From an optimization exercise on the open Yosys and OpenROAD flow, aimed at small area, a short achievable clock period and few clock cycles per item; shortcuts taken in it are not production practice.
The RTL was checked by simulation tests, not by an equivalence proof against the original design.
The series may have gaps, and a smaller design here may also do less where the tests do not look.
The flow treats the clock pin as an ideal source, which a real chip does not have.

==> design/flow/design.v <==
`timescale 1ns / 1ps
`default_nettype none
module MUX2_1(
    input wire S,
    input wire D0,
    input wire D1,
    output wire Out
);
    assign Out = (S == 0) ? D0 : D1;
endmodule
module MUX2_5(
    input wire S,
    input wire [4:0] D0,
    input wire [4:0] D1,
    output wire [4:0] Out
);
    assign Out = (S == 0) ? D0 : D1;
endmodule
module MUX2_32(
    input wire S,
    input wire [31:0] D0,
    input wire [31:0] D1,
    output wire [31:0] Out
);
    assign Out = (S == 0) ? D0 : D1;
endmodule
module MUX4_5(
    input wire [1:0] S,
    input wire [4:0] D0,
    input wire [4:0] D1,
    input wire [4:0] D2,
    input wire [4:0] D3,
    output wire [4:0] Out
);
    assign Out = (S[0] == 0 && S[1] == 0) ? D0 :
    (S[0] == 1 && S[1] == 0) ? D1 :
    (S[0] == 0 && S[1] == 1) ? D2 :
    D3 ;
endmodule
module MUX4_32(
    input wire [1:0] S,
    input wire [31:0] D0,
    input wire [31:0] D1,
    input wire [31:0] D2,
    input wire [31:0] D3,
    output wire [31:0] Out
);
    assign Out = (S[0] == 0 && S[1] == 0) ? D0 :
    (S[0] == 1 && S[1] == 0) ? D1 :
    (S[0] == 0 && S[1] == 1) ? D2 :
    D3 ;
endmodule
`timescale 1ns / 1ps
`default_nettype none
module F_PC(input wire clk,
          input wire reset,
          input wire en,
          input wire [31:0] NPC,
          output reg [31:0] PC);
    always @(posedge clk) begin
        if (reset == 1) begin
            PC <= 32'h0000_3000;
        end
        else begin
            if (en == 1) begin
                PC <= NPC;
            end
        end
    end
endmodule
`timescale 1ns / 1ps
`default_nettype none
module D_REG(input wire clk,
             input wire reset,
             input wire WE,
             input wire [31:0] IR_in,
             input wire [31:0] WPC_in,
             input wire [31:0] PC4_in,
             output reg [31:0] IR_out,
             output reg [31:0] WPC_out,
             output reg [31:0] PC4_out);
    always @(posedge clk) begin
        if (reset) begin
            IR_out  <= 0;
            WPC_out <= 0;
            PC4_out <= 0;
        end
        else begin
            if (WE) begin
                IR_out  <= IR_in;
                WPC_out <= WPC_in;
                PC4_out <= PC4_in;
            end
        end
    end
endmodule
`timescale 1ns / 1ps
`default_nettype none
module D_GRF(input wire [4:0] A1,
           input wire [4:0] A2,
           input wire [4:0] A3,
           input wire [31:0] WD,
           output wire [31:0] RD1,
           output wire [31:0] RD2,
           input wire clk,
           input wire reset,
           input wire WE,
           input wire [31:0] WPC);
reg [31:0] rf [0:31];
assign RD1 = rf[A1];
assign RD2 = rf[A2];
integer i;
always @(posedge clk) begin
    if (reset == 1) begin
        for(i = 0;i<32;i = i+1) begin
            rf[i] <= 32'b0;
        end
    end
    else begin
        if (WE == 1 && A3 != 0) begin
            rf[A3]             <= WD;
        end
    end
end
endmodule
`timescale 1ns / 1ps
`default_nettype none
module D_EXT(input wire [15:0] imm16,
           input wire [1:0] EXTop,
           output reg [31:0] ext_imm16);
always @(*) begin
    case(EXTop)
        2'b00: ext_imm16 = {{16{1'b0}},imm16[15:0]};
        2'b01: ext_imm16 = {{16{imm16[15]}},imm16[15:0]};
        2'b10: ext_imm16 = {imm16[15:0],{16{1'b0}}};
        default: ext_imm16 = 32'b0;
    endcase
end
endmodule
`timescale 1ns / 1ps
`default_nettype none
module D_NPC(input wire [31:0] PC_F,
             input wire [31:0] PC4_D,
             input wire [15:0] I16,
             input wire [25:0] I26,
             input wire [2:0] D_NPC_sel,
             input wire b_jump,
             output reg [31:0] NPC_out);
    wire [31:0] PC_D;
    assign PC_D = PC4_D - 4;
    always @(*) begin
        case(D_NPC_sel)
            3'b001: begin
                NPC_out = {PC_D[31:28], I26, 2'b0};
            end
            3'b010: begin
                if(b_jump) begin
                    NPC_out = PC_D + 4 + {{14{I16[15]}}, I16, 2'b0};
                end
                else begin
                    NPC_out = PC_F + 4;
                end
            end
            default: NPC_out = PC_F + 4;
        endcase
    end
endmodule
`timescale 1ns / 1ps
`default_nettype none
module D_CMP(input wire [31:0] D1,
             input wire [31:0] D2,
             input wire [2:0] cmp_type,
             output reg b_jump);
always @(*) begin
    b_jump = 0;
    case(cmp_type)
        3'd1: begin
            if(D1 == D2) begin
                b_jump = 1;
            end
            else begin
                b_jump = 0;
            end
        end
        3'd2: begin
            if(D1 != D2) begin
                b_jump = 1;
            end
            else begin
                b_jump = 0;
            end
        end
        3'd3: begin
            if($signed(D1) <= 0) begin
                b_jump = 1;
            end
            else begin
                b_jump = 0;
            end
        end
        3'd4: begin
            if($signed(D1) > 0) begin
                b_jump = 1;
            end
            else begin
                b_jump = 0;
            end
        end
        3'd5: begin
            if($signed(D1) < 0) begin
                b_jump = 1;
            end
            else begin
                b_jump = 0;
            end
        end
        3'd6: begin
            if($signed(D1) >= 0) begin
                b_jump = 1;
            end
            else begin
                b_jump = 0;
            end
        end
    endcase
end
endmodule
`timescale 1ns / 1ps
`default_nettype none
module Control_Unit(input wire [5:0] opcode,
                    input wire [5:0] funct,
                    input wire [4:0] rt,
                    output reg RegWrite,
                    output reg [2:0] DMop_R,
                    output reg [2:0] DMop_S,
                    output reg [3:0] ALU_Control,
                    output reg [2:0] CMP_type,
                    output reg [2:0] NPC_sel,
                    output reg [1:0] EXTop,
                    output reg [1:0] PC_sel,
                    output reg ALU_Asel,
                    output reg ALU_Bsel,
                    output reg start,
                    output reg M_D_sel,
                    output reg [1:0] A3_RFsel,
                    output reg [1:0] RF_WDsel
            );
always@(*) begin
    RegWrite         = 1'b0;
    DMop_R           = 3'b000;
    DMop_S           = 3'b000;
    ALU_Control      = 4'b0010;
    CMP_type         = 3'b000;
    NPC_sel          = 3'b000;
    EXTop            = 2'b00;
    PC_sel           = 2'b00;
    ALU_Asel         = 1'b0;
    ALU_Bsel         = 1'b0;
    start            = 1'b0;
    M_D_sel          = 1'b0;
    A3_RFsel         = 2'b00;
    RF_WDsel         = 2'b00;
    case(opcode)
        6'b000000: begin
            case(funct)
                6'b100000: begin
                    RegWrite         = 1'b1;
                    DMop_S           = 3'b000;
                    ALU_Control      = 4'b0010;
                    PC_sel           = 2'b00;
                    ALU_Asel         = 1'b0;
                    ALU_Bsel         = 1'b0;
                    M_D_sel          = 1'b0;
                    A3_RFsel         = 2'b01;
                    RF_WDsel         = 2'b00;
                end
                6'b100001: begin
                    RegWrite         = 1'b1;
                    DMop_S           = 3'b000;
                    ALU_Control      = 4'b0010;
                    PC_sel           = 2'b00;
                    ALU_Asel         = 1'b0;
                    ALU_Bsel         = 1'b0;
                    M_D_sel          = 1'b0;
                    A3_RFsel         = 2'b01;
                    RF_WDsel         = 2'b00;
                end
                6'b100010: begin
                    RegWrite         = 1'b1;
                    DMop_S           = 3'b000;
                    ALU_Control      = 4'b0110;
                    PC_sel           = 2'b00;
                    ALU_Asel         = 1'b0;
                    ALU_Bsel         = 1'b0;
                    M_D_sel          = 1'b0;
                    A3_RFsel         = 2'b01;
                    RF_WDsel         = 2'b00;
                end
                6'b100011: begin
                    RegWrite         = 1'b1;
                    DMop_S           = 3'b000;
                    ALU_Control      = 4'b0110;
                    PC_sel           = 2'b00;
                    ALU_Asel         = 1'b0;
                    ALU_Bsel         = 1'b0;
                    M_D_sel          = 1'b0;
                    A3_RFsel         = 2'b01;
                    RF_WDsel         = 2'b00;
                end
                6'b100100: begin
                    RegWrite         = 1'b1;
                    DMop_S           = 3'b000;
                    ALU_Control      = 4'b0000;
                    PC_sel           = 2'b00;
                    ALU_Asel         = 1'b0;
                    ALU_Bsel         = 1'b0;
                    M_D_sel          = 1'b0;
                    A3_RFsel         = 2'b01;
                    RF_WDsel         = 2'b00;
                end
                6'b100101: begin
                    RegWrite         = 1'b1;
                    DMop_S           = 3'b000;
                    ALU_Control      = 4'b0001;
                    PC_sel           = 2'b00;
                    ALU_Asel         = 1'b0;
                    ALU_Bsel         = 1'b0;
                    M_D_sel          = 1'b0;
                    A3_RFsel         = 2'b01;
                    RF_WDsel         = 2'b00;
                end
                6'b100110: begin
                    RegWrite         = 1'b1;
                    DMop_S           = 3'b000;
                    ALU_Control      = 4'b0011;
                    PC_sel           = 2'b00;
                    ALU_Asel         = 1'b0;
                    ALU_Bsel         = 1'b0;
                    M_D_sel          = 1'b0;
                    A3_RFsel         = 2'b01;
                    RF_WDsel         = 2'b00;
                end
                6'b100111: begin
                    RegWrite         = 1'b1;
                    DMop_S           = 3'b000;
                    ALU_Control      = 4'b0100;
                    PC_sel           = 2'b00;
                    ALU_Asel         = 1'b0;
                    ALU_Bsel         = 1'b0;
                    M_D_sel          = 1'b0;
                    A3_RFsel         = 2'b01;
                    RF_WDsel         = 2'b00;
                end
                6'b101010: begin
                    RegWrite         = 1'b1;
                    DMop_S           = 3'b000;
                    ALU_Control      = 4'b0101;
                    PC_sel           = 2'b00;
                    ALU_Asel         = 1'b0;
                    ALU_Bsel         = 1'b0;
                    M_D_sel          = 1'b0;
                    A3_RFsel         = 2'b01;
                    RF_WDsel         = 2'b00;
                end
                6'b101011: begin
                    RegWrite         = 1'b1;
                    DMop_S           = 3'b000;
                    ALU_Control      = 4'b0111;
                    PC_sel           = 2'b00;
                    ALU_Asel         = 1'b0;
                    ALU_Bsel         = 1'b0;
                    M_D_sel          = 1'b0;
                    A3_RFsel         = 2'b01;
                    RF_WDsel         = 2'b00;
                end
                6'b001000: begin
                    RegWrite         = 1'b0;
                    DMop_S           = 3'b000;
                    ALU_Control      = 4'b0010;
                    PC_sel           = 2'b10;
                end
                6'b001001: begin
                    RegWrite         = 1'b1;
                    DMop_S           = 3'b000;
                    PC_sel           = 2'b10;
                    ALU_Asel         = 1'b0;
                    ALU_Bsel         = 1'b0;
                    M_D_sel          = 1'b0;
                    A3_RFsel         = 2'b01;
                    RF_WDsel         = 2'b10;
                end
                6'b000000: begin
                    RegWrite         = 1'b1;
                    DMop_S           = 3'b000;
                    ALU_Control      = 4'b1001;
                    PC_sel           = 2'b00;
                    ALU_Asel         = 1'b1;
                    ALU_Bsel         = 1'b0;
                    M_D_sel          = 1'b0;
                    A3_RFsel         = 2'b01;
                    RF_WDsel         = 2'b00;
                end
                6'b000010: begin
                    RegWrite         = 1'b1;
                    DMop_S           = 3'b000;
                    ALU_Control      = 4'b1010;
                    PC_sel           = 2'b00;
                    ALU_Asel         = 1'b1;
                    ALU_Bsel         = 1'b0;
                    M_D_sel          = 1'b0;
                    A3_RFsel         = 2'b01;
                    RF_WDsel         = 2'b00;
                end
                6'b000011: begin
                    RegWrite         = 1'b1;
                    DMop_S           = 3'b000;
                    ALU_Control      = 4'b1011;
                    PC_sel           = 2'b00;
                    ALU_Asel         = 1'b1;
                    ALU_Bsel         = 1'b0;
                    M_D_sel          = 1'b0;
                    A3_RFsel         = 2'b01;
                    RF_WDsel         = 2'b00;
                end
                6'b000100: begin
                    RegWrite         = 1'b1;
                    DMop_S           = 3'b000;
                    ALU_Control      = 4'b1001;
                    PC_sel           = 2'b00;
                    ALU_Asel         = 1'b0;
                    ALU_Bsel         = 1'b0;
                    M_D_sel          = 1'b0;
                    A3_RFsel         = 2'b01;
                    RF_WDsel         = 2'b00;
                end
                6'b000110: begin
                    RegWrite         = 1'b1;
                    DMop_S           = 3'b000;
                    ALU_Control      = 4'b1010;
                    PC_sel           = 2'b00;
                    ALU_Asel         = 1'b0;
                    ALU_Bsel         = 1'b0;
                    M_D_sel          = 1'b0;
                    A3_RFsel         = 2'b01;
                    RF_WDsel         = 2'b00;
                end
                6'b000111: begin
                    RegWrite         = 1'b1;
                    DMop_S           = 3'b000;
                    ALU_Control      = 4'b1011;
                    PC_sel           = 2'b00;
                    ALU_Asel         = 1'b0;
                    ALU_Bsel         = 1'b0;
                    M_D_sel          = 1'b0;
                    A3_RFsel         = 2'b01;
                    RF_WDsel         = 2'b00;
                end
                6'b010001: begin
                    RegWrite         = 1'b0;
                    DMop_S           = 3'b000;
                    PC_sel           = 2'b00;
                    start            = 1'b0;
                end
                6'b010011: begin
                    RegWrite         = 1'b0;
                    DMop_S           = 3'b000;
                    PC_sel           = 2'b00;
                    start            = 1'b0;
                end
                6'b010000: begin
                    RegWrite         = 1'b1;
                    DMop_S           = 3'b000;
                    PC_sel           = 2'b00;
                    start            = 1'b0;
                    M_D_sel          = 1'b1;
                    A3_RFsel         = 2'b01;
                    RF_WDsel         = 2'b00;
                end
                6'b010010: begin
                    RegWrite         = 1'b1;
                    DMop_S           = 3'b000;
                    PC_sel           = 2'b00;
                    start            = 1'b0;
                    M_D_sel          = 1'b1;
                    A3_RFsel         = 2'b01;
                    RF_WDsel         = 2'b00;
                end
                6'b011000: begin
                    RegWrite         = 1'b0;
                    DMop_S           = 3'b000;
                    PC_sel           = 2'b00;
                    start            = 1'b1;
                end
                6'b011001: begin
                    RegWrite         = 1'b0;
                    DMop_S           = 3'b000;
                    PC_sel           = 2'b00;
                    start            = 1'b1;
                end
                6'b011010: begin
                    RegWrite         = 1'b0;
                    DMop_S           = 3'b000;
                    PC_sel           = 2'b00;
                    start            = 1'b1;
                end
                6'b011011: begin
                    RegWrite         = 1'b0;
                    DMop_S           = 3'b000;
                    PC_sel           = 2'b00;
                    start            = 1'b1;
                end
                default: begin
                    RegWrite         = 1'b0;
                    DMop_R           = 3'b000;
                    DMop_S           = 3'b000;
                    ALU_Control      = 4'b0010;
                    CMP_type         = 3'b000;
                    NPC_sel          = 3'b000;
                    EXTop            = 2'b00;
                    PC_sel           = 2'b00;
                    ALU_Asel         = 1'b0;
                    ALU_Bsel         = 1'b0;
                    start            = 1'b0;
                    M_D_sel          = 1'b0;
                    A3_RFsel         = 2'b00;
                    RF_WDsel         = 2'b00;
                end    
            endcase
        end
        6'b100011: begin
            RegWrite         = 1'b1;
            DMop_R           = 3'b000;
            DMop_S           = 3'b000;
            ALU_Control      = 4'b0010;
            EXTop            = 2'b01;
            PC_sel           = 2'b00;
            ALU_Asel         = 1'b0;
            ALU_Bsel         = 1'b1;
            M_D_sel          = 1'b0;
            A3_RFsel         = 2'b00;
            RF_WDsel         = 2'b01;
        end
        6'b100000: begin
            RegWrite         = 1'b1;
            DMop_R           = 3'b010;
            DMop_S           = 3'b000;
            ALU_Control      = 4'b0010;
            EXTop            = 2'b01;
            PC_sel           = 2'b00;
            ALU_Asel         = 1'b0;
            ALU_Bsel         = 1'b1;
            M_D_sel          = 1'b0;
            A3_RFsel         = 2'b00;
            RF_WDsel         = 2'b01;
        end
        6'b100100: begin
            RegWrite         = 1'b1;
            DMop_R           = 3'b001;
            DMop_S           = 3'b000;
            ALU_Control      = 4'b0010;
            EXTop            = 2'b01;
            PC_sel           = 2'b00;
            ALU_Asel         = 1'b0;
            ALU_Bsel         = 1'b1;
            M_D_sel          = 1'b0;
            A3_RFsel         = 2'b00;
            RF_WDsel         = 2'b01;
        end
        6'b100001: begin
            RegWrite         = 1'b1;
            DMop_R           = 3'b100;
            DMop_S           = 3'b000;
            ALU_Control      = 4'b0010;
            EXTop            = 2'b01;
            PC_sel           = 2'b00;
            ALU_Asel         = 1'b0;
            ALU_Bsel         = 1'b1;
            M_D_sel          = 1'b0;
            A3_RFsel         = 2'b00;
            RF_WDsel         = 2'b01;
        end
        6'b100101: begin
            RegWrite         = 1'b1;
            DMop_R           = 3'b011;
            DMop_S           = 3'b000;
            ALU_Control      = 4'b0010;
            EXTop            = 2'b01;
            PC_sel           = 2'b00;
            ALU_Asel         = 1'b0;
            ALU_Bsel         = 1'b1;
            M_D_sel          = 1'b0;
            A3_RFsel         = 2'b00;
            RF_WDsel         = 2'b01;
        end
        6'b101011: begin
            RegWrite         = 1'b0;
            DMop_S           = 3'b001;
            ALU_Control      = 4'b0010;
            EXTop            = 2'b01;
            PC_sel           = 2'b00;
            ALU_Asel         = 1'b0;
            ALU_Bsel         = 1'b1;
            M_D_sel          = 1'b0;
        end
        6'b101000: begin
            RegWrite         = 1'b0;
            DMop_S           = 3'b010;
            ALU_Control      = 4'b0010;
            EXTop            = 2'b01;
            PC_sel           = 2'b00;
            ALU_Asel         = 1'b0;
            ALU_Bsel         = 1'b1;
            M_D_sel          = 1'b0;
        end
        6'b101001: begin
            RegWrite         = 1'b0;
            DMop_S           = 3'b011;
            ALU_Control      = 4'b0010;
            EXTop            = 2'b01;
            PC_sel           = 2'b00;
            ALU_Asel         = 1'b0;
            ALU_Bsel         = 1'b1;
            M_D_sel          = 1'b0;
        end
        6'b001111: begin
            RegWrite         = 1'b1;
            DMop_S           = 3'b000;
            ALU_Control      = 4'b1000;
            EXTop            = 2'b10;
            PC_sel           = 2'b00;
            ALU_Asel         = 1'b0;
            ALU_Bsel         = 1'b1;
            M_D_sel          = 1'b0;
            A3_RFsel         = 2'b00;
            RF_WDsel         = 2'b00;
        end
        6'b000100: begin
            RegWrite         = 1'b0;
            DMop_S           = 3'b000;
            CMP_type         = 3'd1;
            NPC_sel          = 3'b010;
            PC_sel           = 2'b01;
        end
        6'b000101: begin
            RegWrite         = 1'b0;
            DMop_S           = 3'b000;
            CMP_type         = 3'd2;
            NPC_sel          = 3'b010;
            PC_sel           = 2'b01;
        end
        6'b000110: begin
            RegWrite         = 1'b0;
            DMop_S           = 3'b000;
            CMP_type         = 3'd3;
            NPC_sel          = 3'b010;
            PC_sel           = 2'b01;
        end
        6'b000111: begin
            RegWrite         = 1'b0;
            DMop_S           = 3'b000;
            CMP_type         = 3'd4;
            NPC_sel          = 3'b010;
            PC_sel           = 2'b01;
        end
        6'b000001: begin
            if(rt == 5'b00000) begin
                RegWrite         = 1'b0;
                DMop_S           = 3'b000;
                CMP_type         = 3'd5;
                NPC_sel          = 3'b010;
                PC_sel           = 2'b01;
            end
            else if(rt == 5'b00001) begin
                RegWrite         = 1'b0;
                DMop_S           = 3'b000;
                CMP_type         = 3'd6;
                NPC_sel          = 3'b010;
                PC_sel           = 2'b01;
            end
        end
        6'b001000: begin
            RegWrite         = 1'b1;
            DMop_S           = 3'b000;
            ALU_Control      = 4'b0010;
            EXTop            = 2'b01;
            PC_sel           = 2'b00;
            ALU_Asel         = 1'b0;
            ALU_Bsel         = 1'b1;
            M_D_sel          = 1'b0;
            A3_RFsel         = 2'b00;
            RF_WDsel         = 2'b00;
        end
        6'b001001: begin
            RegWrite         = 1'b1;
            DMop_S           = 3'b000;
            ALU_Control      = 4'b0010;
            EXTop            = 2'b01;
            PC_sel           = 2'b00;
            ALU_Asel         = 1'b0;
            ALU_Bsel         = 1'b1;
            M_D_sel          = 1'b0;
            A3_RFsel         = 2'b00;
            RF_WDsel         = 2'b00;
        end
        6'b001100: begin
            RegWrite         = 1'b1;
            DMop_S           = 3'b000;
            ALU_Control      = 4'b0000;
            EXTop            = 2'b00;
            PC_sel           = 2'b00;
            ALU_Asel         = 1'b0;
            ALU_Bsel         = 1'b1;
            M_D_sel          = 1'b0;
            A3_RFsel         = 2'b00;
            RF_WDsel         = 2'b00;
        end
        6'b001101: begin
            RegWrite         = 1'b1;
            DMop_S           = 3'b000;
            ALU_Control      = 4'b0001;
            EXTop            = 2'b00;
            PC_sel           = 2'b00;
            ALU_Asel         = 1'b0;
            ALU_Bsel         = 1'b1;
            M_D_sel          = 1'b0;
            A3_RFsel         = 2'b00;
            RF_WDsel         = 2'b00;
        end
        6'b001110: begin
            RegWrite         = 1'b1;
            DMop_S           = 3'b000;
            ALU_Control      = 4'b0011;
            EXTop            = 2'b00;
            PC_sel           = 2'b00;
            ALU_Asel         = 1'b0;
            ALU_Bsel         = 1'b1;
            M_D_sel          = 1'b0;
            A3_RFsel         = 2'b00;
            RF_WDsel         = 2'b00;
        end
        6'b001010: begin
            RegWrite         = 1'b1;
            DMop_S           = 3'b000;
            ALU_Control      = 4'b0101;
            EXTop            = 2'b01;
            PC_sel           = 2'b00;
            ALU_Asel         = 1'b0;
            ALU_Bsel         = 1'b1;
            M_D_sel          = 1'b0;
            A3_RFsel         = 2'b00;
            RF_WDsel         = 2'b00;
        end
        6'b001011: begin
            RegWrite         = 1'b1;
            DMop_S           = 3'b000;
            ALU_Control      = 4'b0111;
            EXTop            = 2'b01;
            PC_sel           = 2'b00;
            ALU_Asel         = 1'b0;
            ALU_Bsel         = 1'b1;
            M_D_sel          = 1'b0;
            A3_RFsel         = 2'b00;
            RF_WDsel         = 2'b00;
        end
        6'b000010: begin
            RegWrite         = 1'b0;
            DMop_S           = 3'b000;
            NPC_sel          = 3'b001;
            PC_sel           = 2'b01;	
        end
        6'b000011: begin
            RegWrite         = 1'b1;
            DMop_S           = 3'b000;
            NPC_sel          = 3'b001;
            PC_sel           = 2'b01;
            A3_RFsel         = 2'b10;
            RF_WDsel         = 2'b10;
        end
        default: begin
            RegWrite         = 1'b0;
            DMop_R           = 3'b000;
            DMop_S           = 3'b000;
            ALU_Control      = 4'b0010;
            CMP_type         = 3'b000;
            NPC_sel          = 3'b000;
            EXTop            = 2'b00;
            PC_sel           = 2'b00;
            ALU_Asel         =  1'b0;
            ALU_Bsel         = 1'b0;
            start            = 1'b0;
            M_D_sel          = 1'b0;
            A3_RFsel         = 2'b00;
            RF_WDsel         = 2'b00;
        end    
    endcase
end	
endmodule
`timescale 1ns / 1ps
`default_nettype none
module E_REG(input wire clk,
             input wire reset,
             input wire WE,
             input wire clr,
             input wire [31:0] V1_in,
             input wire [31:0] V2_in,
             input wire [31:0] IR_in,
             input wire [31:0] E32_in,
             input wire [31:0] WPC_in,
             input wire [31:0] PC4_in,
             output reg [31:0] V1_out,
             output reg [31:0] V2_out,
             output reg [31:0] IR_out,
             output reg [31:0] E32_out,
             output reg [31:0] WPC_out,
             output reg [31:0] PC4_out);
    always @(posedge clk) begin
        if (reset || clr) begin
            V1_out  <= 0;
            V2_out  <= 0;
            IR_out  <= 0;
            E32_out <= 0;
            WPC_out <= 0;
            PC4_out <= 0;
        end
        else begin
            if (WE) begin
                V1_out  <= V1_in;
                V2_out  <= V2_in;
                IR_out  <= IR_in;
                E32_out <= E32_in;
                WPC_out <= WPC_in;
                PC4_out <= PC4_in;
            end
        end
    end
endmodule
`timescale 1ns / 1ps
`default_nettype none
module E_ALU(
        input wire [31:0] SrcA,
        input wire [31:0] SrcB,
        input wire [3:0] ALU_Control,
        output reg [31:0] ALU_Result
    );
always @(*) begin
    case(ALU_Control)
        4'b0000: ALU_Result = SrcA & SrcB;
        4'b0001: ALU_Result = SrcA | SrcB;
        4'b0010: ALU_Result = SrcA + SrcB;
        4'b0011: ALU_Result = SrcA ^ SrcB;
        4'b0100: ALU_Result = ~(SrcA | SrcB);
        4'b0101: ALU_Result = ($signed(SrcA)<$signed(SrcB)) ? 32'b1 : 32'b0;
        4'b0110: ALU_Result = SrcA - SrcB;
        4'b0111: ALU_Result = (SrcA < SrcB) ? 32'b1 : 32'b0;
        4'b1000: ALU_Result = SrcB;  
        4'b1001: ALU_Result = SrcB << SrcA[4:0];
        4'b1010: ALU_Result = SrcB >> SrcA[4:0];
        4'b1011: ALU_Result = $signed($signed(SrcB) >>> SrcA[4:0]);
        4'b1100: ALU_Result = 32'b0;
        4'b1101: ALU_Result = 32'b0;
        4'b1110: ALU_Result = 32'b0;
        4'b1111: ALU_Result = 32'b0;
    endcase
end
endmodule
`timescale 1ns / 1ps
`default_nettype none
module E_Mult_Div(
	    input wire clk,
	    input wire reset,
        input wire [31:0] IR,
        input wire [31:0] SrcA,
        input wire [31:0] SrcB,
        input wire start,
        output reg Busy,
        output reg [31:0] M_D
    );
reg [31:0] Hi;
reg [31:0] Lo;
reg [31:0] cnt;
reg [63:0] Result;
always @(*) begin
    if(IR[31:26]==6'b000000 & IR[5:0]==6'b010000) begin
        M_D = Hi;
    end
    else if(IR[31:26]==6'b000000 & IR[5:0]==6'b010010) begin
        M_D = Lo;
    end
    else begin
        M_D = 32'b0;
    end
end
always @(posedge clk) begin
    if(reset) begin
        Hi <= 0;
        Lo <= 0;
        cnt <= 32'b0;
        Result <= 64'b0;
        Busy <= 1'b0;
    end
    else if(Busy != 1'b1) begin
        if(IR[31:26]==6'b000000 & IR[5:0]==6'b010001) begin
            Hi <= SrcA;
        end
        if(IR[31:26]==6'b000000 & IR[5:0]==6'b010011) begin
            Lo <= SrcA;
        end
        if(start == 1'b1) begin
            if(IR[31:26]==6'b000000 & IR[5:0]==6'b011000) begin 
                Result <= $signed(SrcA)*$signed(SrcB);
                cnt <= 5;
            end
            if(IR[31:26]==6'b000000 & IR[5:0]==6'b011001) begin 
                Result <= SrcA*SrcB;
                cnt <= 5;
            end
            if(IR[31:26]==6'b000000 & IR[5:0]==6'b011010) begin 
                Result <= {$signed(SrcA)%$signed(SrcB),$signed(SrcA)/$signed(SrcB)};
                cnt <= 10;
            end
            if(IR[31:26]==6'b000000 & IR[5:0]==6'b011011) begin 
                Result <= {SrcA%SrcB,SrcA/SrcB};
                cnt <= 10;
            end
            Busy <= 1;
        end
    end
    else if(Busy == 1) begin
        if(cnt > 0) begin
            if(cnt == 1) begin
                {Hi,Lo} <= Result;
                Busy <= 0;
            end
            cnt <= cnt - 1;
        end
    end
end
endmodule
`timescale 1ns / 1ps
`default_nettype none
module Forward_MUX(
	input wire [31:0] RF_RD1,
	input wire [31:0] RF_RD2,
	input wire [31:0] V1_E,
	input wire [31:0] V2_E,
	input wire [31:0] V2_M,
    input wire [31:0] AO_M,
	input wire [31:0] M4,
	input wire [31:0] PC8_E,
	input wire [31:0] PC8_M,
	input wire [31:0] PC8_W,
	input wire [2:0] F_RS_sel,	
	input wire [2:0] F_RT_sel,	
	input wire [2:0] F_ALUA_Esel,
	input wire [2:0] F_ALUB_Esel,	
	input wire [2:0] F_WD_Msel,
	output reg[31:0] MF_RS_D,
    output reg[31:0] MF_RT_D,
    output reg[31:0] MF_ALUA_E,
    output reg[31:0] MF_ALUB_E,
    output reg[31:0] MF_WD_M
    );
	always@(*) begin
		MF_RS_D = 0;
		MF_RT_D = 0;
		MF_ALUA_E = 0;
		MF_ALUB_E = 0;
		MF_WD_M = 0;
		case(F_RS_sel) 
			3'b000: MF_RS_D = RF_RD1;
			3'b001: MF_RS_D = AO_M;
			3'b010: MF_RS_D = M4;
			3'b011: MF_RS_D = PC8_E;
			3'b100: MF_RS_D = PC8_M;
			3'b101: MF_RS_D = PC8_W;
			default : MF_RS_D = 0;
		endcase
		case(F_RT_sel) 
			3'b000: MF_RT_D = RF_RD2;
			3'b001: MF_RT_D = AO_M;
			3'b010: MF_RT_D = M4;
			3'b011: MF_RT_D = PC8_E;
			3'b100: MF_RT_D = PC8_M;
			3'b101: MF_RT_D = PC8_W;
			default : MF_RT_D = 0;
		endcase
		case(F_ALUA_Esel) 
			3'b000: MF_ALUA_E = V1_E;
			3'b001: MF_ALUA_E = AO_M;
			3'b010: MF_ALUA_E = M4;
			3'b011: MF_ALUA_E = 32'b0;
			3'b100: MF_ALUA_E = PC8_M;
			3'b101: MF_ALUA_E = PC8_W;
			default : MF_ALUA_E = 0;
		endcase
		case(F_ALUB_Esel) 
			3'b000: MF_ALUB_E = V2_E;
			3'b001: MF_ALUB_E = AO_M;
			3'b010: MF_ALUB_E = M4;
			3'b011: MF_ALUB_E = 32'b0;
			3'b100: MF_ALUB_E = PC8_M;
			3'b101: MF_ALUB_E = PC8_W;
			default : MF_ALUB_E = 0;
		endcase
		case(F_WD_Msel) 
			3'b000 : MF_WD_M = V2_M;
			3'b001 : MF_WD_M = 32'b0;
			3'b010 : MF_WD_M = M4;
			3'b011 : MF_WD_M = 32'b0;
			3'b100 : MF_WD_M = 32'b0;
			3'b101 : MF_WD_M = PC8_W;
			default : MF_WD_M = 0;
		endcase
	end
endmodule
`timescale 1ns / 1ps
`default_nettype none
module Hazard_Unit(
		input wire clk,
    	input wire reset,
        input wire [31:0] IR_D,
	    input wire [31:0] IR_E,
	    input wire [31:0] IR_M,
	    input wire [31:0] IR_W,
		input wire start,
		input wire Busy,
	    output wire StallF,
	    output wire StallD,
	    output wire FlushE,
	    output wire [2:0] F_RS_sel,	
	    output wire [2:0] F_RT_sel,
	    output wire [2:0] F_ALUA_Esel,	
	    output wire [2:0] F_ALUB_Esel,	
	    output wire [2:0] F_WD_Msel
    );
wire cal_r_D, cal_r_E, cal_r_M, cal_r_W;
wire cal_i_D, cal_i_E, cal_i_M, cal_i_W;
wire load_D, load_E, load_M, load_W;
wire store_D, store_E, store_M, store_W;
wire b_D, b_E, b_M, b_W;
wire jal_D, jal_E, jal_M, jal_W;
wire jalr_D, jalr_E, jalr_M, jalr_W;
wire jr_D, jr_E, jr_M, jr_W;
wire mf_D, mf_E, mf_M, mf_W;
assign cal_r_D = (IR_D[31:26]==6'b000000 & IR_D[5:0]!=6'b001001 & IR_D[5:0]!=6'b001000 & IR_D!=0);
assign cal_r_E = (IR_E[31:26]==6'b000000 & IR_E[5:0]!=6'b001001 & IR_E[5:0]!=6'b001000 & IR_E!=0);
assign cal_r_M = (IR_M[31:26]==6'b000000 & IR_M[5:0]!=6'b001001 & IR_M[5:0]!=6'b001000 & IR_M!=0);
assign cal_r_W = (IR_W[31:26]==6'b000000 & IR_W[5:0]!=6'b001001 & IR_W[5:0]!=6'b001000 & IR_W!=0);
assign cal_i_D = (IR_D[31:26]==6'b001101 | IR_D[31:26]==6'b001000 | IR_D[31:26]==6'b001001 | IR_D[31:26]==6'b001100 | IR_D[31:26]==6'b001110 | IR_D[31:26]==6'b001010 | IR_D[31:26]==6'b001111 | IR_D[31:26]==6'b001011);
assign cal_i_E = (IR_E[31:26]==6'b001101 | IR_E[31:26]==6'b001000 | IR_E[31:26]==6'b001001 | IR_E[31:26]==6'b001100 | IR_E[31:26]==6'b001110 | IR_E[31:26]==6'b001010 | IR_E[31:26]==6'b001111 | IR_E[31:26]==6'b001011);
assign cal_i_M = (IR_M[31:26]==6'b001101 | IR_M[31:26]==6'b001000 | IR_M[31:26]==6'b001001 | IR_M[31:26]==6'b001100 | IR_M[31:26]==6'b001110 | IR_M[31:26]==6'b001010 | IR_M[31:26]==6'b001111 | IR_M[31:26]==6'b001011);
assign cal_i_W = (IR_W[31:26]==6'b001101 | IR_W[31:26]==6'b001000 | IR_W[31:26]==6'b001001 | IR_W[31:26]==6'b001100 | IR_W[31:26]==6'b001110 | IR_W[31:26]==6'b001010 | IR_W[31:26]==6'b001111 | IR_W[31:26]==6'b001011);
assign load_D = (IR_D[31:26]==6'b100011 | IR_D[31:26]==6'b100000 | IR_D[31:26]==6'b100100 | IR_D[31:26]==6'b100001 | IR_D[31:26]==6'b100101);
assign load_E = (IR_E[31:26]==6'b100011 | IR_E[31:26]==6'b100000 | IR_E[31:26]==6'b100100 | IR_E[31:26]==6'b100001 | IR_E[31:26]==6'b100101);
assign load_M = (IR_M[31:26]==6'b100011 | IR_M[31:26]==6'b100000 | IR_M[31:26]==6'b100100 | IR_M[31:26]==6'b100001 | IR_M[31:26]==6'b100101);
assign load_W = (IR_W[31:26]==6'b100011 | IR_W[31:26]==6'b100000 | IR_W[31:26]==6'b100100 | IR_W[31:26]==6'b100001 | IR_W[31:26]==6'b100101);
assign store_D = (IR_D[31:26]==6'b101011 | IR_D[31:26]==6'b101001 | IR_D[31:26]==6'b101000);
assign store_E = (IR_E[31:26]==6'b101011 | IR_E[31:26]==6'b101001 | IR_E[31:26]==6'b101000);
assign store_M = (IR_M[31:26]==6'b101011 | IR_M[31:26]==6'b101001 | IR_M[31:26]==6'b101000);
assign store_W = (IR_W[31:26]==6'b101011 | IR_W[31:26]==6'b101001 | IR_W[31:26]==6'b101000);
assign b_D = (IR_D[31:26]==6'b000100 | IR_D[31:26]==6'b000101 | IR_D[31:26]==6'b000110 | IR_D[31:26]==6'b000111 | (IR_D[31:26]==6'b000001&&(IR_D[20:16]==5'b00000 | IR_D[20:16]==5'b00001)));
assign b_E = (IR_E[31:26]==6'b000100 | IR_E[31:26]==6'b000101 | IR_E[31:26]==6'b000110 | IR_E[31:26]==6'b000111 | (IR_E[31:26]==6'b000001&&(IR_E[20:16]==5'b00000 | IR_E[20:16]==5'b00001)));
assign b_M = (IR_M[31:26]==6'b000100 | IR_M[31:26]==6'b000101 | IR_M[31:26]==6'b000110 | IR_M[31:26]==6'b000111 | (IR_M[31:26]==6'b000001&&(IR_M[20:16]==5'b00000 | IR_M[20:16]==5'b00001)));
assign b_W = (IR_W[31:26]==6'b000100 | IR_W[31:26]==6'b000101 | IR_W[31:26]==6'b000110 | IR_W[31:26]==6'b000111 | (IR_W[31:26]==6'b000001&&(IR_W[20:16]==5'b00000 | IR_W[20:16]==5'b00001)));
assign jal_D = (IR_D[31:26]==6'b000011);
assign jal_E = (IR_E[31:26]==6'b000011);
assign jal_M = (IR_M[31:26]==6'b000011);
assign jal_W = (IR_W[31:26]==6'b000011);
assign jalr_D = (IR_D[31:26]==6'b000000 & IR_D[5:0]==6'b001001);
assign jalr_E = (IR_E[31:26]==6'b000000 & IR_E[5:0]==6'b001001);
assign jalr_M = (IR_M[31:26]==6'b000000 & IR_M[5:0]==6'b001001);
assign jalr_W = (IR_W[31:26]==6'b000000 & IR_W[5:0]==6'b001001);
assign jr_D = (IR_D[31:26]==6'b000000 & IR_D[5:0]==6'b001000);
assign jr_E = (IR_E[31:26]==6'b000000 & IR_E[5:0]==6'b001000);
assign jr_M = (IR_M[31:26]==6'b000000 & IR_M[5:0]==6'b001000);
assign jr_W = (IR_W[31:26]==6'b000000 & IR_W[5:0]==6'b001000);
wire stall_b,stall_cal_r,stall_cal_i,stall_load,stall_store,stall_jr,stall_jalr,stall_busy;
assign stall_b = (b_D & cal_r_E & (IR_D[25:21]==IR_E[15:11] | IR_D[20:16]==IR_E[15:11])) | 
						(b_D & cal_i_E & (IR_D[25:21]==IR_E[20:16] | IR_D[20:16]==IR_E[20:16])) | 
						(b_D & load_E & (IR_D[25:21]==IR_E[20:16] | IR_D[20:16]==IR_E[20:16])) | 
						(b_D & load_M & (IR_D[25:21]==IR_M[20:16] | IR_D[20:16]==IR_M[20:16]));
assign stall_cal_r = cal_r_D & load_E & (IR_D[25:21]==IR_E[20:16] | IR_D[20:16]==IR_E[20:16]);
assign stall_cal_i = cal_i_D & load_E & IR_D[25:21]==IR_E[20:16];
assign stall_load = load_D & load_E & IR_D[25:21]==IR_E[20:16];
assign stall_store = store_D & load_E & IR_D[25:21]==IR_E[20:16];
assign stall_jr = (jr_D & cal_r_E & IR_D[25:21]==IR_E[15:11]) | 
					(jr_D & cal_i_E & IR_D[25:21]==IR_E[20:16]) | 
					(jr_D & load_E & IR_D[25:21]==IR_E[20:16]) | 
					(jr_D & load_M & IR_D[25:21]==IR_M[20:16]);
assign stall_jalr =  (jalr_D & cal_r_E & IR_D[25:21]==IR_E[15:11]) | 
					(jalr_D & cal_i_E & IR_D[25:21]==IR_E[20:16]) | 
					(jalr_D & load_E & IR_D[25:21]==IR_E[20:16]) | 
					(jalr_D & load_M & IR_D[25:21]==IR_M[20:16]);
assign stall_busy = (IR_D[31:26]==6'b000000 & (IR_D[5:0]==6'b011000 | IR_D[5:0]==6'b011001 | IR_D[5:0]==6'b011010 | IR_D[5:0]==6'b011011 | 
					IR_D[5:0]==6'b010011 | IR_D[5:0]==6'b010001 | IR_D[5:0]==6'b010000 | IR_D[5:0]==6'b010010)) & (Busy | start);
wire stall;							
assign stall = stall_b | stall_cal_r | stall_cal_i | stall_load | stall_store | stall_jr | stall_jalr | stall_busy;
assign StallF = stall;
assign StallD = stall;
assign FlushE = stall;
wire RS_D, RT_D, RS_E, RT_E, RT_M;
assign RS_D = (cal_r_D | cal_i_D | load_D | store_D | b_D  | (IR_D[31:26]==6'b000000 & (IR_D[5:0]==6'b001000 | IR_D[5:0]==6'b001001)));
assign RT_D = (cal_r_D | store_D | b_D);
assign RS_E = (cal_r_E | cal_i_E | load_E | store_E);
assign RT_E = (cal_r_E | store_E);
assign RT_M = (store_M);
assign F_RS_sel = (RS_D & jal_E & IR_D[25:21]==31 & IR_D[25:21]!=0) ? 3 :
				(RS_D & jalr_E & IR_D[25:21]==IR_E[15:11] & IR_D[25:21]!=0) ? 3 :
				(RS_D & cal_r_M & IR_D[25:21]==IR_M[15:11] & IR_D[25:21]!=0) ? 1 :
				(RS_D & cal_i_M & IR_D[25:21]==IR_M[20:16] & IR_D[25:21]!=0) ? 1 :
				(RS_D & jal_M & IR_D[25:21]==31 & IR_D[25:21]!=0) ? 4 :
				(RS_D & jalr_M & IR_D[25:21]==IR_M[15:11] & IR_D[25:21]!=0) ? 4 :
				(RS_D & cal_r_W & IR_D[25:21]==IR_W[15:11] & IR_D[25:21]!=0) ? 2 :
				(RS_D & cal_i_W & IR_D[25:21]==IR_W[20:16] & IR_D[25:21]!=0) ? 2 :
				(RS_D & load_W & IR_D[25:21]==IR_W[20:16] & IR_D[25:21]!=0) ? 2 :
				(RS_D & jal_W & IR_D[25:21]==31 & IR_D[25:21]!=0) ? 5 :
				(RS_D & jalr_W & IR_D[25:21]==IR_W[15:11] & IR_D[25:21]!=0) ? 5 :
				0 ;
assign F_RT_sel = (RT_D & jal_E & IR_D[20:16]==31 & IR_D[20:16]!=0) ? 3 :
				(RT_D & jalr_E & IR_D[20:16]==IR_E[15:11] & IR_D[20:16]!=0) ? 3 :
				(RT_D & cal_r_M & IR_D[20:16]==IR_M[15:11] & IR_D[20:16]!=0) ? 1 :
				(RT_D & cal_i_M & IR_D[20:16]==IR_M[20:16] & IR_D[20:16]!=0) ? 1 :
				(RT_D & jal_M & IR_D[20:16]==31 & IR_D[20:16]!=0) ? 4 :
				(RT_D & jalr_M & IR_D[20:16]==IR_M[15:11] & IR_D[20:16]!=0) ? 4 :
				(RT_D & cal_r_W & IR_D[20:16]==IR_W[15:11] & IR_D[20:16]!=0) ? 2 :
				(RT_D & cal_i_W & IR_D[20:16]==IR_W[20:16] & IR_D[20:16]!=0) ? 2 :
				(RT_D & load_W & IR_D[20:16]==IR_W[20:16] & IR_D[20:16]!=0) ? 2 :
				(RT_D & jal_W & IR_D[20:16]==31 & IR_D[20:16]!=0) ? 5 :
				(RT_D & jalr_W & IR_D[20:16]==IR_W[15:11] & IR_D[20:16]!=0) ? 5 :
				0; 
assign F_ALUA_Esel = (RS_E & cal_r_M & IR_E[25:21]==IR_M[15:11] & IR_E[25:21]!=0) ? 1 :
				(RS_E & cal_i_M & IR_E[25:21]==IR_M[20:16] & IR_E[25:21]!=0) ? 1 :
				(RS_E & jal_M & IR_E[25:21]==31 & IR_E[25:21]!=0) ? 4 :
				(RS_E & jalr_M & IR_E[25:21]==IR_M[15:11] & IR_E[25:21]!=0) ? 4 :
				(RS_E & cal_r_W & IR_E[25:21]==IR_W[15:11] & IR_E[25:21]!=0) ? 2 :
				(RS_E & cal_i_W & IR_E[25:21]==IR_W[20:16] & IR_E[25:21]!=0) ? 2 :
				(RS_E & load_W & IR_E[25:21]==IR_W[20:16] & IR_E[25:21]!=0) ? 2 :
				(RS_E & jal_W & IR_E[25:21]==31 & IR_E[25:21]!=0) ? 5 :
				(RS_E & jalr_W & IR_E[25:21]==IR_W[15:11] & IR_E[25:21]!=0) ? 5 :
				0;
assign F_ALUB_Esel = (RT_E & cal_r_M & IR_E[20:16]==IR_M[15:11] & IR_E[20:16]!=0) ? 1 :
				(RT_E & cal_i_M & IR_E[20:16]==IR_M[20:16] & IR_E[20:16]!=0) ? 1 :
				(RT_E & jal_M & IR_E[20:16]==31 & IR_E[20:16]!=0) ? 4 :
				(RT_E & jalr_M & IR_E[20:16]==IR_M[15:11] & IR_E[20:16]!=0) ? 4 :
				(RT_E & cal_r_W & IR_E[20:16]==IR_W[15:11] & IR_E[20:16]!=0) ? 2 :
				(RT_E & cal_i_W & IR_E[20:16]==IR_W[20:16] & IR_E[20:16]!=0) ? 2 :
				(RT_E & load_W & IR_E[20:16]==IR_W[20:16] & IR_E[20:16]!=0) ? 2 :
				(RT_E & jal_W & IR_E[20:16]==31 & IR_E[20:16]!=0) ? 5 :
				(RT_E & jalr_W & IR_E[20:16]==IR_W[15:11] & IR_E[20:16]!=0) ? 5 :
				0;
assign F_WD_Msel = (RT_M & cal_r_W & IR_M[20:16]==IR_W[15:11] & IR_M[20:16]!=0) ? 2 :
				(RT_M & cal_i_W & IR_M[20:16]==IR_W[20:16] & IR_M[20:16]!=0) ? 2 :
				(RT_M & load_W & IR_M[20:16]==IR_W[20:16] & IR_M[20:16]!=0) ? 2 :
				(RT_M & jal_W & IR_M[20:16]==31 & IR_M[20:16]!=0) ? 5 :
				(RT_M & jalr_W & IR_M[20:16]==IR_W[15:11] & IR_M[20:16]!=0) ? 5 :
				0;
endmodule
`timescale 1ns / 1ps
module M_REG(input wire clk,
             input wire reset,
             input wire WE,
             input wire [31:0] V2_in,
             input wire [31:0] AO_in,
             input wire [31:0] IR_in,
             input wire [31:0] WPC_in,
             input wire [31:0] PC4_in,
             output reg [31:0] V2_out,
             output reg [31:0] AO_out,
             output reg [31:0] IR_out,
             output reg [31:0] WPC_out,
             output reg [31:0] PC4_out);
    always @(posedge clk) begin
        if (reset) begin
            V2_out  <= 0;
            AO_out  <= 0;
            IR_out  <= 0;
            WPC_out <= 0;
            PC4_out <= 0;
        end
        else begin
            if (WE) begin
                V2_out  <= V2_in;
                AO_out  <= AO_in;
                IR_out  <= IR_in;
                WPC_out <= WPC_in;
                PC4_out <= PC4_in;
            end
        end
    end
endmodule
`timescale 1ns / 1ps
`default_nettype none
module BE(
        input wire [1:0] data,
        input wire [31:0] WriteData_in,
        input wire [2:0] Op,
        output reg [3:0] DM_control,
        output reg [31:0] WriteData_out
    );
always @(*) begin
    WriteData_out = 32'b0;
    DM_control = 4'b0000;
    if(Op == 3'b000) begin
        DM_control = 4'b0000;
    end
    else if(Op == 3'b001) begin
        WriteData_out = WriteData_in;
        DM_control = 4'b1111;
    end
    else if(Op == 3'b010) begin
        WriteData_out = {4{WriteData_in[7:0]}};
        case(data)
            2'b00: begin
                DM_control = 4'b0001;
            end
            2'b01: begin
                DM_control = 4'b0010;
            end
            2'b10: begin
                DM_control = 4'b0100;
            end
            2'b11: begin
                DM_control = 4'b1000;
            end
        endcase
    end
    else if(Op == 3'b011) begin
        WriteData_out = {2{WriteData_in[15:0]}};
        casex(data)
            2'b0x: begin
                DM_control = 4'b0011;
            end
            2'b1x: begin
                DM_control = 4'b1100;
            end
        endcase
    end
end
endmodule
`timescale 1ns / 1ps
`default_nettype none
module DataEXT(
        input wire [1:0] A,
        input wire [31:0] Din,
        input wire [2:0] Op,
        output reg [31:0] Dout
    );
always @(*) begin
    Dout = 32'b0;
    if(Op == 3'b000) begin
        Dout = Din;
    end
    else if(Op == 3'b001) begin
        Dout = {{24{1'b0}},Din[(A*8)+:8]};
    end
    else if(Op == 3'b010) begin
        Dout = {{24{Din[(A*8)+7]}},Din[(A*8)+:8]};
    end
    else if(Op == 3'b011) begin
        Dout = {{16{1'b0}},Din[(A[1]*16)+:16]};
    end
    else if(Op == 3'b100) begin
        Dout = {{16{Din[(A[1]*16)+15]}},Din[(A[1]*16)+:16]};
    end
end
endmodule
`timescale 1ns / 1ps
module W_REG(input wire clk,
             input wire reset,
             input wire WE,
             input wire [31:0] IR_in,
             input wire [31:0] AO_in,
             input wire [31:0] DR_in,
             input wire [31:0] WPC_in,
             input wire [31:0] PC4_in,
             output reg [31:0] IR_out,
             output reg [31:0] AO_out,
             output reg [31:0] DR_out,
             output reg [31:0] WPC_out,
             output reg [31:0] PC4_out);
    always @(posedge clk) begin
        if (reset) begin
            IR_out  <= 0;
            AO_out  <= 0;
            DR_out  <= 0;
            WPC_out <= 0;
            PC4_out <= 0;
        end
        else begin
            if (WE) begin
                IR_out  <= IR_in;
                AO_out  <= AO_in;
                DR_out  <= DR_in;
                WPC_out <= WPC_in;
                PC4_out <= PC4_in;
            end
        end
    end
endmodule
`timescale 1ns / 1ps
`default_nettype none
module mips(input wire clk,
            input wire reset,
            input wire [31:0] i_inst_rdata,
            input wire [31:0] m_data_rdata,
            output wire [31:0] i_inst_addr,
            output wire [31:0] m_data_addr,
            output wire [31:0] m_data_wdata,
            output wire [3:0] m_data_byteen,
            output wire [31:0] m_inst_addr,
            output wire w_grf_we,
            output wire [4:0] w_grf_addr,
            output wire [31:0] w_grf_wdata,
            output wire [31:0] w_inst_addr
        );
    wire RegWrite;
    wire [2:0] DMop_R;
    wire [2:0] DMop_S;
    wire [3:0] DM_control;
    wire [1:0] EXTop;
    wire [3:0] ALU_Control;
    wire [2:0] NPC_sel;
    wire [2:0] CMP_type;
    wire [31:0] PC;
    wire [31:0] IM;
    wire [31:0] ADD4;
    wire [31:0] IR_D;
    wire [31:0] WPC_D;
    wire [31:0] PC4_D;
    wire [31:0] RF_RD1;
    wire [31:0] RF_RD2;
    wire [31:0] EXT;
    wire [31:0] NPC;
    wire b_jump;
    wire [31:0] V1_E;
    wire [31:0] V2_E;
    wire [31:0] IR_E;
    wire [31:0] E32_E;
    wire [31:0] WPC_E;
    wire [31:0] PC4_E;
    wire [31:0] ALU;
    wire [31:0] V2_M;
    wire [31:0] AO_M;
    wire [31:0] IR_M;
    wire [31:0] E32_M;
    wire [31:0] WPC_M;
    wire [31:0] PC4_M;
    wire [31:0] WriteData;
    wire [31:0] D; 
    wire [31:0] DM;
    wire [31:0] IR_W;
    wire [31:0] AO_W;
    wire start;
    wire Busy;
    wire [31:0] M_D;
    wire [31:0] E32_W;
    wire [31:0] DR_W;
    wire [31:0] WPC_W;
    wire [31:0] PC4_W;
    wire [1:0] PC_sel;
    wire ALU_Asel;
    wire ALU_Bsel;
    wire M_D_sel;
    wire [1:0] RF_WDsel;
    wire [1:0] A3_RFsel;
    wire [31:0] M_PC;
    wire [31:0] M_ALU_A;
    wire [31:0] M_ALU_B;
    wire [31:0] M_M_D;
    wire [4:0] M_A3_RF;
    wire [31:0] M_RF_WD;
    wire [2:0] F_RS_sel;	
	wire [2:0] F_RT_sel;	
	wire [2:0] F_ALUA_Esel;
	wire [2:0] F_ALUB_Esel;
	wire [2:0] F_WD_Msel;
    wire [31:0] MF_RS_D;
    wire [31:0] MF_RT_D;
    wire [31:0] MF_ALUA_E;
    wire [31:0] MF_ALUB_E;
    wire [31:0] MF_WD_M;
    wire StallF;
    wire StallD;
    wire FlushE;
    MUX4_32 my_M_PC(
        .S(PC_sel),
        .D0(ADD4),
        .D1(NPC),
        .D2(MF_RS_D),
        .D3(32'b0),
        .Out(M_PC)
    );
    MUX2_32 my_M_ALU_A(
        .S(ALU_Asel),
        .D0(MF_ALUA_E),
        .D1({{27{1'b0}},IR_E[10:6]}),
        .Out(M_ALU_A)
    );
    MUX2_32 my_M_ALU_B(
        .S(ALU_Bsel),
        .D0(MF_ALUB_E),
        .D1(E32_E),
        .Out(M_ALU_B)
    );
    MUX2_32 my_M_M_D(
        .S(M_D_sel),
        .D0(ALU),
        .D1(M_D),
        .Out(M_M_D)
    );
    MUX4_5 my_M_A3_RF(
        .S(A3_RFsel),
        .D0(IR_W[20:16]),
        .D1(IR_W[15:11]),
        .D2(5'h1f),
        .D3(5'b0),
        .Out(M_A3_RF)
    );
    MUX4_32 my_M_RF_WD(
        .S(RF_WDsel),
        .D0(AO_W),
        .D1(DR_W),
        .D2(PC4_W + 4),
        .D3(32'b0),
        .Out(M_RF_WD)
    );
    Forward_MUX my_Forward_MUX (
        .RF_RD1(RF_RD1),
        .RF_RD2(RF_RD2),
        .V1_E(V1_E),
        .V2_E(V2_E),
        .V2_M(V2_M),
        .AO_M(AO_M),
        .M4(M_RF_WD),
        .PC8_E(PC4_E + 4),
        .PC8_M(PC4_M + 4),
        .PC8_W(PC4_W + 4),
        .F_RS_sel(F_RS_sel),	
        .F_RT_sel(F_RT_sel),	
        .F_ALUA_Esel(F_ALUA_Esel),
        .F_ALUB_Esel(F_ALUB_Esel),	
        .F_WD_Msel(F_WD_Msel),
        .MF_RS_D(MF_RS_D),
        .MF_RT_D(MF_RT_D),
        .MF_ALUA_E(MF_ALUA_E),
        .MF_ALUB_E(MF_ALUB_E),
        .MF_WD_M(MF_WD_M)
    );
    Hazard_Unit my_Hazard_Unit(
        .clk(clk),
        .reset(reset),
        .IR_D(IR_D),
	    .IR_E(IR_E),
	    .IR_M(IR_M),
	    .IR_W(IR_W),
		.start(start),
		.Busy(Busy),
	    .StallF(StallF),
	    .StallD(StallD),
	    .FlushE(FlushE),
	    .F_RS_sel(F_RS_sel),	
        .F_RT_sel(F_RT_sel),	
        .F_ALUA_Esel(F_ALUA_Esel),
        .F_ALUB_Esel(F_ALUB_Esel),	
        .F_WD_Msel(F_WD_Msel)
    );
    F_PC my_PC(
        .clk(clk),
        .reset(reset),
        .en(!StallF),
        .NPC(M_PC),
        .PC(PC)
    );
    assign i_inst_addr = PC;
    assign IM = i_inst_rdata;
    assign ADD4 = PC + 4;
    D_REG my_D_REG(
        .clk(clk),
        .reset(reset),
        .WE(!StallD),
        .IR_in(IM),
        .WPC_in(PC),
        .PC4_in(ADD4),
        .IR_out(IR_D),
        .WPC_out(WPC_D),
        .PC4_out(PC4_D)
    );
    D_GRF my_RF(
        .A1(IR_D[25:21]),
        .A2(IR_D[20:16]),
        .A3(M_A3_RF),
        .WD(M_RF_WD),
        .RD1(RF_RD1),
        .RD2(RF_RD2),
        .clk(clk),
        .reset(reset),
        .WE(RegWrite),
        .WPC(WPC_W)
    );
    assign w_grf_we = RegWrite;
    assign w_grf_addr = M_A3_RF;
    assign w_grf_wdata = M_RF_WD;
    assign w_inst_addr = WPC_W;
    D_EXT my_EXT(
        .imm16(IR_D[15:0]),
        .EXTop(EXTop),
        .ext_imm16(EXT)
    );
    D_NPC my_NPC(
        .PC_F(PC),
        .PC4_D(PC4_D),
        .I16(IR_D[15:0]),
        .I26(IR_D[25:0]),
        .D_NPC_sel(NPC_sel),
        .b_jump(b_jump),
        .NPC_out(NPC)
    );
    D_CMP my_CMP(
        .D1(MF_RS_D),
        .D2(MF_RT_D),
        .cmp_type(CMP_type),
        .b_jump(b_jump)
    );
    Control_Unit my_Control_Unit_D(
        .opcode(IR_D[31:26]),
        .funct(IR_D[5:0]),
        .rt(IR_D[20:16]),
        .CMP_type(CMP_type),
        .NPC_sel(NPC_sel),
        .EXTop(EXTop),
        .PC_sel(PC_sel)
    );
    E_REG my_E_REG(
        .clk(clk),
        .reset(reset),
        .WE(1'b1),
        .clr(FlushE),
        .V1_in(MF_RS_D),
        .V2_in(MF_RT_D),
        .IR_in(IR_D),
        .E32_in(EXT),
        .WPC_in(WPC_D),
        .PC4_in(PC4_D),
        .V1_out(V1_E),
        .V2_out(V2_E),
        .IR_out(IR_E),
        .E32_out(E32_E),
        .WPC_out(WPC_E),
        .PC4_out(PC4_E)
    );
    E_ALU my_ALU(
        .SrcA(M_ALU_A),
        .SrcB(M_ALU_B),
        .ALU_Control(ALU_Control),
        .ALU_Result(ALU)
    );
    E_Mult_Div my_E_Mult_Div(
	    .clk(clk),
	    .reset(reset),
        .IR(IR_E),
        .SrcA(M_ALU_A),
        .SrcB(M_ALU_B),
        .start(start),
        .Busy(Busy),
        .M_D(M_D)
    );
    Control_Unit my_Control_Unit_E(
        .opcode(IR_E[31:26]),
        .funct(IR_E[5:0]),
        .ALU_Control(ALU_Control),
        .ALU_Asel(ALU_Asel),
        .ALU_Bsel(ALU_Bsel),
        .start(start),
        .M_D_sel(M_D_sel)
    );
    M_REG my_M_REG(
        .clk(clk),
        .reset(reset),
        .WE(1'b1),
        .V2_in(MF_ALUB_E),
        .AO_in(M_M_D),
        .IR_in(IR_E),
        .WPC_in(WPC_E),
        .PC4_in(PC4_E),
        .V2_out(V2_M),
        .AO_out(AO_M),
        .IR_out(IR_M),
        .WPC_out(WPC_M),
        .PC4_out(PC4_M)
    );
    BE my_BE(
        .data(AO_M[1:0]),
        .WriteData_in(MF_WD_M),
        .Op(DMop_S),
        .DM_control(DM_control),
        .WriteData_out(WriteData)
    );
    assign m_data_addr = AO_M;
    assign m_data_wdata = WriteData;
    assign m_data_byteen = DM_control;
    assign m_inst_addr = WPC_M;
    assign D = m_data_rdata;
    DataEXT my_DataEXT(
        .A(AO_M[1:0]),
        .Din(D),
        .Op(DMop_R),
        .Dout(DM)
    );
    Control_Unit my_Control_Unit_M(
        .opcode(IR_M[31:26]),
        .funct(IR_M[5:0]),
        .DMop_R(DMop_R),
        .DMop_S(DMop_S)
    );
    W_REG my_W_REG(
        .clk(clk),
        .reset(reset),
        .WE(1'b1),
        .IR_in(IR_M),
        .AO_in(AO_M),
        .WPC_in(WPC_M),
        .PC4_in(PC4_M),
        .DR_in(DM),
        .IR_out(IR_W),
        .AO_out(AO_W),
        .PC4_out(PC4_W),
        .WPC_out(WPC_W),
        .DR_out(DR_W)
    );
    Control_Unit my_Control_Unit_W(
        .opcode(IR_W[31:26]),
        .funct(IR_W[5:0]),
        .RegWrite(RegWrite),
        .A3_RFsel(A3_RFsel),
        .RF_WDsel(RF_WDsel)
    );
endmodule
==> design/flow/run.sh <==
#!/bin/bash
# synth_recipe.tcl (not shown) runs the flow's synth.tcl, then flattens the netlist and writes it again
# the make line also repeats each setting of config.mk as NAME=value (left out here)
make -C /OpenROAD-flow-scripts/flow DESIGN_CONFIG=/design/flow/config.mk WORK_HOME=/design/flow/orfs CLKGATE_MAP_FILE= SYNTH_SCRIPT=/design/flow/synth_recipe.tcl finish
==> design/flow/config.mk <==
export PLATFORM = sky130hd
export DESIGN_NAME = mips
export DESIGN_NICKNAME = mips
export VERILOG_FILES = /design/flow/design.v
export SDC_FILE = /design/flow/constraint.sdc
export NUM_CORES = 8
export LEC_CHECK = 0
export CAP_MARGIN = 20
export CORE_MARGIN = 2
export CORE_UTILIZATION = 40
export SLEW_MARGIN = 20
==> design/flow/constraint.sdc <==
create_clock -name core_clock -period 100.0 [get_ports {clk}]
set_input_delay 20.0000 -clock core_clock [delete_from_list [all_inputs] [get_ports {clk}]]
set_output_delay 20.0000 -clock core_clock [all_outputs]
set_load 0.01 [all_outputs]
Run 1, the metal 3 layer:
Drawn at 1 px/µm. Cells faint in the background.
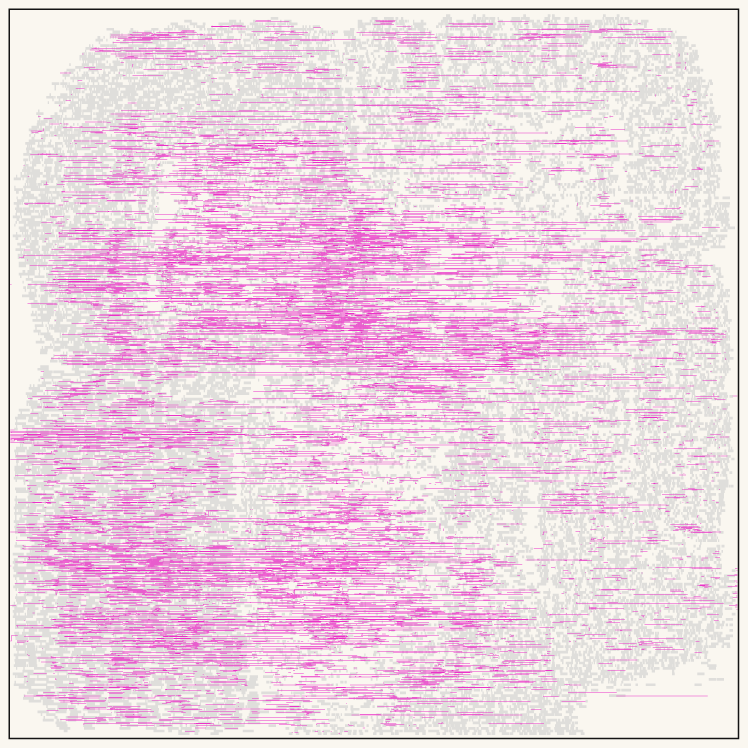
longest straight run	479 µm
nets with wire on the layer	3,097
share of all routed wire	12%
WL final: 1150 mm
via count: 212,132
GRT met3 Usage: 0.139

Run 1, sequential cells coloured by instance or generate block:
Drawn at 1 px/µm. Other sequential cells in the stronger grey, the rest of the logic in the fainter grey.
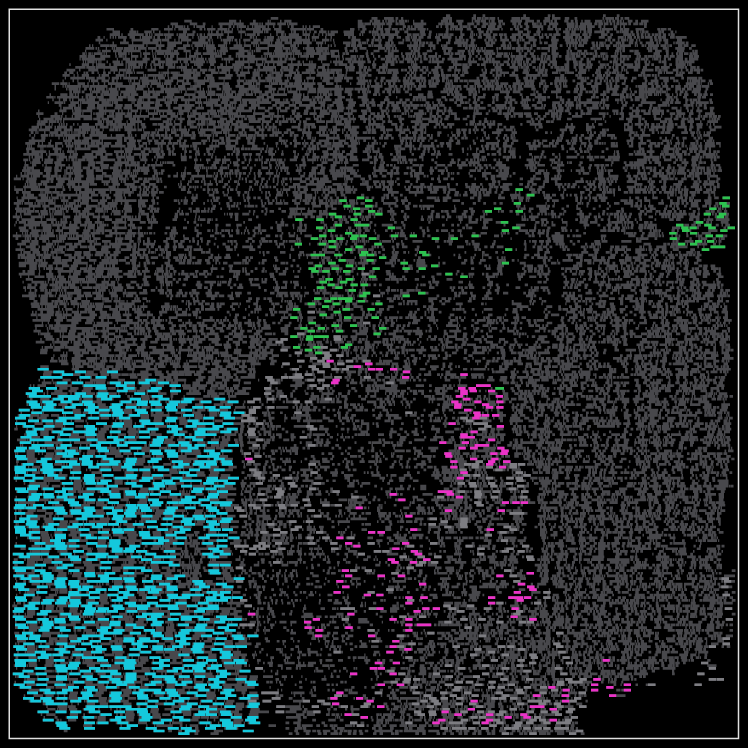
colour	scope	sequential cells
cyan	my_RF	1,024
magenta	my_E_REG	190
green	my_E_Mult_Div	161
not coloured	462

==> results.toml, run 1 <==
[timing]
setup_viol = 0
worst_pin_slew_ps = 1390
finalHoldViolations = 0
fin_crit_sh = 0.953
timing.fmax_ghz = 0.0105
skew_ps = 125

[clock_network]
hold_buffers = 0
cts-htree-levels = 4
cts_tree = "yes"
cts_sinks = 1837
cts_buffers = 203
cts_root_buffer = "clkbuf_16"
worstSkewPairLatency_ps = 990

[finish]
largest_registers = "my_RF.rf: 1024 flops, my_E_Mult_Div.Result: 64 flops"
fill_cells = 50022
finish.utilization = 0.495
largest_register = "my_RF.rf"
syn_to_final_growth_pct = 23.1
drive_gt1_frac = 0.227
largest_reg_flops = 1024

[setup_path]
crit_top_cell = "o21a_1"
worstSetupStartpointType = "flip-flop"
cp.depth = 493
critPathMaxStageDelay_ps = 860
rr_worst_depth = 493
crit_buf_inv = 51
path_class = "flip-flop to flip-flop"
cp_slowest_cell = "o21ai_4"
arrival_ps = 96100
endpoint_kind = "flip-flop"
r2r_start = "my_W_REG.IR_out[29]"
startpoint = "my_W_REG.IR_out[29]"

[synth]
netlist.area_leader.share = 0.147
avgSynthCellArea_um2 = 8.74
synthMuxAreaShare = 0.0868
synth_adder_area_share = 0.238
synth_flop_cell = "edfxtp_1"
yosys.area.top_type = "edfxtp_1"
ys_types = 150
synth_xor_area_frac = 0.0460
postSynthCellCount = 23965
synth_top_family_by_area = "adder cells"
ys_top_cells_by_area = "edfxtp_1 (15%), fa_1 (14%), ha_1 (9.7%)"
synth-compound-area-share = 0.162
synth_most_common_cell = "nor2_1"
synth.top_cells.by_count = "nor2_1 (3,031), nand2_1 (2,535), inv_1 (2,024)"
ys_ff_latch = 1837

[die]
die-area_mm2 = 0.530
num_rows = 265
die_w_um = 728
die_y_um = 728
pin_count = 268

[global_route]
gr-total-overflow = 0
use_met2 = 0.625
grt_pass1_wl_mm = 1580
grt_max_degree = 129
antenna_found_initial = 180
grt_pass1_vias = 206110

[drt]
drc = 0
via_per_inst = 6.15
initialDrtViolationCount = 26531
ant_nets = 0

[min_path]
hold_class = "flip-flop to flip-flop"
holdPathStages = 1
hold_start = "my_E_REG.WPC_out[22]"

[outcome]
outcome = "complete, no violations"

[placed_design]
globalplace.congestion = 1.11
Testbench counts for the RTL of run 1, summed over its fixed seeds: cycles 212,367, programs 64.
Run 1, routing congestion map:
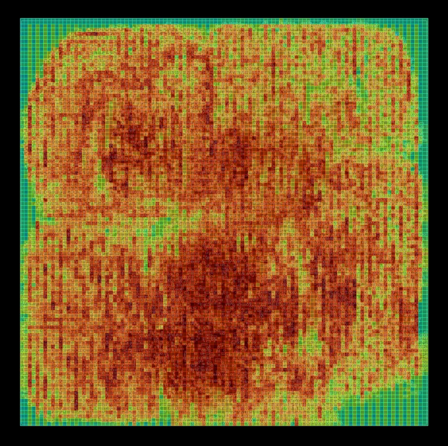
most crowded layer after global routing: met2
met1 Use GR: 0.516

[run 1: cells in the final DEF (no fill, tap or decap), types with 204 or more instances in the layout]
master and count:
a21o_1 293, a21oi_1 1365, and3_1 209, buf_4 4134, clkbuf_16 204, clkdlybuf4s50_1 266, dfxtp_1 799, edfxtp_1 1024
fa_1 1475, ha_1 1619, inv_1 2008, mux4_2 644, nand2_1 2480, nand3_1 409, nor2_1 2996, nor2b_1 369
nor3_1 620, o21a_1 416, o21ai_0 856, xnor2_1 657, xor2_1 409
[run 1: stage by stage]
step | instances | hold slack [ps] | area (µm²) | setup WS [ps]
6_report | 34506 | 434 | 258000 | 4740
5_1_grt | 34427 | 449 | 258000 | -256
4_1_cts | 34370 | 432 | 256000 | 90.4
3_5_place_dp | 33996 | 421 | 249000 | -1710
3_3_place_gp | 33995 | 417 | 249000 | -1600
2_1_floorplan | 23996 | 414 | 210000 | -0.0853
[run 1: worst paths after layout]
check                           slack (ps)                       end
worst min register to register         430      my_M_REG.WPC_out[22]
worst max register to register        4740  my_E_Mult_Div.Result[24]
worst min-delay path                   430      my_M_REG.WPC_out[22]
worst max-delay path                  4740  my_E_Mult_Div.Result[24]
[run 1: layout make-up]
type,instances,area (µm²),share of cell area
antenna,97,243,0.000941
tap,6942,8690,0.0337
clock inverter,123,1410,0.00548
inverter,2069,7790,0.0302
timing repair buffer,4462,34700,0.135
sequential,1837,47100,0.182
clock buffer,250,5400,0.0209
multi-input combinational,18726,153000,0.592
[run 1: cell families after synthesis]
group	count (synthesis)
other cells	1
buf+inv	3433
simple gates	8373
flops	1837
fa+ha+maj	3098
mux	985
xor+xnor	1094
compound gates	5144
[run 1: repair_timing]
item / 4_1_cts / 5_1_grt
pin swaps: 3 / 85
resized for setup: 47 / 394
hold endpoints to repair: 0 / 0
endpoints found under the setup margin: 64 / 64
buffers inserted: 1 / 37
cloned: 0 / 0
[run 1: layer usage]
| metal | vias up | share of wire |
|---|---|---|
| li1 | 90978 | - |
| met1 | 105131 | 0.37 |
| met2 | 12631 | 0.42 |
| met3 | 3300 | 0.12 |
| met4 | 92 | 0.087 |
| met5 | - | 0.00056 |
--- run 2 (changed files replaced; the others as in run 1) ---
==> design/flow/design.v <==
`timescale 1ns / 1ps
`default_nettype none
module D_GRF(input wire clk,
             input wire reset,
             input wire [4:0] ra,
             input wire [4:0] rb,
             output wire [31:0] qa,
             output wire [31:0] qb,
             input wire we,
             input wire [4:0] wa,
             input wire [31:0] wd);
    reg [31:0] rf [1:31];
    reg [31:1] valid;
    always @(posedge clk) begin
        if (reset) valid <= 31'b0;
        else if (we) valid[wa] <= 1'b1;
    end
    always @(posedge clk) begin
        if (we) rf[wa] <= wd;
    end
    wire [31:0] valid0 = {valid, 1'b0};
    assign qa = valid0[ra] ? rf[ra] : 32'b0;
    assign qb = valid0[rb] ? rf[rb] : 32'b0;
endmodule
`timescale 1ns / 1ps
`default_nettype none
module E_Mult_Div(input wire clk,
                  input wire reset,
                  input wire start,
                  input wire [1:0] op,        
                  input wire [31:0] a,
                  input wire [31:0] b,
                  input wire wr_hi,
                  input wire wr_lo,
                  output wire busy,
                  output wire [31:0] hi,
                  output wire [31:0] lo);
    reg [32:0] H;        
    reg [31:0] L;        
    reg [31:0] M;        
    reg [3:0]  cnt;
    reg        run, isdiv, sgn, negq, negr;
    assign busy = run;
    assign hi = H[31:0];
    assign lo = L;
    wire [32:0] mext = {sgn & M[31], M};
    wire last = cnt == 4'd0;
    wire [33:0] p0 = {H[32], H};
    wire [33:0] s0 = p0 + (L[0] ? {mext[32], mext} : 34'b0);
    wire [33:0] p1 = {s0[33], s0[33:1]};
    wire [33:0] s1 = p1 + (L[1] ? {mext[32], mext} : 34'b0);
    wire [33:0] p2 = {s1[33], s1[33:1]};
    wire [33:0] s2 = p2 + (L[2] ? {mext[32], mext} : 34'b0);
    wire [33:0] p3 = {s2[33], s2[33:1]};
    wire msub = last & sgn;
    wire [33:0] y3 = L[3] ? {mext[32], mext} : 34'b0;
    wire [33:0] s3 = msub ? p3 - y3 : p3 + y3;
    wire [32:0] d0 = {H[31:0], L[31]};
    wire [33:0] t0 = {1'b0, d0} - {2'b0, M};
    wire        q0 = ~t0[33];
    wire [31:0] r0 = q0 ? t0[31:0] : d0[31:0];
    wire [32:0] d1 = {r0, L[30]};
    wire [33:0] t1 = {1'b0, d1} - {2'b0, M};
    wire        q1 = ~t1[33];
    wire [31:0] r1 = q1 ? t1[31:0] : d1[31:0];
    wire [31:0] qv = {L[29:0], q0, q1};
    wire [31:0] na = (op[1] & ~op[0] & a[31]) ? -a : a;
    wire [31:0] nb = (op[1] & ~op[0] & b[31]) ? -b : b;
    always @(posedge clk) begin
        if (reset) begin
            H <= 33'b0;
            L <= 32'b0;
            run <= 1'b0;
        end else if (start) begin
            H <= 33'b0;
            L <= op[1] ? na : b;
            M <= op[1] ? nb : a;
            sgn <= ~op[0];
            isdiv <= op[1];
            negq <= ~op[0] & (a[31] ^ b[31]);
            negr <= ~op[0] & a[31];
            cnt <= op[1] ? 4'd15 : 4'd7;
            run <= 1'b1;
        end else if (run) begin
            cnt <= cnt - 4'd1;
            if (last) run <= 1'b0;
            if (isdiv) begin
                if (last) begin
                    H <= {1'b0, negr ? -r1 : r1};
                    L <= negq ? -qv : qv;
                end else begin
                    H <= {1'b0, r1};
                    L <= qv;
                end
            end else begin
                H <= s3[33:1];
                L <= {s3[0], s2[0], s1[0], s0[0], L[31:4]};
            end
        end else begin
            if (wr_hi) H <= {1'b0, a};
            if (wr_lo) L <= a;
        end
    end
endmodule
`timescale 1ns / 1ps
`default_nettype none
module mips(input wire clk,
            input wire reset,
            input wire [31:0] i_inst_rdata,
            input wire [31:0] m_data_rdata,
            output wire [31:0] i_inst_addr,
            output wire [31:0] m_data_addr,
            output wire [31:0] m_data_wdata,
            output wire [3:0] m_data_byteen,
            output wire [31:0] m_inst_addr,
            output wire w_grf_we,
            output wire [4:0] w_grf_addr,
            output wire [31:0] w_grf_wdata,
            output wire [31:0] w_inst_addr
        );
    reg [31:2] pc;           
    reg [31:0] ir;           
    reg [31:2] xpc;          
    reg        m_we;         
    reg        m_load;
    reg [2:0]  m_lt;         
    reg [4:0]  m_rd;
    reg [31:0] m_res;        
    reg [31:2] m_pc;
    reg [3:0]  m_be;
    reg [31:0] m_wd;
    reg        w_we;
    reg [4:0]  w_rd;
    reg [31:0] w_wd;
    reg [31:2] w_pc;
    assign i_inst_addr   = {pc, 2'b00};
    assign m_data_addr   = m_res;
    assign m_data_wdata  = m_wd;
    assign m_data_byteen = m_be;
    assign m_inst_addr   = {m_pc, 2'b00};
    assign w_grf_we      = w_we;
    assign w_grf_addr    = w_rd;
    assign w_grf_wdata   = w_wd;
    assign w_inst_addr   = {w_pc, 2'b00};
    wire [5:0] op = ir[31:26];
    wire [5:0] fn = ir[5:0];
    wire [4:0] rs = ir[25:21];
    wire [4:0] rt = ir[20:16];
    wire [4:0] rd = ir[15:11];
    wire [15:0] imm = ir[15:0];
    wire r_type  = op == 6'b000000;
    wire f_shift = r_type & fn[5:3] == 3'b000;           
    wire f_jr    = r_type & fn == 6'b001000;
    wire f_jalr  = r_type & fn == 6'b001001;
    wire f_mfhi  = r_type & fn == 6'b010000;
    wire f_mthi  = r_type & fn == 6'b010001;
    wire f_mflo  = r_type & fn == 6'b010010;
    wire f_mtlo  = r_type & fn == 6'b010011;
    wire f_md    = r_type & fn[5:2] == 4'b0110;         
    wire f_alu   = r_type & fn[5] == 1'b1;               
    wire o_regimm = op == 6'b000001;
    wire o_j     = op == 6'b000010;
    wire o_jal   = op == 6'b000011;
    wire o_beq   = op == 6'b000100;
    wire o_bne   = op == 6'b000101;
    wire o_blez  = op == 6'b000110;
    wire o_bgtz  = op == 6'b000111;
    wire o_alui  = op[5:3] == 3'b001;                    
    wire o_load  = op[5:3] == 3'b100;
    wire o_store = op[5:3] == 3'b101;
    wire use_rs = ~(r_type & fn[5:2] == 4'b0000) & ~f_mfhi & ~f_mflo & ~o_j & ~o_jal;
    wire use_rt = r_type | o_store | o_beq | o_bne;
    wire [4:0] dst = (f_shift | f_alu | f_jalr | f_mfhi | f_mflo) ? rd :
                     (o_alui | o_load) ? rt :
                     o_jal ? 5'd31 : 5'd0;
    wire [31:0] rf_a, rf_b;
    D_GRF grf(.clk(clk), .reset(reset),
              .ra(rs), .rb(rt), .qa(rf_a), .qb(rf_b),
              .we(w_we), .wa(w_rd), .wd(w_wd));
    wire a_m = m_we & m_rd == rs;
    wire b_m = m_we & m_rd == rt;
    wire a_w = w_we & w_rd == rs;
    wire b_w = w_we & w_rd == rt;
    wire [31:0] va = a_m ? m_res : a_w ? w_wd : rf_a;
    wire [31:0] vb = b_m ? m_res : b_w ? w_wd : rf_b;
    wire md_busy;
    wire [31:0] hi, lo;
    wire hilo_op = f_mfhi | f_mflo | f_mthi | f_mtlo;
    wire stall = (m_load & ((use_rs & a_m) | (use_rt & b_m))) | (hilo_op & md_busy);
    wire go = ~stall;
    E_Mult_Div md(.clk(clk), .reset(reset),
                  .start(go & f_md), .op(fn[1:0]), .a(va), .b(vb),
                  .wr_hi(go & f_mthi), .wr_lo(go & f_mtlo),
                  .busy(md_busy), .hi(hi), .lo(lo));
    wire [31:0] simm = {{16{imm[15]}}, imm};
    wire [31:0] zimm = {16'b0, imm};
    wire [2:0] aop = o_alui ? op[2:0] : fn[2:0];
    wire logic_imm = o_alui & op[2];                     
    wire [31:0] bsrc = (o_alui | o_load | o_store) ? (logic_imm ? zimm : simm) : vb;
    wire is_sub = r_type ? (fn[1] | fn[3]) : (o_alui & op[1]);    
    wire [32:0] addb = {1'b0, is_sub ? ~bsrc : bsrc};
    wire [32:0] sum = {1'b0, va} + addb + {32'b0, is_sub};
    wire lt_s = (va[31] ^ bsrc[31]) ? va[31] : sum[31];
    wire lt_u = ~sum[32];
    wire slt_u = o_alui ? op[0] : fn[0];
    reg [31:0] logic_res;
    always @(*) begin
        case (aop[1:0])
            2'b00: logic_res = va & bsrc;
            2'b01: logic_res = va | bsrc;
            2'b10: logic_res = va ^ bsrc;
            default: logic_res = o_alui ? {imm, 16'b0} : ~(va | bsrc);    
        endcase
    end
    wire [4:0] sa = fn[2] ? va[4:0] : ir[10:6];
    wire [31:0] shl = vb << sa;
    wire [31:0] shr = $signed({fn[0] & vb[31], vb}) >>> sa;
    wire is_alu_r = f_alu;
    wire cmp_sel = (r_type & fn[3]) | (o_alui & op[2:1] == 2'b01);   
    wire log_sel = (r_type & fn[2]) | (o_alui & op[2]);               
    wire [31:2] pc_inc = pc + 30'd1;     
    reg [31:0] res;
    always @(*) begin
        if (f_shift) res = fn[1] ? shr : shl;
        else if (f_mfhi) res = hi;
        else if (f_mflo) res = lo;
        else if (f_jalr | o_jal) res = {pc_inc, 2'b00};
        else if (cmp_sel) res = {31'b0, slt_u ? lt_u : lt_s};
        else if (log_sel) res = logic_res;
        else res = sum[31:0];
    end
    wire eq = va == vb;
    wire cond = o_beq ? eq :
                o_bne ? ~eq :
                o_blez ? (va[31] | va == 32'b0) :
                o_bgtz ? ~(va[31] | va == 32'b0) :
                (va[31] ^ rt[0]);                         
    wire br = (o_beq | o_bne | o_blez | o_bgtz | o_regimm) & cond;
    wire [31:2] br_tgt = pc + simm[29:0];
    wire [31:2] npc = (f_jr | f_jalr) ? va[31:2] :
                      (o_j | o_jal) ? {pc[31:28], ir[25:0]} :
                      br ? br_tgt : pc_inc;
    wire [1:0] ea = sum[1:0];
    wire [3:0] be = ~o_store ? 4'b0000 :
                    op[1] ? 4'b1111 :
                    op[0] ? (ea[1] ? 4'b1100 : 4'b0011) :
                    (4'b0001 << ea);
    wire [31:0] sdata = op[1] ? vb : op[0] ? {2{vb[15:0]}} : {4{vb[7:0]}};
    wire [31:0] ld_w = m_data_rdata;
    wire [15:0] ld_h = m_res[1] ? ld_w[31:16] : ld_w[15:0];
    wire [7:0]  ld_b = m_res[0] ? ld_h[15:8] : ld_h[7:0];
    wire [31:0] ld_v = m_lt[0] ? {{24{~m_lt[2] & ld_b[7]}}, ld_b} :
                       m_lt[1] ? {{16{~m_lt[2] & ld_h[15]}}, ld_h} : ld_w;
    always @(posedge clk) begin
        if (reset) begin
            pc <= 30'h0000_0c00;
            ir <= 32'b0;
            m_we <= 1'b0;
            m_load <= 1'b0;
            m_be <= 4'b0;
            w_we <= 1'b0;
        end else begin
            if (go) begin
                pc <= npc;
                ir <= i_inst_rdata;
                xpc <= pc;
            end
            m_we <= go & dst != 5'd0;
            m_load <= go & o_load;
            m_be <= go ? be : 4'b0;
            w_we <= m_we;
        end
        m_lt <= {op[2], op[1:0] == 2'b01, op[1:0] == 2'b00};
        m_rd <= dst;
        m_res <= res;
        m_pc <= xpc;
        m_wd <= sdata;
        w_rd <= m_rd;
        w_wd <= m_load ? ld_v : m_res;
        w_pc <= m_pc;
    end
endmodule
Run 2, sequential cells coloured by instance or generate block:
Drawn at 1 px/µm. Other sequential cells in the stronger grey, the rest of the logic in the fainter grey.
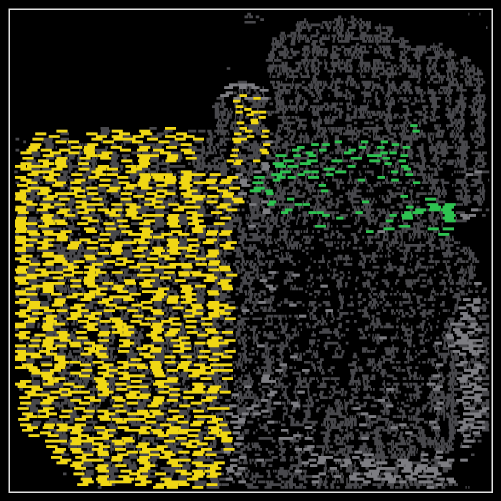
colour	scope	sequential cells
yellow	grf	1,023
green	md	106

==> run 2 against run 1 <==
Compared with the run above:
- final cell count fell by 66%
- largest cell class unchanged
- design area fell by 60%
- first-iteration DRC count fell by 59%
- setup slack improved by 73000 ps
- synthesized area fell by 56%
- worst hold slack got worse by 120 ps
- clock-buffer cell count fell by 59
==> results.toml, run 2 <==
[setup_path]
crit_buf_inv = 1
critPathMaxStageDelay_ps = 1020
worstSetupStartpointType = "flip-flop"
path_class = "flip-flop to output port"

[timing]
fin_crit_sh = 0.226
setup_viol = 0
worst_pin_slew_ps = 1330
timing.fmax_ghz = 0.0442
skew_ps = 93.0

[finish]
largest_register = "grf.rf"
largest_registers = "grf.rf: 992 flops, md.H: 33 flops"
final_cell_mix = "edfxtp_1 (1,062), nand2_1 (673), a21oi_1 (658)"
largest_reg_flops = 992
design_area_mm2 = 0.103

[synth]
synth.top_cells.by_count = "edfxtp_1 (1,062), nand2_1 (673), a21oi_1 (664)"
synth_most_common_cell = "edfxtp_1"
ys_ff_latch = 1407
ys_top_cells_by_area = "edfxtp_1 (35%), mux4_2 (10%), dfxtp_1 (7.6%)"
ys_types = 105
avgSynthCellArea_um2 = 10.6
postSynthCellCount = 8566
yosys.area.top_type = "edfxtp_1"
netlist.area_leader.share = 0.350

[die]
num_rows = 175
die_w_um = 481
die-area_mm2 = 0.232
die_y_um = 481

[global_route]
grt_busiest_layer = "met2"
grt_pass1_wl_mm = 577
gr-usage-met3 = 0.0934
grt_pass1_vias = 75164
grt_max_degree = 91

[drt]
num_vias = 78820
ant_nets = 0
via_per_inst = 6.64

[outcome]
outcome = "complete, no violations"

[clock_network]
cts_root_buffer = "clkbuf_16"
cts_tree = "yes"
cts-htree-levels = 4
worstSkewPairLatency_ps = 870

[placed_design]
postPlaceCellArea_mm2 = 0.0981

[min_path]
hold_class = "flip-flop to flip-flop"
Testbench counts for the RTL of run 2, summed over its fixed seeds: cycles 198,629, programs 64.
Run 2, routing congestion map:
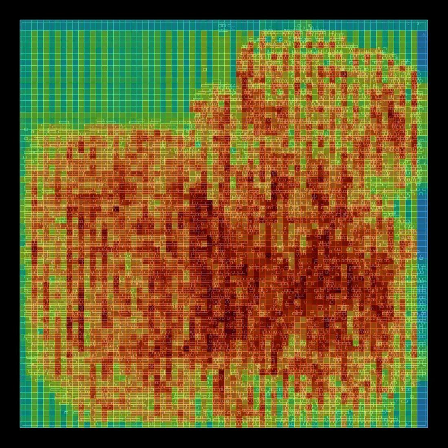
WL per Instance: 35.1 µm
met1 Use GR: 0.432
met2 Usage GRT: 0.537

run 2: cell types whose count changed in the layout (fill, tap and decap cells not counted), moves of 420 or more:
cell,change
o21ai_0,-420
nor3_1,-455
nor2_1,-2398
buf_4,-3810
dfxtp_1,-467
inv_1,-1768
nand2_1,-1807
a21oi_1,-707
ha_1,-1272
fa_1,-1467
run 2: area by class of cell:
class | instances | area, µm²
flip-flops and latches | 1407 | 38800
well taps | 3009 | 3760
diodes | 18 | 45.0
inverters | 251 | 943
repair buffers | 591 | 5170
clock inverters | 82 | 1060
multi-input cells | 6315 | 49400
fillers | 20956 | 124000
clock buffers | 191 | 4030
run 2: layer usage:
layer  routed length, µm  up-vias  part of all wire
met5                 198        -           0.00048
met4               32600       26             0.078
met3               47000     1332              0.11
met2              184000     5344              0.44
met1              152000    39040              0.37
li1                    -    33078                 -
run 2: kinds of logic (layout without fill, tap and decap cells):
group	Yosys count	after routing	synth area share
flops	1407	1407	0.425
compound gates	2356	2356	0.168
mux	969	969	0.165
buf+inv	849	1115	0.0380
fa+ha+maj	355	355	0.0494
xor+xnor	443	443	0.0425
other cells	1	24	0.0000411
simple gates	2186	2186	0.112
run 2: worst reg2reg max path: cells and delay by family (launching register included):
family,cells,cell delay (ps)
xor+xnor,1,200
simple gates,4,870
mux,2,500
compound gates,20,5540
flops,1,530
buf+inv,7,1710
fa+ha+maj,3,1150
run 2: metrics by stage:
step / setup slack, ps / hold slack, ps / utilization / std cells
floorplan: 77600 / 323 / - / 8571
global placement: 77950 / 324 / 0.432 / 11570
detailed placement: 77890 / 327 / 0.432 / 11571
CTS: 77410 / 315 / 0.454 / 11844
global route: 77340 / 316 / 0.455 / 11848
finish: 77400 / 317 / 0.455 / 11864
run 2: final timing paths:
path           start              to  slack, ps  cells after the start
max          w_wd[4]  w_grf_wdata[4]      77400                      1
min          m_pc[3]         w_pc[3]        320                      0
max reg2reg  md.M[2]        md.L[30]      89430                     37
min reg2reg  m_pc[3]         w_pc[3]        320                      0
--- run 3 (changed files replaced; the others as in run 2) ---
removed: design/flow/run.sh
==> design/flow/design.v <==
`timescale 1ns / 1ps
`default_nettype none
module rca #(parameter W = 32)
           (input wire [W-1:0] a,
            input wire [W-1:0] b,
            input wire ci,
            output wire [W-1:0] s,
            output wire co);
    wire [W:0] c;
    assign c[0] = ci;
    genvar i;
    generate
        for (i = 0; i < W; i = i + 1) begin : bit_
            assign s[i] = a[i] ^ b[i] ^ c[i];
            assign c[i + 1] = (a[i] & b[i]) | (c[i] & (a[i] ^ b[i]));
        end
    endgenerate
    assign co = c[W];
endmodule
module rinc #(parameter W = 32)
            (input wire [W-1:0] a,
             input wire ci,
             output wire [W-1:0] s);
    wire [W:0] c;
    assign c[0] = ci;
    genvar i;
    generate
        for (i = 0; i < W; i = i + 1) begin : bit_
            assign s[i] = a[i] ^ c[i];
            assign c[i + 1] = a[i] & c[i];
        end
    endgenerate
endmodule
module cneg #(parameter W = 32)
            (input wire [W-1:0] a,
             input wire n,
             output wire [W-1:0] s);
    rinc #(W) inc(.a(a ^ {W{n}}), .ci(n), .s(s));
endmodule
`timescale 1ns / 1ps
`default_nettype none
module aoi222(input wire a, input wire b, input wire c, input wire d,
              input wire e, input wire f, output wire y);
    assign y = ~((a & b) | (c & d) | (e & f));
endmodule
module nand4x(input wire a, input wire b, input wire c, input wire d, output wire y);
    assign y = ~(a & b & c & d);
endmodule
module nand3x(input wire a, input wire b, input wire c, output wire y);
    assign y = ~(a & b & c);
endmodule
module sel33(input wire [32:0] sel,
             input wire [33*32-1:0] d,
             output wire [31:0] q);
    genvar b, k;
    generate
        for (b = 0; b < 32; b = b + 1) begin : bit_
            wire [10:0] y;
            for (k = 0; k < 11; k = k + 1) begin : grp
                aoi222 g(.a(d[(3*k)*32+b]), .b(sel[3*k]),
                         .c(d[(3*k+1)*32+b]), .d(sel[3*k+1]),
                         .e(d[(3*k+2)*32+b]), .f(sel[3*k+2]), .y(y[k]));
            end
            wire p0, p1, p2;
            nand4x n0(.a(y[0]), .b(y[1]), .c(y[2]), .d(y[3]), .y(p0));
            nand4x n1(.a(y[4]), .b(y[5]), .c(y[6]), .d(y[7]), .y(p1));
            nand3x n2(.a(y[8]), .b(y[9]), .c(y[10]), .y(p2));
            assign q[b] = p0 | p1 | p2;
        end
    endgenerate
endmodule
`timescale 1ns / 1ps
`default_nettype none
module D_GRF(input wire clk,
             input wire reset,
             input wire [4:0] ra,
             input wire [4:0] rb,
             input wire a_m,             
             input wire a_w,             
             input wire b_m,
             input wire b_w,
             input wire [31:0] m_val,
             output wire [31:0] qa,
             output wire [31:0] qb,
             input wire we,
             input wire [4:0] wa,
             input wire [31:0] wd);
    reg [31:0] rf [1:31];
    reg [31:1] valid;
    always @(posedge clk) begin
        if (reset) valid <= 31'b0;
        else if (we) valid[wa] <= 1'b1;
    end
    always @(posedge clk) begin
        if (we) rf[wa] <= wd;
    end
    wire [32:0] sa, sb;
    wire [33*32-1:0] d;
    assign sa[0] = a_m;
    assign sa[1] = a_w & ~a_m;
    assign sb[0] = b_m;
    assign sb[1] = b_w & ~b_m;
    assign d[31:0] = m_val;
    assign d[63:32] = wd;
    genvar i;
    generate
        for (i = 1; i < 32; i = i + 1) begin : reg_
            assign sa[i + 1] = valid[i] & ra == i & ~a_m & ~a_w;
            assign sb[i + 1] = valid[i] & rb == i & ~b_m & ~b_w;
            assign d[(i + 1) * 32 + 31:(i + 1) * 32] = rf[i];
        end
    endgenerate
    sel33 pa(.sel(sa), .d(d), .q(qa));
    sel33 pb(.sel(sb), .d(d), .q(qb));
endmodule
`timescale 1ns / 1ps
`default_nettype none
module E_Mult_Div(input wire clk,
                  input wire reset,
                  input wire start,
                  input wire [1:0] op,        
                  input wire [31:0] a,
                  input wire [31:0] b,
                  input wire wr_hi,
                  input wire wr_lo,
                  output wire busy,
                  output wire [31:0] hi,
                  output wire [31:0] lo,
                  output reg hi_neg,
                  output reg lo_neg);
    reg [32:0] H;        
    reg [31:0] L;        
    reg [31:0] M;        
    reg [3:0]  cnt;
    reg        run, isdiv, sgn;
    assign busy = run;
    assign hi = H[31:0];
    assign lo = L;
    wire sdiv = op == 2'b10;
    wire [31:0] a_in, b_in;
    cneg #(32) na(.a(a), .n(sdiv & a[31]), .s(a_in));
    cneg #(32) nb(.a(b), .n(sdiv & b[31]), .s(b_in));
    wire [33:0] mext = {{2{sgn & M[31]}}, M};
    wire last = cnt == 4'd7;             
    wire msub = last & sgn;
    wire [33:0] s0, s1, s2, s3;
    rca #(34) m0(.a({H[32], H}), .b(mext & {34{L[0]}}), .ci(1'b0), .s(s0), .co());
    rca #(34) m1(.a({s0[33], s0[33:1]}), .b(mext & {34{L[1]}}), .ci(1'b0), .s(s1), .co());
    rca #(34) m2(.a({s1[33], s1[33:1]}), .b(mext & {34{L[2]}}), .ci(1'b0), .s(s2), .co());
    rca #(34) m3(.a({s2[33], s2[33:1]}), .b((mext & {34{L[3]}}) ^ {34{msub}}), .ci(msub), .s(s3), .co());
    wire [32:0] x0  = {H[31:0], L[31]};
    wire [33:0] t0;
    rca #(34) d0(.a({1'b0, x0}), .b(~{2'b0, M}), .ci(1'b1), .s(t0), .co());
    wire q0 = ~t0[33];
    wire [32:0] x1a = {t0[31:0], L[30]};
    wire [32:0] x1b = {x0[31:0], L[30]};
    wire [33:0] t1a, t1b;
    rca #(34) d1a(.a({1'b0, x1a}), .b(~{2'b0, M}), .ci(1'b1), .s(t1a), .co());
    rca #(34) d1b(.a({1'b0, x1b}), .b(~{2'b0, M}), .ci(1'b1), .s(t1b), .co());
    wire q1 = q0 ? ~t1a[33] : ~t1b[33];
    wire [31:0] r1 = q0 ? (q1 ? t1a[31:0] : x1a[31:0]) : (q1 ? t1b[31:0] : x1b[31:0]);
    always @(posedge clk) begin
        if (reset) begin
            H <= 33'b0;
            L <= 32'b0;
            run <= 1'b0;
            hi_neg <= 1'b0;
            lo_neg <= 1'b0;
        end else if (start) begin
            H <= 33'b0;
            L <= a_in;
            M <= b_in;
            sgn <= ~op[0];
            isdiv <= op[1];
            hi_neg <= sdiv & a[31];
            lo_neg <= sdiv & (a[31] ^ b[31]);
            cnt <= 4'd0;
            run <= 1'b1;
        end else if (run) begin
            cnt <= cnt + 4'd1;
            if (isdiv) begin
                H <= {1'b0, r1};
                L <= {L[29:0], q0, q1};
                if (cnt == 4'd15) run <= 1'b0;
            end else begin
                H <= s3[33:1];
                L <= {s3[0], s2[0], s1[0], s0[0], L[31:4]};
                if (last) run <= 1'b0;
            end
        end else begin
            if (wr_hi) begin
                H <= {1'b0, a};
                hi_neg <= 1'b0;
            end
            if (wr_lo) begin
                L <= a;
                lo_neg <= 1'b0;
            end
        end
    end
endmodule
`timescale 1ns / 1ps
`default_nettype none
module mips(input wire clk,
            input wire reset,
            input wire [31:0] i_inst_rdata,
            input wire [31:0] m_data_rdata,
            output wire [31:0] i_inst_addr,
            output wire [31:0] m_data_addr,
            output wire [31:0] m_data_wdata,
            output wire [3:0] m_data_byteen,
            output wire [31:0] m_inst_addr,
            output wire w_grf_we,
            output wire [4:0] w_grf_addr,
            output wire [31:0] w_grf_wdata,
            output wire [31:0] w_inst_addr
        );
    reg [31:2] pc;           
    reg [31:0] ir;           
    reg [31:2] xpc;          
    reg        m_we;         
    reg        m_load;
    reg [2:0]  m_lt;         
    reg [4:0]  m_rd;
    reg [31:0] m_res;        
    reg [31:2] m_pc;
    reg [3:0]  m_be;
    reg [31:0] m_wd;
    reg        w_we;
    reg [4:0]  w_rd;
    reg [31:0] w_wd;
    reg [31:2] w_pc;
    assign i_inst_addr   = {pc, 2'b00};
    assign m_data_addr   = m_res;
    assign m_data_wdata  = m_wd;
    assign m_data_byteen = m_be;
    assign m_inst_addr   = {m_pc, 2'b00};
    assign w_grf_we      = w_we;
    assign w_grf_addr    = w_rd;
    assign w_grf_wdata   = w_wd;
    assign w_inst_addr   = {w_pc, 2'b00};
    wire [5:0] op = ir[31:26];
    wire [5:0] fn = ir[5:0];
    wire [4:0] rs = ir[25:21];
    wire [4:0] rt = ir[20:16];
    wire [4:0] rd = ir[15:11];
    wire [15:0] imm = ir[15:0];
    wire r_type  = op == 6'b000000;
    wire f_shift = r_type & fn[5:3] == 3'b000;           
    wire f_jr    = r_type & fn == 6'b001000;
    wire f_jalr  = r_type & fn == 6'b001001;
    wire f_mfhi  = r_type & fn == 6'b010000;
    wire f_mthi  = r_type & fn == 6'b010001;
    wire f_mflo  = r_type & fn == 6'b010010;
    wire f_mtlo  = r_type & fn == 6'b010011;
    wire f_md    = r_type & fn[5:2] == 4'b0110;         
    wire f_alu   = r_type & fn[5] == 1'b1;               
    wire o_regimm = op == 6'b000001;
    wire o_j     = op == 6'b000010;
    wire o_jal   = op == 6'b000011;
    wire o_beq   = op == 6'b000100;
    wire o_bne   = op == 6'b000101;
    wire o_blez  = op == 6'b000110;
    wire o_bgtz  = op == 6'b000111;
    wire o_alui  = op[5:3] == 3'b001;                    
    wire o_load  = op[5:3] == 3'b100;
    wire o_store = op[5:3] == 3'b101;
    wire use_rs = ~(r_type & fn[5:2] == 4'b0000) & ~f_mfhi & ~f_mflo & ~o_j & ~o_jal;
    wire use_rt = r_type | o_store | o_beq | o_bne;
    wire [4:0] dst = (f_shift | f_alu | f_jalr | f_mfhi | f_mflo) ? rd :
                     (o_alui | o_load) ? rt :
                     o_jal ? 5'd31 : 5'd0;
    wire a_m = m_we & m_rd == rs;
    wire b_m = m_we & m_rd == rt;
    wire a_w = w_we & w_rd == rs;
    wire b_w = w_we & w_rd == rt;
    wire [31:0] va, vb;
    D_GRF grf(.clk(clk), .reset(reset),
              .ra(rs), .rb(rt), .a_m(a_m), .a_w(a_w), .b_m(b_m), .b_w(b_w),
              .m_val(m_res), .qa(va), .qb(vb),
              .we(w_we), .wa(w_rd), .wd(w_wd));
    wire md_busy;
    wire [31:0] hi, lo;
    wire hi_neg, lo_neg;
    wire hilo_op = f_mfhi | f_mflo | f_mthi | f_mtlo;
    wire stall = (m_load & ((use_rs & a_m) | (use_rt & b_m))) | (hilo_op & md_busy);
    wire go = ~stall;
    E_Mult_Div md(.clk(clk), .reset(reset),
                  .start(go & f_md), .op(fn[1:0]), .a(va), .b(vb),
                  .wr_hi(go & f_mthi), .wr_lo(go & f_mtlo),
                  .busy(md_busy), .hi(hi), .lo(lo), .hi_neg(hi_neg), .lo_neg(lo_neg));
    wire [31:0] mf_val;
    cneg #(32) mfn(.a(fn[1] ? lo : hi), .n(fn[1] ? lo_neg : hi_neg), .s(mf_val));
    wire [31:0] simm = {{16{imm[15]}}, imm};
    wire [31:0] zimm = {16'b0, imm};
    wire [2:0] aop = o_alui ? op[2:0] : fn[2:0];
    wire logic_imm = o_alui & op[2];                     
    wire [31:0] bsrc = (o_alui | o_load | o_store) ? (logic_imm ? zimm : simm) : vb;
    wire is_sub = r_type ? (fn[1] | fn[3]) : (o_alui & op[1]);    
    wire [32:0] sum;
    rca #(32) alu_add(.a(va), .b(is_sub ? ~bsrc : bsrc), .ci(is_sub), .s(sum[31:0]), .co(sum[32]));
    wire lt_s = (va[31] ^ bsrc[31]) ? va[31] : sum[31];
    wire lt_u = ~sum[32];
    wire slt_u = o_alui ? op[0] : fn[0];
    reg [31:0] logic_res;
    always @(*) begin
        case (aop[1:0])
            2'b00: logic_res = va & bsrc;
            2'b01: logic_res = va | bsrc;
            2'b10: logic_res = va ^ bsrc;
            default: logic_res = o_alui ? {imm, 16'b0} : ~(va | bsrc);    
        endcase
    end
    wire [4:0] sa = fn[2] ? va[4:0] : ir[10:6];
    wire [31:0] shl = vb << sa;
    wire [31:0] shr = $signed({fn[0] & vb[31], vb}) >>> sa;
    wire is_alu_r = f_alu;
    wire cmp_sel = (r_type & fn[3]) | (o_alui & op[2:1] == 2'b01);   
    wire log_sel = (r_type & fn[2]) | (o_alui & op[2]);               
    wire [31:2] pc_inc;
    rinc #(30) pc_add(.a(pc), .ci(1'b1), .s(pc_inc));     
    reg [31:0] res;
    always @(*) begin
        if (f_shift) res = fn[1] ? shr : shl;
        else if (f_mfhi | f_mflo) res = mf_val;
        else if (f_jalr | o_jal) res = {pc_inc, 2'b00};
        else if (cmp_sel) res = {31'b0, slt_u ? lt_u : lt_s};
        else if (log_sel) res = logic_res;
        else res = sum[31:0];
    end
    wire eq = va == vb;
    wire cond = o_beq ? eq :
                o_bne ? ~eq :
                o_blez ? (va[31] | va == 32'b0) :
                o_bgtz ? ~(va[31] | va == 32'b0) :
                (va[31] ^ rt[0]);                         
    wire br = (o_beq | o_bne | o_blez | o_bgtz | o_regimm) & cond;
    wire [31:2] br_tgt;
    rca #(30) br_add(.a(pc), .b(simm[29:0]), .ci(1'b0), .s(br_tgt), .co());
    wire [31:2] npc = (f_jr | f_jalr) ? va[31:2] :
                      (o_j | o_jal) ? {pc[31:28], ir[25:0]} :
                      br ? br_tgt : pc_inc;
    wire [1:0] ea = sum[1:0];
    wire [3:0] be = ~o_store ? 4'b0000 :
                    op[1] ? 4'b1111 :
                    op[0] ? (ea[1] ? 4'b1100 : 4'b0011) :
                    (4'b0001 << ea);
    wire [31:0] sdata = op[1] ? vb : op[0] ? {2{vb[15:0]}} : {4{vb[7:0]}};
    wire [31:0] ld_w = m_data_rdata;
    wire [15:0] ld_h = m_res[1] ? ld_w[31:16] : ld_w[15:0];
    wire [7:0]  ld_b = m_res[0] ? ld_h[15:8] : ld_h[7:0];
    wire [31:0] ld_v = m_lt[0] ? {{24{~m_lt[2] & ld_b[7]}}, ld_b} :
                       m_lt[1] ? {{16{~m_lt[2] & ld_h[15]}}, ld_h} : ld_w;
    always @(posedge clk) begin
        if (reset) begin
            pc <= 30'h0000_0c00;
            ir[31:26] <= 6'b001111;      
            ir[20:16] <= 5'd0;
            m_we <= 1'b0;
            m_load <= 1'b0;
            m_be <= 4'b0;
            w_we <= 1'b0;
        end else begin
            if (go) begin
                pc <= npc;
                ir[31:26] <= i_inst_rdata[31:26];
                ir[20:16] <= i_inst_rdata[20:16];
            end
            m_we <= go & dst != 5'd0;
            m_load <= go & o_load;
            m_be <= go ? be : 4'b0;
            w_we <= m_we;
        end
    end
    always @(posedge clk) begin
        if (go) begin
            ir[25:21] <= i_inst_rdata[25:21];
            ir[15:0] <= i_inst_rdata[15:0];
            xpc <= pc;
        end
        m_lt <= {op[2], op[1:0] == 2'b01, op[1:0] == 2'b00};
        m_rd <= dst;
        m_res <= res;
        m_pc <= xpc;
        m_wd <= sdata;
        w_rd <= m_rd;
        w_wd <= m_load ? ld_v : m_res;
        w_pc <= m_pc;
    end
endmodule
==> design/flow/flow/run.sh <==
#!/bin/bash
# Layout flow: the standard ORFS flow (standard.sh, unchanged synthesis), with two changes
# to how the layout is made:
#  - the port buffers are sky130_fd_sc_hd__buf_4 instead of the delay-cell buffers that
#    buffer_ports picks by default;
#  - timing repair aims at a setup slack margin, so that it optimises the paths that set the
#    achieved period (period less worst slack) instead of stopping at zero slack.
# The clock, the SDC and every other setting are the standard flow's.
set -euo pipefail
MARGIN=79
bash standard.sh "BUFFER_PORTS_ARGS=-buffer_cell sky130_fd_sc_hd__buf_4" \
    "SETUP_SLACK_MARGIN=$MARGIN" finish > flow_make.log 2>&1
==> design/flow/standard.sh <==
#!/bin/bash
# synth_recipe.tcl (not shown) runs the flow's synth.tcl, then flattens the netlist and writes it again
# the make line also repeats each setting of config.mk as NAME=value (left out here)
make -C /OpenROAD-flow-scripts/flow DESIGN_CONFIG=/design/flow/config.mk WORK_HOME=/design/flow/orfs CLKGATE_MAP_FILE= SYNTH_SCRIPT=/design/flow/synth_recipe.tcl "${@:-finish}"
==> design/flow/config.mk <==
export PLATFORM = sky130hd
export DESIGN_NAME = mips
export DESIGN_NICKNAME = mips
export VERILOG_FILES = /design/flow/design.v
export SDC_FILE = /design/flow/constraint.sdc
export NUM_CORES = 8
export LEC_CHECK = 0
export CAP_MARGIN = 20
export CORE_MARGIN = 2
export CORE_UTILIZATION = 40
export SLEW_MARGIN = 20
export SYNTH_HIERARCHICAL = 1
export SYNTH_MINIMUM_KEEP_SIZE = 0
Run 3, routing congestion map:
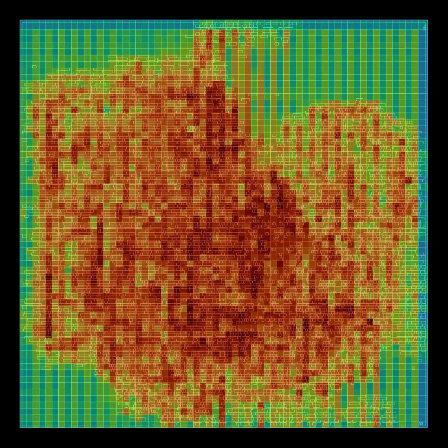
met2 Usage GRT: 0.521
All-Layer GR Usage: 0.342

==> run 3 against run 2 <==
Compared with the run above:
- final cell count down 24%
- wire length fell by 19%
- clock skew is 31 ps lower
- still clean on timing, DRC and antenna
==> results.toml, run 3 <==
[outcome]
outcome = "complete, no violations"

[setup_path]
rr_worst_depth = 53
reg2reg_slack_ps = 80740
r2r-end = "m_res[31]"
endpoint_kind = "output port"
critPathMaxStageDelay_ps = 350
path_class = "flip-flop to output port"
arrival_ps = 1510
worstSetupStartpointType = "flip-flop"
crit_buf_inv = 2

[die]
die-area_mm2 = 0.192
num_rows = 159
pin_count = 268
die_y_um = 438
die_w_um = 438

[synth]
postSynthCellCount = 5751
avgSynthCellArea_um2 = 13.1

[clock_network]
cts_tree = "yes"
cts_sinks = 1397
cts_buffers = 151
cts_root_buffer = "clkbuf_16"
hold_buffers = 0
cts-htree-levels = 4
worstSkewPairLatency_ps = 870

[drt]
drc = 0
top_layer_used = "met5"
drt-met1-wl_mm = 113
wl_met3_mm = 45.2
wl_met2_mm = 148
initialDrtViolationCount = 12331
via_per_inst = 6.95
drt-wirelength-per-cell_um = 37.4
ant_nets = 0

[global_route]
grt_max_degree = 75
antenna_found_initial = 32
grt_pass1_vias = 60025
grt_pass1_wl_mm = 465
gr-total-overflow = 0

[finish]
final_common_cell = "edfxtp_1"
fill_cells = 16526
fin_cells = 8980
drive_gt1_frac = 0.222
final_cell_mix = "edfxtp_1 (1,081), a222oi_1 (706), buf_4 (507)"
largest_registers = "grf.rf: 992 flops, md.H: 33 flops"
multiInputGateArea_mm2 = 0.0343
syn_to_final_growth_pct = 19.8
largest_reg_flops = 992

[placed_design]
post-place-cells = 8513

[timing]
worst_pin_slew_ps = 1430
skew_ps = 61.9
fin_crit_sh = 0.215
setup_viol = 0
finalHoldViolations = 0
fin_crit_ps = 21510
timing.fmax_ghz = 0.0465

[min_path]
holdPathStages = 0
hold_class = "flip-flop to flip-flop"
min_delay_worst_endpoint = "m_pc[26]"
hold_start = "xpc[26]"
Testbench counts for the RTL of run 3, summed over its fixed seeds: cycles 198,629, programs 64.
Run 3, the metal 3 layer:
Drawn at 1 px/µm. Cells faint in the background.
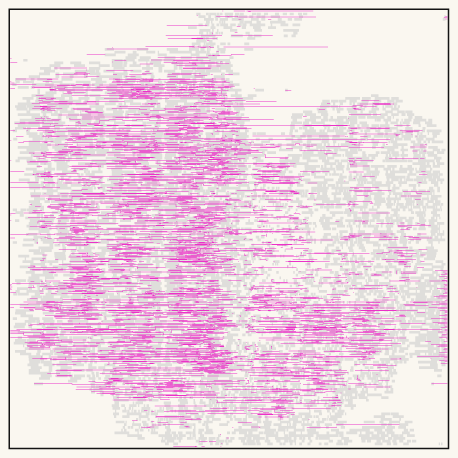
wire length on this layer	45.2 mm
main direction	horizontal
share of all routed wire	13%
longest straight run	184 µm
GRT met3 Usage: 0.108
WL final: 335 mm
via count: 62,400

-- run 3: cell types whose count changed in the layout (fill, tap and decap cells not counted), moves of 221 or more --
cell,previous run,this run
nand2_1,673,264
a21oi_1,658,160
o21ai_0,436,83
nor2_1,598,205
xnor2_1,289,68
a222oi_1,7,706
fa_1,8,300
clkdlybuf4s50_1,260,0
mux4_2,405,60
-- run 3: worst max-delay path by stage --
stage / start / to / slack (ps) / depth (start not counted)
CTS: w_wd[5] / w_grf_wdata[5] / 78450 / 2
floorplan: m_data_rdata[31] / w_wd[11] / 78900 / 5
global placement: reset / md.M[16] / 78100 / 3
detailed placement: reset / md.M[13] / 78070 / 3
global route: w_wd[5] / w_grf_wdata[5] / 78450 / 2
finish: w_wd[5] / w_grf_wdata[5] / 78490 / 2
-- run 3: routing by layer --
layer  track usage  vias to the layer above
met3         0.108                     1208
met4         0.242                       24
met1         0.411                    31258
met2         0.521                     5078
li1              -                    24832
met5             0                        -
-- run 3: layout make-up --
class                           count  area share
Clock buffer                      208      0.0455
Sequential cell                  1397       0.435
Antenna cell                       17    0.000472
Multi-Input combinational cell   3799       0.380
Timing Repair Buffer              765      0.0840
Clock inverter                     71      0.0109
Inverter                          228     0.00950
Tap cell                         2495      0.0346
-- run 3: stage by stage --
step,area (µm²),hold slack (ps),utilization,worst slack (ps)
after floorplan,75400,323,-,78900
after global placement,81500,324,0.435,78100
after detailed placement,81500,327,0.435,78070
after CTS,90000,336,0.480,78450
after global routing,90200,342,0.481,78450
final,90200,336,0.481,78490
-- run 3: repair_timing --
item,CTS,global route
setup endpoints to repair,217,217
resized for setup,562,30
gates cloned,27,0
buffers inserted,137,7
==> inputs of run 4 (changes only) <==
==> design/flow/run.sh (new file) <==
#!/bin/bash
# synth_recipe.tcl (not shown) runs the flow's synth.tcl, then flattens the netlist and writes it again
# the make line also repeats each setting of config.mk as NAME=value (left out here)
make -C /OpenROAD-flow-scripts/flow DESIGN_CONFIG=/design/flow/config.mk WORK_HOME=/design/flow/orfs CLKGATE_MAP_FILE= SYNTH_SCRIPT=/design/flow/synth_recipe.tcl finish
removed: design/flow/flow/run.sh
removed: design/flow/standard.sh
Run 4, sequential cells coloured by instance or generate block:
Drawn at 1 px/µm. Other sequential cells in the stronger grey, the rest of the logic in the fainter grey.
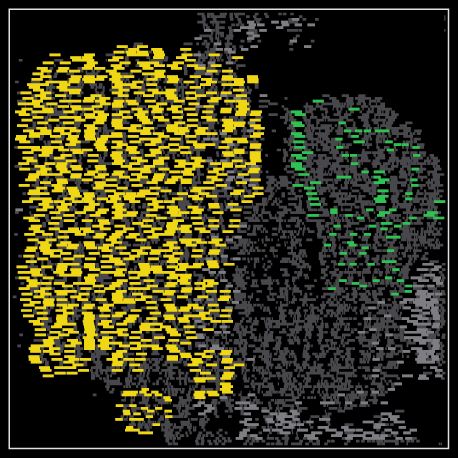
colour	scope	sequential cells
yellow	grf	1,023
green	md	106
not coloured	268
fin util: 0.467
Finished Layout Cells: 8,816
Die ar.: 0.192 mm²

==> run 4 against run 3 <==
Compared with the run above:
- still clean
- setup slack worse by 940 ps
- clock skew is 21 ps higher
- via count is 2.9% lower
- worst hold slack better by 3.9 ps
- wire length is 6.6% lower
- first-iteration DRC count is 2.8% lower
- synthesized area stayed put
- critical path depth stayed put
- die area stayed put
==> results.toml, run 4 <==
[clock_network]
cts-htree-levels = 4
cts_max_path_buffers = 3
cts_tree = "yes"
worstSkewPairLatency_ps = 870
cts_sinks = 1397
cts_root_buffer = "clkbuf_16"
ctsResizeCount = 0
clk_pin_slew_ps = 60
hold_buffers = 0
cts_buffers = 153
cts_setup_buffers = 0

[timing]
tns_ps = 0
finalHoldViolations = 0
fin_crit_sh = 0.224
worst_slew_margin_rel = 0.245
fin_ws_ps = 77550
skew_ps = 82.7
setup_viol = 0
timing.fmax_ghz = 0.0446
fin_crit_ps = 22450
worst_pin_slew_ps = 1130

[drt]
drc = 0
drtPass1Iterations = 14
via_per_inst = 6.87
initialDrtViolationCount = 11980
num_vias = 60562
routed_wl_mm = 313
ant_nets = 0

[finish]
largest_register = "grf.rf"
syn_to_final_growth_pct = 16.3
fill_cells = 16694
largest_registers = "grf.rf: 992 flops, md.H: 33 flops"
final_common_cell = "edfxtp_1"
drive_gt1_frac = 0.132
final_cell_mix = "edfxtp_1 (1,081), a222oi_1 (706), buf_4 (339)"
regArea_mm2 = 0.0388
fin_nets = 6745
multiInputGateArea_mm2 = 0.0342
largest_reg_flops = 992

[die]
die_w_um = 438
pin_count = 268
start_util = 0.402
num_rows = 159
die_y_um = 438

[setup_path]
crit_buf_inv = 2
crit_chain = "buf_4 > clkdlybuf4s50_1"
r2r-end = "m_res[0]"
r2r_start = "ir[19]"
critPathMaxStageDelay_ps = 640
cp_top_family = "buffers and inverters"
reg2reg_slack_ps = 80580
cp_slowest_cell = "clkdlybuf4s50_1"
path_class = "flip-flop to output port"
endpoint_kind = "output port"
crit_fanout = 34
worstSetupStartpointType = "flip-flop"
rr_worst_depth = 56
arrival_ps = 2450

[job]
maxCapViolCount = 0

[global_route]
antenna_found_initial = 25
gr-total-overflow = 0
grt_max_degree = 77
grt_busiest_layer = "met2"
grt_pass1_vias = 58094
grt_pass1_wl_mm = 439

[synth]
syn_area_mm2 = 0.0753
avgSynthCellArea_um2 = 13.1
postSynthCellCount = 5751

[placed_design]
dpl.hpwl_mm = 211
port_buffers = 261
post-place-ws_ps = 77840
globalplace.congestion = 0.991

[min_path]
hold_class = "flip-flop to flip-flop"
min_delay_worst_endpoint = "m_pc[19]"
hold_start = "xpc[19]"
holdPathStages = 0

[outcome]
outcome = "complete, no violations"
Run 4, routing congestion map:
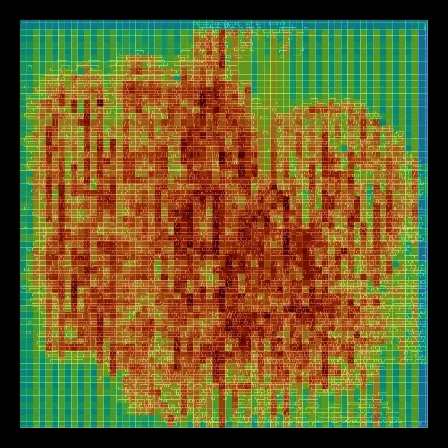
WL per Instance: 35.5 µm
GRT met3 Usage: 0.0963
All-Layer GR Usage: 0.319
met1 Use GR: 0.382
met2 Usage GRT: 0.492

-- run 4: stage by stage --
step	hold WS (ps)	std cells	instance area, µm²	util
floorplan	323	5770	75400	-
global placement	324	8518	82200	0.438
detailed placement	327	8518	82200	0.438
CTS	336	8799	87500	0.467
global route	338	8803	87500	0.467
finish	339	8816	87600	0.467
-- run 4: routing by layer --
layer / vias to the layer above / wire [µm]
li1: 24499 / -
met1: 30119 / 107000
met2: 4838 / 141000
met3: 1090 / 40000
met4: 16 / 25100
met5: - / 112
-- run 4: area by class of cell --
class | count | share of cell area
Timing Repair Buffer | 602 | 0.0596
Inverter | 228 | 0.00977
Tap cell | 2495 | 0.0357
Clock inverter | 80 | 0.0121
Multi-Input combinational cell | 3798 | 0.391
Sequential cell | 1397 | 0.443
Antenna cell | 15 | 0.000429
Clock buffer | 201 | 0.0484
-- run 4: worst max path at each step --
stage	cells past startpoint	endpoint	start	slack, ps
floorplan	2	md.M[0]	reset	77800
global placement	6	w_wd[28]	m_data_rdata[23]	77490
detailed placement	5	md.H[2]	reset	77840
CTS	1	w_grf_addr[0]	w_rd[0]	77600
global route	2	w_grf_wdata[13]	w_wd[13]	77540
finish	2	w_grf_wdata[13]	w_wd[13]	77550
-- run 4: worst register-to-register path: cells and delay by family (launching register included) --
kind	cells	cell delay [ps]
DFF	1	740
xor gates and xnor gates	2	340
buffers and inverters	7	1100
muxes	2	610
AOI/OAI and AO/OA	4	1270
and+or+nand+nor	9	2360
adders and majority gates	32	12970
--- run 5 (changed files replaced; the others as in run 4) ---
removed: design/flow/run.sh
==> design/flow/design.v <==
`timescale 1ns / 1ps
`default_nettype none
module rca #(parameter W = 32)
           (input wire [W-1:0] a,
            input wire [W-1:0] b,
            input wire ci,
            output wire [W-1:0] s,
            output wire co);
    wire [W:0] c;
    assign c[0] = ci;
    genvar i;
    generate
        for (i = 0; i < W; i = i + 1) begin : bit_
            assign s[i] = a[i] ^ b[i] ^ c[i];
            assign c[i + 1] = (a[i] & b[i]) | (c[i] & (a[i] ^ b[i]));
        end
    endgenerate
    assign co = c[W];
endmodule
module rinc #(parameter W = 32)
            (input wire [W-1:0] a,
             input wire ci,
             output wire [W-1:0] s);
    wire [W:0] c;
    assign c[0] = ci;
    genvar i;
    generate
        for (i = 0; i < W; i = i + 1) begin : bit_
            assign s[i] = a[i] ^ c[i];
            assign c[i + 1] = a[i] & c[i];
        end
    endgenerate
endmodule
module cneg #(parameter W = 32)
            (input wire [W-1:0] a,
             input wire n,
             output wire [W-1:0] s);
    rinc #(W) inc(.a(a ^ {W{n}}), .ci(n), .s(s));
endmodule
module booth_pp(input wire [34:0] m,
                input wire b2,
                input wire b1,
                input wire b0,
                output wire [34:0] pp,
                output wire neg);
    wire one = b1 ^ b0;
    wire two = (b2 & ~b1 & ~b0) | (~b2 & b1 & b0);
    assign neg = b2 & ~(b1 & b0);
    wire [34:0] m2 = {m[33:0], 1'b0};
    genvar i;
    generate
        for (i = 0; i < 35; i = i + 1) begin : bit_
            wire y;
            a22oi_c g(.a(m[i]), .b(one), .c(m2[i]), .d(two), .y(y));
            xnor2_c x(.a(y), .b(neg), .y(pp[i]));
        end
    endgenerate
endmodule
`timescale 1ns / 1ps
`default_nettype none
module aoi222(input wire a, input wire b, input wire c, input wire d,
              input wire e, input wire f, output wire y);
    assign y = ~((a & b) | (c & d) | (e & f));
endmodule
module nand4x(input wire a, input wire b, input wire c, input wire d, output wire y);
    assign y = ~(a & b & c & d);
endmodule
module nand3x(input wire a, input wire b, input wire c, output wire y);
    assign y = ~(a & b & c);
endmodule
module sel32(input wire [31:0] sel,
             input wire [32*32-1:0] d,
             output wire [31:0] q);
    genvar b, k;
    generate
        for (b = 0; b < 32; b = b + 1) begin : bit_
            wire [10:0] y;
            for (k = 0; k < 10; k = k + 1) begin : grp
                aoi222 g(.a(d[(3*k)*32+b]), .b(sel[3*k]),
                         .c(d[(3*k+1)*32+b]), .d(sel[3*k+1]),
                         .e(d[(3*k+2)*32+b]), .f(sel[3*k+2]), .y(y[k]));
            end
            a22oi_c g10(.a(d[30*32+b]), .b(sel[30]), .c(d[31*32+b]), .d(sel[31]), .y(y[10]));
            wire p0, p1, p2;
            nand4x n0(.a(y[0]), .b(y[1]), .c(y[2]), .d(y[3]), .y(p0));
            nand4x n1(.a(y[4]), .b(y[5]), .c(y[6]), .d(y[7]), .y(p1));
            nand3x n2(.a(y[8]), .b(y[9]), .c(y[10]), .y(p2));
            assign q[b] = p0 | p1 | p2;
        end
    endgenerate
endmodule
module mux2i_c(input wire a0, input wire a1, input wire s, output wire y);
    assign y = ~(s ? a1 : a0);
endmodule
module mux4_c(input wire a0, input wire a1, input wire a2, input wire a3,
              input wire s0, input wire s1, output wire y);
    assign y = s1 ? (s0 ? a3 : a2) : (s0 ? a1 : a0);
endmodule
module a22oi_c(input wire a, input wire b, input wire c, input wire d, output wire y);
    assign y = ~((a & b) | (c & d));
endmodule
module o21ai_c(input wire a, input wire b, input wire c, output wire y);
    assign y = ~((a | b) & c);
endmodule
module nand2_c(input wire a, input wire b, output wire y);
    assign y = ~(a & b);
endmodule
module xnor2_c(input wire a, input wire b, output wire y);
    assign y = ~(a ^ b);
endmodule
module rgate #(parameter W = 1, parameter [W-1:0] INIT = {W{1'b0}})
             (input wire [W-1:0] d,
              input wire rst,
              output wire [W-1:0] y);
    assign y = rst ? INIT : d;
endmodule
`timescale 1ns / 1ps
`default_nettype none
module D_GRF(input wire clk,
             input wire reset,
             input wire [4:0] ra,
             input wire [4:0] rb,
             input wire a_m,             
             input wire b_m,
             input wire [31:0] m_val,
             output wire [31:0] qa,
             output wire [31:0] qb,
             input wire we,
             input wire [4:0] wa,
             input wire [31:0] wd);
    reg [31:0] rf [1:31];
    reg [31:1] valid;
    wire [31:1] valid_d;
    genvar i;
    generate
        for (i = 1; i < 32; i = i + 1) begin : v_
            rgate #(1) r(.d(valid[i] | (we & wa == i)), .rst(reset), .y(valid_d[i]));
        end
    endgenerate
    always @(posedge clk) begin
        valid <= valid_d;
        if (we) rf[wa] <= wd;
    end
    wire [31:0] sa, sb;
    wire [32*32-1:0] d;
    assign sa[0] = a_m;
    assign sb[0] = b_m;
    assign d[31:0] = m_val;
    generate
        for (i = 1; i < 32; i = i + 1) begin : reg_
            assign sa[i] = valid[i] & ra == i & ~a_m;
            assign sb[i] = valid[i] & rb == i & ~b_m;
            assign d[i * 32 + 31:i * 32] = rf[i];
        end
    endgenerate
    sel32 pa(.sel(sa), .d(d), .q(qa));
    sel32 pb(.sel(sb), .d(d), .q(qb));
endmodule
`timescale 1ns / 1ps
`default_nettype none
module E_SHIFT(input wire [31:0] x,
               input wire [4:0] sa,
               input wire right,
               input wire arith,
               output wire [31:0] y);
    wire [4:0] ra = right ? sa : (~sa + 5'd1);
    wire [31:0] r [0:5];
    assign r[0] = x;
    genvar k, i;
    generate
        for (k = 0; k < 5; k = k + 1) begin : lvl
            for (i = 0; i < 32; i = i + 1) begin : bit_
                wire [31:0] p = r[k];
                mux2i_c m(.a0(p[i]), .a1(p[(i + (1 << k)) % 32]), .s(ra[k]), .y(r[k + 1][i]));
            end
        end
    endgenerate
    wire [31:0] top = ~(32'hffffffff >> sa);     
    wire [31:0] low = ~(32'hffffffff << sa);     
    wire [31:0] m = right ? top : low;
    wire fill = right & arith & x[31];
    generate
        for (i = 0; i < 32; i = i + 1) begin : out_
            o21ai_c o(.a(r[5][i]), .b(m[i]), .c(~(fill & m[i])), .y(y[i]));
        end
    endgenerate
endmodule
module E_ALU(input wire [31:0] a,
             input wire [31:0] b,
             input wire sub,             
             input wire [3:0] lt,        
             input wire slt_u,           
             output wire [31:0] sum,
             output wire [31:0] lg,
             output wire slt,
             output wire zero);
    wire co;
    rca #(32) add(.a(a), .b(b ^ {32{sub}}), .ci(sub), .s(sum), .co(co));
    wire lt_s = (a[31] ^ b[31]) ? a[31] : sum[31];
    assign slt = slt_u ? ~co : lt_s;
    genvar i;
    generate
        for (i = 0; i < 32; i = i + 1) begin : lg_
            mux4_c m(.a0(lt[0]), .a1(lt[1]), .a2(lt[2]), .a3(lt[3]), .s0(b[i]), .s1(a[i]), .y(lg[i]));
        end
    endgenerate
    assign zero = sum == 32'b0;
endmodule
`timescale 1ns / 1ps
`default_nettype none
module E_Mult_Div(input wire clk,
                  input wire reset,
                  input wire start,
                  input wire [1:0] op,        
                  input wire [31:0] a,
                  input wire [31:0] b,
                  input wire wr_hi,
                  input wire wr_lo,
                  output wire busy,
                  output wire [31:0] hi,
                  output wire [31:0] lo,
                  output reg hi_neg,
                  output reg lo_neg,
                  output reg hi_z,        
                  output reg lo_z);
    reg [32:0] H;        
    reg [31:0] L;        
    reg [31:0] M;        
    reg [3:0]  cnt;
    reg        run, isdiv, sgn, lb, fix;
    assign busy = run;
    assign hi = H[31:0];
    assign lo = L;
    wire sdiv = op == 2'b10;
    wire [31:0] a_in, b_in;
    cneg #(32) na(.a(a), .n(sdiv & a[31]), .s(a_in));
    cneg #(32) nb(.a(b), .n(sdiv & b[31]), .s(b_in));
    wire [34:0] mx = {{3{sgn & M[31]}}, M};
    wire [34:0] s0, s1;
    wire n0, n1;
    wire [34:0] pp0, pp1;
    booth_pp bp0(.m(mx), .b2(L[1] & ~fix), .b1(L[0] & ~fix), .b0(lb | fix), .pp(pp0), .neg(n0));
    booth_pp bp1(.m(mx), .b2(L[3]), .b1(L[2]), .b0(L[1]), .pp(pp1), .neg(n1));
    rca #(35) m0(.a({H[32], H[32], H}), .b(pp0), .ci(n0), .s(s0), .co());
    rca #(35) m1(.a({s0[34], s0[34], s0[34:2]}), .b(pp1), .ci(n1), .s(s1), .co());
    wire last = cnt == 4'd7;             
    wire [32:0] x0  = {H[31:0], L[31]};
    wire [33:0] t0;
    rca #(34) d0(.a({1'b0, x0}), .b(~{2'b0, M}), .ci(1'b1), .s(t0), .co());
    wire q0 = ~t0[33];
    wire [32:0] x1a = {t0[31:0], L[30]};
    wire [32:0] x1b = {x0[31:0], L[30]};
    wire [33:0] t1a, t1b;
    rca #(34) d1a(.a({1'b0, x1a}), .b(~{2'b0, M}), .ci(1'b1), .s(t1a), .co());
    rca #(34) d1b(.a({1'b0, x1b}), .b(~{2'b0, M}), .ci(1'b1), .s(t1b), .co());
    wire q1 = q0 ? ~t1a[33] : ~t1b[33];
    wire [31:0] r1 = q0 ? (q1 ? t1a[31:0] : x1a[31:0]) : (q1 ? t1b[31:0] : x1b[31:0]);
    reg run_n, hneg_n, lneg_n, hz_n, lz_n;
    always @(*) begin
        run_n = run;
        hneg_n = hi_neg;
        lneg_n = lo_neg;
        hz_n = hi_z;
        lz_n = lo_z;
        if (start) begin
            run_n = 1'b1;
            hneg_n = sdiv & a[31];
            lneg_n = sdiv & (a[31] ^ b[31]);
            hz_n = 1'b0;
            lz_n = 1'b0;
        end else if (run) begin
            if (isdiv) begin
                if (cnt == 4'd15) run_n = 1'b0;
            end else if (fix) begin
                run_n = 1'b0;
            end else if (last) begin
                run_n = ~sgn & L[3];     
            end
        end else begin
            if (wr_hi) begin
                hneg_n = 1'b0;
                hz_n = 1'b0;
            end
            if (wr_lo) begin
                lneg_n = 1'b0;
                lz_n = 1'b0;
            end
        end
    end
    wire [4:0] st_d;
    rgate #(5, 5'b00011) r_st(.d({run_n, hneg_n, lneg_n, hz_n, lz_n}), .rst(reset), .y(st_d));
    always @(posedge clk) begin
        {run, hi_neg, lo_neg, hi_z, lo_z} <= st_d;
    end
    always @(posedge clk) begin
        if (start) begin
            H <= 33'b0;
            L <= a_in;
            M <= b_in;
            sgn <= ~op[0];
            isdiv <= op[1];
            cnt <= 4'd0;
            lb <= 1'b0;
            fix <= 1'b0;
        end else if (run) begin
            cnt <= cnt + 4'd1;
            if (isdiv) begin
                H <= {1'b0, r1};
                L <= {L[29:0], q0, q1};
            end else if (fix) begin
                H <= s0[32:0];
                fix <= 1'b0;
            end else begin
                H <= s1[34:2];
                L <= {s1[1:0], s0[1:0], L[31:4]};
                lb <= L[3];
                if (last) fix <= ~sgn & L[3];
            end
        end else begin
            if (wr_hi) H <= {1'b0, a};
            if (wr_lo) L <= a;
        end
    end
endmodule
`timescale 1ns / 1ps
`default_nettype none
module mips(input wire clk,
            input wire reset,
            input wire [31:0] i_inst_rdata,
            input wire [31:0] m_data_rdata,
            output wire [31:0] i_inst_addr,
            output wire [31:0] m_data_addr,
            output wire [31:0] m_data_wdata,
            output wire [3:0] m_data_byteen,
            output wire [31:0] m_inst_addr,
            output wire w_grf_we,
            output wire [4:0] w_grf_addr,
            output wire [31:0] w_grf_wdata,
            output wire [31:0] w_inst_addr
        );
    reg [31:2] pc;           
    reg [31:0] ir;           
    reg [31:2] xpc;          
    reg        m_we;         
    reg        m_load;
    reg [2:0]  m_lt;         
    reg [4:0]  m_rd;
    reg [31:0] m_res;        
    reg [31:2] m_pc;
    reg [3:0]  m_be;
    reg [31:0] m_wd;
    reg        w_we;
    reg [4:0]  w_rd;
    reg [31:0] w_wd;
    reg [31:2] w_pc;
    assign i_inst_addr   = {pc, 2'b00};
    assign m_data_addr   = m_res;
    assign m_data_wdata  = m_wd;
    assign m_data_byteen = m_be;
    assign m_inst_addr   = {m_pc, 2'b00};
    assign w_grf_we      = w_we;
    assign w_grf_addr    = w_rd;
    assign w_grf_wdata   = w_wd;
    assign w_inst_addr   = {w_pc, 2'b00};
    wire [5:0] op = ir[31:26];
    wire [5:0] fn = ir[5:0];
    wire [4:0] rs = ir[25:21];
    wire [4:0] rt = ir[20:16];
    wire [4:0] rd = ir[15:11];
    wire [15:0] imm = ir[15:0];
    wire r_type  = op == 6'b000000;
    wire f_shift = r_type & fn[5:3] == 3'b000;           
    wire f_jr    = r_type & fn == 6'b001000;
    wire f_jalr  = r_type & fn == 6'b001001;
    wire f_mfhi  = r_type & fn == 6'b010000;
    wire f_mthi  = r_type & fn == 6'b010001;
    wire f_mflo  = r_type & fn == 6'b010010;
    wire f_mtlo  = r_type & fn == 6'b010011;
    wire f_md    = r_type & fn[5:2] == 4'b0110;         
    wire f_alu   = r_type & fn[5] == 1'b1;               
    wire o_regimm = op == 6'b000001;
    wire o_j     = op == 6'b000010;
    wire o_jal   = op == 6'b000011;
    wire o_beq   = op == 6'b000100;
    wire o_bne   = op == 6'b000101;
    wire o_blez  = op == 6'b000110;
    wire o_bgtz  = op == 6'b000111;
    wire o_alui  = op[5:3] == 3'b001;                    
    wire o_load  = op[5:3] == 3'b100;
    wire o_store = op[5:3] == 3'b101;
    wire use_rs = ~(r_type & fn[5:2] == 4'b0000) & ~f_mfhi & ~f_mflo & ~o_j & ~o_jal;
    wire use_rt = r_type | o_store | o_beq | o_bne;
    wire [4:0] dst = (f_shift | f_alu | f_jalr | f_mfhi | f_mflo) ? rd :
                     (o_alui | o_load) ? rt :
                     o_jal ? 5'd31 : 5'd0;
    wire a_m = m_we & m_rd == rs;
    wire b_m = m_we & m_rd == rt;
    wire [31:0] va, vb;
    wire [31:0] m_wdata;
    D_GRF grf(.clk(clk), .reset(reset),
              .ra(rs), .rb(rt), .a_m(a_m), .b_m(b_m),
              .m_val(m_res), .qa(va), .qb(vb),
              .we(m_we), .wa(m_rd), .wd(m_wdata));
    wire md_busy;
    wire [31:0] hi, lo;
    wire hi_neg, lo_neg, hi_z, lo_z;
    wire hilo_op = f_mfhi | f_mflo | f_mthi | f_mtlo;
    wire stall = (m_load & ((use_rs & a_m) | (use_rt & b_m))) | (hilo_op & md_busy);
    wire go = ~stall;
    E_Mult_Div md(.clk(clk), .reset(reset),
                  .start(go & f_md), .op(fn[1:0]), .a(va), .b(vb),
                  .wr_hi(go & f_mthi), .wr_lo(go & f_mtlo),
                  .busy(md_busy), .hi(hi), .lo(lo), .hi_neg(hi_neg), .lo_neg(lo_neg),
                  .hi_z(hi_z), .lo_z(lo_z));
    wire [31:0] mf_val;
    cneg #(32) mfn(.a(fn[1] ? (lo & {32{~lo_z}}) : (hi & {32{~hi_z}})), .n(fn[1] ? lo_neg : hi_neg), .s(mf_val));
    wire o_lui = op == 6'b001111;
    wire logic_imm = o_alui & op[2];                     
    wire [31:0] bsrc = o_lui ? {imm, 16'b0} :
                       (o_alui | o_load | o_store) ? {{16{~logic_imm & imm[15]}}, imm} : vb;
    wire is_sub = r_type ? fn[1] : ((o_alui & op[1]) | o_beq | o_bne);
    wire cmp_sel = (r_type & fn[3]) | (o_alui & op[2:1] == 2'b01);   
    wire log_sel = (r_type & fn[2]) | (o_alui & op[2]);               
    wire [1:0] lop = o_alui ? op[1:0] : fn[1:0];
    wire [3:0] ltab = lop == 2'b00 ? 4'b1000 :
                      lop == 2'b01 ? 4'b1110 :
                      lop == 2'b10 ? 4'b0110 :
                      o_alui ? 4'b1010 : 4'b0001;
    wire [31:0] sum, lg;
    wire slt, zero;
    E_ALU alu(.a(va), .b(bsrc), .sub(is_sub), .lt(ltab), .slt_u(o_alui ? op[0] : fn[0]),
              .sum(sum), .lg(lg), .slt(slt), .zero(zero));
    wire [31:0] sh_y;
    E_SHIFT shf(.x(vb), .sa(fn[2] ? va[4:0] : ir[10:6]), .right(fn[1]), .arith(fn[0]), .y(sh_y));
    wire [31:2] pc_inc;
    rinc #(30) pc_add(.a(pc), .ci(1'b1), .s(pc_inc));     
    wire s_sh = f_shift;
    wire s_mf = f_mfhi | f_mflo;
    wire s_lk = f_jalr | o_jal;
    wire s_cmp = cmp_sel & ~s_sh & ~s_mf & ~s_lk;
    wire s_lg = log_sel & ~cmp_sel & ~s_sh & ~s_mf & ~s_lk;
    wire s_sum = ~log_sel & ~cmp_sel & ~s_sh & ~s_mf & ~s_lk;
    wire [31:0] lk = {pc_inc, 2'b00};
    wire [31:0] res;
    genvar gi;
    generate
        for (gi = 0; gi < 32; gi = gi + 1) begin : res_
            wire y0, y1;
            aoi222 g0(.a(sum[gi]), .b(s_sum), .c(lg[gi]), .d(s_lg), .e(sh_y[gi]), .f(s_sh), .y(y0));
            if (gi == 0) begin : b0
                a22oi_c g1(.a(mf_val[gi]), .b(s_mf), .c(slt), .d(s_cmp), .y(y1));
            end else begin : bn
                a22oi_c g1(.a(mf_val[gi]), .b(s_mf), .c(lk[gi]), .d(s_lk), .y(y1));
            end
            nand2_c g2(.a(y0), .b(y1), .y(res[gi]));
        end
    endgenerate
    wire cond = o_beq ? zero :
                o_bne ? ~zero :
                o_blez ? (va[31] | zero) :
                o_bgtz ? ~(va[31] | zero) :
                (va[31] ^ rt[0]);                         
    wire br = (o_beq | o_bne | o_blez | o_bgtz | o_regimm) & cond;
    wire [31:0] simm = {{16{imm[15]}}, imm};
    wire [31:2] br_tgt;
    rca #(30) br_add(.a(pc), .b(simm[29:0]), .ci(1'b0), .s(br_tgt), .co());
    wire [31:2] npc = (f_jr | f_jalr) ? va[31:2] :
                      (o_j | o_jal) ? {pc[31:28], ir[25:0]} :
                      br ? br_tgt : pc_inc;
    wire [1:0] ea = sum[1:0];
    wire [3:0] be = ~o_store ? 4'b0000 :
                    op[1] ? 4'b1111 :
                    op[0] ? (ea[1] ? 4'b1100 : 4'b0011) :
                    (4'b0001 << ea);
    wire [31:0] sdata = op[1] ? vb : op[0] ? {2{vb[15:0]}} : {4{vb[7:0]}};
    wire [31:0] ld_w = m_data_rdata;
    wire [15:0] ld_h = m_res[1] ? ld_w[31:16] : ld_w[15:0];
    wire [7:0]  ld_b = m_res[0] ? ld_h[15:8] : ld_h[7:0];
    wire [31:0] ld_v = m_lt[0] ? {{24{~m_lt[2] & ld_b[7]}}, ld_b} :
                       m_lt[1] ? {{16{~m_lt[2] & ld_h[15]}}, ld_h} : ld_w;
    assign m_wdata = m_load ? ld_v : m_res;
    wire [31:2] pc_d;
    wire [10:0] irc_d;
    wire m_we_d, m_load_d, w_we_d;
    wire [3:0] m_be_d;
    rgate #(30, 30'h0000_0c00) r_pc(.d(go ? npc : pc), .rst(reset), .y(pc_d));
    rgate #(11, 11'b001111_00000) r_ir(.d(go ? {i_inst_rdata[31:26], i_inst_rdata[20:16]} : {ir[31:26], ir[20:16]}),
                                      .rst(reset), .y(irc_d));
    rgate #(1) r_mwe(.d(go & dst != 5'd0), .rst(reset), .y(m_we_d));
    rgate #(1) r_mld(.d(go & o_load), .rst(reset), .y(m_load_d));
    rgate #(4) r_mbe(.d(go ? be : 4'b0), .rst(reset), .y(m_be_d));
    rgate #(1) r_wwe(.d(m_we), .rst(reset), .y(w_we_d));
    always @(posedge clk) begin
        pc <= pc_d;
        {ir[31:26], ir[20:16]} <= irc_d;
        m_we <= m_we_d;
        m_load <= m_load_d;
        m_be <= m_be_d;
        w_we <= w_we_d;
        if (go) begin
            ir[25:21] <= i_inst_rdata[25:21];
            ir[15:0] <= i_inst_rdata[15:0];
            xpc <= pc;
        end
        m_lt <= {op[2], op[1:0] == 2'b01, op[1:0] == 2'b00};
        m_rd <= dst;
        m_res <= res;
        m_pc <= xpc;
        m_wd <= sdata;
        w_rd <= m_rd;
        w_wd <= m_wdata;
        w_pc <= m_pc;
    end
endmodule
==> design/flow/flow/run.sh <==
#!/bin/bash
# Layout flow: the standard ORFS flow (standard.sh, with its synthesis unchanged), with two
# changes to how the layout is made:
#  - the port buffers are sky130_fd_sc_hd__buf_1 instead of the delay cells that buffer_ports
#    picks by default (repair may upsize them);
set -euo pipefail
MARGIN=78.6
bash standard.sh "BUFFER_PORTS_ARGS=-buffer_cell sky130_fd_sc_hd__buf_1" \
    "SETUP_SLACK_MARGIN=$MARGIN" finish > flow_make.log 2>&1
==> design/flow/standard.sh <==
#!/bin/bash
# synth_recipe.tcl (not shown) runs the flow's synth.tcl, then flattens the netlist and writes it again
# the make line also repeats each setting of config.mk as NAME=value (left out here)
make -C /OpenROAD-flow-scripts/flow DESIGN_CONFIG=/design/flow/config.mk WORK_HOME=/design/flow/orfs CLKGATE_MAP_FILE= SYNTH_SCRIPT=/design/flow/synth_recipe.tcl "${@:-finish}"
==> design/flow/config.mk <==
export PLATFORM = sky130hd
export DESIGN_NAME = mips
export DESIGN_NICKNAME = mips
export VERILOG_FILES = /design/flow/design.v
export SDC_FILE = /design/flow/constraint.sdc
export NUM_CORES = 8
export LEC_CHECK = 0
export CAP_MARGIN = 20
export CORE_MARGIN = 2
export CORE_UTILIZATION = 40
export CTS_CLUSTER_DIAMETER = 70
export CTS_CLUSTER_SIZE = 22
export SLEW_MARGIN = 20
export SYNTH_HIERARCHICAL = 1
export SYNTH_MINIMUM_KEEP_SIZE = 0
Run 5, routing congestion map:
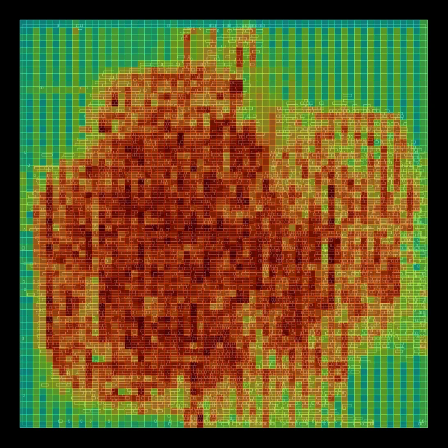
met1 Use GR: 0.401
met2 Usage GRT: 0.521
WL per Instance: 41.8 µm
fin util: 0.458
GRT met3 Usage: 0.172

==> run 5 against run 4 <==
Compared with the run above:
- die area down 4.0%
- clock-buffer cell count down 73
- still clean
- via count shrank 3.0%
- critical path type is now primary input to flip-flop
- fmax grew 4.7%
- setup slack better by 1000 ps
- wire length up 8.2%
- non-clock buffer count fell by 4
- critical endpoint is now grf.rf[13][10]
- worst hold slack better by 1.7 ps
- first-iteration DRC count rose by 3.8%
- clock skew increased by 17 ps
==> results.toml, run 5 <==
[outcome]
outcome = "complete, no violations"

[drt]
initialDrtViolationCount = 12435
drc = 0
routed_wl_mm = 339
num_vias = 58742
drtPass1Iterations = 14
via_per_inst = 7.25
ant_nets = 0

[die]
coreArea_mm2 = 0.179
die_w_um = 429
start_util = 0.404
num_rows = 155
pin_count = 268
die_y_um = 429

[clock_network]
clk_pin_slew_ps = 90
cts_max_path_buffers = 3
cts_tree = "yes"
cts_sinks = 1401
cts_buffers = 100
worstSkewPairLatency_ps = 830
cts_root_buffer = "clkbuf_16"
cts-htree-levels = 3

[timing]
setup_viol = 0
worst_slew_margin_rel = 0.197
finalHoldViolations = 0
slew_viol_final = 0
timing.fmax_ghz = 0.0466
fin_crit_ps = 21440
skew_ps = 99.9
fin_crit_sh = 0.214
tns_ps = 0
worst_pin_slew_ps = 1200
rsz0062_at_grt = "true"

[global_route]
gr-usage-all-layers = 0.360
antenna_found_initial = 39
grt_pass1_wl_mm = 459
grt_pass1_vias = 55919
gr-total-overflow = 0
grt_max_degree = 87

[placed_design]
port_buffers = 261
dpl.hpwl_mm = 219
globalplace.congestion = 1.08

[finish]
syn_to_final_growth_pct = 13.5
largest_register = "grf.rf"
largest_reg_flops = 992
largest_registers = "grf.rf: 992 flops, md.H: 33 flops"
final_cell_mix = "edfxtp_1 (1,109), a222oi_1 (672), buf_4 (342)"
final_common_cell = "edfxtp_1"
fin_nets = 6067
drive_gt1_frac = 0.193

[synth]
syn_area_mm2 = 0.0722
avgSynthCellArea_um2 = 14.1
ys_warn_count = 10
postSynthCellCount = 5138

[setup_path]
path_class = "primary input to flip-flop"
endpoint_kind = "flip-flop"
cp.required_ps = 100510
arrival_ps = 21950
crit_fanout = 32
worstSetupStartpointType = "primary input"

[min_path]
hold_class = "flip-flop to flip-flop"

[job]
maxCapViolCount = 0
Testbench counts for the RTL of run 5, summed over its fixed seeds: cycles 198,764, programs 64.
Run 5, sequential cells coloured by instance or generate block:
Drawn at 1.5 px/µm. Other sequential cells in the stronger grey, the rest of the logic in the fainter grey.
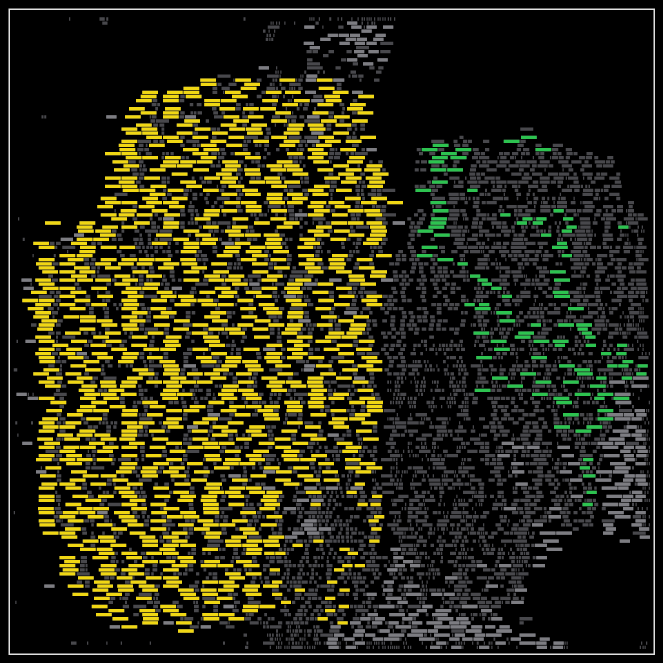
colour	scope	sequential cells
green	md	110
yellow	grf	1,023
not coloured	268
Finished Layout Cells: 8,102
Die ar.: 0.184 mm²

-- run 5: cell count changes in the layout (fill, tap and decap cells not counted), sizes merged, moves of 65 or more --
| cell | previous run | this run |
|---|---|---|
| nor2b | 44 | 125 |
| and2 | 105 | 9 |
| mux2i | 168 | 292 |
| fa | 300 | 234 |
| buf | 342 | 584 |
| a21oi | 163 | 98 |
| nor2 | 242 | 138 |
| o21ai | 88 | 162 |
| clkdlybuf4s50 | 260 | 0 |
| ha | 199 | 134 |
| a22oi | 15 | 169 |
-- run 5: area by class of cell --
class,instances,area (µm²)
Clock buffer,128,2690
Tap cell,2355,2950
Antenna cell,28,70.1
Timing Repair Buffer,598,3750
Multi-Input combinational cell,3385,31800
Fill cell,15898,97000
Sequential cell,1401,39400
Clock inverter,60,816
Inverter,147,554
-- run 5: critical path, cell delays in order --
cell      delay, ps
buf_1           160
mux4_2          300
nand3b_1        100
nand2_2         100
buf_4           570
o22a_2          650
-- run 5: worst paths after layout --
check	from	cells past startpoint	end	slack, ps
worst max register to register	ir[17]	60	pc[4]	79750
worst max-delay path	m_data_rdata[31]	6	grf.rf[13][10]	78560
worst min register to register	xpc[6]	0	m_pc[6]	340
worst min-delay path	xpc[6]	0	m_pc[6]	340
-- run 5: per-stage QoR --
step                      setup slack [ps]   util  std cells  area, µm²  hold slack (ps)
after floorplan                      78570      -       5155      72500              323
after global placement               77650  0.435       7872      77800              324
after detailed placement             77590  0.435       7873      77800              327
after CTS                            78500  0.457       8066      81700              340
after global routing                 78580  0.458       8075      81900              351
final                                78560  0.458       8102      82000              341
-- run 5: metal layers --
metal | vias to the layer above | wire length, µm | global-route usage | share of wire
li1 | 22502 | - | - | -
met1 | 29057 | 108000 | 0.401 | 0.32
met2 | 5408 | 142000 | 0.521 | 0.42
met3 | 1747 | 52800 | 0.172 | 0.16
met4 | 28 | 36300 | 0.299 | 0.11
met5 | - | 239 | 0.00104 | 0.00071
-- run 5: repair_timing --
| action | 4_1_cts | 5_1_grt |
|---|---|---|
| endpoints found under the hold margin | 0 | 0 |
| hold buffers | 0 | 0 |
| buffers inserted | 5 | 5 |
| gates cloned | 0 | 0 |
| endpoints found under the setup margin | 175 | 33 |
| gates resized for setup | 197 | 31 |
==> inputs of run 6 (changes only) <==
--- a/design/flow/design.v
+++ b/design/flow/design.v
@@ -218,3 +218,4 @@
                   input wire wr_lo,
-                  output wire busy,
+                  output wire busy,       
+                  output wire pend,       
                   output wire [31:0] hi,
@@ -230,3 +231,11 @@
     reg        run, isdiv, sgn, lb, fix;
-    assign busy = run;
+    reg [31:0] pv;       
+    reg        pend_v, pend_hi;
+    assign busy = run | pend_v;
+    assign pend = pend_v;
+    wire apply = ~run & pend_v;                  
+    wire put = run & ~pend_v & (wr_hi | wr_lo);  
+    wire set_hi = (~run & ~pend_v & wr_hi) | (apply & pend_hi);
+    wire set_lo = (~run & ~pend_v & wr_lo) | (apply & ~pend_hi);
+    wire [31:0] wv = pend_v ? pv : a;
     assign hi = H[31:0];
@@ -278,17 +287,21 @@
             end
-        end else begin
-            if (wr_hi) begin
-                hneg_n = 1'b0;
-                hz_n = 1'b0;
-            end
-            if (wr_lo) begin
-                lneg_n = 1'b0;
-                lz_n = 1'b0;
-            end
+        end
+        if (set_hi) begin
+            hneg_n = 1'b0;
+            hz_n = 1'b0;
+        end
+        if (set_lo) begin
+            lneg_n = 1'b0;
+            lz_n = 1'b0;
         end
     end
-    wire [4:0] st_d;
-    rgate #(5, 5'b00011) r_st(.d({run_n, hneg_n, lneg_n, hz_n, lz_n}), .rst(reset), .y(st_d));
+    wire pend_n = ~start & (put | (pend_v & ~apply));
+    wire [5:0] st_d;
+    rgate #(6, 6'b000110) r_st(.d({run_n, hneg_n, lneg_n, hz_n, lz_n, pend_n}), .rst(reset), .y(st_d));
     always @(posedge clk) begin
-        {run, hi_neg, lo_neg, hi_z, lo_z} <= st_d;
+        {run, hi_neg, lo_neg, hi_z, lo_z, pend_v} <= st_d;
+        if (put) begin
+            pv <= a;
+            pend_hi <= wr_hi;
+        end
     end
@@ -319,4 +332,4 @@
         end else begin
-            if (wr_hi) H <= {1'b0, a};
-            if (wr_lo) L <= a;
+            if (set_hi) H <= {1'b0, wv};
+            if (set_lo) L <= wv;
         end
@@ -403,7 +416,7 @@
               .we(m_we), .wa(m_rd), .wd(m_wdata));
-    wire md_busy;
+    wire md_busy, md_pend;
     wire [31:0] hi, lo;
     wire hi_neg, lo_neg, hi_z, lo_z;
-    wire hilo_op = f_mfhi | f_mflo | f_mthi | f_mtlo;
-    wire stall = (m_load & ((use_rs & a_m) | (use_rt & b_m))) | (hilo_op & md_busy);
+    wire stall = (m_load & ((use_rs & a_m) | (use_rt & b_m))) |
+                 ((f_mfhi | f_mflo) & md_busy) | ((f_mthi | f_mtlo) & md_pend);
     wire go = ~stall;
@@ -412,3 +425,3 @@
                   .wr_hi(go & f_mthi), .wr_lo(go & f_mtlo),
-                  .busy(md_busy), .hi(hi), .lo(lo), .hi_neg(hi_neg), .lo_neg(lo_neg),
+                  .busy(md_busy), .pend(md_pend), .hi(hi), .lo(lo), .hi_neg(hi_neg), .lo_neg(lo_neg),
                   .hi_z(hi_z), .lo_z(lo_z));
==> design/flow/flow/run.sh (replaced) <==
#!/bin/bash
# Layout flow: the standard ORFS flow (standard.sh, with its synthesis unchanged), with these
# changes to how the layout is made:
#  - the port buffers are sky130_fd_sc_hd__buf_1 instead of the delay cells that buffer_ports
#    picks by default (repair may upsize them);
#  - timing repair aims at a setup slack margin, so that it works on the paths that set the
#    achieved period (the clock period less the worst slack) instead of stopping at zero slack;
set -euo pipefail
HERE=$(pwd)
MARGIN=78.6
bash standard.sh "BUFFER_PORTS_ARGS=-buffer_cell sky130_fd_sc_hd__buf_1" \
    "SETUP_SLACK_MARGIN=$MARGIN" "POST_CTS_TCL=$HERE/flow/post_cts.tcl" finish > flow_make.log 2>&1
==> design/flow/flow/post_cts.tcl (new file) <==
# Area recovery after CTS: downsize cells (recover_power), then repair setup again to the
# same slack margin the flow uses, then legalize.
log_cmd estimate_parasitics -placement
log_cmd repair_timing -recover_power 100 -verbose
log_cmd repair_timing -setup -setup_margin $::env(SETUP_SLACK_MARGIN) -repair_tns 100 -verbose
log_cmd detailed_placement
check_placement -verbose
Run 6, routing congestion map:
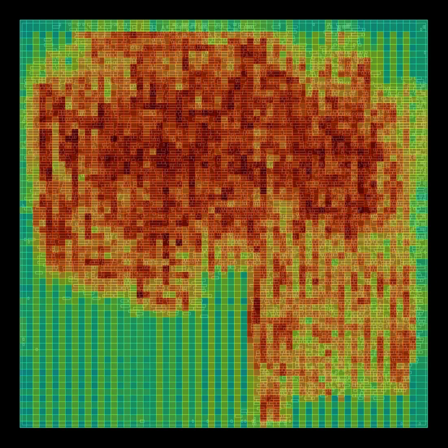
GRT met3 Usage: 0.152
met1 Use GR: 0.388
met2 Usage GRT: 0.500
WL per Instance: 39.6 µm

==> run 6 against run 5 <==
Compared with the run above:
- synthesized cell count rose by 0.93%
- clock skew up 10 ps
- sequential share of layout area grew 0.12 points
- worst hold slack gained 2.9 ps
- design area up 2.1%
- global-route usage is 1.8 points lower
- core utilization fell by 0.070 points
- die area grew 1.9%
- setup slack gained 37 ps
- highest routed layer unchanged
==> results.toml, run 6 <==
[placed_design]
port_buffers = 261
dpl.hpwl_mm = 224
postPlaceCellArea_mm2 = 0.0795
globalplace.congestion = 1.05
post-place-ws_ps = 77600

[global_route]
grt_max_degree = 79
gr-total-overflow = 0
gr-usage-all-layers = 0.342
antenna_found_initial = 29
grt_pass1_wl_mm = 445
grt_pass1_vias = 55706

[drt]
initialDrtViolationCount = 11676
ant_nets = 0
drtPass1Iterations = 14
drc = 0
via_per_inst = 7.07

[timing]
slew_viol_final = 0
timing.fmax_ghz = 0.0467
skew_ps = 110
rsz0062_at_grt = "true"
fin_crit_sh = 0.214
tns_ps = 0
setup_viol = 0
worst_pin_slew_ps = 1280
finalHoldViolations = 0
worst_slew_margin_rel = 0.144
fin_crit_ps = 21400
fin_ws_ps = 78600

[setup_path]
cp.required_ps = 80000
crit_fanout = 1
cp_slowest_cell = "dfxtp_4"
worstSetupStartpointType = "flip-flop"
endpoint_kind = "output port"
path_class = "flip-flop to output port"
crit_chain = "buf_6"
critPathMaxStageDelay_ps = 430
cp_top_family = "flip-flops"
crit_buf_inv = 1
arrival_ps = 1400

[finish]
drive_gt1_frac = 0.201
final_cell_mix = "edfxtp_1 (1,142), a222oi_1 (672), mux2i_1 (285)"
final_common_cell = "edfxtp_1"
largest_reg_flops = 992
largest_register = "grf.rf"
fin_nets = 6161
largest_registers = "grf.rf: 992 flops, md.H: 33 flops"
syn_to_final_growth_pct = 13.7
design_area_mm2 = 0.0837

[die]
die-area_mm2 = 0.188
die_w_um = 433
start_util = 0.402
num_rows = 157
coreArea_mm2 = 0.183
pin_count = 268
die_y_um = 433

[synth]
syn_area_mm2 = 0.0737
ys_warn_count = 10
postSynthCellCount = 5186
avgSynthCellArea_um2 = 14.2

[clock_network]
cts_sinks = 1435
clk_pin_slew_ps = 90
cts_tree = "yes"
worstSkewPairLatency_ps = 840

[job]
maxCapViolCount = 0

[min_path]
hold_class = "flip-flop to flip-flop"

[outcome]
outcome = "complete, no violations"
Testbench counts for the RTL of run 6, summed over its fixed seeds: cycles 193,207, programs 64.
Run 6, the metal 3 layer:
Drawn at 1 px/µm. Cells faint in the background.
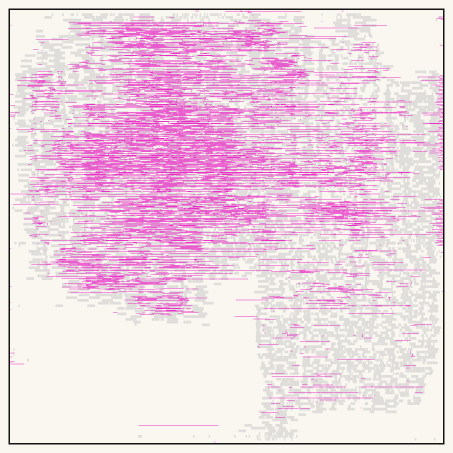
wire length on this layer	50.6 mm
nets with wire on the layer	1,131
longest straight run	249 µm
via count: 58,573
WL final: 328 mm

## run 6: layer usage
metal | vias to the layer above | GRT usage | share of wire
met1 | 29171 | 0.388 | 0.32
met4 | 20 | 0.268 | 0.098
met3 | 1404 | 0.152 | 0.15
li1 | 22797 | - | -
met5 | - | 0.00781 | 0.00096
met2 | 5181 | 0.500 | 0.42
## run 6: path summary, 6_finish.rpt
check	slack [ps]	start	cells after the start	to
worst max register to register	79370	m_rd[3]	58	pc[29]
worst min register to register	340	xpc[13]	0	m_pc[13]
worst min-delay path	340	xpc[13]	0	m_pc[13]
worst max-delay path	78600	w_wd[13]	1	w_grf_wdata[13]
## run 6: final cells by class
class                           count  area [µm²]
Timing Repair Buffer              663        4620
Antenna cell                       18        45.0
Inverter                          114         428
Clock inverter                     51         698
Fill cell                       16555       99300
Multi-Input combinational cell   3420       32000
Sequential cell                  1435       40300
Clock buffer                      124        2510
Tap cell                         2464        3080
## run 6: per-stage QoR
step	util	hold slack, ps	std cells
floorplan	-	323	5203
global placement	0.434	324	8039
detailed placement	0.434	327	8040
global route	0.457	343	8274
finish	0.457	344	8289
==> inputs of run 7 (changes only) <==
--- a/design/flow/design.v
+++ b/design/flow/design.v
@@ -76,3 +76,3 @@
         for (b = 0; b < 32; b = b + 1) begin : bit_
-            wire [10:0] y;
+            wire [9:0] y;
             for (k = 0; k < 10; k = k + 1) begin : grp
@@ -82,3 +82,5 @@
             end
-            a22oi_c g10(.a(d[30*32+b]), .b(sel[30]), .c(d[31*32+b]), .d(sel[31]), .y(y[10]));
+            wire y30, y31;
+            nand2_c g30(.a(d[30*32+b]), .b(sel[30]), .y(y30));
+            nand2_c g31(.a(d[31*32+b]), .b(sel[31]), .y(y31));
             wire p0, p1, p2;
@@ -86,3 +88,3 @@
             nand4x n1(.a(y[4]), .b(y[5]), .c(y[6]), .d(y[7]), .y(p1));
-            nand3x n2(.a(y[8]), .b(y[9]), .c(y[10]), .y(p2));
+            nand4x n2(.a(y[8]), .b(y[9]), .c(y30), .d(y31), .y(p2));
             assign q[b] = p0 | p1 | p2;
@@ -165,2 +167,3 @@
                output wire [31:0] y);
+    wire nfill;
     wire [4:0] ra = right ? sa : (~sa + 5'd1);
@@ -177,11 +180,18 @@
     endgenerate
-    wire [31:0] top = ~(32'hffffffff >> sa);     
-    wire [31:0] low = ~(32'hffffffff << sa);     
-    wire [31:0] m = right ? top : low;
-    wire fill = right & arith & x[31];
+    wire [31:0] t;
+    wire [31:0] mn;
     generate
         for (i = 0; i < 32; i = i + 1) begin : out_
-            o21ai_c o(.a(r[5][i]), .b(m[i]), .c(~(fill & m[i])), .y(y[i]));
+            assign t[i] = sa > i;
+            if (i == 0) begin : e0
+                assign mn[i] = ~(~right & t[0]);        
+            end else if (i == 31) begin : e31
+                assign mn[i] = ~(right & t[0]);
+            end else begin : em
+                mux2i_c mm(.a0(t[i]), .a1(t[31 - i]), .s(right), .y(mn[i]));
+            end
+            mux2i_c o(.a0(nfill), .a1(r[5][i]), .s(mn[i]), .y(y[i]));
         end
     endgenerate
+    assign nfill = ~(right & arith & x[31]);
 endmodule
@@ -264,4 +274,44 @@
     rca #(34) d1b(.a({1'b0, x1b}), .b(~{2'b0, M}), .ci(1'b1), .s(t1b), .co());
-    wire q1 = q0 ? ~t1a[33] : ~t1b[33];
-    wire [31:0] r1 = q0 ? (q1 ? t1a[31:0] : x1a[31:0]) : (q1 ? t1b[31:0] : x1b[31:0]);
+    wire q1a = ~t1a[33];
+    wire q1b = ~t1b[33];
+    wire q1 = q0 ? q1a : q1b;
+    wire rn = run & ~start;
+    wire e_wv = set_hi & ~start;
+    wire e_s1 = rn & ~isdiv & ~fix;
+    wire e_s0 = rn & ~isdiv & fix;
+    wire e_t1a = rn & isdiv & q0 & q1a;
+    wire e_x1a = rn & isdiv & q0 & ~q1a;
+    wire e_t1b = rn & isdiv & ~q0 & q1b;
+    wire e_x1b = rn & isdiv & ~q0 & ~q1b;
+    wire [32:0] h_d;
+    wire [31:0] x1a_w = x1a[31:0];
+    wire [31:0] x1b_w = x1b[31:0];
+    genvar i;
+    generate
+        for (i = 0; i < 32; i = i + 1) begin : hb
+            wire y0, y1, y2;
+            aoi222 g0(.a(wv[i]), .b(e_wv), .c(s1[i + 2]), .d(e_s1), .e(s0[i]), .f(e_s0), .y(y0));
+            aoi222 g1(.a(t1a[i]), .b(e_t1a), .c(x1a_w[i]), .d(e_x1a), .e(t1b[i]), .f(e_t1b), .y(y1));
+            nand2_c g2(.a(x1b_w[i]), .b(e_x1b), .y(y2));
+            nand3x g3(.a(y0), .b(y1), .c(y2), .y(h_d[i]));
+        end
+    endgenerate
+    assign h_d[32] = (s1[34] & e_s1) | (s0[32] & e_s0);
+    wire h_en = start | set_hi | run;
+    wire e_ls = start;
+    wire e_lw = set_lo & ~start;
+    wire e_lm = rn & ~isdiv & ~fix;
+    wire e_ld = rn & isdiv;
+    wire [31:0] lm = {s1[1:0], s0[1:0], L[31:4]};
+    wire [31:0] ld = {L[29:0], q0, q1};
+    wire [31:0] l_d;
+    generate
+        for (i = 0; i < 32; i = i + 1) begin : lb_
+            wire y0, y1;
+            aoi222 g0(.a(a_in[i]), .b(e_ls), .c(wv[i]), .d(e_lw), .e(lm[i]), .f(e_lm), .y(y0));
+            nand2_c g1(.a(ld[i]), .b(e_ld), .y(y1));
+            nand2_c g2(.a(y0), .b(y1), .y(l_d[i]));
+        end
+    endgenerate
+    wire l_en = start | set_lo | (run & ~(~isdiv & fix));
     reg run_n, hneg_n, lneg_n, hz_n, lz_n;
@@ -308,5 +358,5 @@
     always @(posedge clk) begin
+        if (h_en) H <= h_d;
+        if (l_en) L <= l_d;
         if (start) begin
-            H <= 33'b0;
-            L <= a_in;
             M <= b_in;
@@ -319,17 +369,8 @@
             cnt <= cnt + 4'd1;
-            if (isdiv) begin
-                H <= {1'b0, r1};
-                L <= {L[29:0], q0, q1};
-            end else if (fix) begin
-                H <= s0[32:0];
-                fix <= 1'b0;
-            end else begin
-                H <= s1[34:2];
-                L <= {s1[1:0], s0[1:0], L[31:4]};
+            if (~isdiv & ~fix) begin
                 lb <= L[3];
                 if (last) fix <= ~sgn & L[3];
+            end else if (fix) begin
+                fix <= 1'b0;
             end
-        end else begin
-            if (set_hi) H <= {1'b0, wv};
-            if (set_lo) L <= wv;
         end
@@ -460,10 +501,14 @@
         for (gi = 0; gi < 32; gi = gi + 1) begin : res_
-            wire y0, y1;
+            wire y0, y1, y2;
             aoi222 g0(.a(sum[gi]), .b(s_sum), .c(lg[gi]), .d(s_lg), .e(sh_y[gi]), .f(s_sh), .y(y0));
+            nand2_c g1(.a(mf_val[gi]), .b(s_mf), .y(y1));
             if (gi == 0) begin : b0
-                a22oi_c g1(.a(mf_val[gi]), .b(s_mf), .c(slt), .d(s_cmp), .y(y1));
+                nand2_c g2(.a(slt), .b(s_cmp), .y(y2));
+                nand3x g3(.a(y0), .b(y1), .c(y2), .y(res[gi]));
+            end else if (gi == 1) begin : b1
+                nand2_c g3(.a(y0), .b(y1), .y(res[gi]));   
             end else begin : bn
-                a22oi_c g1(.a(mf_val[gi]), .b(s_mf), .c(lk[gi]), .d(s_lk), .y(y1));
+                nand2_c g2(.a(lk[gi]), .b(s_lk), .y(y2));
+                nand3x g3(.a(y0), .b(y1), .c(y2), .y(res[gi]));
             end
-            nand2_c g2(.a(y0), .b(y1), .y(res[gi]));
         end
@@ -479,5 +524,21 @@
     rca #(30) br_add(.a(pc), .b(simm[29:0]), .ci(1'b0), .s(br_tgt), .co());
-    wire [31:2] npc = (f_jr | f_jalr) ? va[31:2] :
-                      (o_j | o_jal) ? {pc[31:28], ir[25:0]} :
-                      br ? br_tgt : pc_inc;
+    wire t_jr = f_jr | f_jalr;
+    wire t_j = o_j | o_jal;
+    wire e_jr = go & t_jr;
+    wire e_j = go & t_j;
+    wire e_br = go & br;
+    wire e_inc = go & ~t_jr & ~t_j & ~br;
+    wire e_hold = ~go;
+    wire [31:2] jt = {pc[31:28], ir[25:0]};
+    wire [31:2] npc;
+    genvar pi;
+    generate
+        for (pi = 2; pi < 32; pi = pi + 1) begin : npc_
+            wire y0, y1, y2;
+            aoi222 g0(.a(va[pi]), .b(e_jr), .c(jt[pi]), .d(e_j), .e(br_tgt[pi]), .f(e_br), .y(y0));
+            nand2_c g1(.a(pc_inc[pi]), .b(e_inc), .y(y1));
+            nand2_c g2(.a(pc[pi]), .b(e_hold), .y(y2));
+            nand3x g3(.a(y0), .b(y1), .c(y2), .y(npc[pi]));
+        end
+    endgenerate
     wire [1:0] ea = sum[1:0];
@@ -489,7 +550,45 @@
     wire [31:0] ld_w = m_data_rdata;
-    wire [15:0] ld_h = m_res[1] ? ld_w[31:16] : ld_w[15:0];
-    wire [7:0]  ld_b = m_res[0] ? ld_h[15:8] : ld_h[7:0];
-    wire [31:0] ld_v = m_lt[0] ? {{24{~m_lt[2] & ld_b[7]}}, ld_b} :
-                       m_lt[1] ? {{16{~m_lt[2] & ld_h[15]}}, ld_h} : ld_w;
-    assign m_wdata = m_load ? ld_v : m_res;
+    wire ld_b = m_load & m_lt[0];                        
+    wire ld_h = m_load & m_lt[1];                        
+    wire ld_wd = m_load & ~m_lt[0] & ~m_lt[1];           
+    wire [1:0] ea_m = m_res[1:0];
+    wire e_b0 = ld_wd | (ld_h & ~ea_m[1]) | (ld_b & ea_m == 2'd0);
+    wire e_b1 = ld_b & ea_m == 2'd1;
+    wire e_b2 = (ld_h & ea_m[1]) | (ld_b & ea_m == 2'd2);
+    wire e_b3 = ld_b & ea_m == 2'd3;
+    wire e_h1 = ld_wd | (ld_h & ~ea_m[1]);
+    wire e_h3 = ld_h & ea_m[1];
+    wire e_hs = ld_b;
+    wire e_u = ld_wd;
+    wire e_us = ld_b | ld_h;
+    wire e_r = ~m_load;
+    wire sg = ~m_lt[2];
+    wire s7 = sg & ld_b & ea_m == 2'd0;
+    wire s15 = sg & ((ld_b & ea_m == 2'd1) | (ld_h & ~ea_m[1]));
+    wire s23 = sg & ld_b & ea_m == 2'd2;
+    wire s31 = sg & ((ld_b & ea_m == 2'd3) | (ld_h & ea_m[1]));
+    wire sy0, sy1, ld_sign;
+    aoi222 sg0(.a(ld_w[7]), .b(s7), .c(ld_w[15]), .d(s15), .e(ld_w[23]), .f(s23), .y(sy0));
+    nand2_c sg1(.a(ld_w[31]), .b(s31), .y(sy1));
+    nand2_c sg2(.a(sy0), .b(sy1), .y(ld_sign));
+    genvar li;
+    generate
+        for (li = 0; li < 32; li = li + 1) begin : wd_
+            wire y0, y1;
+            if (li < 8) begin : lo
+                wire y2;
+                aoi222 g0(.a(ld_w[li]), .b(e_b0), .c(ld_w[li + 8]), .d(e_b1), .e(ld_w[li + 16]), .f(e_b2), .y(y0));
+                nand2_c g1(.a(ld_w[li + 24]), .b(e_b3), .y(y1));
+                nand2_c g2(.a(m_res[li]), .b(e_r), .y(y2));
+                nand3x g3(.a(y0), .b(y1), .c(y2), .y(m_wdata[li]));
+            end else if (li < 16) begin : mid
+                nand2_c g2(.a(y0), .b(y1), .y(m_wdata[li]));
+                aoi222 g0(.a(ld_w[li]), .b(e_h1), .c(ld_w[li + 16]), .d(e_h3), .e(ld_sign), .f(e_hs), .y(y0));
+                nand2_c g1(.a(m_res[li]), .b(e_r), .y(y1));
+            end else begin : hi
+                aoi222 g0(.a(ld_w[li]), .b(e_u), .c(ld_sign), .d(e_us), .e(m_res[li]), .f(e_r), .y(y0));
+                assign m_wdata[li] = ~y0;
+            end
+        end
+    endgenerate
     wire [31:2] pc_d;
@@ -498,3 +597,3 @@
     wire [3:0] m_be_d;
-    rgate #(30, 30'h0000_0c00) r_pc(.d(go ? npc : pc), .rst(reset), .y(pc_d));
+    rgate #(30, 30'h0000_0c00) r_pc(.d(npc), .rst(reset), .y(pc_d));
     rgate #(11, 11'b001111_00000) r_ir(.d(go ? {i_inst_rdata[31:26], i_inst_rdata[20:16]} : {ir[31:26], ir[20:16]}),
Run 7, routing congestion map:
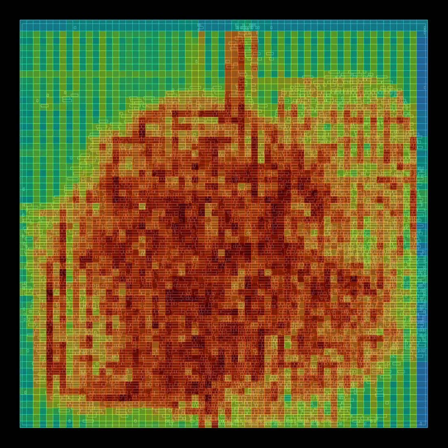
WL per Instance: 41.1 µm
All-Layer GR Usage: 0.354

==> run 7 against run 6 <==
Compared with the run above:
- still clean
- sequential share of layout area increased by 1.1 points
- global-route usage rose by 1.2 points
- clock-buffer cell count stayed put
- synthesized area shrank 3.5%
- register-to-register slack improved by 400 ps
- synthesized cell count fell by 5.2%
- largest cell class unchanged
==> results.toml, run 7 <==
[outcome]
outcome = "complete, no violations"

[setup_path]
rr_worst_depth = 59
startpoint = "m_data_rdata[13]"
endpoint_kind = "flip-flop"
r2r-end = "pc[26]"
cp.required_ps = 100330
path_class = "primary input to flip-flop"
critPathCapture = "grf.rf[13][5]"
crit_fanout = 32

[timing]
rsz0062_at_grt = "true"
finalHoldViolations = 0
skew_ps = 91.9
fin_crit_sh = 0.215
worst_pin_slew_ps = 1360
timing.fmax_ghz = 0.0465
slew_viol_final = 0

[synth]
syn_area_mm2 = 0.0710
avgSynthCellArea_um2 = 14.4
postSynthCellCount = 4917

[finish]
largest_registers = "grf.rf: 992 flops, md.H: 33 flops"
largest_reg_flops = 992
largest_register = "grf.rf"
fin_nets = 6056
syn_to_final_growth_pct = 16.2
drive_gt1_frac = 0.184
final_cell_mix = "edfxtp_1 (1,175), a222oi_1 (831), nand2_1 (458)"

[drt]
drc = 0
initialDrtViolationCount = 14363
via_per_inst = 7.21
drtPass1Iterations = 15
num_vias = 58125

[die]
die_w_um = 425
coreArea_mm2 = 0.176
die_y_um = 425
num_rows = 154

[global_route]
grt_pass1_vias = 54825
antenna_found_initial = 26
grt_max_degree = 65

[job]
maxCapViolCount = 0

[placed_design]
globalplace.congestion = 1.04

[clock_network]
cts_sinks = 1435
worstSkewPairLatency_ps = 840
Testbench counts for the RTL of run 7, summed over its fixed seeds: cycles 193,207, programs 64.
Run 7, sequential cells coloured by instance or generate block:
Drawn at 1.5 px/µm. Other sequential cells in the stronger grey, the rest of the logic in the fainter grey.
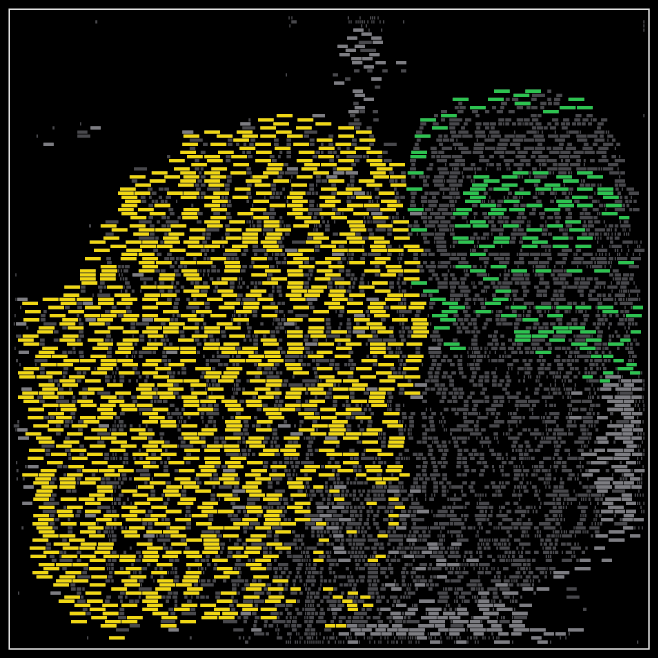
colour	scope	sequential cells
yellow	grf	1,023
green	md	144
Die ar.: 0.181 mm²
Finished Layout Cells: 8,064
fin util: 0.468

[run 7: cell types whose count changed in the layout (fill, tap and decap cells not counted), sizes merged, moves of 48 or more]
cell	previous run	this run
o21ai	146	22
a222oi	672	831
a22oi	197	72
o22ai	62	3
nand4	136	200
nand2	207	472
mux2i	285	237
mux2	125	67
a21oi	146	56
[run 7: per-layer routing]
metal / GRT usage / vias up / wire length (µm) / part of all wire
met1: 0.414 / 28640 / 108000 / 0.33
met3: 0.157 / 1488 / 53200 / 0.16
met4: 0.288 / 16 / 32900 / 0.099
met5: 0.0116 / - / 383 / 0.0012
li1: - / 22327 / - / -
met2: 0.500 / 5654 / 137000 / 0.41
[run 7: critical path, cell delays in order]
cell      delay [ps]
clkbuf_1         230
a222oi_1         870
nand3_1          150
clkbuf_2         570
[run 7: layout make-up]
cell class / instances / area, µm² / area share
sequential: 1435 / 40700 / 0.493
multi-input combinational: 3247 / 29700 / 0.360
timing repair buffer: 688 / 5030 / 0.0609
tap: 2340 / 2930 / 0.0355
clock buffer: 124 / 2610 / 0.0316
clock inverter: 63 / 910 / 0.0110
inverter: 135 / 553 / 0.00670
timing repair inverter: 17 / 128 / 0.00155
antenna: 15 / 37.5 / 0.000455
[run 7: per-stage QoR]
step | hold slack (ps) | setup slack (ps) | instance area [µm²] | utilization
5_1_grt | 352 | 78490 | 82500 | 0.468
6_report | 344 | 78480 | 82600 | 0.468
2_1_floorplan | 323 | 78440 | 71100 | -
3_3_place_gp | 323 | 76640 | 77000 | 0.437
3_5_place_dp | 327 | 76880 | 77000 | 0.437
[run 7: worst min path at each step]
stage          startpoint  endpoint  slack, ps  cells past startpoint
2_1_floorplan     xpc[10]  m_pc[10]        320                      0
3_3_place_gp       xpc[6]   m_pc[6]        320                      0
3_5_place_dp      xpc[17]  m_pc[17]        330                      0
5_1_grt           xpc[16]  m_pc[16]        350                      0
6_report          xpc[11]  m_pc[11]        340                      0
==> inputs of run 8 (changes only) <==
--- a/design/flow/design.v
+++ b/design/flow/design.v
@@ -380,2 +380,67 @@
 `default_nettype none
+module ld_ext #(parameter HAS_RES = 1)
+             (input wire [31:0] w,
+              input wire ld,             
+              input wire [2:0] lt,       
+              input wire [1:0] ea,
+              input wire [31:0] res,
+              input wire res_en,
+              output wire [31:0] y);
+    wire ld_b = ld & lt[0];                      
+    wire ld_h = ld & lt[1];                      
+    wire ld_w = ld & ~lt[0] & ~lt[1];            
+    wire sg = ~lt[2];
+    wire e_b0 = ld_w | (ld_h & ~ea[1]) | (ld_b & ea == 2'd0);
+    wire e_b1 = ld_b & ea == 2'd1;
+    wire e_b2 = (ld_h & ea[1]) | (ld_b & ea == 2'd2);
+    wire e_b3 = ld_b & ea == 2'd3;
+    wire e_h1 = ld_w | (ld_h & ~ea[1]);
+    wire e_h3 = ld_h & ea[1];
+    wire e_hs = ld_b;
+    wire e_u = ld_w;
+    wire e_us = ld_b | ld_h;
+    wire s7 = sg & ld_b & ea == 2'd0;
+    wire s15 = sg & ((ld_b & ea == 2'd1) | (ld_h & ~ea[1]));
+    wire s23 = sg & ld_b & ea == 2'd2;
+    wire s31 = sg & ((ld_b & ea == 2'd3) | (ld_h & ea[1]));
+    wire sy0, sy1, sign;
+    aoi222 sg0(.a(w[7]), .b(s7), .c(w[15]), .d(s15), .e(w[23]), .f(s23), .y(sy0));
+    nand2_c sg1(.a(w[31]), .b(s31), .y(sy1));
+    nand2_c sg2(.a(sy0), .b(sy1), .y(sign));
+    genvar i;
+    generate
+        for (i = 0; i < 32; i = i + 1) begin : b_
+            wire y0, y1, y2;
+            if (i < 8) begin : lo
+                aoi222 g0(.a(w[i]), .b(e_b0), .c(w[i + 8]), .d(e_b1), .e(w[i + 16]), .f(e_b2), .y(y0));
+                nand2_c g1(.a(w[i + 24]), .b(e_b3), .y(y1));
+                if (HAS_RES) begin : r
+                    nand2_c g2(.a(res[i]), .b(res_en), .y(y2));
+                    nand3x g3(.a(y0), .b(y1), .c(y2), .y(y[i]));
+                end else begin : n
+                    nand2_c g3(.a(y0), .b(y1), .y(y[i]));
+                end
+            end else if (i < 16) begin : mid
+                aoi222 g0(.a(w[i]), .b(e_h1), .c(w[i + 16]), .d(e_h3), .e(sign), .f(e_hs), .y(y0));
+                if (HAS_RES) begin : r
+                    nand2_c g1(.a(res[i]), .b(res_en), .y(y1));
+                    nand2_c g2(.a(y0), .b(y1), .y(y[i]));
+                end else begin : n
+                    assign y[i] = ~y0;
+                end
+            end else begin : hi
+                if (HAS_RES) begin : r
+                    aoi222 g0(.a(w[i]), .b(e_u), .c(sign), .d(e_us), .e(res[i]), .f(res_en), .y(y0));
+                    assign y[i] = ~y0;
+                end else begin : n
+                    nand2_c g0(.a(w[i]), .b(e_u), .y(y0));
+                    nand2_c g1(.a(sign), .b(e_us), .y(y1));
+                    nand2_c g2(.a(y0), .b(y1), .y(y[i]));
+                end
+            end
+        end
+    endgenerate
+endmodule
+`timescale 1ns / 1ps
+`default_nettype none
 module mips(input wire clk,
@@ -397,2 +462,4 @@
     reg [31:2] xpc;          
+    reg [31:2] mar;          
+    reg        xe;           
     reg        m_we;         
@@ -410,3 +477,3 @@
     assign i_inst_addr   = {pc, 2'b00};
-    assign m_data_addr   = m_res;
+    assign m_data_addr   = {mar, 2'b00};
     assign m_data_wdata  = m_wd;
@@ -495,3 +562,4 @@
     wire s_lg = log_sel & ~cmp_sel & ~s_sh & ~s_mf & ~s_lk;
-    wire s_sum = ~log_sel & ~cmp_sel & ~s_sh & ~s_mf & ~s_lk;
+    wire s_sum = ~log_sel & ~cmp_sel & ~s_sh & ~s_mf & ~s_lk & ~xe;
+    wire s_ld = xe;
     wire [31:0] lk = {pc_inc, 2'b00};
@@ -502,12 +570,14 @@
             wire y0, y1, y2;
+            wire y3;
             aoi222 g0(.a(sum[gi]), .b(s_sum), .c(lg[gi]), .d(s_lg), .e(sh_y[gi]), .f(s_sh), .y(y0));
             nand2_c g1(.a(mf_val[gi]), .b(s_mf), .y(y1));
+            nand2_c g4(.a(ldv[gi]), .b(s_ld), .y(y3));
             if (gi == 0) begin : b0
                 nand2_c g2(.a(slt), .b(s_cmp), .y(y2));
-                nand3x g3(.a(y0), .b(y1), .c(y2), .y(res[gi]));
+                nand4x g3(.a(y0), .b(y1), .c(y2), .d(y3), .y(res[gi]));
             end else if (gi == 1) begin : b1
-                nand2_c g3(.a(y0), .b(y1), .y(res[gi]));   
+                nand3x g3(.a(y0), .b(y1), .c(y3), .y(res[gi]));   
             end else begin : bn
                 nand2_c g2(.a(lk[gi]), .b(s_lk), .y(y2));
-                nand3x g3(.a(y0), .b(y1), .c(y2), .y(res[gi]));
+                nand4x g3(.a(y0), .b(y1), .c(y2), .d(y3), .y(res[gi]));
             end
@@ -549,46 +619,6 @@
     wire [31:0] sdata = op[1] ? vb : op[0] ? {2{vb[15:0]}} : {4{vb[7:0]}};
-    wire [31:0] ld_w = m_data_rdata;
-    wire ld_b = m_load & m_lt[0];                        
-    wire ld_h = m_load & m_lt[1];                        
-    wire ld_wd = m_load & ~m_lt[0] & ~m_lt[1];           
-    wire [1:0] ea_m = m_res[1:0];
-    wire e_b0 = ld_wd | (ld_h & ~ea_m[1]) | (ld_b & ea_m == 2'd0);
-    wire e_b1 = ld_b & ea_m == 2'd1;
-    wire e_b2 = (ld_h & ea_m[1]) | (ld_b & ea_m == 2'd2);
-    wire e_b3 = ld_b & ea_m == 2'd3;
-    wire e_h1 = ld_wd | (ld_h & ~ea_m[1]);
-    wire e_h3 = ld_h & ea_m[1];
-    wire e_hs = ld_b;
-    wire e_u = ld_wd;
-    wire e_us = ld_b | ld_h;
-    wire e_r = ~m_load;
-    wire sg = ~m_lt[2];
-    wire s7 = sg & ld_b & ea_m == 2'd0;
-    wire s15 = sg & ((ld_b & ea_m == 2'd1) | (ld_h & ~ea_m[1]));
-    wire s23 = sg & ld_b & ea_m == 2'd2;
-    wire s31 = sg & ((ld_b & ea_m == 2'd3) | (ld_h & ea_m[1]));
-    wire sy0, sy1, ld_sign;
-    aoi222 sg0(.a(ld_w[7]), .b(s7), .c(ld_w[15]), .d(s15), .e(ld_w[23]), .f(s23), .y(sy0));
-    nand2_c sg1(.a(ld_w[31]), .b(s31), .y(sy1));
-    nand2_c sg2(.a(sy0), .b(sy1), .y(ld_sign));
-    genvar li;
-    generate
-        for (li = 0; li < 32; li = li + 1) begin : wd_
-            wire y0, y1;
-            if (li < 8) begin : lo
-                wire y2;
-                aoi222 g0(.a(ld_w[li]), .b(e_b0), .c(ld_w[li + 8]), .d(e_b1), .e(ld_w[li + 16]), .f(e_b2), .y(y0));
-                nand2_c g1(.a(ld_w[li + 24]), .b(e_b3), .y(y1));
-                nand2_c g2(.a(m_res[li]), .b(e_r), .y(y2));
-                nand3x g3(.a(y0), .b(y1), .c(y2), .y(m_wdata[li]));
-            end else if (li < 16) begin : mid
-                nand2_c g2(.a(y0), .b(y1), .y(m_wdata[li]));
-                aoi222 g0(.a(ld_w[li]), .b(e_h1), .c(ld_w[li + 16]), .d(e_h3), .e(ld_sign), .f(e_hs), .y(y0));
-                nand2_c g1(.a(m_res[li]), .b(e_r), .y(y1));
-            end else begin : hi
-                aoi222 g0(.a(ld_w[li]), .b(e_u), .c(ld_sign), .d(e_us), .e(m_res[li]), .f(e_r), .y(y0));
-                assign m_wdata[li] = ~y0;
-            end
-        end
-    endgenerate
+    wire [31:0] ldv;
+    ld_ext lm(.w(m_data_rdata), .ld(m_load), .lt(m_lt), .ea(m_res[1:0]), .res(m_res), .res_en(~m_load), .y(m_wdata));
+    ld_ext #(0) lx(.w(m_data_rdata), .ld(xe), .lt({op[2], op[1:0] == 2'b01, op[1:0] == 2'b00}), .ea(ir[1:0]),
+              .res(32'b0), .res_en(1'b0), .y(ldv));
     wire [31:2] pc_d;
@@ -601,3 +631,7 @@
     rgate #(1) r_mwe(.d(go & dst != 5'd0), .rst(reset), .y(m_we_d));
-    rgate #(1) r_mld(.d(go & o_load), .rst(reset), .y(m_load_d));
+    rgate #(1) r_mld(.d(go & o_load & ~xe), .rst(reset), .y(m_load_d));
+    wire x_port = (o_load & ~xe) | o_store;      
+    wire in_ld0 = i_inst_rdata[31:29] == 3'b100 & i_inst_rdata[25:21] == 5'd0;
+    wire xe_d;
+    rgate #(1) r_xe(.d(go ? (~x_port & in_ld0) : xe), .rst(reset), .y(xe_d));
     rgate #(4) r_mbe(.d(go ? be : 4'b0), .rst(reset), .y(m_be_d));
@@ -609,2 +643,5 @@
         m_load <= m_load_d;
+        xe <= xe_d;
+        if (go & x_port) mar <= sum[31:2];
+        else if (go & in_ld0) mar <= {{16{i_inst_rdata[15]}}, i_inst_rdata[15:2]};
         m_be <= m_be_d;
Run 8, selected gate families:
Drawn at 1.5 px/µm.
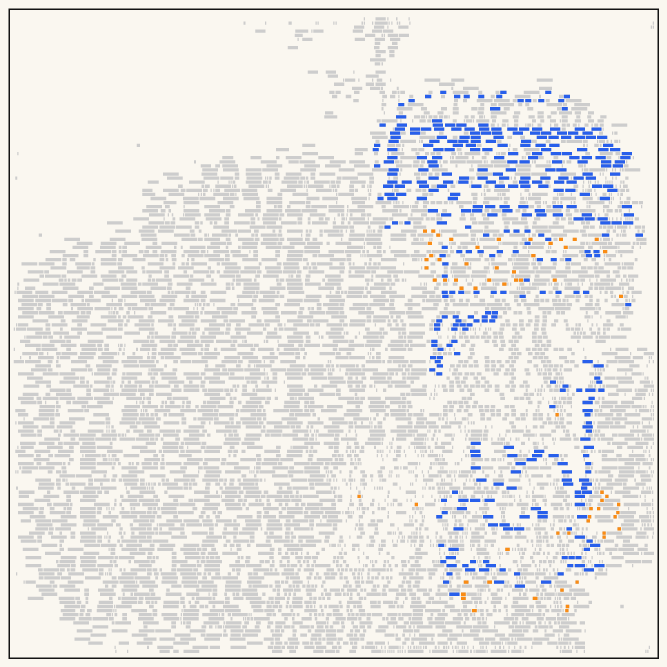
colour	family	cells
orange	AND-OR and OR-AND gates	62
blue	adder and majority cells	368
Finished Layout Cells: 8,310
fraction of area in multi-input gates: 0.365
most common cell after layout, fill and taps aside: edfxtp_1

==> run 8 against run 7 <==
Compared with the run above:
- still clean on timing, DRC and antenna
- clock skew up 35 ps
- fmax is 0.48% higher
- worst hold slack got worse by 37 ps
- sequential share of layout area about the same
- synthesized cell count grew 4.8%
- core utilization is 0.35 points lower
- register-to-register slack improved by 290 ps
- critical path depth up 3
==> results.toml, run 8 <==
[setup_path]
arrival_ps = 21800
reg2reg_slack_ps = 80060
path_class = "primary input to flip-flop"
worstSetupStartpointType = "primary input"
cp.required_ps = 100390
crit_fanout = 16

[drt]
drtPass1Iterations = 15
drc = 0
via_per_inst = 7.17
ant_nets = 0
initialDrtViolationCount = 14266
routed_wl_mm = 332
drt-wirelength-per-cell_um = 39.9

[finish]
drive_gt1_frac = 0.167
syn_to_final_growth_pct = 15.2
largest_reg_flops = 992

[clock_network]
worstSkewPairLatency_ps = 820
cts_sinks = 1466

[placed_design]
port_buffers = 259
post-place-cells = 7976
globalplace.congestion = 1.00
dpl.hpwl_mm = 215

[die]
coreArea_mm2 = 0.181
die_w_um = 432
start_util = 0.403
die_y_um = 432

[synth]
postSynthCellCount = 5152
avgSynthCellArea_um2 = 14.2
ys_warn_count = 10

[min_path]
hold_class = "flip-flop to flip-flop"

[job]
maxCapViolCount = 0

[timing]
tns_ps = 0
fin_ws_ps = 78590
slew_viol_final = 0
fin_crit_sh = 0.214
finalHoldViolations = 0
timing.fmax_ghz = 0.0467
setup_viol = 0

[global_route]
grt_max_degree = 65
grt_pass1_vias = 57007

[outcome]
outcome = "complete, no violations"
Testbench counts for the RTL of run 8, summed over its fixed seeds: cycles 185,332, programs 64.
Run 8, routing congestion map:
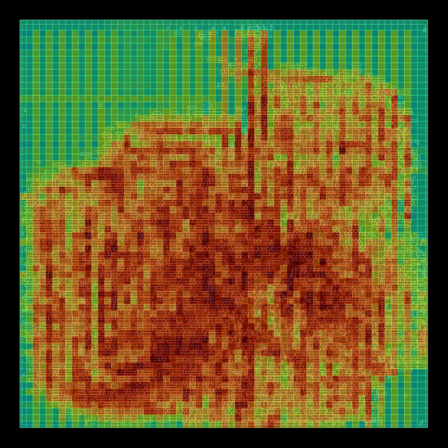
met1 Use GR: 0.412
fin util: 0.465

-- run 8: worst paths after layout --
kind,from,endpoint,cells after the start
setup / recovery,m_data_rdata[23],grf.rf[24][8],7
hold / removal,m_pc[4],w_pc[4],0
setup reg to reg,ir[19],pc[18],63
hold reg to reg,m_pc[4],w_pc[4],0
-- run 8: layer usage --
| metal | wire [µm] | global-route usage | up-vias | share of wire |
|---|---|---|---|---|
| li1 | - | - | 23151 | - |
| met1 | 112000 | 0.412 | 29717 | 0.34 |
| met2 | 138000 | 0.494 | 5421 | 0.42 |
| met3 | 53200 | 0.152 | 1292 | 0.16 |
| met4 | 27400 | 0.242 | 18 | 0.083 |
| met5 | 649 | 0.0216 | - | 0.0020 |
-- run 8: worst max-delay path: stages --
cell,delay [ps]
buf_8,110
a222oi_1,290
buf_4,190
nand2_4,140
a222oi_1,340
clkbuf_1,400
nand2_2,320
-- run 8: final cells by class --
type / instances / area (µm²)
timing repair buffer: 668 / 4810
clock buffer: 133 / 2730
sequential: 1466 / 41500
antenna: 21 / 52.6
clock inverter: 55 / 751
tap: 2370 / 2970
inverter: 150 / 601
timing repair inverter: 13 / 95.1
fill: 16171 / 97000
multi-input combinational: 3434 / 30800
-- run 8: through the flow --
| stage | utilization | hold WS, ps | cell area, µm² |
|---|---|---|---|
| 2_1_floorplan | - | 323 | 73300 |
| 3_3_place_gp | 0.436 | 324 | 79000 |
| 3_5_place_dp | 0.436 | 327 | 79100 |
| 5_1_grt | 0.465 | 337 | 84300 |
| 6_report | 0.465 | 307 | 84300 |
==> inputs of run 9 (changes only) <==
--- a/design/flow/design.v
+++ b/design/flow/design.v
@@ -239,3 +239,3 @@
     reg [31:0] M;        
-    reg [3:0]  cnt;
+    reg [4:0]  cnt;
     reg        run, isdiv, sgn, lb, fix;
@@ -264,3 +264,3 @@
     rca #(35) m1(.a({s0[34], s0[34], s0[34:2]}), .b(pp1), .ci(n1), .s(s1), .co());
-    wire last = cnt == 4'd7;             
+    wire last = cnt == 5'd7;             
     wire [32:0] x0  = {H[31:0], L[31]};
@@ -269,21 +269,12 @@
     wire q0 = ~t0[33];
-    wire [32:0] x1a = {t0[31:0], L[30]};
-    wire [32:0] x1b = {x0[31:0], L[30]};
-    wire [33:0] t1a, t1b;
-    rca #(34) d1a(.a({1'b0, x1a}), .b(~{2'b0, M}), .ci(1'b1), .s(t1a), .co());
-    rca #(34) d1b(.a({1'b0, x1b}), .b(~{2'b0, M}), .ci(1'b1), .s(t1b), .co());
-    wire q1a = ~t1a[33];
-    wire q1b = ~t1b[33];
-    wire q1 = q0 ? q1a : q1b;
     wire rn = run & ~start;
     wire e_wv = set_hi & ~start;
-    wire e_s1 = rn & ~isdiv & ~fix;
+    wire jmp = rn & ~isdiv & ~fix & cnt == 5'd4 & L[15:0] == {16{lb}};
+    wire e_hj = jmp;
+    wire [32:0] hj = {{16{H[32]}}, H[32:16]};
+    wire e_s1 = rn & ~isdiv & ~fix & ~jmp;
     wire e_s0 = rn & ~isdiv & fix;
-    wire e_t1a = rn & isdiv & q0 & q1a;
-    wire e_x1a = rn & isdiv & q0 & ~q1a;
-    wire e_t1b = rn & isdiv & ~q0 & q1b;
-    wire e_x1b = rn & isdiv & ~q0 & ~q1b;
+    wire e_t0 = rn & isdiv & q0;
+    wire e_x0 = rn & isdiv & ~q0;
     wire [32:0] h_d;
-    wire [31:0] x1a_w = x1a[31:0];
-    wire [31:0] x1b_w = x1b[31:0];
     genvar i;
@@ -291,17 +282,26 @@
         for (i = 0; i < 32; i = i + 1) begin : hb
-            wire y0, y1, y2;
+            wire y0, y1;
             aoi222 g0(.a(wv[i]), .b(e_wv), .c(s1[i + 2]), .d(e_s1), .e(s0[i]), .f(e_s0), .y(y0));
-            aoi222 g1(.a(t1a[i]), .b(e_t1a), .c(x1a_w[i]), .d(e_x1a), .e(t1b[i]), .f(e_t1b), .y(y1));
-            nand2_c g2(.a(x1b_w[i]), .b(e_x1b), .y(y2));
-            nand3x g3(.a(y0), .b(y1), .c(y2), .y(h_d[i]));
+            aoi222 g1(.a(t0[i]), .b(e_t0), .c(x0[i]), .d(e_x0), .e(hj[i]), .f(e_hj), .y(y1));
+            nand2_c g3(.a(y0), .b(y1), .y(h_d[i]));
         end
     endgenerate
-    assign h_d[32] = (s1[34] & e_s1) | (s0[32] & e_s0);
+    assign h_d[32] = (s1[34] & e_s1) | (s0[32] & e_s0) | (H[32] & e_hj);
     wire h_en = start | set_hi | run;
-    wire e_ls = start;
+    wire op_div = op[1];
+    wire z3 = a_in[31:24] == 8'd0;
+    wire z2 = z3 & a_in[23:16] == 8'd0;
+    wire z1 = z2 & a_in[15:8] == 8'd0;
+    wire [1:0] sk = ~op_div ? 2'd0 : z1 ? 2'd3 : z2 ? 2'd2 : z3 ? 2'd1 : 2'd0;
+    wire e_ls = start & sk == 2'd0;
+    wire e_ls1 = start & sk == 2'd1;
+    wire e_ls2 = start & sk == 2'd2;
+    wire e_ls3 = start & sk == 2'd3;
     wire e_lw = set_lo & ~start;
-    wire e_lm = rn & ~isdiv & ~fix;
+    wire e_lm = rn & ~isdiv & ~fix & ~jmp;
+    wire e_lj = jmp;
+    wire [31:0] lj = {H[15:0], L[31:16]};
     wire e_ld = rn & isdiv;
     wire [31:0] lm = {s1[1:0], s0[1:0], L[31:4]};
-    wire [31:0] ld = {L[29:0], q0, q1};
+    wire [31:0] ld = {L[30:0], q0};
     wire [31:0] l_d;
@@ -311,4 +311,21 @@
             aoi222 g0(.a(a_in[i]), .b(e_ls), .c(wv[i]), .d(e_lw), .e(lm[i]), .f(e_lm), .y(y0));
-            nand2_c g1(.a(ld[i]), .b(e_ld), .y(y1));
-            nand2_c g2(.a(y0), .b(y1), .y(l_d[i]));
+            wire yj;
+            nand2_c gj(.a(lj[i]), .b(e_lj), .y(yj));
+            if (i < 8) begin : s0_
+                nand2_c g1(.a(ld[i]), .b(e_ld), .y(y1));
+                nand3x g2(.a(y0), .b(y1), .c(yj), .y(l_d[i]));
+            end else if (i < 16) begin : s1_
+                wire y2;
+                nand2_c g1(.a(ld[i]), .b(e_ld), .y(y1));
+                nand2_c g3(.a(a_in[i - 8]), .b(e_ls1), .y(y2));
+                nand4x g2(.a(y0), .b(y1), .c(y2), .d(yj), .y(l_d[i]));
+            end else if (i < 24) begin : s2_
+                aoi222 g1(.a(ld[i]), .b(e_ld), .c(a_in[i - 8]), .d(e_ls1), .e(a_in[i - 16]), .f(e_ls2), .y(y1));
+                nand3x g2(.a(y0), .b(y1), .c(yj), .y(l_d[i]));
+            end else begin : s3_
+                wire y2;
+                aoi222 g1(.a(ld[i]), .b(e_ld), .c(a_in[i - 8]), .d(e_ls1), .e(a_in[i - 16]), .f(e_ls2), .y(y1));
+                nand2_c g3(.a(a_in[i - 24]), .b(e_ls3), .y(y2));
+                nand4x g2(.a(y0), .b(y1), .c(y2), .d(yj), .y(l_d[i]));
+            end
         end
@@ -331,3 +348,3 @@
             if (isdiv) begin
-                if (cnt == 4'd15) run_n = 1'b0;
+                if (cnt == 5'd31) run_n = 1'b0;
             end else if (fix) begin
@@ -336,2 +353,4 @@
                 run_n = ~sgn & L[3];     
+            end else if (jmp) begin
+                run_n = ~sgn & L[15];
             end
@@ -364,3 +383,3 @@
             isdiv <= op[1];
-            cnt <= 4'd0;
+            cnt <= {sk, 3'b000};         
             lb <= 1'b0;
@@ -368,4 +387,6 @@
         end else if (run) begin
-            cnt <= cnt + 4'd1;
-            if (~isdiv & ~fix) begin
+            cnt <= cnt + 5'd1;
+            if (jmp) begin
+                fix <= ~sgn & L[15];
+            end else if (~isdiv & ~fix) begin
                 lb <= L[3];
@@ -471,3 +492,2 @@
     reg [3:0]  m_be;
-    reg [31:0] m_wd;
     reg        w_we;
@@ -478,3 +498,3 @@
     assign m_data_addr   = {mar, 2'b00};
-    assign m_data_wdata  = m_wd;
+    assign m_data_wdata  = m_res;        
     assign m_data_byteen = m_be;
@@ -557,2 +577,3 @@
     rinc #(30) pc_add(.a(pc), .ci(1'b1), .s(pc_inc));     
+    wire [31:0] sdata = op[1] ? vb : op[0] ? {2{vb[15:0]}} : {4{vb[7:0]}};
     wire s_sh = f_shift;
@@ -562,3 +583,4 @@
     wire s_lg = log_sel & ~cmp_sel & ~s_sh & ~s_mf & ~s_lk;
-    wire s_sum = ~log_sel & ~cmp_sel & ~s_sh & ~s_mf & ~s_lk & ~xe;
+    wire s_st = o_store;
+    wire s_sum = ~log_sel & ~cmp_sel & ~s_sh & ~s_mf & ~s_lk & ~xe & ~o_store;
     wire s_ld = xe;
@@ -570,14 +592,12 @@
             wire y0, y1, y2;
-            wire y3;
             aoi222 g0(.a(sum[gi]), .b(s_sum), .c(lg[gi]), .d(s_lg), .e(sh_y[gi]), .f(s_sh), .y(y0));
-            nand2_c g1(.a(mf_val[gi]), .b(s_mf), .y(y1));
-            nand2_c g4(.a(ldv[gi]), .b(s_ld), .y(y3));
+            aoi222 g1(.a(mf_val[gi]), .b(s_mf), .c(ldv[gi]), .d(s_ld), .e(sdata[gi]), .f(s_st), .y(y1));
             if (gi == 0) begin : b0
                 nand2_c g2(.a(slt), .b(s_cmp), .y(y2));
-                nand4x g3(.a(y0), .b(y1), .c(y2), .d(y3), .y(res[gi]));
+                nand3x g3(.a(y0), .b(y1), .c(y2), .y(res[gi]));
             end else if (gi == 1) begin : b1
-                nand3x g3(.a(y0), .b(y1), .c(y3), .y(res[gi]));   
+                nand2_c g3(.a(y0), .b(y1), .y(res[gi]));   
             end else begin : bn
                 nand2_c g2(.a(lk[gi]), .b(s_lk), .y(y2));
-                nand4x g3(.a(y0), .b(y1), .c(y2), .d(y3), .y(res[gi]));
+                nand3x g3(.a(y0), .b(y1), .c(y2), .y(res[gi]));
             end
@@ -618,3 +638,2 @@
                     (4'b0001 << ea);
-    wire [31:0] sdata = op[1] ? vb : op[0] ? {2{vb[15:0]}} : {4{vb[7:0]}};
     wire [31:0] ldv;
@@ -657,3 +676,2 @@
         m_pc <= xpc;
-        m_wd <= sdata;
         w_rd <= m_rd;
--- a/design/flow/config.mk
+++ b/design/flow/config.mk
@@ -9,3 +9,3 @@
 export CORE_MARGIN = 2
-export CORE_UTILIZATION = 40
+export CORE_UTILIZATION = 65
 export CTS_CLUSTER_DIAMETER = 70
Run 9, selected gate families:
Drawn at 1.5 px/µm.
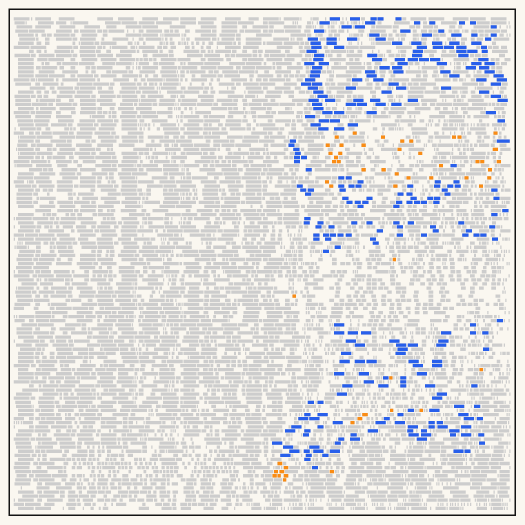
colour	family	cells
orange	AND-OR and OR-AND gates	53
blue	adder and majority cells	302

==> run 9 against run 8 <==
Compared with the run above:
- synthesized area is 1.9% lower
- clock-buffer cell count fell by 12
- synthesized cell count decreased by 1.5%
- critical path type is now flip-flop to output port
- core utilization grew 28 points
- non-clock buffer count shrank 51
- largest cell class unchanged
==> results.toml, run 9 <==
[outcome]
outcome = "complete, no violations"

[setup_path]
r2r_start = "ir[16]"
endpoint_kind = "output port"
critPathMaxStageDelay_ps = 450
arrival_ps = 1420
worstSetupStartpointType = "flip-flop"
cp_top_family = "flip-flops"
reg2reg_slack_ps = 78980
r2r-end = "pc[20]"
path_class = "flip-flop to output port"
critPathCapture = "m_data_wdata[6]"
crit_chain = "buf_4"
startpoint = "m_res[6]"
cp.required_ps = 80000
crit_fanout = 4
crit_buf_inv = 1
cp.depth = 1

[die]
start_util = 0.658
die_y_um = 336
num_rows = 121
coreArea_mm2 = 0.109
pin_count = 268
die_w_um = 336

[global_route]
grt_pass1_wl_mm = 398
grt_pass1_vias = 55524
gr-usage-all-layers = 0.496
grt_max_degree = 65
antenna_found_initial = 21
gr-total-overflow = 0

[timing]
slew_viol_final = 0
finalHoldViolations = 0
fin_crit_sh = 0.214
worst_pin_slew_ps = 1270
fin_crit_ps = 21420
worst_slew_margin_rel = 0.152
setup_viol = 0
timing.fmax_ghz = 0.0467
rsz0062_at_grt = "true"
tns_ps = 0
skew_ps = 31.2

[placed_design]
globalplace.congestion = 1.05
port_buffers = 259
dpl.hpwl_mm = 192

[drt]
via_per_inst = 8.21
ant_nets = 0
top_layer_used = "met5"
routed_wl_mm = 285
drt-met1-wl_mm = 87.1
wl_met2_mm = 122
drt-wirelength-per-cell_um = 39.4
drtPass1Iterations = 22
num_vias = 59471
drc = 0
wl_met3_mm = 48.2
initialDrtViolationCount = 15046

[finish]
syn_to_final_growth_pct = 12.6
final_cell_mix = "edfxtp_1 (1,207), a222oi_1 (896), nand2_1 (496)"
final_common_cell = "edfxtp_1"
largest_reg_flops = 992
fill_cells = 7205
fin_nets = 6047
largest_register = "grf.rf"
largest_registers = "grf.rf: 992 flops, md.H: 33 flops"
drive_gt1_frac = 0.159

[clock_network]
cts_sinks = 1435
cts_tree = "yes"
clk_pin_slew_ps = 80
worstSkewPairLatency_ps = 750

[job]
maxCapViolCount = 0

[synth]
ys_warn_count = 10
postSynthCellCount = 5074
avgSynthCellArea_um2 = 14.1
syn_area_mm2 = 0.0718

[pwr]
Testbench counts for the RTL of run 9, summed over its fixed seeds: cycles 183,109, programs 64.
Run 9, sequential cells coloured by instance or generate block:
Drawn at 1.5 px/µm. Other sequential cells in the stronger grey, the rest of the logic in the fainter grey.
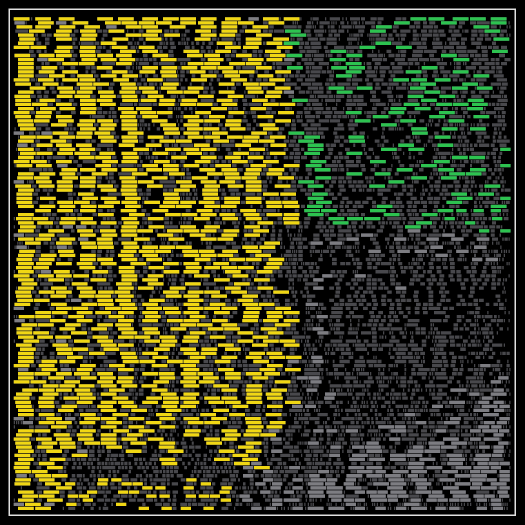
colour	scope	sequential cells
yellow	grf	1,023
green	md	145
not coloured	267
fin util: 0.740
Finished Layout Cells: 7,246
Die ar.: 0.113 mm²

-- run 9: cell type report --
type,instances,area (µm²),area share
Clock buffer,121,2450,0.0303
Timing Repair Buffer,617,4000,0.0495
Multi-Input combinational cell,3399,30200,0.374
Sequential cell,1435,40900,0.507
Inverter,131,558,0.00690
Tap cell,1476,1850,0.0229
Timing Repair inverter,5,37.5,0.000464
Clock inverter,47,717,0.00887
Antenna cell,15,37.5,0.000464
-- run 9: metrics by stage --
step / utilization / instance area (µm²) / hold WS (ps) / setup slack, ps / instances
2_1_floorplan: - / 71900 / 323 / 78440 / 5084
3_3_place_gp: 0.699 / 76300 / 325 / 77160 / 6969
3_5_place_dp: 0.699 / 76300 / 327 / 77080 / 6969
5_1_grt: 0.740 / 80800 / 346 / 78590 / 7235
6_report: 0.740 / 80800 / 340 / 78580 / 7246
-- run 9: how the worst min path moves through the flow --
| stage | cells past startpoint | startpoint | endpoint | slack (ps) |
|---|---|---|---|---|
| 2_1_floorplan | 0 | xpc[10] | m_pc[10] | 320 |
| 3_3_place_gp | 0 | xpc[14] | m_pc[14] | 330 |
| 3_5_place_dp | 0 | xpc[16] | m_pc[16] | 330 |
| 5_1_grt | 0 | xpc[24] | m_pc[24] | 350 |
| 6_report | 0 | xpc[24] | m_pc[24] | 340 |
-- run 9: routing by layer --
layer / vias up / global-route usage
met5: - / 0.00298
met4: 20 / 0.361
met3: 1661 / 0.185
met2: 6300 / 0.731
met1: 28473 / 0.600
li1: 23017 / -
==> inputs of run 10 (changes only) <==
--- a/design/flow/design.v
+++ b/design/flow/design.v
@@ -132,15 +132,13 @@
              input wire [31:0] wd);
-    reg [31:0] rf [1:31];
-    reg [31:1] valid;
-    wire [31:1] valid_d;
+    wire [31:0] rf [1:31];
     genvar i;
     generate
-        for (i = 1; i < 32; i = i + 1) begin : v_
-            rgate #(1) r(.d(valid[i] | (we & wa == i)), .rst(reset), .y(valid_d[i]));
+        for (i = 1; i < 32; i = i + 1) begin : r_
+            reg [31:0] q;
+            always @(posedge clk) begin
+                if ((we & wa == i) | reset) q <= wd;
+            end
+            assign rf[i] = q;
         end
     endgenerate
-    always @(posedge clk) begin
-        valid <= valid_d;
-        if (we) rf[wa] <= wd;
-    end
     wire [31:0] sa, sb;
@@ -152,4 +150,4 @@
         for (i = 1; i < 32; i = i + 1) begin : reg_
-            assign sa[i] = valid[i] & ra == i & ~a_m;
-            assign sb[i] = valid[i] & rb == i & ~b_m;
+            assign sa[i] = ra == i & ~a_m;
+            assign sb[i] = rb == i & ~b_m;
             assign d[i * 32 + 31:i * 32] = rf[i];
@@ -443,19 +441,18 @@
                 end
+            end else if (HAS_RES && i < 16) begin : midr
+                aoi222 g0(.a(w[i]), .b(e_h1), .c(w[i + 16]), .d(e_h3), .e(res[i]), .f(res_en), .y(y0));
+                aoi222 g1(.a(w[7]), .b(s7 & e_hs), .c(w[15]), .d(s15 & e_hs), .e(w[23]), .f(s23 & e_hs), .y(y1));
+                nand2_c g2(.a(w[31]), .b(s31 & e_hs), .y(y2));
+                nand3x g3(.a(y0), .b(y1), .c(y2), .y(y[i]));
+            end else if (HAS_RES) begin : hir
+                aoi222 g0(.a(w[i]), .b(e_u), .c(res[i]), .d(res_en), .e(w[7]), .f(s7), .y(y0));
+                aoi222 g1(.a(w[15]), .b(s15), .c(w[23]), .d(s23), .e(w[31]), .f(s31), .y(y1));
+                nand2_c g2(.a(y0), .b(y1), .y(y[i]));
             end else if (i < 16) begin : mid
                 aoi222 g0(.a(w[i]), .b(e_h1), .c(w[i + 16]), .d(e_h3), .e(sign), .f(e_hs), .y(y0));
-                if (HAS_RES) begin : r
-                    nand2_c g1(.a(res[i]), .b(res_en), .y(y1));
-                    nand2_c g2(.a(y0), .b(y1), .y(y[i]));
-                end else begin : n
-                    assign y[i] = ~y0;
-                end
+                assign y[i] = ~y0;
             end else begin : hi
-                if (HAS_RES) begin : r
-                    aoi222 g0(.a(w[i]), .b(e_u), .c(sign), .d(e_us), .e(res[i]), .f(res_en), .y(y0));
-                    assign y[i] = ~y0;
-                end else begin : n
-                    nand2_c g0(.a(w[i]), .b(e_u), .y(y0));
-                    nand2_c g1(.a(sign), .b(e_us), .y(y1));
-                    nand2_c g2(.a(y0), .b(y1), .y(y[i]));
-                end
+                nand2_c g0(.a(w[i]), .b(e_u), .y(y0));
+                nand2_c g1(.a(sign), .b(e_us), .y(y1));
+                nand2_c g2(.a(y0), .b(y1), .y(y[i]));
             end
@@ -639,3 +636,4 @@
     wire [31:0] ldv;
-    ld_ext lm(.w(m_data_rdata), .ld(m_load), .lt(m_lt), .ea(m_res[1:0]), .res(m_res), .res_en(~m_load), .y(m_wdata));
+    ld_ext lm(.w(m_data_rdata), .ld(m_load & ~reset), .lt(m_lt), .ea(m_res[1:0]), .res(m_res),
+              .res_en(~m_load & ~reset), .y(m_wdata));
     ld_ext #(0) lx(.w(m_data_rdata), .ld(xe), .lt({op[2], op[1:0] == 2'b01, op[1:0] == 2'b00}), .ea(ir[1:0]),
--- a/design/flow/flow/post_cts.tcl
+++ b/design/flow/flow/post_cts.tcl
@@ -1,3 +1,4 @@
 # Area recovery after CTS: downsize cells (recover_power), then repair setup again to the
-# same slack margin the flow uses, then legalize.
+# same slack margin the flow uses, then legalize. Delay cells are kept out of both steps.
+set_dont_use [get_lib_cells {*/sky130_fd_sc_hd__clkdlybuf* */sky130_fd_sc_hd__dlygate* */sky130_fd_sc_hd__dlymetal* */sky130_fd_sc_hd__dlyb*}]
 log_cmd estimate_parasitics -placement
Run 10, routing congestion map:
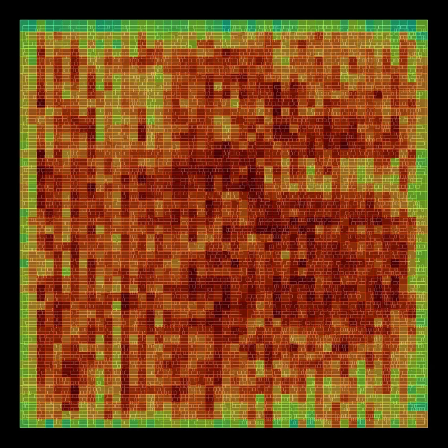
WL per Instance: 41.2 µm
GRT met3 Usage: 0.202
met1 Use GR: 0.592
met2 Usage GRT: 0.734
All-Layer GR Usage: 0.501

==> run 10 against run 9 <==
Compared with the run above:
- synthesized cell count fell by 1.6%
- global-route usage rose by 0.49 points
- non-clock buffer count fell by 63
- still clean on timing, DRC and antenna
- die area fell by 1.6%
- setup slack got worse by 8.8 ps
- fmax barely moved
- sequential cell count fell by 31
==> results.toml, run 10 <==
[outcome]
outcome = "complete, no violations"

[finish]
largest_registers = "grf.r_.q: 992 flops, md.H: 33 flops"
largest_register = "grf.r_.q"
fin_nets = 5907
drive_gt1_frac = 0.157
final_common_cell = "edfxtp_1"
final_cell_mix = "edfxtp_1 (1,207), a222oi_1 (919), nand2_1 (491)"
largest_reg_flops = 992
syn_to_final_growth_pct = 11.6

[drt]
routed_wl_mm = 289
num_vias = 58902
drc = 0
initialDrtViolationCount = 17118
drtPass1Iterations = 22
ant_nets = 0
via_per_inst = 8.39

[clock_network]
clk_pin_slew_ps = 90
cts_sinks = 1404
cts_tree = "yes"
worstSkewPairLatency_ps = 750

[die]
die-area_mm2 = 0.111
start_util = 0.657
pin_count = 268
die_w_um = 334
die_y_um = 334
num_rows = 120
coreArea_mm2 = 0.108

[timing]
skew_ps = 66.6
timing.fmax_ghz = 0.0467
fin_crit_sh = 0.214
hold_ws_ps = 339
worst_slew_margin_rel = 0.0776
slew_viol_final = 0
finalHoldViolations = 0
tns_ps = 0
fin_crit_ps = 21430
rsz0062_at_grt = "true"
worst_pin_slew_ps = 1380
setup_viol = 0

[setup_path]
startpoint = "m_res[5]"
crit_fanout = 4
reg2reg_slack_ps = 78980
r2r_start = "m_rd[3]"
worstSetupStartpointType = "flip-flop"
rr_worst_depth = 61
path_class = "flip-flop to output port"
cp_top_family = "flip-flops"
r2r-end = "pc[13]"
cp_slowest_cell = "dfxtp_2"
crit_buf_inv = 1
endpoint_kind = "output port"
crit_chain = "buf_2"
cp.required_ps = 80000
arrival_ps = 1430
critPathMaxStageDelay_ps = 450

[global_route]
grt_pass1_vias = 54751
gr-total-overflow = 0
grt_pass1_wl_mm = 398
grt_max_degree = 65
antenna_found_initial = 22

[synth]
avgSynthCellArea_um2 = 14.1
syn_area_mm2 = 0.0707
ys_warn_count = 10
postSynthCellCount = 4995

[placed_design]
globalplace.congestion = 1.08
dpl.hpwl_mm = 192
port_buffers = 259

[min_path]
min_delay_worst_endpoint = "m_pc[27]"
hold_start = "xpc[27]"
holdPathStages = 0
hold_class = "flip-flop to flip-flop"

[job]
maxCapViolCount = 0
Testbench counts for the RTL of run 10, summed over its fixed seeds: cycles 183,109, programs 64.
Run 10, selected gate families:
Drawn at 1.5 px/µm.
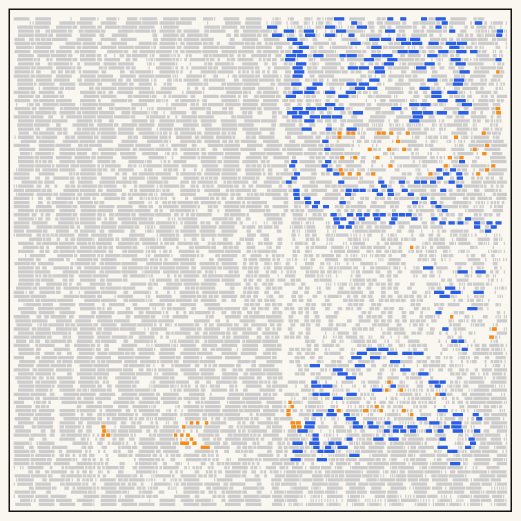
colour	family	cells
blue	adder and majority cells	302
orange	AND-OR and OR-AND gates	73

run 10: worst max-delay path by stage:
stage / to / slack [ps] / cells past startpoint
after floorplan: grf.r_[10].q[0] / 78470 / 5
after global placement: grf.r_[13].q[0] / 77390 / 6
after detailed placement: grf.r_[13].q[0] / 77330 / 6
after global routing: grf.r_[3].q[1] / 78460 / 7
final: m_data_wdata[5] / 78570 / 1
run 10: stage by stage:
step / area, µm² / instances / worst slack (ps) / util
final: 78800 / 7020 / 78570 / 0.733
after global routing: 78800 / 7016 / 78460 / 0.733
after detailed placement: 75000 / 6778 / 77330 / 0.698
after global placement: 75000 / 6778 / 77390 / 0.698
after floorplan: 71000 / 5005 / 78470 / -
run 10: final cells by class:
cell class                 instances  area (µm²)
antenna                            4        10.0
multi-input combinational       3377       30200
sequential                      1404       40300
clock inverter                    40         507
inverter                         115         432
timing repair buffer             554        3280
tap                             1403        1760
clock buffer                     123        2350
fill                            7167       28700
run 10: routing by layer:
metal	global-route usage	vias to the layer above	share of wire
met3	0.202	1752	0.17
met2	0.734	6267	0.41
met5	0.0239	-	0.0012
li1	-	22706	-
met4	0.379	22	0.11
met1	0.592	28155	0.30
==> inputs of run 11 (changes only) <==
--- a/design/flow/design.v
+++ b/design/flow/design.v
@@ -231,5 +231,3 @@
                   output reg hi_neg,
-                  output reg lo_neg,
-                  output reg hi_z,        
-                  output reg lo_z);
+                  output reg lo_neg);
     reg [32:0] H;        
@@ -267,4 +265,5 @@
     wire q0 = ~t0[33];
-    wire rn = run & ~start;
-    wire e_wv = set_hi & ~start;
+    wire st = start & ~reset;
+    wire rn = run & ~start & ~reset;
+    wire e_wv = set_hi & ~start & ~reset;
     wire jmp = rn & ~isdiv & ~fix & cnt == 5'd4 & L[15:0] == {16{lb}};
@@ -287,3 +286,3 @@
     assign h_d[32] = (s1[34] & e_s1) | (s0[32] & e_s0) | (H[32] & e_hj);
-    wire h_en = start | set_hi | run;
+    wire h_en = start | set_hi | run | reset;
     wire op_div = op[1];
@@ -293,7 +292,7 @@
     wire [1:0] sk = ~op_div ? 2'd0 : z1 ? 2'd3 : z2 ? 2'd2 : z3 ? 2'd1 : 2'd0;
-    wire e_ls = start & sk == 2'd0;
-    wire e_ls1 = start & sk == 2'd1;
-    wire e_ls2 = start & sk == 2'd2;
-    wire e_ls3 = start & sk == 2'd3;
-    wire e_lw = set_lo & ~start;
+    wire e_ls = st & sk == 2'd0;
+    wire e_ls1 = st & sk == 2'd1;
+    wire e_ls2 = st & sk == 2'd2;
+    wire e_ls3 = st & sk == 2'd3;
+    wire e_lw = set_lo & ~start & ~reset;
     wire e_lm = rn & ~isdiv & ~fix & ~jmp;
@@ -330,4 +329,4 @@
     endgenerate
-    wire l_en = start | set_lo | (run & ~(~isdiv & fix));
-    reg run_n, hneg_n, lneg_n, hz_n, lz_n;
+    wire l_en = start | set_lo | (run & ~(~isdiv & fix)) | reset;
+    reg run_n, hneg_n, lneg_n;
     always @(*) begin
@@ -336,4 +335,2 @@
         lneg_n = lo_neg;
-        hz_n = hi_z;
-        lz_n = lo_z;
         if (start) begin
@@ -342,4 +339,2 @@
             lneg_n = sdiv & (a[31] ^ b[31]);
-            hz_n = 1'b0;
-            lz_n = 1'b0;
         end else if (run) begin
@@ -357,3 +352,2 @@
             hneg_n = 1'b0;
-            hz_n = 1'b0;
         end
@@ -361,3 +355,2 @@
             lneg_n = 1'b0;
-            lz_n = 1'b0;
         end
@@ -365,6 +358,6 @@
     wire pend_n = ~start & (put | (pend_v & ~apply));
-    wire [5:0] st_d;
-    rgate #(6, 6'b000110) r_st(.d({run_n, hneg_n, lneg_n, hz_n, lz_n, pend_n}), .rst(reset), .y(st_d));
+    wire [3:0] st_d;
+    rgate #(4) r_st(.d({run_n, hneg_n, lneg_n, pend_n}), .rst(reset), .y(st_d));
     always @(posedge clk) begin
-        {run, hi_neg, lo_neg, hi_z, lo_z, pend_v} <= st_d;
+        {run, hi_neg, lo_neg, pend_v} <= st_d;
         if (put) begin
@@ -543,3 +536,3 @@
     wire [31:0] hi, lo;
-    wire hi_neg, lo_neg, hi_z, lo_z;
+    wire hi_neg, lo_neg;
     wire stall = (m_load & ((use_rs & a_m) | (use_rt & b_m))) |
@@ -550,6 +543,5 @@
                   .wr_hi(go & f_mthi), .wr_lo(go & f_mtlo),
-                  .busy(md_busy), .pend(md_pend), .hi(hi), .lo(lo), .hi_neg(hi_neg), .lo_neg(lo_neg),
-                  .hi_z(hi_z), .lo_z(lo_z));
+                  .busy(md_busy), .pend(md_pend), .hi(hi), .lo(lo), .hi_neg(hi_neg), .lo_neg(lo_neg));
     wire [31:0] mf_val;
-    cneg #(32) mfn(.a(fn[1] ? (lo & {32{~lo_z}}) : (hi & {32{~hi_z}})), .n(fn[1] ? lo_neg : hi_neg), .s(mf_val));
+    cneg #(32) mfn(.a(fn[1] ? lo : hi), .n(fn[1] ? lo_neg : hi_neg), .s(mf_val));
     wire o_lui = op == 6'b001111;
--- a/design/flow/config.mk
+++ b/design/flow/config.mk
@@ -9,3 +9,3 @@
 export CORE_MARGIN = 2
-export CORE_UTILIZATION = 65
+export CORE_UTILIZATION = 55
 export CTS_CLUSTER_DIAMETER = 70
Run 11, the metal 3 layer:
Drawn at 1 px/µm. Cells faint in the background.
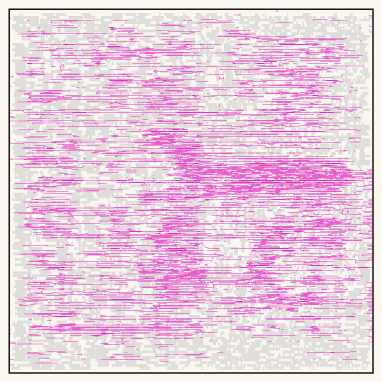
wire length on this layer	42.1 mm
share of all routed wire	14%
longest straight run	196 µm

==> run 11 against run 10 <==
Compared with the run above:
- register-to-register slack better by 80 ps
- sequential cell count fell by 2
- critical path type is now primary input to flip-flop
- largest cell class unchanged
- highest routed layer unchanged
- synthesized area is 0.10% lower
- still clean
- clock-buffer cell count up 5
- die area up 18%
- non-clock buffer count increased by 26
==> results.toml, run 11 <==
[drt]
drt-wirelength-per-cell_um = 40.6
drc = 0
ant_nets = 0
routed_wl_mm = 297
drtPass1Iterations = 19
initialDrtViolationCount = 14690
num_vias = 57565
via_per_inst = 7.86

[min_path]
hold_class = "flip-flop to flip-flop"
holdPathStages = 0

[synth]
postSynthCellCount = 4974
syn_area_mm2 = 0.0706
avgSynthCellArea_um2 = 14.2
ys_warn_count = 10

[finish]
largest_register = "grf.r_.q"
fin_nets = 5924
syn_to_final_growth_pct = 13.6
final_cell_mix = "edfxtp_1 (1,207), a222oi_1 (919), nand2_1 (498)"
largest_registers = "grf.r_.q: 992 flops, md.H: 33 flops"
largest_reg_flops = 992
drive_gt1_frac = 0.175
design_area_mm2 = 0.0802
final_common_cell = "edfxtp_1"
finish.utilization = 0.629

[timing]
rsz0062_at_grt = "true"
setup_viol = 0
tns_ps = 0
fin_crit_sh = 0.215
worst_slew_margin_rel = 0.123
timing.fmax_ghz = 0.0464
worst_pin_slew_ps = 1310
finalHoldViolations = 0
hold_ws_ps = 341
fin_crit_ps = 21550
skew_ps = 57.3
slew_viol_final = 0

[setup_path]
rr_worst_depth = 58
crit_fanout = 32
endpoint_kind = "flip-flop"
path_class = "primary input to flip-flop"
arrival_ps = 22100
cp.required_ps = 100550
reg2reg_slack_ps = 79060
worstSetupStartpointType = "primary input"

[global_route]
gr-total-overflow = 0
antenna_found_initial = 17
grt_pass1_vias = 53549
grt_max_degree = 65
gr-usage-all-layers = 0.439
grt_pass1_wl_mm = 408

[placed_design]
post-place-cells = 7038
postPlaceCellArea_mm2 = 0.0755
port_buffers = 259
globalplace.congestion = 1.08

[die]
start_util = 0.554
die_y_um = 362
coreArea_mm2 = 0.128
die_w_um = 362
die-area_mm2 = 0.131
pin_count = 268
num_rows = 131

[clock_network]
cts_sinks = 1402
worstSkewPairLatency_ps = 800
cts_tree = "yes"
clk_pin_slew_ps = 90

[outcome]
outcome = "complete, no violations"

[job]
maxCapViolCount = 0
Testbench counts for the RTL of run 11, summed over its fixed seeds: cycles 183,109, programs 64.
Run 11, selected gate families:
Drawn at 1.5 px/µm.
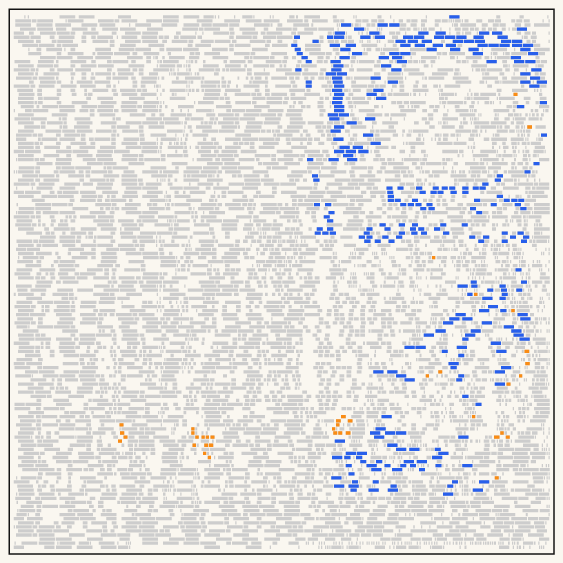
colour	family	cells
blue	adder and majority cells	302
orange	AND-OR and OR-AND gates	39
fraction of area in multi-input gates: 0.375
Finished Layout Cells: 7,321

-- run 11: cell count changes in the layout (fill, tap and decap cells not counted), sizes merged, moves of 9 or more --
cell	before	now
a22o	33	1
clkbuf	187	216
inv	127	155
mux2	98	131
nor2	143	134
-- run 11: worst max-delay path: stages --
cell	delay, ps
buf_8	140
nor2_4	710
nand2_1	680
nand3_4	500
-- run 11: routing by layer --
layer | track usage | routed length, µm | share of wire | up-vias
met3 | 0.133 | 42100 | 0.14 | 1236
met4 | 0.268 | 23900 | 0.080 | 16
met5 | 0.0104 | 354 | 0.0012 | -
li1 | - | - | - | 22712
met2 | 0.678 | 132000 | 0.44 | 5151
met1 | 0.544 | 98900 | 0.33 | 28450
-- run 11: area by class of cell --
type	count	area [µm²]
well taps	1662	2080
flip-flops and latches	1402	40300
fillers	9848	47300
multi-input cells	3351	30100
repair buffers	580	3590
inverters	117	439
clock buffers	128	2780
diodes	10	25.0
clock inverters	71	907
-- run 11: stage by stage --
step | setup WS [ps]
6_report | 78450
5_1_grt | 78540
3_5_place_dp | 77380
3_3_place_gp | 77370
2_1_floorplan | 77470
-- run 11: path summary, 6_finish.rpt --
kind,from,end
setup / recovery,reset,grf.r_[1].q[3]
hold / removal,xpc[27],m_pc[27]
setup reg to reg,m_rd[1],pc[13]
hold reg to reg,xpc[27],m_pc[27]
==> inputs of run 12 (changes only) <==
--- a/design/flow/config.mk
+++ b/design/flow/config.mk
@@ -9,3 +9,3 @@
 export CORE_MARGIN = 2
-export CORE_UTILIZATION = 55
+export CORE_UTILIZATION = 65
 export CTS_CLUSTER_DIAMETER = 70
Run 12, selected gate families:
Drawn at 1.5 px/µm.
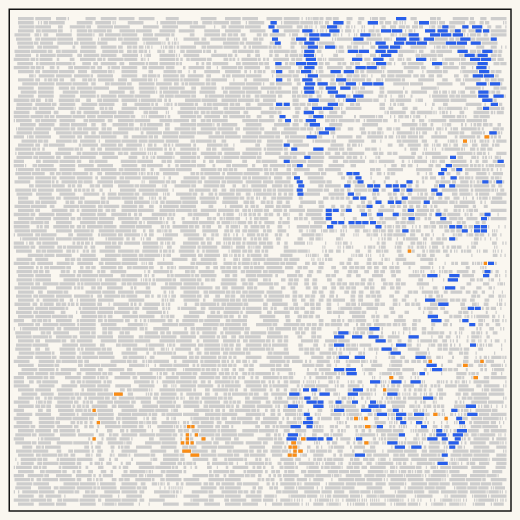
colour	family	cells
blue	adder and majority cells	302
orange	AND-OR and OR-AND gates	39

==> run 12 against run 11 <==
Compared with the run above:
- fmax is 0.39% higher
- global-route usage up 8.2 points
- synthesized cell count unchanged
- highest routed layer unchanged
==> results.toml, run 12 <==
[timing]
fin_crit_sh = 0.215
worst_slew_margin_rel = 0.128
tns_ps = 0
rsz0062_at_grt = "true"
skew_ps = 84.7
worst_pin_slew_ps = 1310
fin_crit_ps = 21470
finalHoldViolations = 0
hold_ws_ps = 341
setup_viol = 0
fin_ws_ps = 78530
slew_viol_final = 0
timing.fmax_ghz = 0.0466

[die]
num_rows = 120
start_util = 0.658
pin_count = 268
die_y_um = 334
die-area_mm2 = 0.111
die_w_um = 334
coreArea_mm2 = 0.107

[drt]
drtPass1Iterations = 22
routed_wl_mm = 297
via_per_inst = 8.47
drc = 0
drt-wirelength-per-cell_um = 41.9
ant_nets = 0
initialDrtViolationCount = 17878
num_vias = 60096

[finish]
multiInputGateArea_mm2 = 0.0305
final_common_cell = "edfxtp_1"
final_cell_mix = "edfxtp_1 (1,207), a222oi_1 (919), nand2_1 (487)"
fin_cells = 7091
finish.utilization = 0.744
largest_reg_flops = 992
fill_cells = 6924
regArea_mm2 = 0.0403
fin_nets = 5969
syn_to_final_growth_pct = 13.2
largest_registers = "grf.r_.q: 992 flops, md.H: 33 flops"
drive_gt1_frac = 0.177
largest_register = "grf.r_.q"

[job]
maxCapViolCount = 0

[placed_design]
post-place-cells = 6759
dpl.hpwl_mm = 191
globalplace.congestion = 1.10
post-place-ws_ps = 76780
port_buffers = 259

[min_path]
hold_class = "flip-flop to flip-flop"

[global_route]
antenna_found_initial = 24
grt_pass1_wl_mm = 412
gr-usage-all-layers = 0.521
grt_pass1_vias = 56224
gr-total-overflow = 0
grt_max_degree = 68

[setup_path]
crit_fanout = 16
arrival_ps = 21860
critPathMaxStageDelay_ps = 440
path_class = "primary input to flip-flop"
cp_top_family = "compound AO/OA/AOI/OAI gates"
cp_slowest_cell = "a222oi_1"
endpoint_kind = "flip-flop"
cp.required_ps = 100400
worstSetupStartpointType = "primary input"
crit_chain = "buf_16 > buf_6 > nor2_4 > nor3b_2 > o21bai_4 > a222oi_1 > buf_4 > nand3_2"
crit_buf_inv = 3

[synth]
ys_warn_count = 10
syn_area_mm2 = 0.0706
postSynthCellCount = 4974
avgSynthCellArea_um2 = 14.2

[clock_network]
worstSkewPairLatency_ps = 770
cts_tree = "yes"
clk_pin_slew_ps = 90
cts_sinks = 1402

[outcome]
outcome = "complete, no violations"
Run 12, cells by drive strength:
Drawn at 1.5 px/µm.
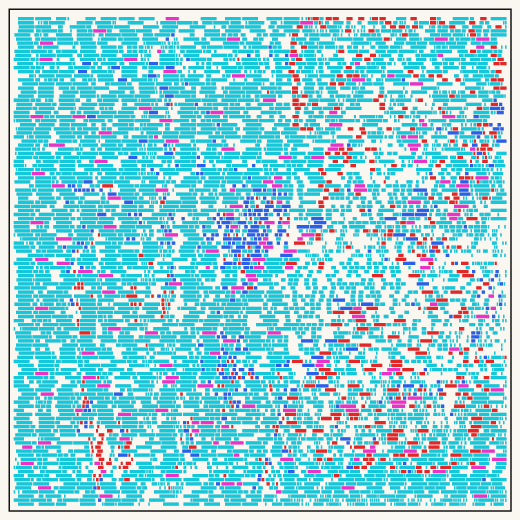
colour	size	cells	share
cyan	drive 1 or less	4,670	82%
red	drive 2	481	8.5%
blue	drive 3 to 4	358	6.3%
magenta	drive 6 and up	167	2.9%

run 12: metal layers:
layer  up-vias  part of all wire  wire (µm)  track usage
met5         -            0.0016        464      0.00825
met4        32              0.10      31100        0.371
met3      1872              0.18      55000        0.241
met2      6635              0.41     123000        0.754
met1     28721              0.30      88300        0.614
li1      22836                 -          -            -
run 12: final cells by class:
cell class,count,share of cell area
Sequential cell,1402,0.504
Multi-Input combinational cell,3374,0.382
Timing Repair Buffer,617,0.0485
Clock buffer,123,0.0300
Tap cell,1403,0.0220
Clock inverter,43,0.00767
Inverter,117,0.00550
Antenna cell,12,0.000376
run 12: stage by stage:
stage	instance area, µm²
floorplan	70900
global route	79900
detailed placement	75000
global placement	74900
finish	79900
run 12: path summary, 6_finish.rpt:
kind / start / to / slack (ps) / cells after the start
worst min register to register: xpc[18] / m_pc[18] / 340 / 0
worst max-delay path: reset / grf.r_[13].q[1] / 78530 / 8
worst max register to register: m_rd[0] / pc[6] / 79260 / 57
worst min-delay path: xpc[18] / m_pc[18] / 340 / 0
==> inputs of run 13 (changes only) <==
--- a/design/flow/design.v
+++ b/design/flow/design.v
@@ -202,4 +202,3 @@
              output wire [31:0] lg,
-             output wire slt,
-             output wire zero);
+             output wire slt);
     wire co;
@@ -214,3 +213,2 @@
     endgenerate
-    assign zero = sum == 32'b0;
 endmodule
@@ -550,3 +548,3 @@
                        (o_alui | o_load | o_store) ? {{16{~logic_imm & imm[15]}}, imm} : vb;
-    wire is_sub = r_type ? fn[1] : ((o_alui & op[1]) | o_beq | o_bne);
+    wire is_sub = r_type ? fn[1] : (o_alui & op[1]);
     wire cmp_sel = (r_type & fn[3]) | (o_alui & op[2:1] == 2'b01);   
@@ -559,5 +557,5 @@
     wire [31:0] sum, lg;
-    wire slt, zero;
+    wire slt;
     E_ALU alu(.a(va), .b(bsrc), .sub(is_sub), .lt(ltab), .slt_u(o_alui ? op[0] : fn[0]),
-              .sum(sum), .lg(lg), .slt(slt), .zero(zero));
+              .sum(sum), .lg(lg), .slt(slt));
     wire [31:0] sh_y;
@@ -594,2 +592,3 @@
     endgenerate
+    wire zero = (va ^ vb) == 32'b0;
     wire cond = o_beq ? zero :
Run 13, cells by drive strength:
Drawn at 1.5 px/µm.
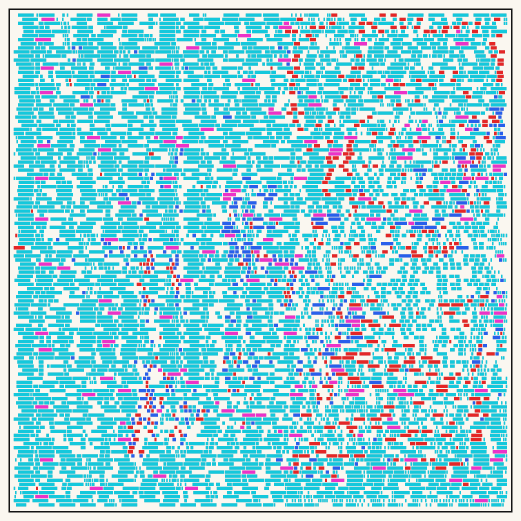
colour	size	cells	share
red	drive 2	421	7.5%
cyan	drive 1 or less	4,732	84%
blue	drive 3 to 4	338	6.0%
magenta	drive 6 and up	150	2.7%

==> run 13 against run 12 <==
Compared with the run above:
- worst hold slack about the same
- non-clock buffer count shrank 55
- via count is 1.0% lower
- clock-buffer cell count increased by 6
- synthesized area increased by 0.24%
- wire length shrank 1.4%
- core utilization down 1.3 points
==> results.toml, run 13 <==
[setup_path]
path_class = "primary input to flip-flop"
endpoint_kind = "flip-flop"

[finish]
drive_gt1_frac = 0.161
largest_register = "grf.r_.q"
fin_cells = 7087
final_common_cell = "edfxtp_1"
largest_reg_flops = 992
final_cell_mix = "edfxtp_1 (1,207), a222oi_1 (919), nand2_1 (503)"
fin_nets = 5931
largest_registers = "grf.r_.q: 992 flops, md.H: 33 flops"

[synth]
avgSynthCellArea_um2 = 14.1
syn_area_mm2 = 0.0708

[drt]
via_per_inst = 8.39
drc = 0
ant_nets = 0
drtPass1Iterations = 22
initialDrtViolationCount = 15885

[timing]
fin_crit_ps = 21550
setup_viol = 0
skew_ps = 68.6
finalHoldViolations = 0
worst_slew_margin_rel = 0.0704
fin_ws_ps = 78450

[global_route]
use_met2 = 0.725
gr-total-overflow = 0
antenna_found_initial = 35
gr-usage-all-layers = 0.512
grt_busiest_layer = "met2"
grt_pass1_wl_mm = 404
grt_use_met1 = 0.600

[placed_design]
globalplace.congestion = 1.10
post-place-cells = 6819
port_buffers = 259

[die]
die-area_mm2 = 0.112
die_w_um = 334
pin_count = 268

[clock_network]
worstSkewPairLatency_ps = 760

[min_path]
hold_class = "flip-flop to flip-flop"

[outcome]
outcome = "complete, no violations"
Testbench counts for the RTL of run 13, summed over its fixed seeds: cycles 183,109, programs 64.
Run 13, the metal 3 layer:
Drawn at 1.5 px/µm. Cells faint in the background.
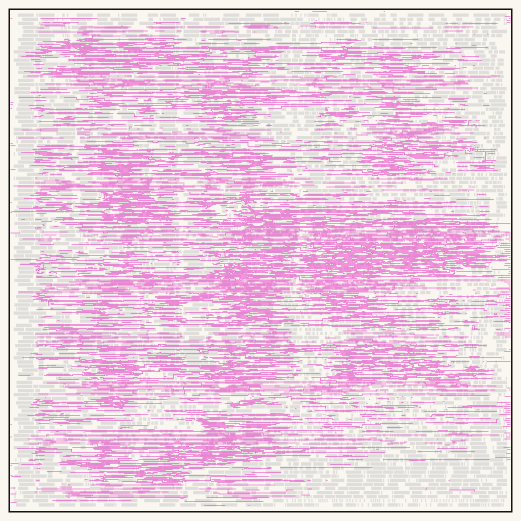
nets with wire on the layer	1,341
longest straight run	206 µm
via count: 59,490
GRT met3 Usage: 0.239

[run 13: path summary, 6_finish.rpt]
check	start	end	depth (start not counted)
max	reset	grf.r_[9].q[6]	6
min	xpc[15]	m_pc[15]	0
max reg2reg	m_rd[1]	m_res[0]	57
min reg2reg	xpc[15]	m_pc[15]	0
[run 13: layer usage]
metal	vias up	wire [µm]
met2	6425	121000
li1	22778	-
met1	28387	86900
met4	24	31600
met5	-	614
met3	1876	53300
[run 13: layout make-up]
cell class	instances	area (µm²)
inverter	121	455
timing repair buffer	562	3400
sequential	1402	40300
fill	7209	29200
clock inverter	41	484
tap	1414	1770
clock buffer	129	2500
multi-input combinational	3386	30200
antenna	32	80.1
[run 13: critical path, cell delays in order]
cell,delay [ps]
buf_16,140
nor2b_2,270
nand3_1,190
nor2_1,510
nand2_1,520
nand3_4,430
==> inputs of run 14 (changes only) <==
--- a/design/flow/design.v
+++ b/design/flow/design.v
@@ -528,3 +528,5 @@
     wire [31:0] m_wdata;
-    D_GRF grf(.clk(clk), .reset(reset),
+    reg rf_clr;
+    always @(posedge clk) rf_clr <= reset;
+    D_GRF grf(.clk(clk), .reset(rf_clr),
               .ra(rs), .rb(rt), .a_m(a_m), .b_m(b_m),
@@ -627,4 +629,4 @@
     wire [31:0] ldv;
-    ld_ext lm(.w(m_data_rdata), .ld(m_load & ~reset), .lt(m_lt), .ea(m_res[1:0]), .res(m_res),
-              .res_en(~m_load & ~reset), .y(m_wdata));
+    ld_ext lm(.w(m_data_rdata), .ld(m_load & ~rf_clr), .lt(m_lt), .ea(m_res[1:0]), .res(m_res),
+              .res_en(~m_load & ~rf_clr), .y(m_wdata));
     ld_ext #(0) lx(.w(m_data_rdata), .ld(xe), .lt({op[2], op[1:0] == 2'b01, op[1:0] == 2'b00}), .ea(ir[1:0]),
Run 14, the metal 3 layer:
Drawn at 1.5 px/µm. Cells faint in the background.
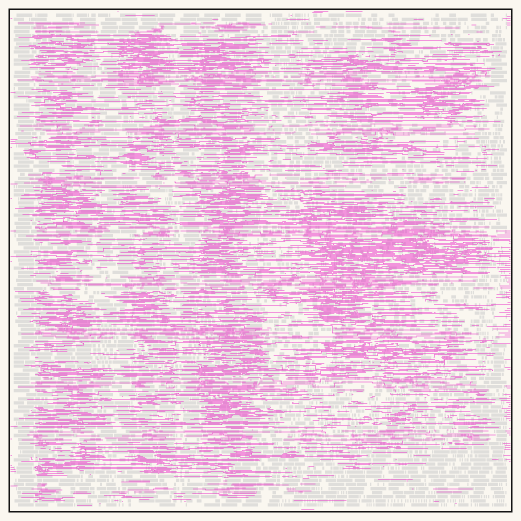
longest straight run	139 µm
nets with wire on the layer	1,383
share of all routed wire	17%
wire length on this layer	49.6 mm
main direction	horizontal

==> run 14 against run 13 <==
Compared with the run above:
- core utilization is 0.13 points higher
- clock skew is 13 ps lower
- non-clock buffer count is 44 higher
- final cell count hardly changed
- via count is 1.0% lower
- sequential cell count is 1 higher
- register-to-register slack better by 40 ps
- synthesized cell count hardly changed
- design area is 0.18% higher
- fmax is 0.55% higher
- worst hold slack better by 0.94 ps
- first-iteration DRC count is 5.9% higher
- critical endpoint is now m_res[12]
==> results.toml, run 14 <==
[synth]
postSynthCellCount = 5009
avgSynthCellArea_um2 = 14.1

[timing]
worst_pin_slew_ps = 1310
worst_slew_margin_rel = 0.129
finalHoldViolations = 0
fin_crit_ps = 21430
skew_ps = 56.0
rsz0062_at_grt = "true"
slew_viol_final = 0
tns_ps = 0

[clock_network]
cts_tree = "yes"
cts_sinks = 1403
worstSkewPairLatency_ps = 750
clk_pin_slew_ps = 80

[setup_path]
critPathMaxStageDelay_ps = 410
path_class = "primary input to flip-flop"
crit_fanout = 27
startpoint = "m_data_rdata[7]"
cp.required_ps = 100560
crit_chain = "buf_1 > buf_2 > a222oi_1 > buf_4 > nand2_4 > a222oi_1 > inv_1 > a222oi_1 > nand3_1"
rr_worst_depth = 52
crit_top_cell = "a222oi_1"

[finish]
largest_register = "grf.r_.q"
drive_gt1_frac = 0.162
final_cell_mix = "edfxtp_1 (1,207), a222oi_1 (919), nand2_1 (509)"
largest_reg_flops = 992
largest_registers = "grf.r_.q: 992 flops, md.H: 33 flops"
fin_nets = 5962

[global_route]
grt_max_degree = 84
gr-usage-all-layers = 0.508
antenna_found_initial = 21
gr-total-overflow = 0
grt_pass1_vias = 54837

[min_path]
holdPathStages = 0

[die]
num_rows = 121
coreArea_mm2 = 0.108
start_util = 0.653
die_y_um = 334

[drt]
via_per_inst = 8.31
drtPass1Iterations = 22
ant_nets = 0
drt-wirelength-per-cell_um = 41.0
routed_wl_mm = 291
num_vias = 58885

[placed_design]
post-place-ws_ps = 77200
globalplace.congestion = 1.07
dpl.hpwl_mm = 191

[outcome]
outcome = "complete, no violations"

[job]
maxCapViolCount = 0
Testbench counts for the RTL of run 14, summed over its fixed seeds: cycles 183,109, programs 64.
Run 14, cells by drive strength:
Drawn at 1.5 px/µm.
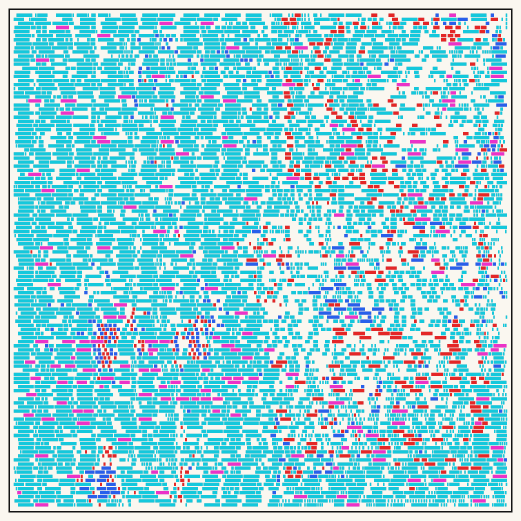
colour	size	cells	share
red	drive 2	459	8.1%
magenta	drive 6 and up	171	3.0%
blue	drive 3 to 4	286	5.0%
cyan	drive 1 or less	4,751	84%

==> run 14: worst paths after layout <==
kind,to,slack [ps]
setup reg to reg,m_res[0],81110
hold reg to reg,m_pc[5],340
setup / recovery,m_res[12],78570
hold / removal,m_pc[5],340
==> run 14: final cells by class <==
class	count	area [µm²]
Fill cell	7181	29000
Timing Repair Buffer	606	4020
Tap cell	1414	1770
Multi-Input combinational cell	3377	29900
Clock inverter	30	425
Sequential cell	1403	40300
Inverter	121	455
Clock buffer	130	2450
Antenna cell	9	22.5
==> run 14: through the flow <==
stage               cells   util  hold slack [ps]  area [µm²]
finish               7090  0.732              342       79400
global route         7085  0.732              350       79400
detailed placement   6847  0.695              327       75300
global placement     6845  0.695              324       75300
floorplan            5019      -              323       70900
==> run 14: layer usage <==
layer,vias to the layer above,global-route usage,wire length (µm)
met4,24,0.377,31000
met2,6350,0.736,121000
met3,1644,0.191,49600
met5,-,0.00347,223
li1,22760,-,-
met1,28107,0.621,88700
==> run 14: worst max-delay path: cells and delay by family <==
family | cells | cell delay (ps)
AO/OA/AOI/OAI | 3 | 1050
buffers and inverters | 4 | 650
AND/OR/NAND/NOR | 2 | 260
==> inputs of run 15 (changes only) <==
--- a/design/flow/design.v
+++ b/design/flow/design.v
@@ -251,10 +251,8 @@
     wire [34:0] mx = {{3{sgn & M[31]}}, M};
-    wire [34:0] s0, s1;
-    wire n0, n1;
-    wire [34:0] pp0, pp1;
+    wire [34:0] s0;
+    wire n0;
+    wire [34:0] pp0;
     booth_pp bp0(.m(mx), .b2(L[1] & ~fix), .b1(L[0] & ~fix), .b0(lb | fix), .pp(pp0), .neg(n0));
-    booth_pp bp1(.m(mx), .b2(L[3]), .b1(L[2]), .b0(L[1]), .pp(pp1), .neg(n1));
     rca #(35) m0(.a({H[32], H[32], H}), .b(pp0), .ci(n0), .s(s0), .co());
-    rca #(35) m1(.a({s0[34], s0[34], s0[34:2]}), .b(pp1), .ci(n1), .s(s1), .co());
-    wire last = cnt == 5'd7;             
+    wire last = cnt == 5'd15;            
     wire [32:0] x0  = {H[31:0], L[31]};
@@ -266,5 +264,9 @@
     wire e_wv = set_hi & ~start & ~reset;
-    wire jmp = rn & ~isdiv & ~fix & cnt == 5'd4 & L[15:0] == {16{lb}};
-    wire e_hj = jmp;
+    wire jmp16 = rn & ~isdiv & ~fix & cnt == 5'd8 & L[15:0] == {16{lb}};
+    wire jmp24 = rn & ~isdiv & ~fix & cnt == 5'd4 & L[23:0] == {24{lb}};
+    wire jmp = jmp16 | jmp24;
+    wire e_hj = jmp16;
+    wire e_hj24 = jmp24;
     wire [32:0] hj = {{16{H[32]}}, H[32:16]};
+    wire [32:0] hj24 = {{24{H[32]}}, H[32:24]};
     wire e_s1 = rn & ~isdiv & ~fix & ~jmp;
@@ -277,9 +279,10 @@
         for (i = 0; i < 32; i = i + 1) begin : hb
-            wire y0, y1;
-            aoi222 g0(.a(wv[i]), .b(e_wv), .c(s1[i + 2]), .d(e_s1), .e(s0[i]), .f(e_s0), .y(y0));
+            wire y0, y1, y2;
+            aoi222 g0(.a(wv[i]), .b(e_wv), .c(s0[i + 2]), .d(e_s1), .e(s0[i]), .f(e_s0), .y(y0));
             aoi222 g1(.a(t0[i]), .b(e_t0), .c(x0[i]), .d(e_x0), .e(hj[i]), .f(e_hj), .y(y1));
-            nand2_c g3(.a(y0), .b(y1), .y(h_d[i]));
+            nand2_c g2(.a(hj24[i]), .b(e_hj24), .y(y2));
+            nand3x g3(.a(y0), .b(y1), .c(y2), .y(h_d[i]));
         end
     endgenerate
-    assign h_d[32] = (s1[34] & e_s1) | (s0[32] & e_s0) | (H[32] & e_hj);
+    assign h_d[32] = (s0[34] & e_s1) | (s0[32] & e_s0) | (H[32] & (e_hj | e_hj24));
     wire h_en = start | set_hi | run | reset;
@@ -296,6 +299,8 @@
     wire e_lm = rn & ~isdiv & ~fix & ~jmp;
-    wire e_lj = jmp;
+    wire e_lj = jmp16;
     wire [31:0] lj = {H[15:0], L[31:16]};
+    wire e_lj24 = jmp24;
+    wire [31:0] lj24 = {H[23:0], L[31:24]};
     wire e_ld = rn & isdiv;
-    wire [31:0] lm = {s1[1:0], s0[1:0], L[31:4]};
+    wire [31:0] lm = {s0[1:0], L[31:2]};
     wire [31:0] ld = {L[30:0], q0};
@@ -306,7 +311,9 @@
             aoi222 g0(.a(a_in[i]), .b(e_ls), .c(wv[i]), .d(e_lw), .e(lm[i]), .f(e_lm), .y(y0));
-            wire yj;
+            wire yj, yk, yjk;
             nand2_c gj(.a(lj[i]), .b(e_lj), .y(yj));
+            nand2_c gk(.a(lj24[i]), .b(e_lj24), .y(yk));
+            assign yjk = yj & yk;
             if (i < 8) begin : s0_
                 nand2_c g1(.a(ld[i]), .b(e_ld), .y(y1));
-                nand3x g2(.a(y0), .b(y1), .c(yj), .y(l_d[i]));
+                nand3x g2(.a(y0), .b(y1), .c(yjk), .y(l_d[i]));
             end else if (i < 16) begin : s1_
@@ -315,6 +322,6 @@
                 nand2_c g3(.a(a_in[i - 8]), .b(e_ls1), .y(y2));
-                nand4x g2(.a(y0), .b(y1), .c(y2), .d(yj), .y(l_d[i]));
+                nand4x g2(.a(y0), .b(y1), .c(y2), .d(yjk), .y(l_d[i]));
             end else if (i < 24) begin : s2_
                 aoi222 g1(.a(ld[i]), .b(e_ld), .c(a_in[i - 8]), .d(e_ls1), .e(a_in[i - 16]), .f(e_ls2), .y(y1));
-                nand3x g2(.a(y0), .b(y1), .c(yj), .y(l_d[i]));
+                nand3x g2(.a(y0), .b(y1), .c(yjk), .y(l_d[i]));
             end else begin : s3_
@@ -323,3 +330,3 @@
                 nand2_c g3(.a(a_in[i - 24]), .b(e_ls3), .y(y2));
-                nand4x g2(.a(y0), .b(y1), .c(y2), .d(yj), .y(l_d[i]));
+                nand4x g2(.a(y0), .b(y1), .c(y2), .d(yjk), .y(l_d[i]));
             end
@@ -343,5 +350,7 @@
             end else if (last) begin
-                run_n = ~sgn & L[3];     
-            end else if (jmp) begin
+                run_n = ~sgn & L[1];     
+            end else if (jmp16) begin
                 run_n = ~sgn & L[15];
+            end else if (jmp24) begin
+                run_n = ~sgn & L[23];
             end
@@ -378,6 +387,6 @@
             if (jmp) begin
-                fix <= ~sgn & L[15];
+                fix <= ~sgn & (jmp16 ? L[15] : L[23]);
             end else if (~isdiv & ~fix) begin
-                lb <= L[3];
-                if (last) fix <= ~sgn & L[3];
+                lb <= L[1];
+                if (last) fix <= ~sgn & L[1];
             end else if (fix) begin
Run 15, selected gate families:
Drawn at 1.5 px/µm.
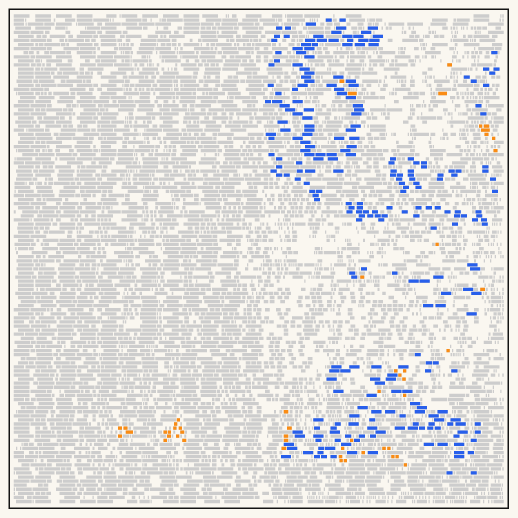
colour	family	cells
blue	adder and majority cells	267
orange	AND-OR and OR-AND gates	51

==> run 15 against run 14 <==
Compared with the run above:
- design area is 1.5% lower
- fmax decreased by 0.32%
- final cell count decreased by 0.44%
- first-iteration DRC count shrank 2.6%
- clock skew is 1.8 ps higher
- global-route usage increased by 0.089 points
- core utilization about the same
- clock-buffer cell count fell by 2
==> results.toml, run 15 <==
[finish]
drive_gt1_frac = 0.151
regArea_mm2 = 0.0403
finish.utilization = 0.732
design_area_mm2 = 0.0782
final_common_cell = "edfxtp_1"
largest_register = "grf.r_.q"
fin_nets = 5910
fin_cells = 7059
largest_reg_flops = 992
syn_to_final_growth_pct = 12.0
final_cell_mix = "edfxtp_1 (1,207), a222oi_1 (919), nand2_1 (543)"
multiInputGateArea_mm2 = 0.0290
fill_cells = 6921
largest_registers = "grf.r_.q: 992 flops, md.H: 33 flops"

[die]
die-area_mm2 = 0.110
coreArea_mm2 = 0.107
start_util = 0.654
pin_count = 268
die_w_um = 332
die_y_um = 332
num_rows = 120

[clock_network]
clk_pin_slew_ps = 90
cts_tree = "yes"
cts_sinks = 1403
worstSkewPairLatency_ps = 760

[timing]
finalHoldViolations = 0
worst_slew_margin_rel = 0.0710
timing.fmax_ghz = 0.0465
setup_viol = 0
fin_ws_ps = 78500
fin_crit_ps = 21500
skew_ps = 57.9
hold_ws_ps = 347
fin_crit_sh = 0.215
slew_viol_final = 0
tns_ps = 0
worst_pin_slew_ps = 1390
rsz0062_at_grt = "false"

[synth]
postSynthCellCount = 5008
syn_area_mm2 = 0.0698
ys_warn_count = 10
avgSynthCellArea_um2 = 13.9

[global_route]
gr-total-overflow = 0
grt_pass1_wl_mm = 401
grt_max_degree = 65
antenna_found_initial = 23
gr-usage-all-layers = 0.509
grt_pass1_vias = 54681

[drt]
drt-wirelength-per-cell_um = 41.0
ant_nets = 0
drtPass1Iterations = 23
drc = 0
initialDrtViolationCount = 16384
num_vias = 59157
routed_wl_mm = 290
via_per_inst = 8.38

[setup_path]
worstSetupStartpointType = "primary input"
startpoint = "m_data_rdata[23]"
path_class = "primary input to flip-flop"
crit_fanout = 29
reg2reg_slack_ps = 81040
cp.required_ps = 100560
r2r_start = "ir[20]"
arrival_ps = 22060
rr_worst_depth = 55
r2r-end = "m_res[0]"
endpoint_kind = "flip-flop"

[placed_design]
postPlaceCellArea_mm2 = 0.0742
port_buffers = 259
post-place-ws_ps = 77270
post-place-cells = 6820
dpl.hpwl_mm = 191
globalplace.congestion = 1.09

[min_path]
hold_start = "xpc[7]"
hold_class = "flip-flop to flip-flop"
min_delay_worst_endpoint = "m_pc[7]"
holdPathStages = 0

[outcome]
outcome = "complete, no violations"

[job]
maxCapViolCount = 0
Testbench counts for the RTL of run 15, summed over its fixed seeds: cycles 185,724, programs 64.
Run 15, the metal 3 layer:
Drawn at 1.5 px/µm. Cells faint in the background.
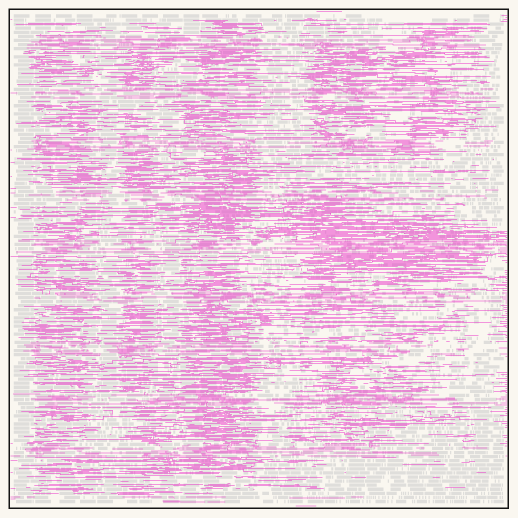
longest straight run	154 µm
main direction	horizontal

## run 15: cell count changes in the layout (fill, tap and decap cells not counted), sizes merged, moves of 8 or more
cell   delta
buf      -18
fa       -35
nor2      +8
and2     +29
nand3    +35
xnor2    -35
a22oi    -34
nand2    +32
## run 15: worst max path at each step
| stage | end | depth (start not counted) | slack, ps |
|---|---|---|---|
| after global routing | md.H[8] | 5 | 78600 |
| after detailed placement | md.L[28] | 7 | 77270 |
| final | m_res[25] | 9 | 78500 |
| after global placement | md.L[29] | 7 | 77390 |
| after floorplan | md.H[0] | 7 | 77990 |
## run 15: layout make-up
type,instances,share of cell area
Tap cell,1403,0.0225
Timing Repair Buffer,585,0.0485
Antenna cell,6,0.000192
Sequential cell,1403,0.516
Clock buffer,128,0.0305
Inverter,111,0.00535
Clock inverter,34,0.00629
Multi-Input combinational cell,3389,0.371
## run 15: layer usage
| layer | share of wire | up-vias | global-route usage |
|---|---|---|---|
| met5 | 0.00098 | - | 0.00738 |
| met4 | 0.10 | 22 | 0.355 |
| met3 | 0.18 | 1798 | 0.205 |
| met2 | 0.41 | 6663 | 0.737 |
| met1 | 0.30 | 27979 | 0.623 |
| li1 | - | 22695 | - |
## run 15: worst max-delay path, cell delays in order
cell and delay, ps:
buf_1 70, clkbuf_4 320, a222oi_1 380, buf_4 230, nand2_4 140, nand2_1 110
nand2_1 50, a222oi_1 560, nand3_1 190

[separate check: timing with driven ports]
The flow's constraints put no driver on any port. The routed layouts listed below were extracted and timed again, unchanged, in two steps. Step 1: set_driving_cell puts a clkbuf_16 on clk and a buf_2 on each other input, an assumption about the parent block. Step 2 moves the port delays by t, midway between the first and last clock arrival at a register: inputs arrive t later, outputs are due t later. That takes back most of the time a late clock gives input paths. Three values: ideal, step 1, step 2; two values: the first two.
| run | shift t [ns] | slack for setup (ns) | latest minus earliest clock arrival (ns) | worst slew at a driven data input, ns |
|---|---|---|---|---|
| run 1 | 1.034 | 4.739 / 4.739 / 4.739 | 0.132 / 0.131 | 0.27 |
| run 2 | 0.903 | 77.399 / 77.319 / 77.837 | 0.093 / 0.094 | 0.07 |
| run 3 | 0.924 | 78.492 / 78.407 / 78.187 | 0.066 / 0.065 | 0.06 |
| run 4 | 0.911 | 77.554 / 77.470 / 77.670 | 0.085 / 0.085 | 0.07 |
| run 5 | 0.869 | 78.561 / 78.487 / 77.755 | 0.101 / 0.101 | 0.06 |
| run 6 | 0.869 | 78.598 / 78.509 / 77.888 | 0.110 / 0.110 | 0.19 |
| run 7 | 0.871 | 78.482 / 78.505 / 77.669 | 0.093 / 0.093 | 0.27 |
| run 8 | 0.836 | 78.585 / 78.526 / 77.743 | 0.128 / 0.128 | 0.20 |
| run 9 | 0.810 | 78.581 / 78.506 / 77.915 | 0.031 / 0.032 | 0.06 |
| run 10 | 0.801 | 78.572 / 78.475 / 77.673 | 0.067 / 0.067 | 0.18 |
| run 11 | 0.851 | 78.450 / 78.490 / 77.639 | 0.057 / 0.057 | 0.06 |
| run 12 | 0.802 | 78.535 / 78.416 / 77.614 | 0.085 / 0.085 | 0.20 |
| run 13 | 0.807 | 78.451 / 78.417 / 77.610 | 0.075 / 0.075 | 0.17 |
| run 14 | 0.800 | 78.570 / 78.508 / 77.822 | 0.056 / 0.056 | 0.16 |
| run 15 | 0.808 | 78.500 / 78.507 / 77.746 | 0.058 / 0.058 | 0.07 |
After both steps setup and hold are still met in every run listed. The setup slack of run 12, which loses most, moves by -0.119 ns with the drivers and by -0.921 ns with both steps.
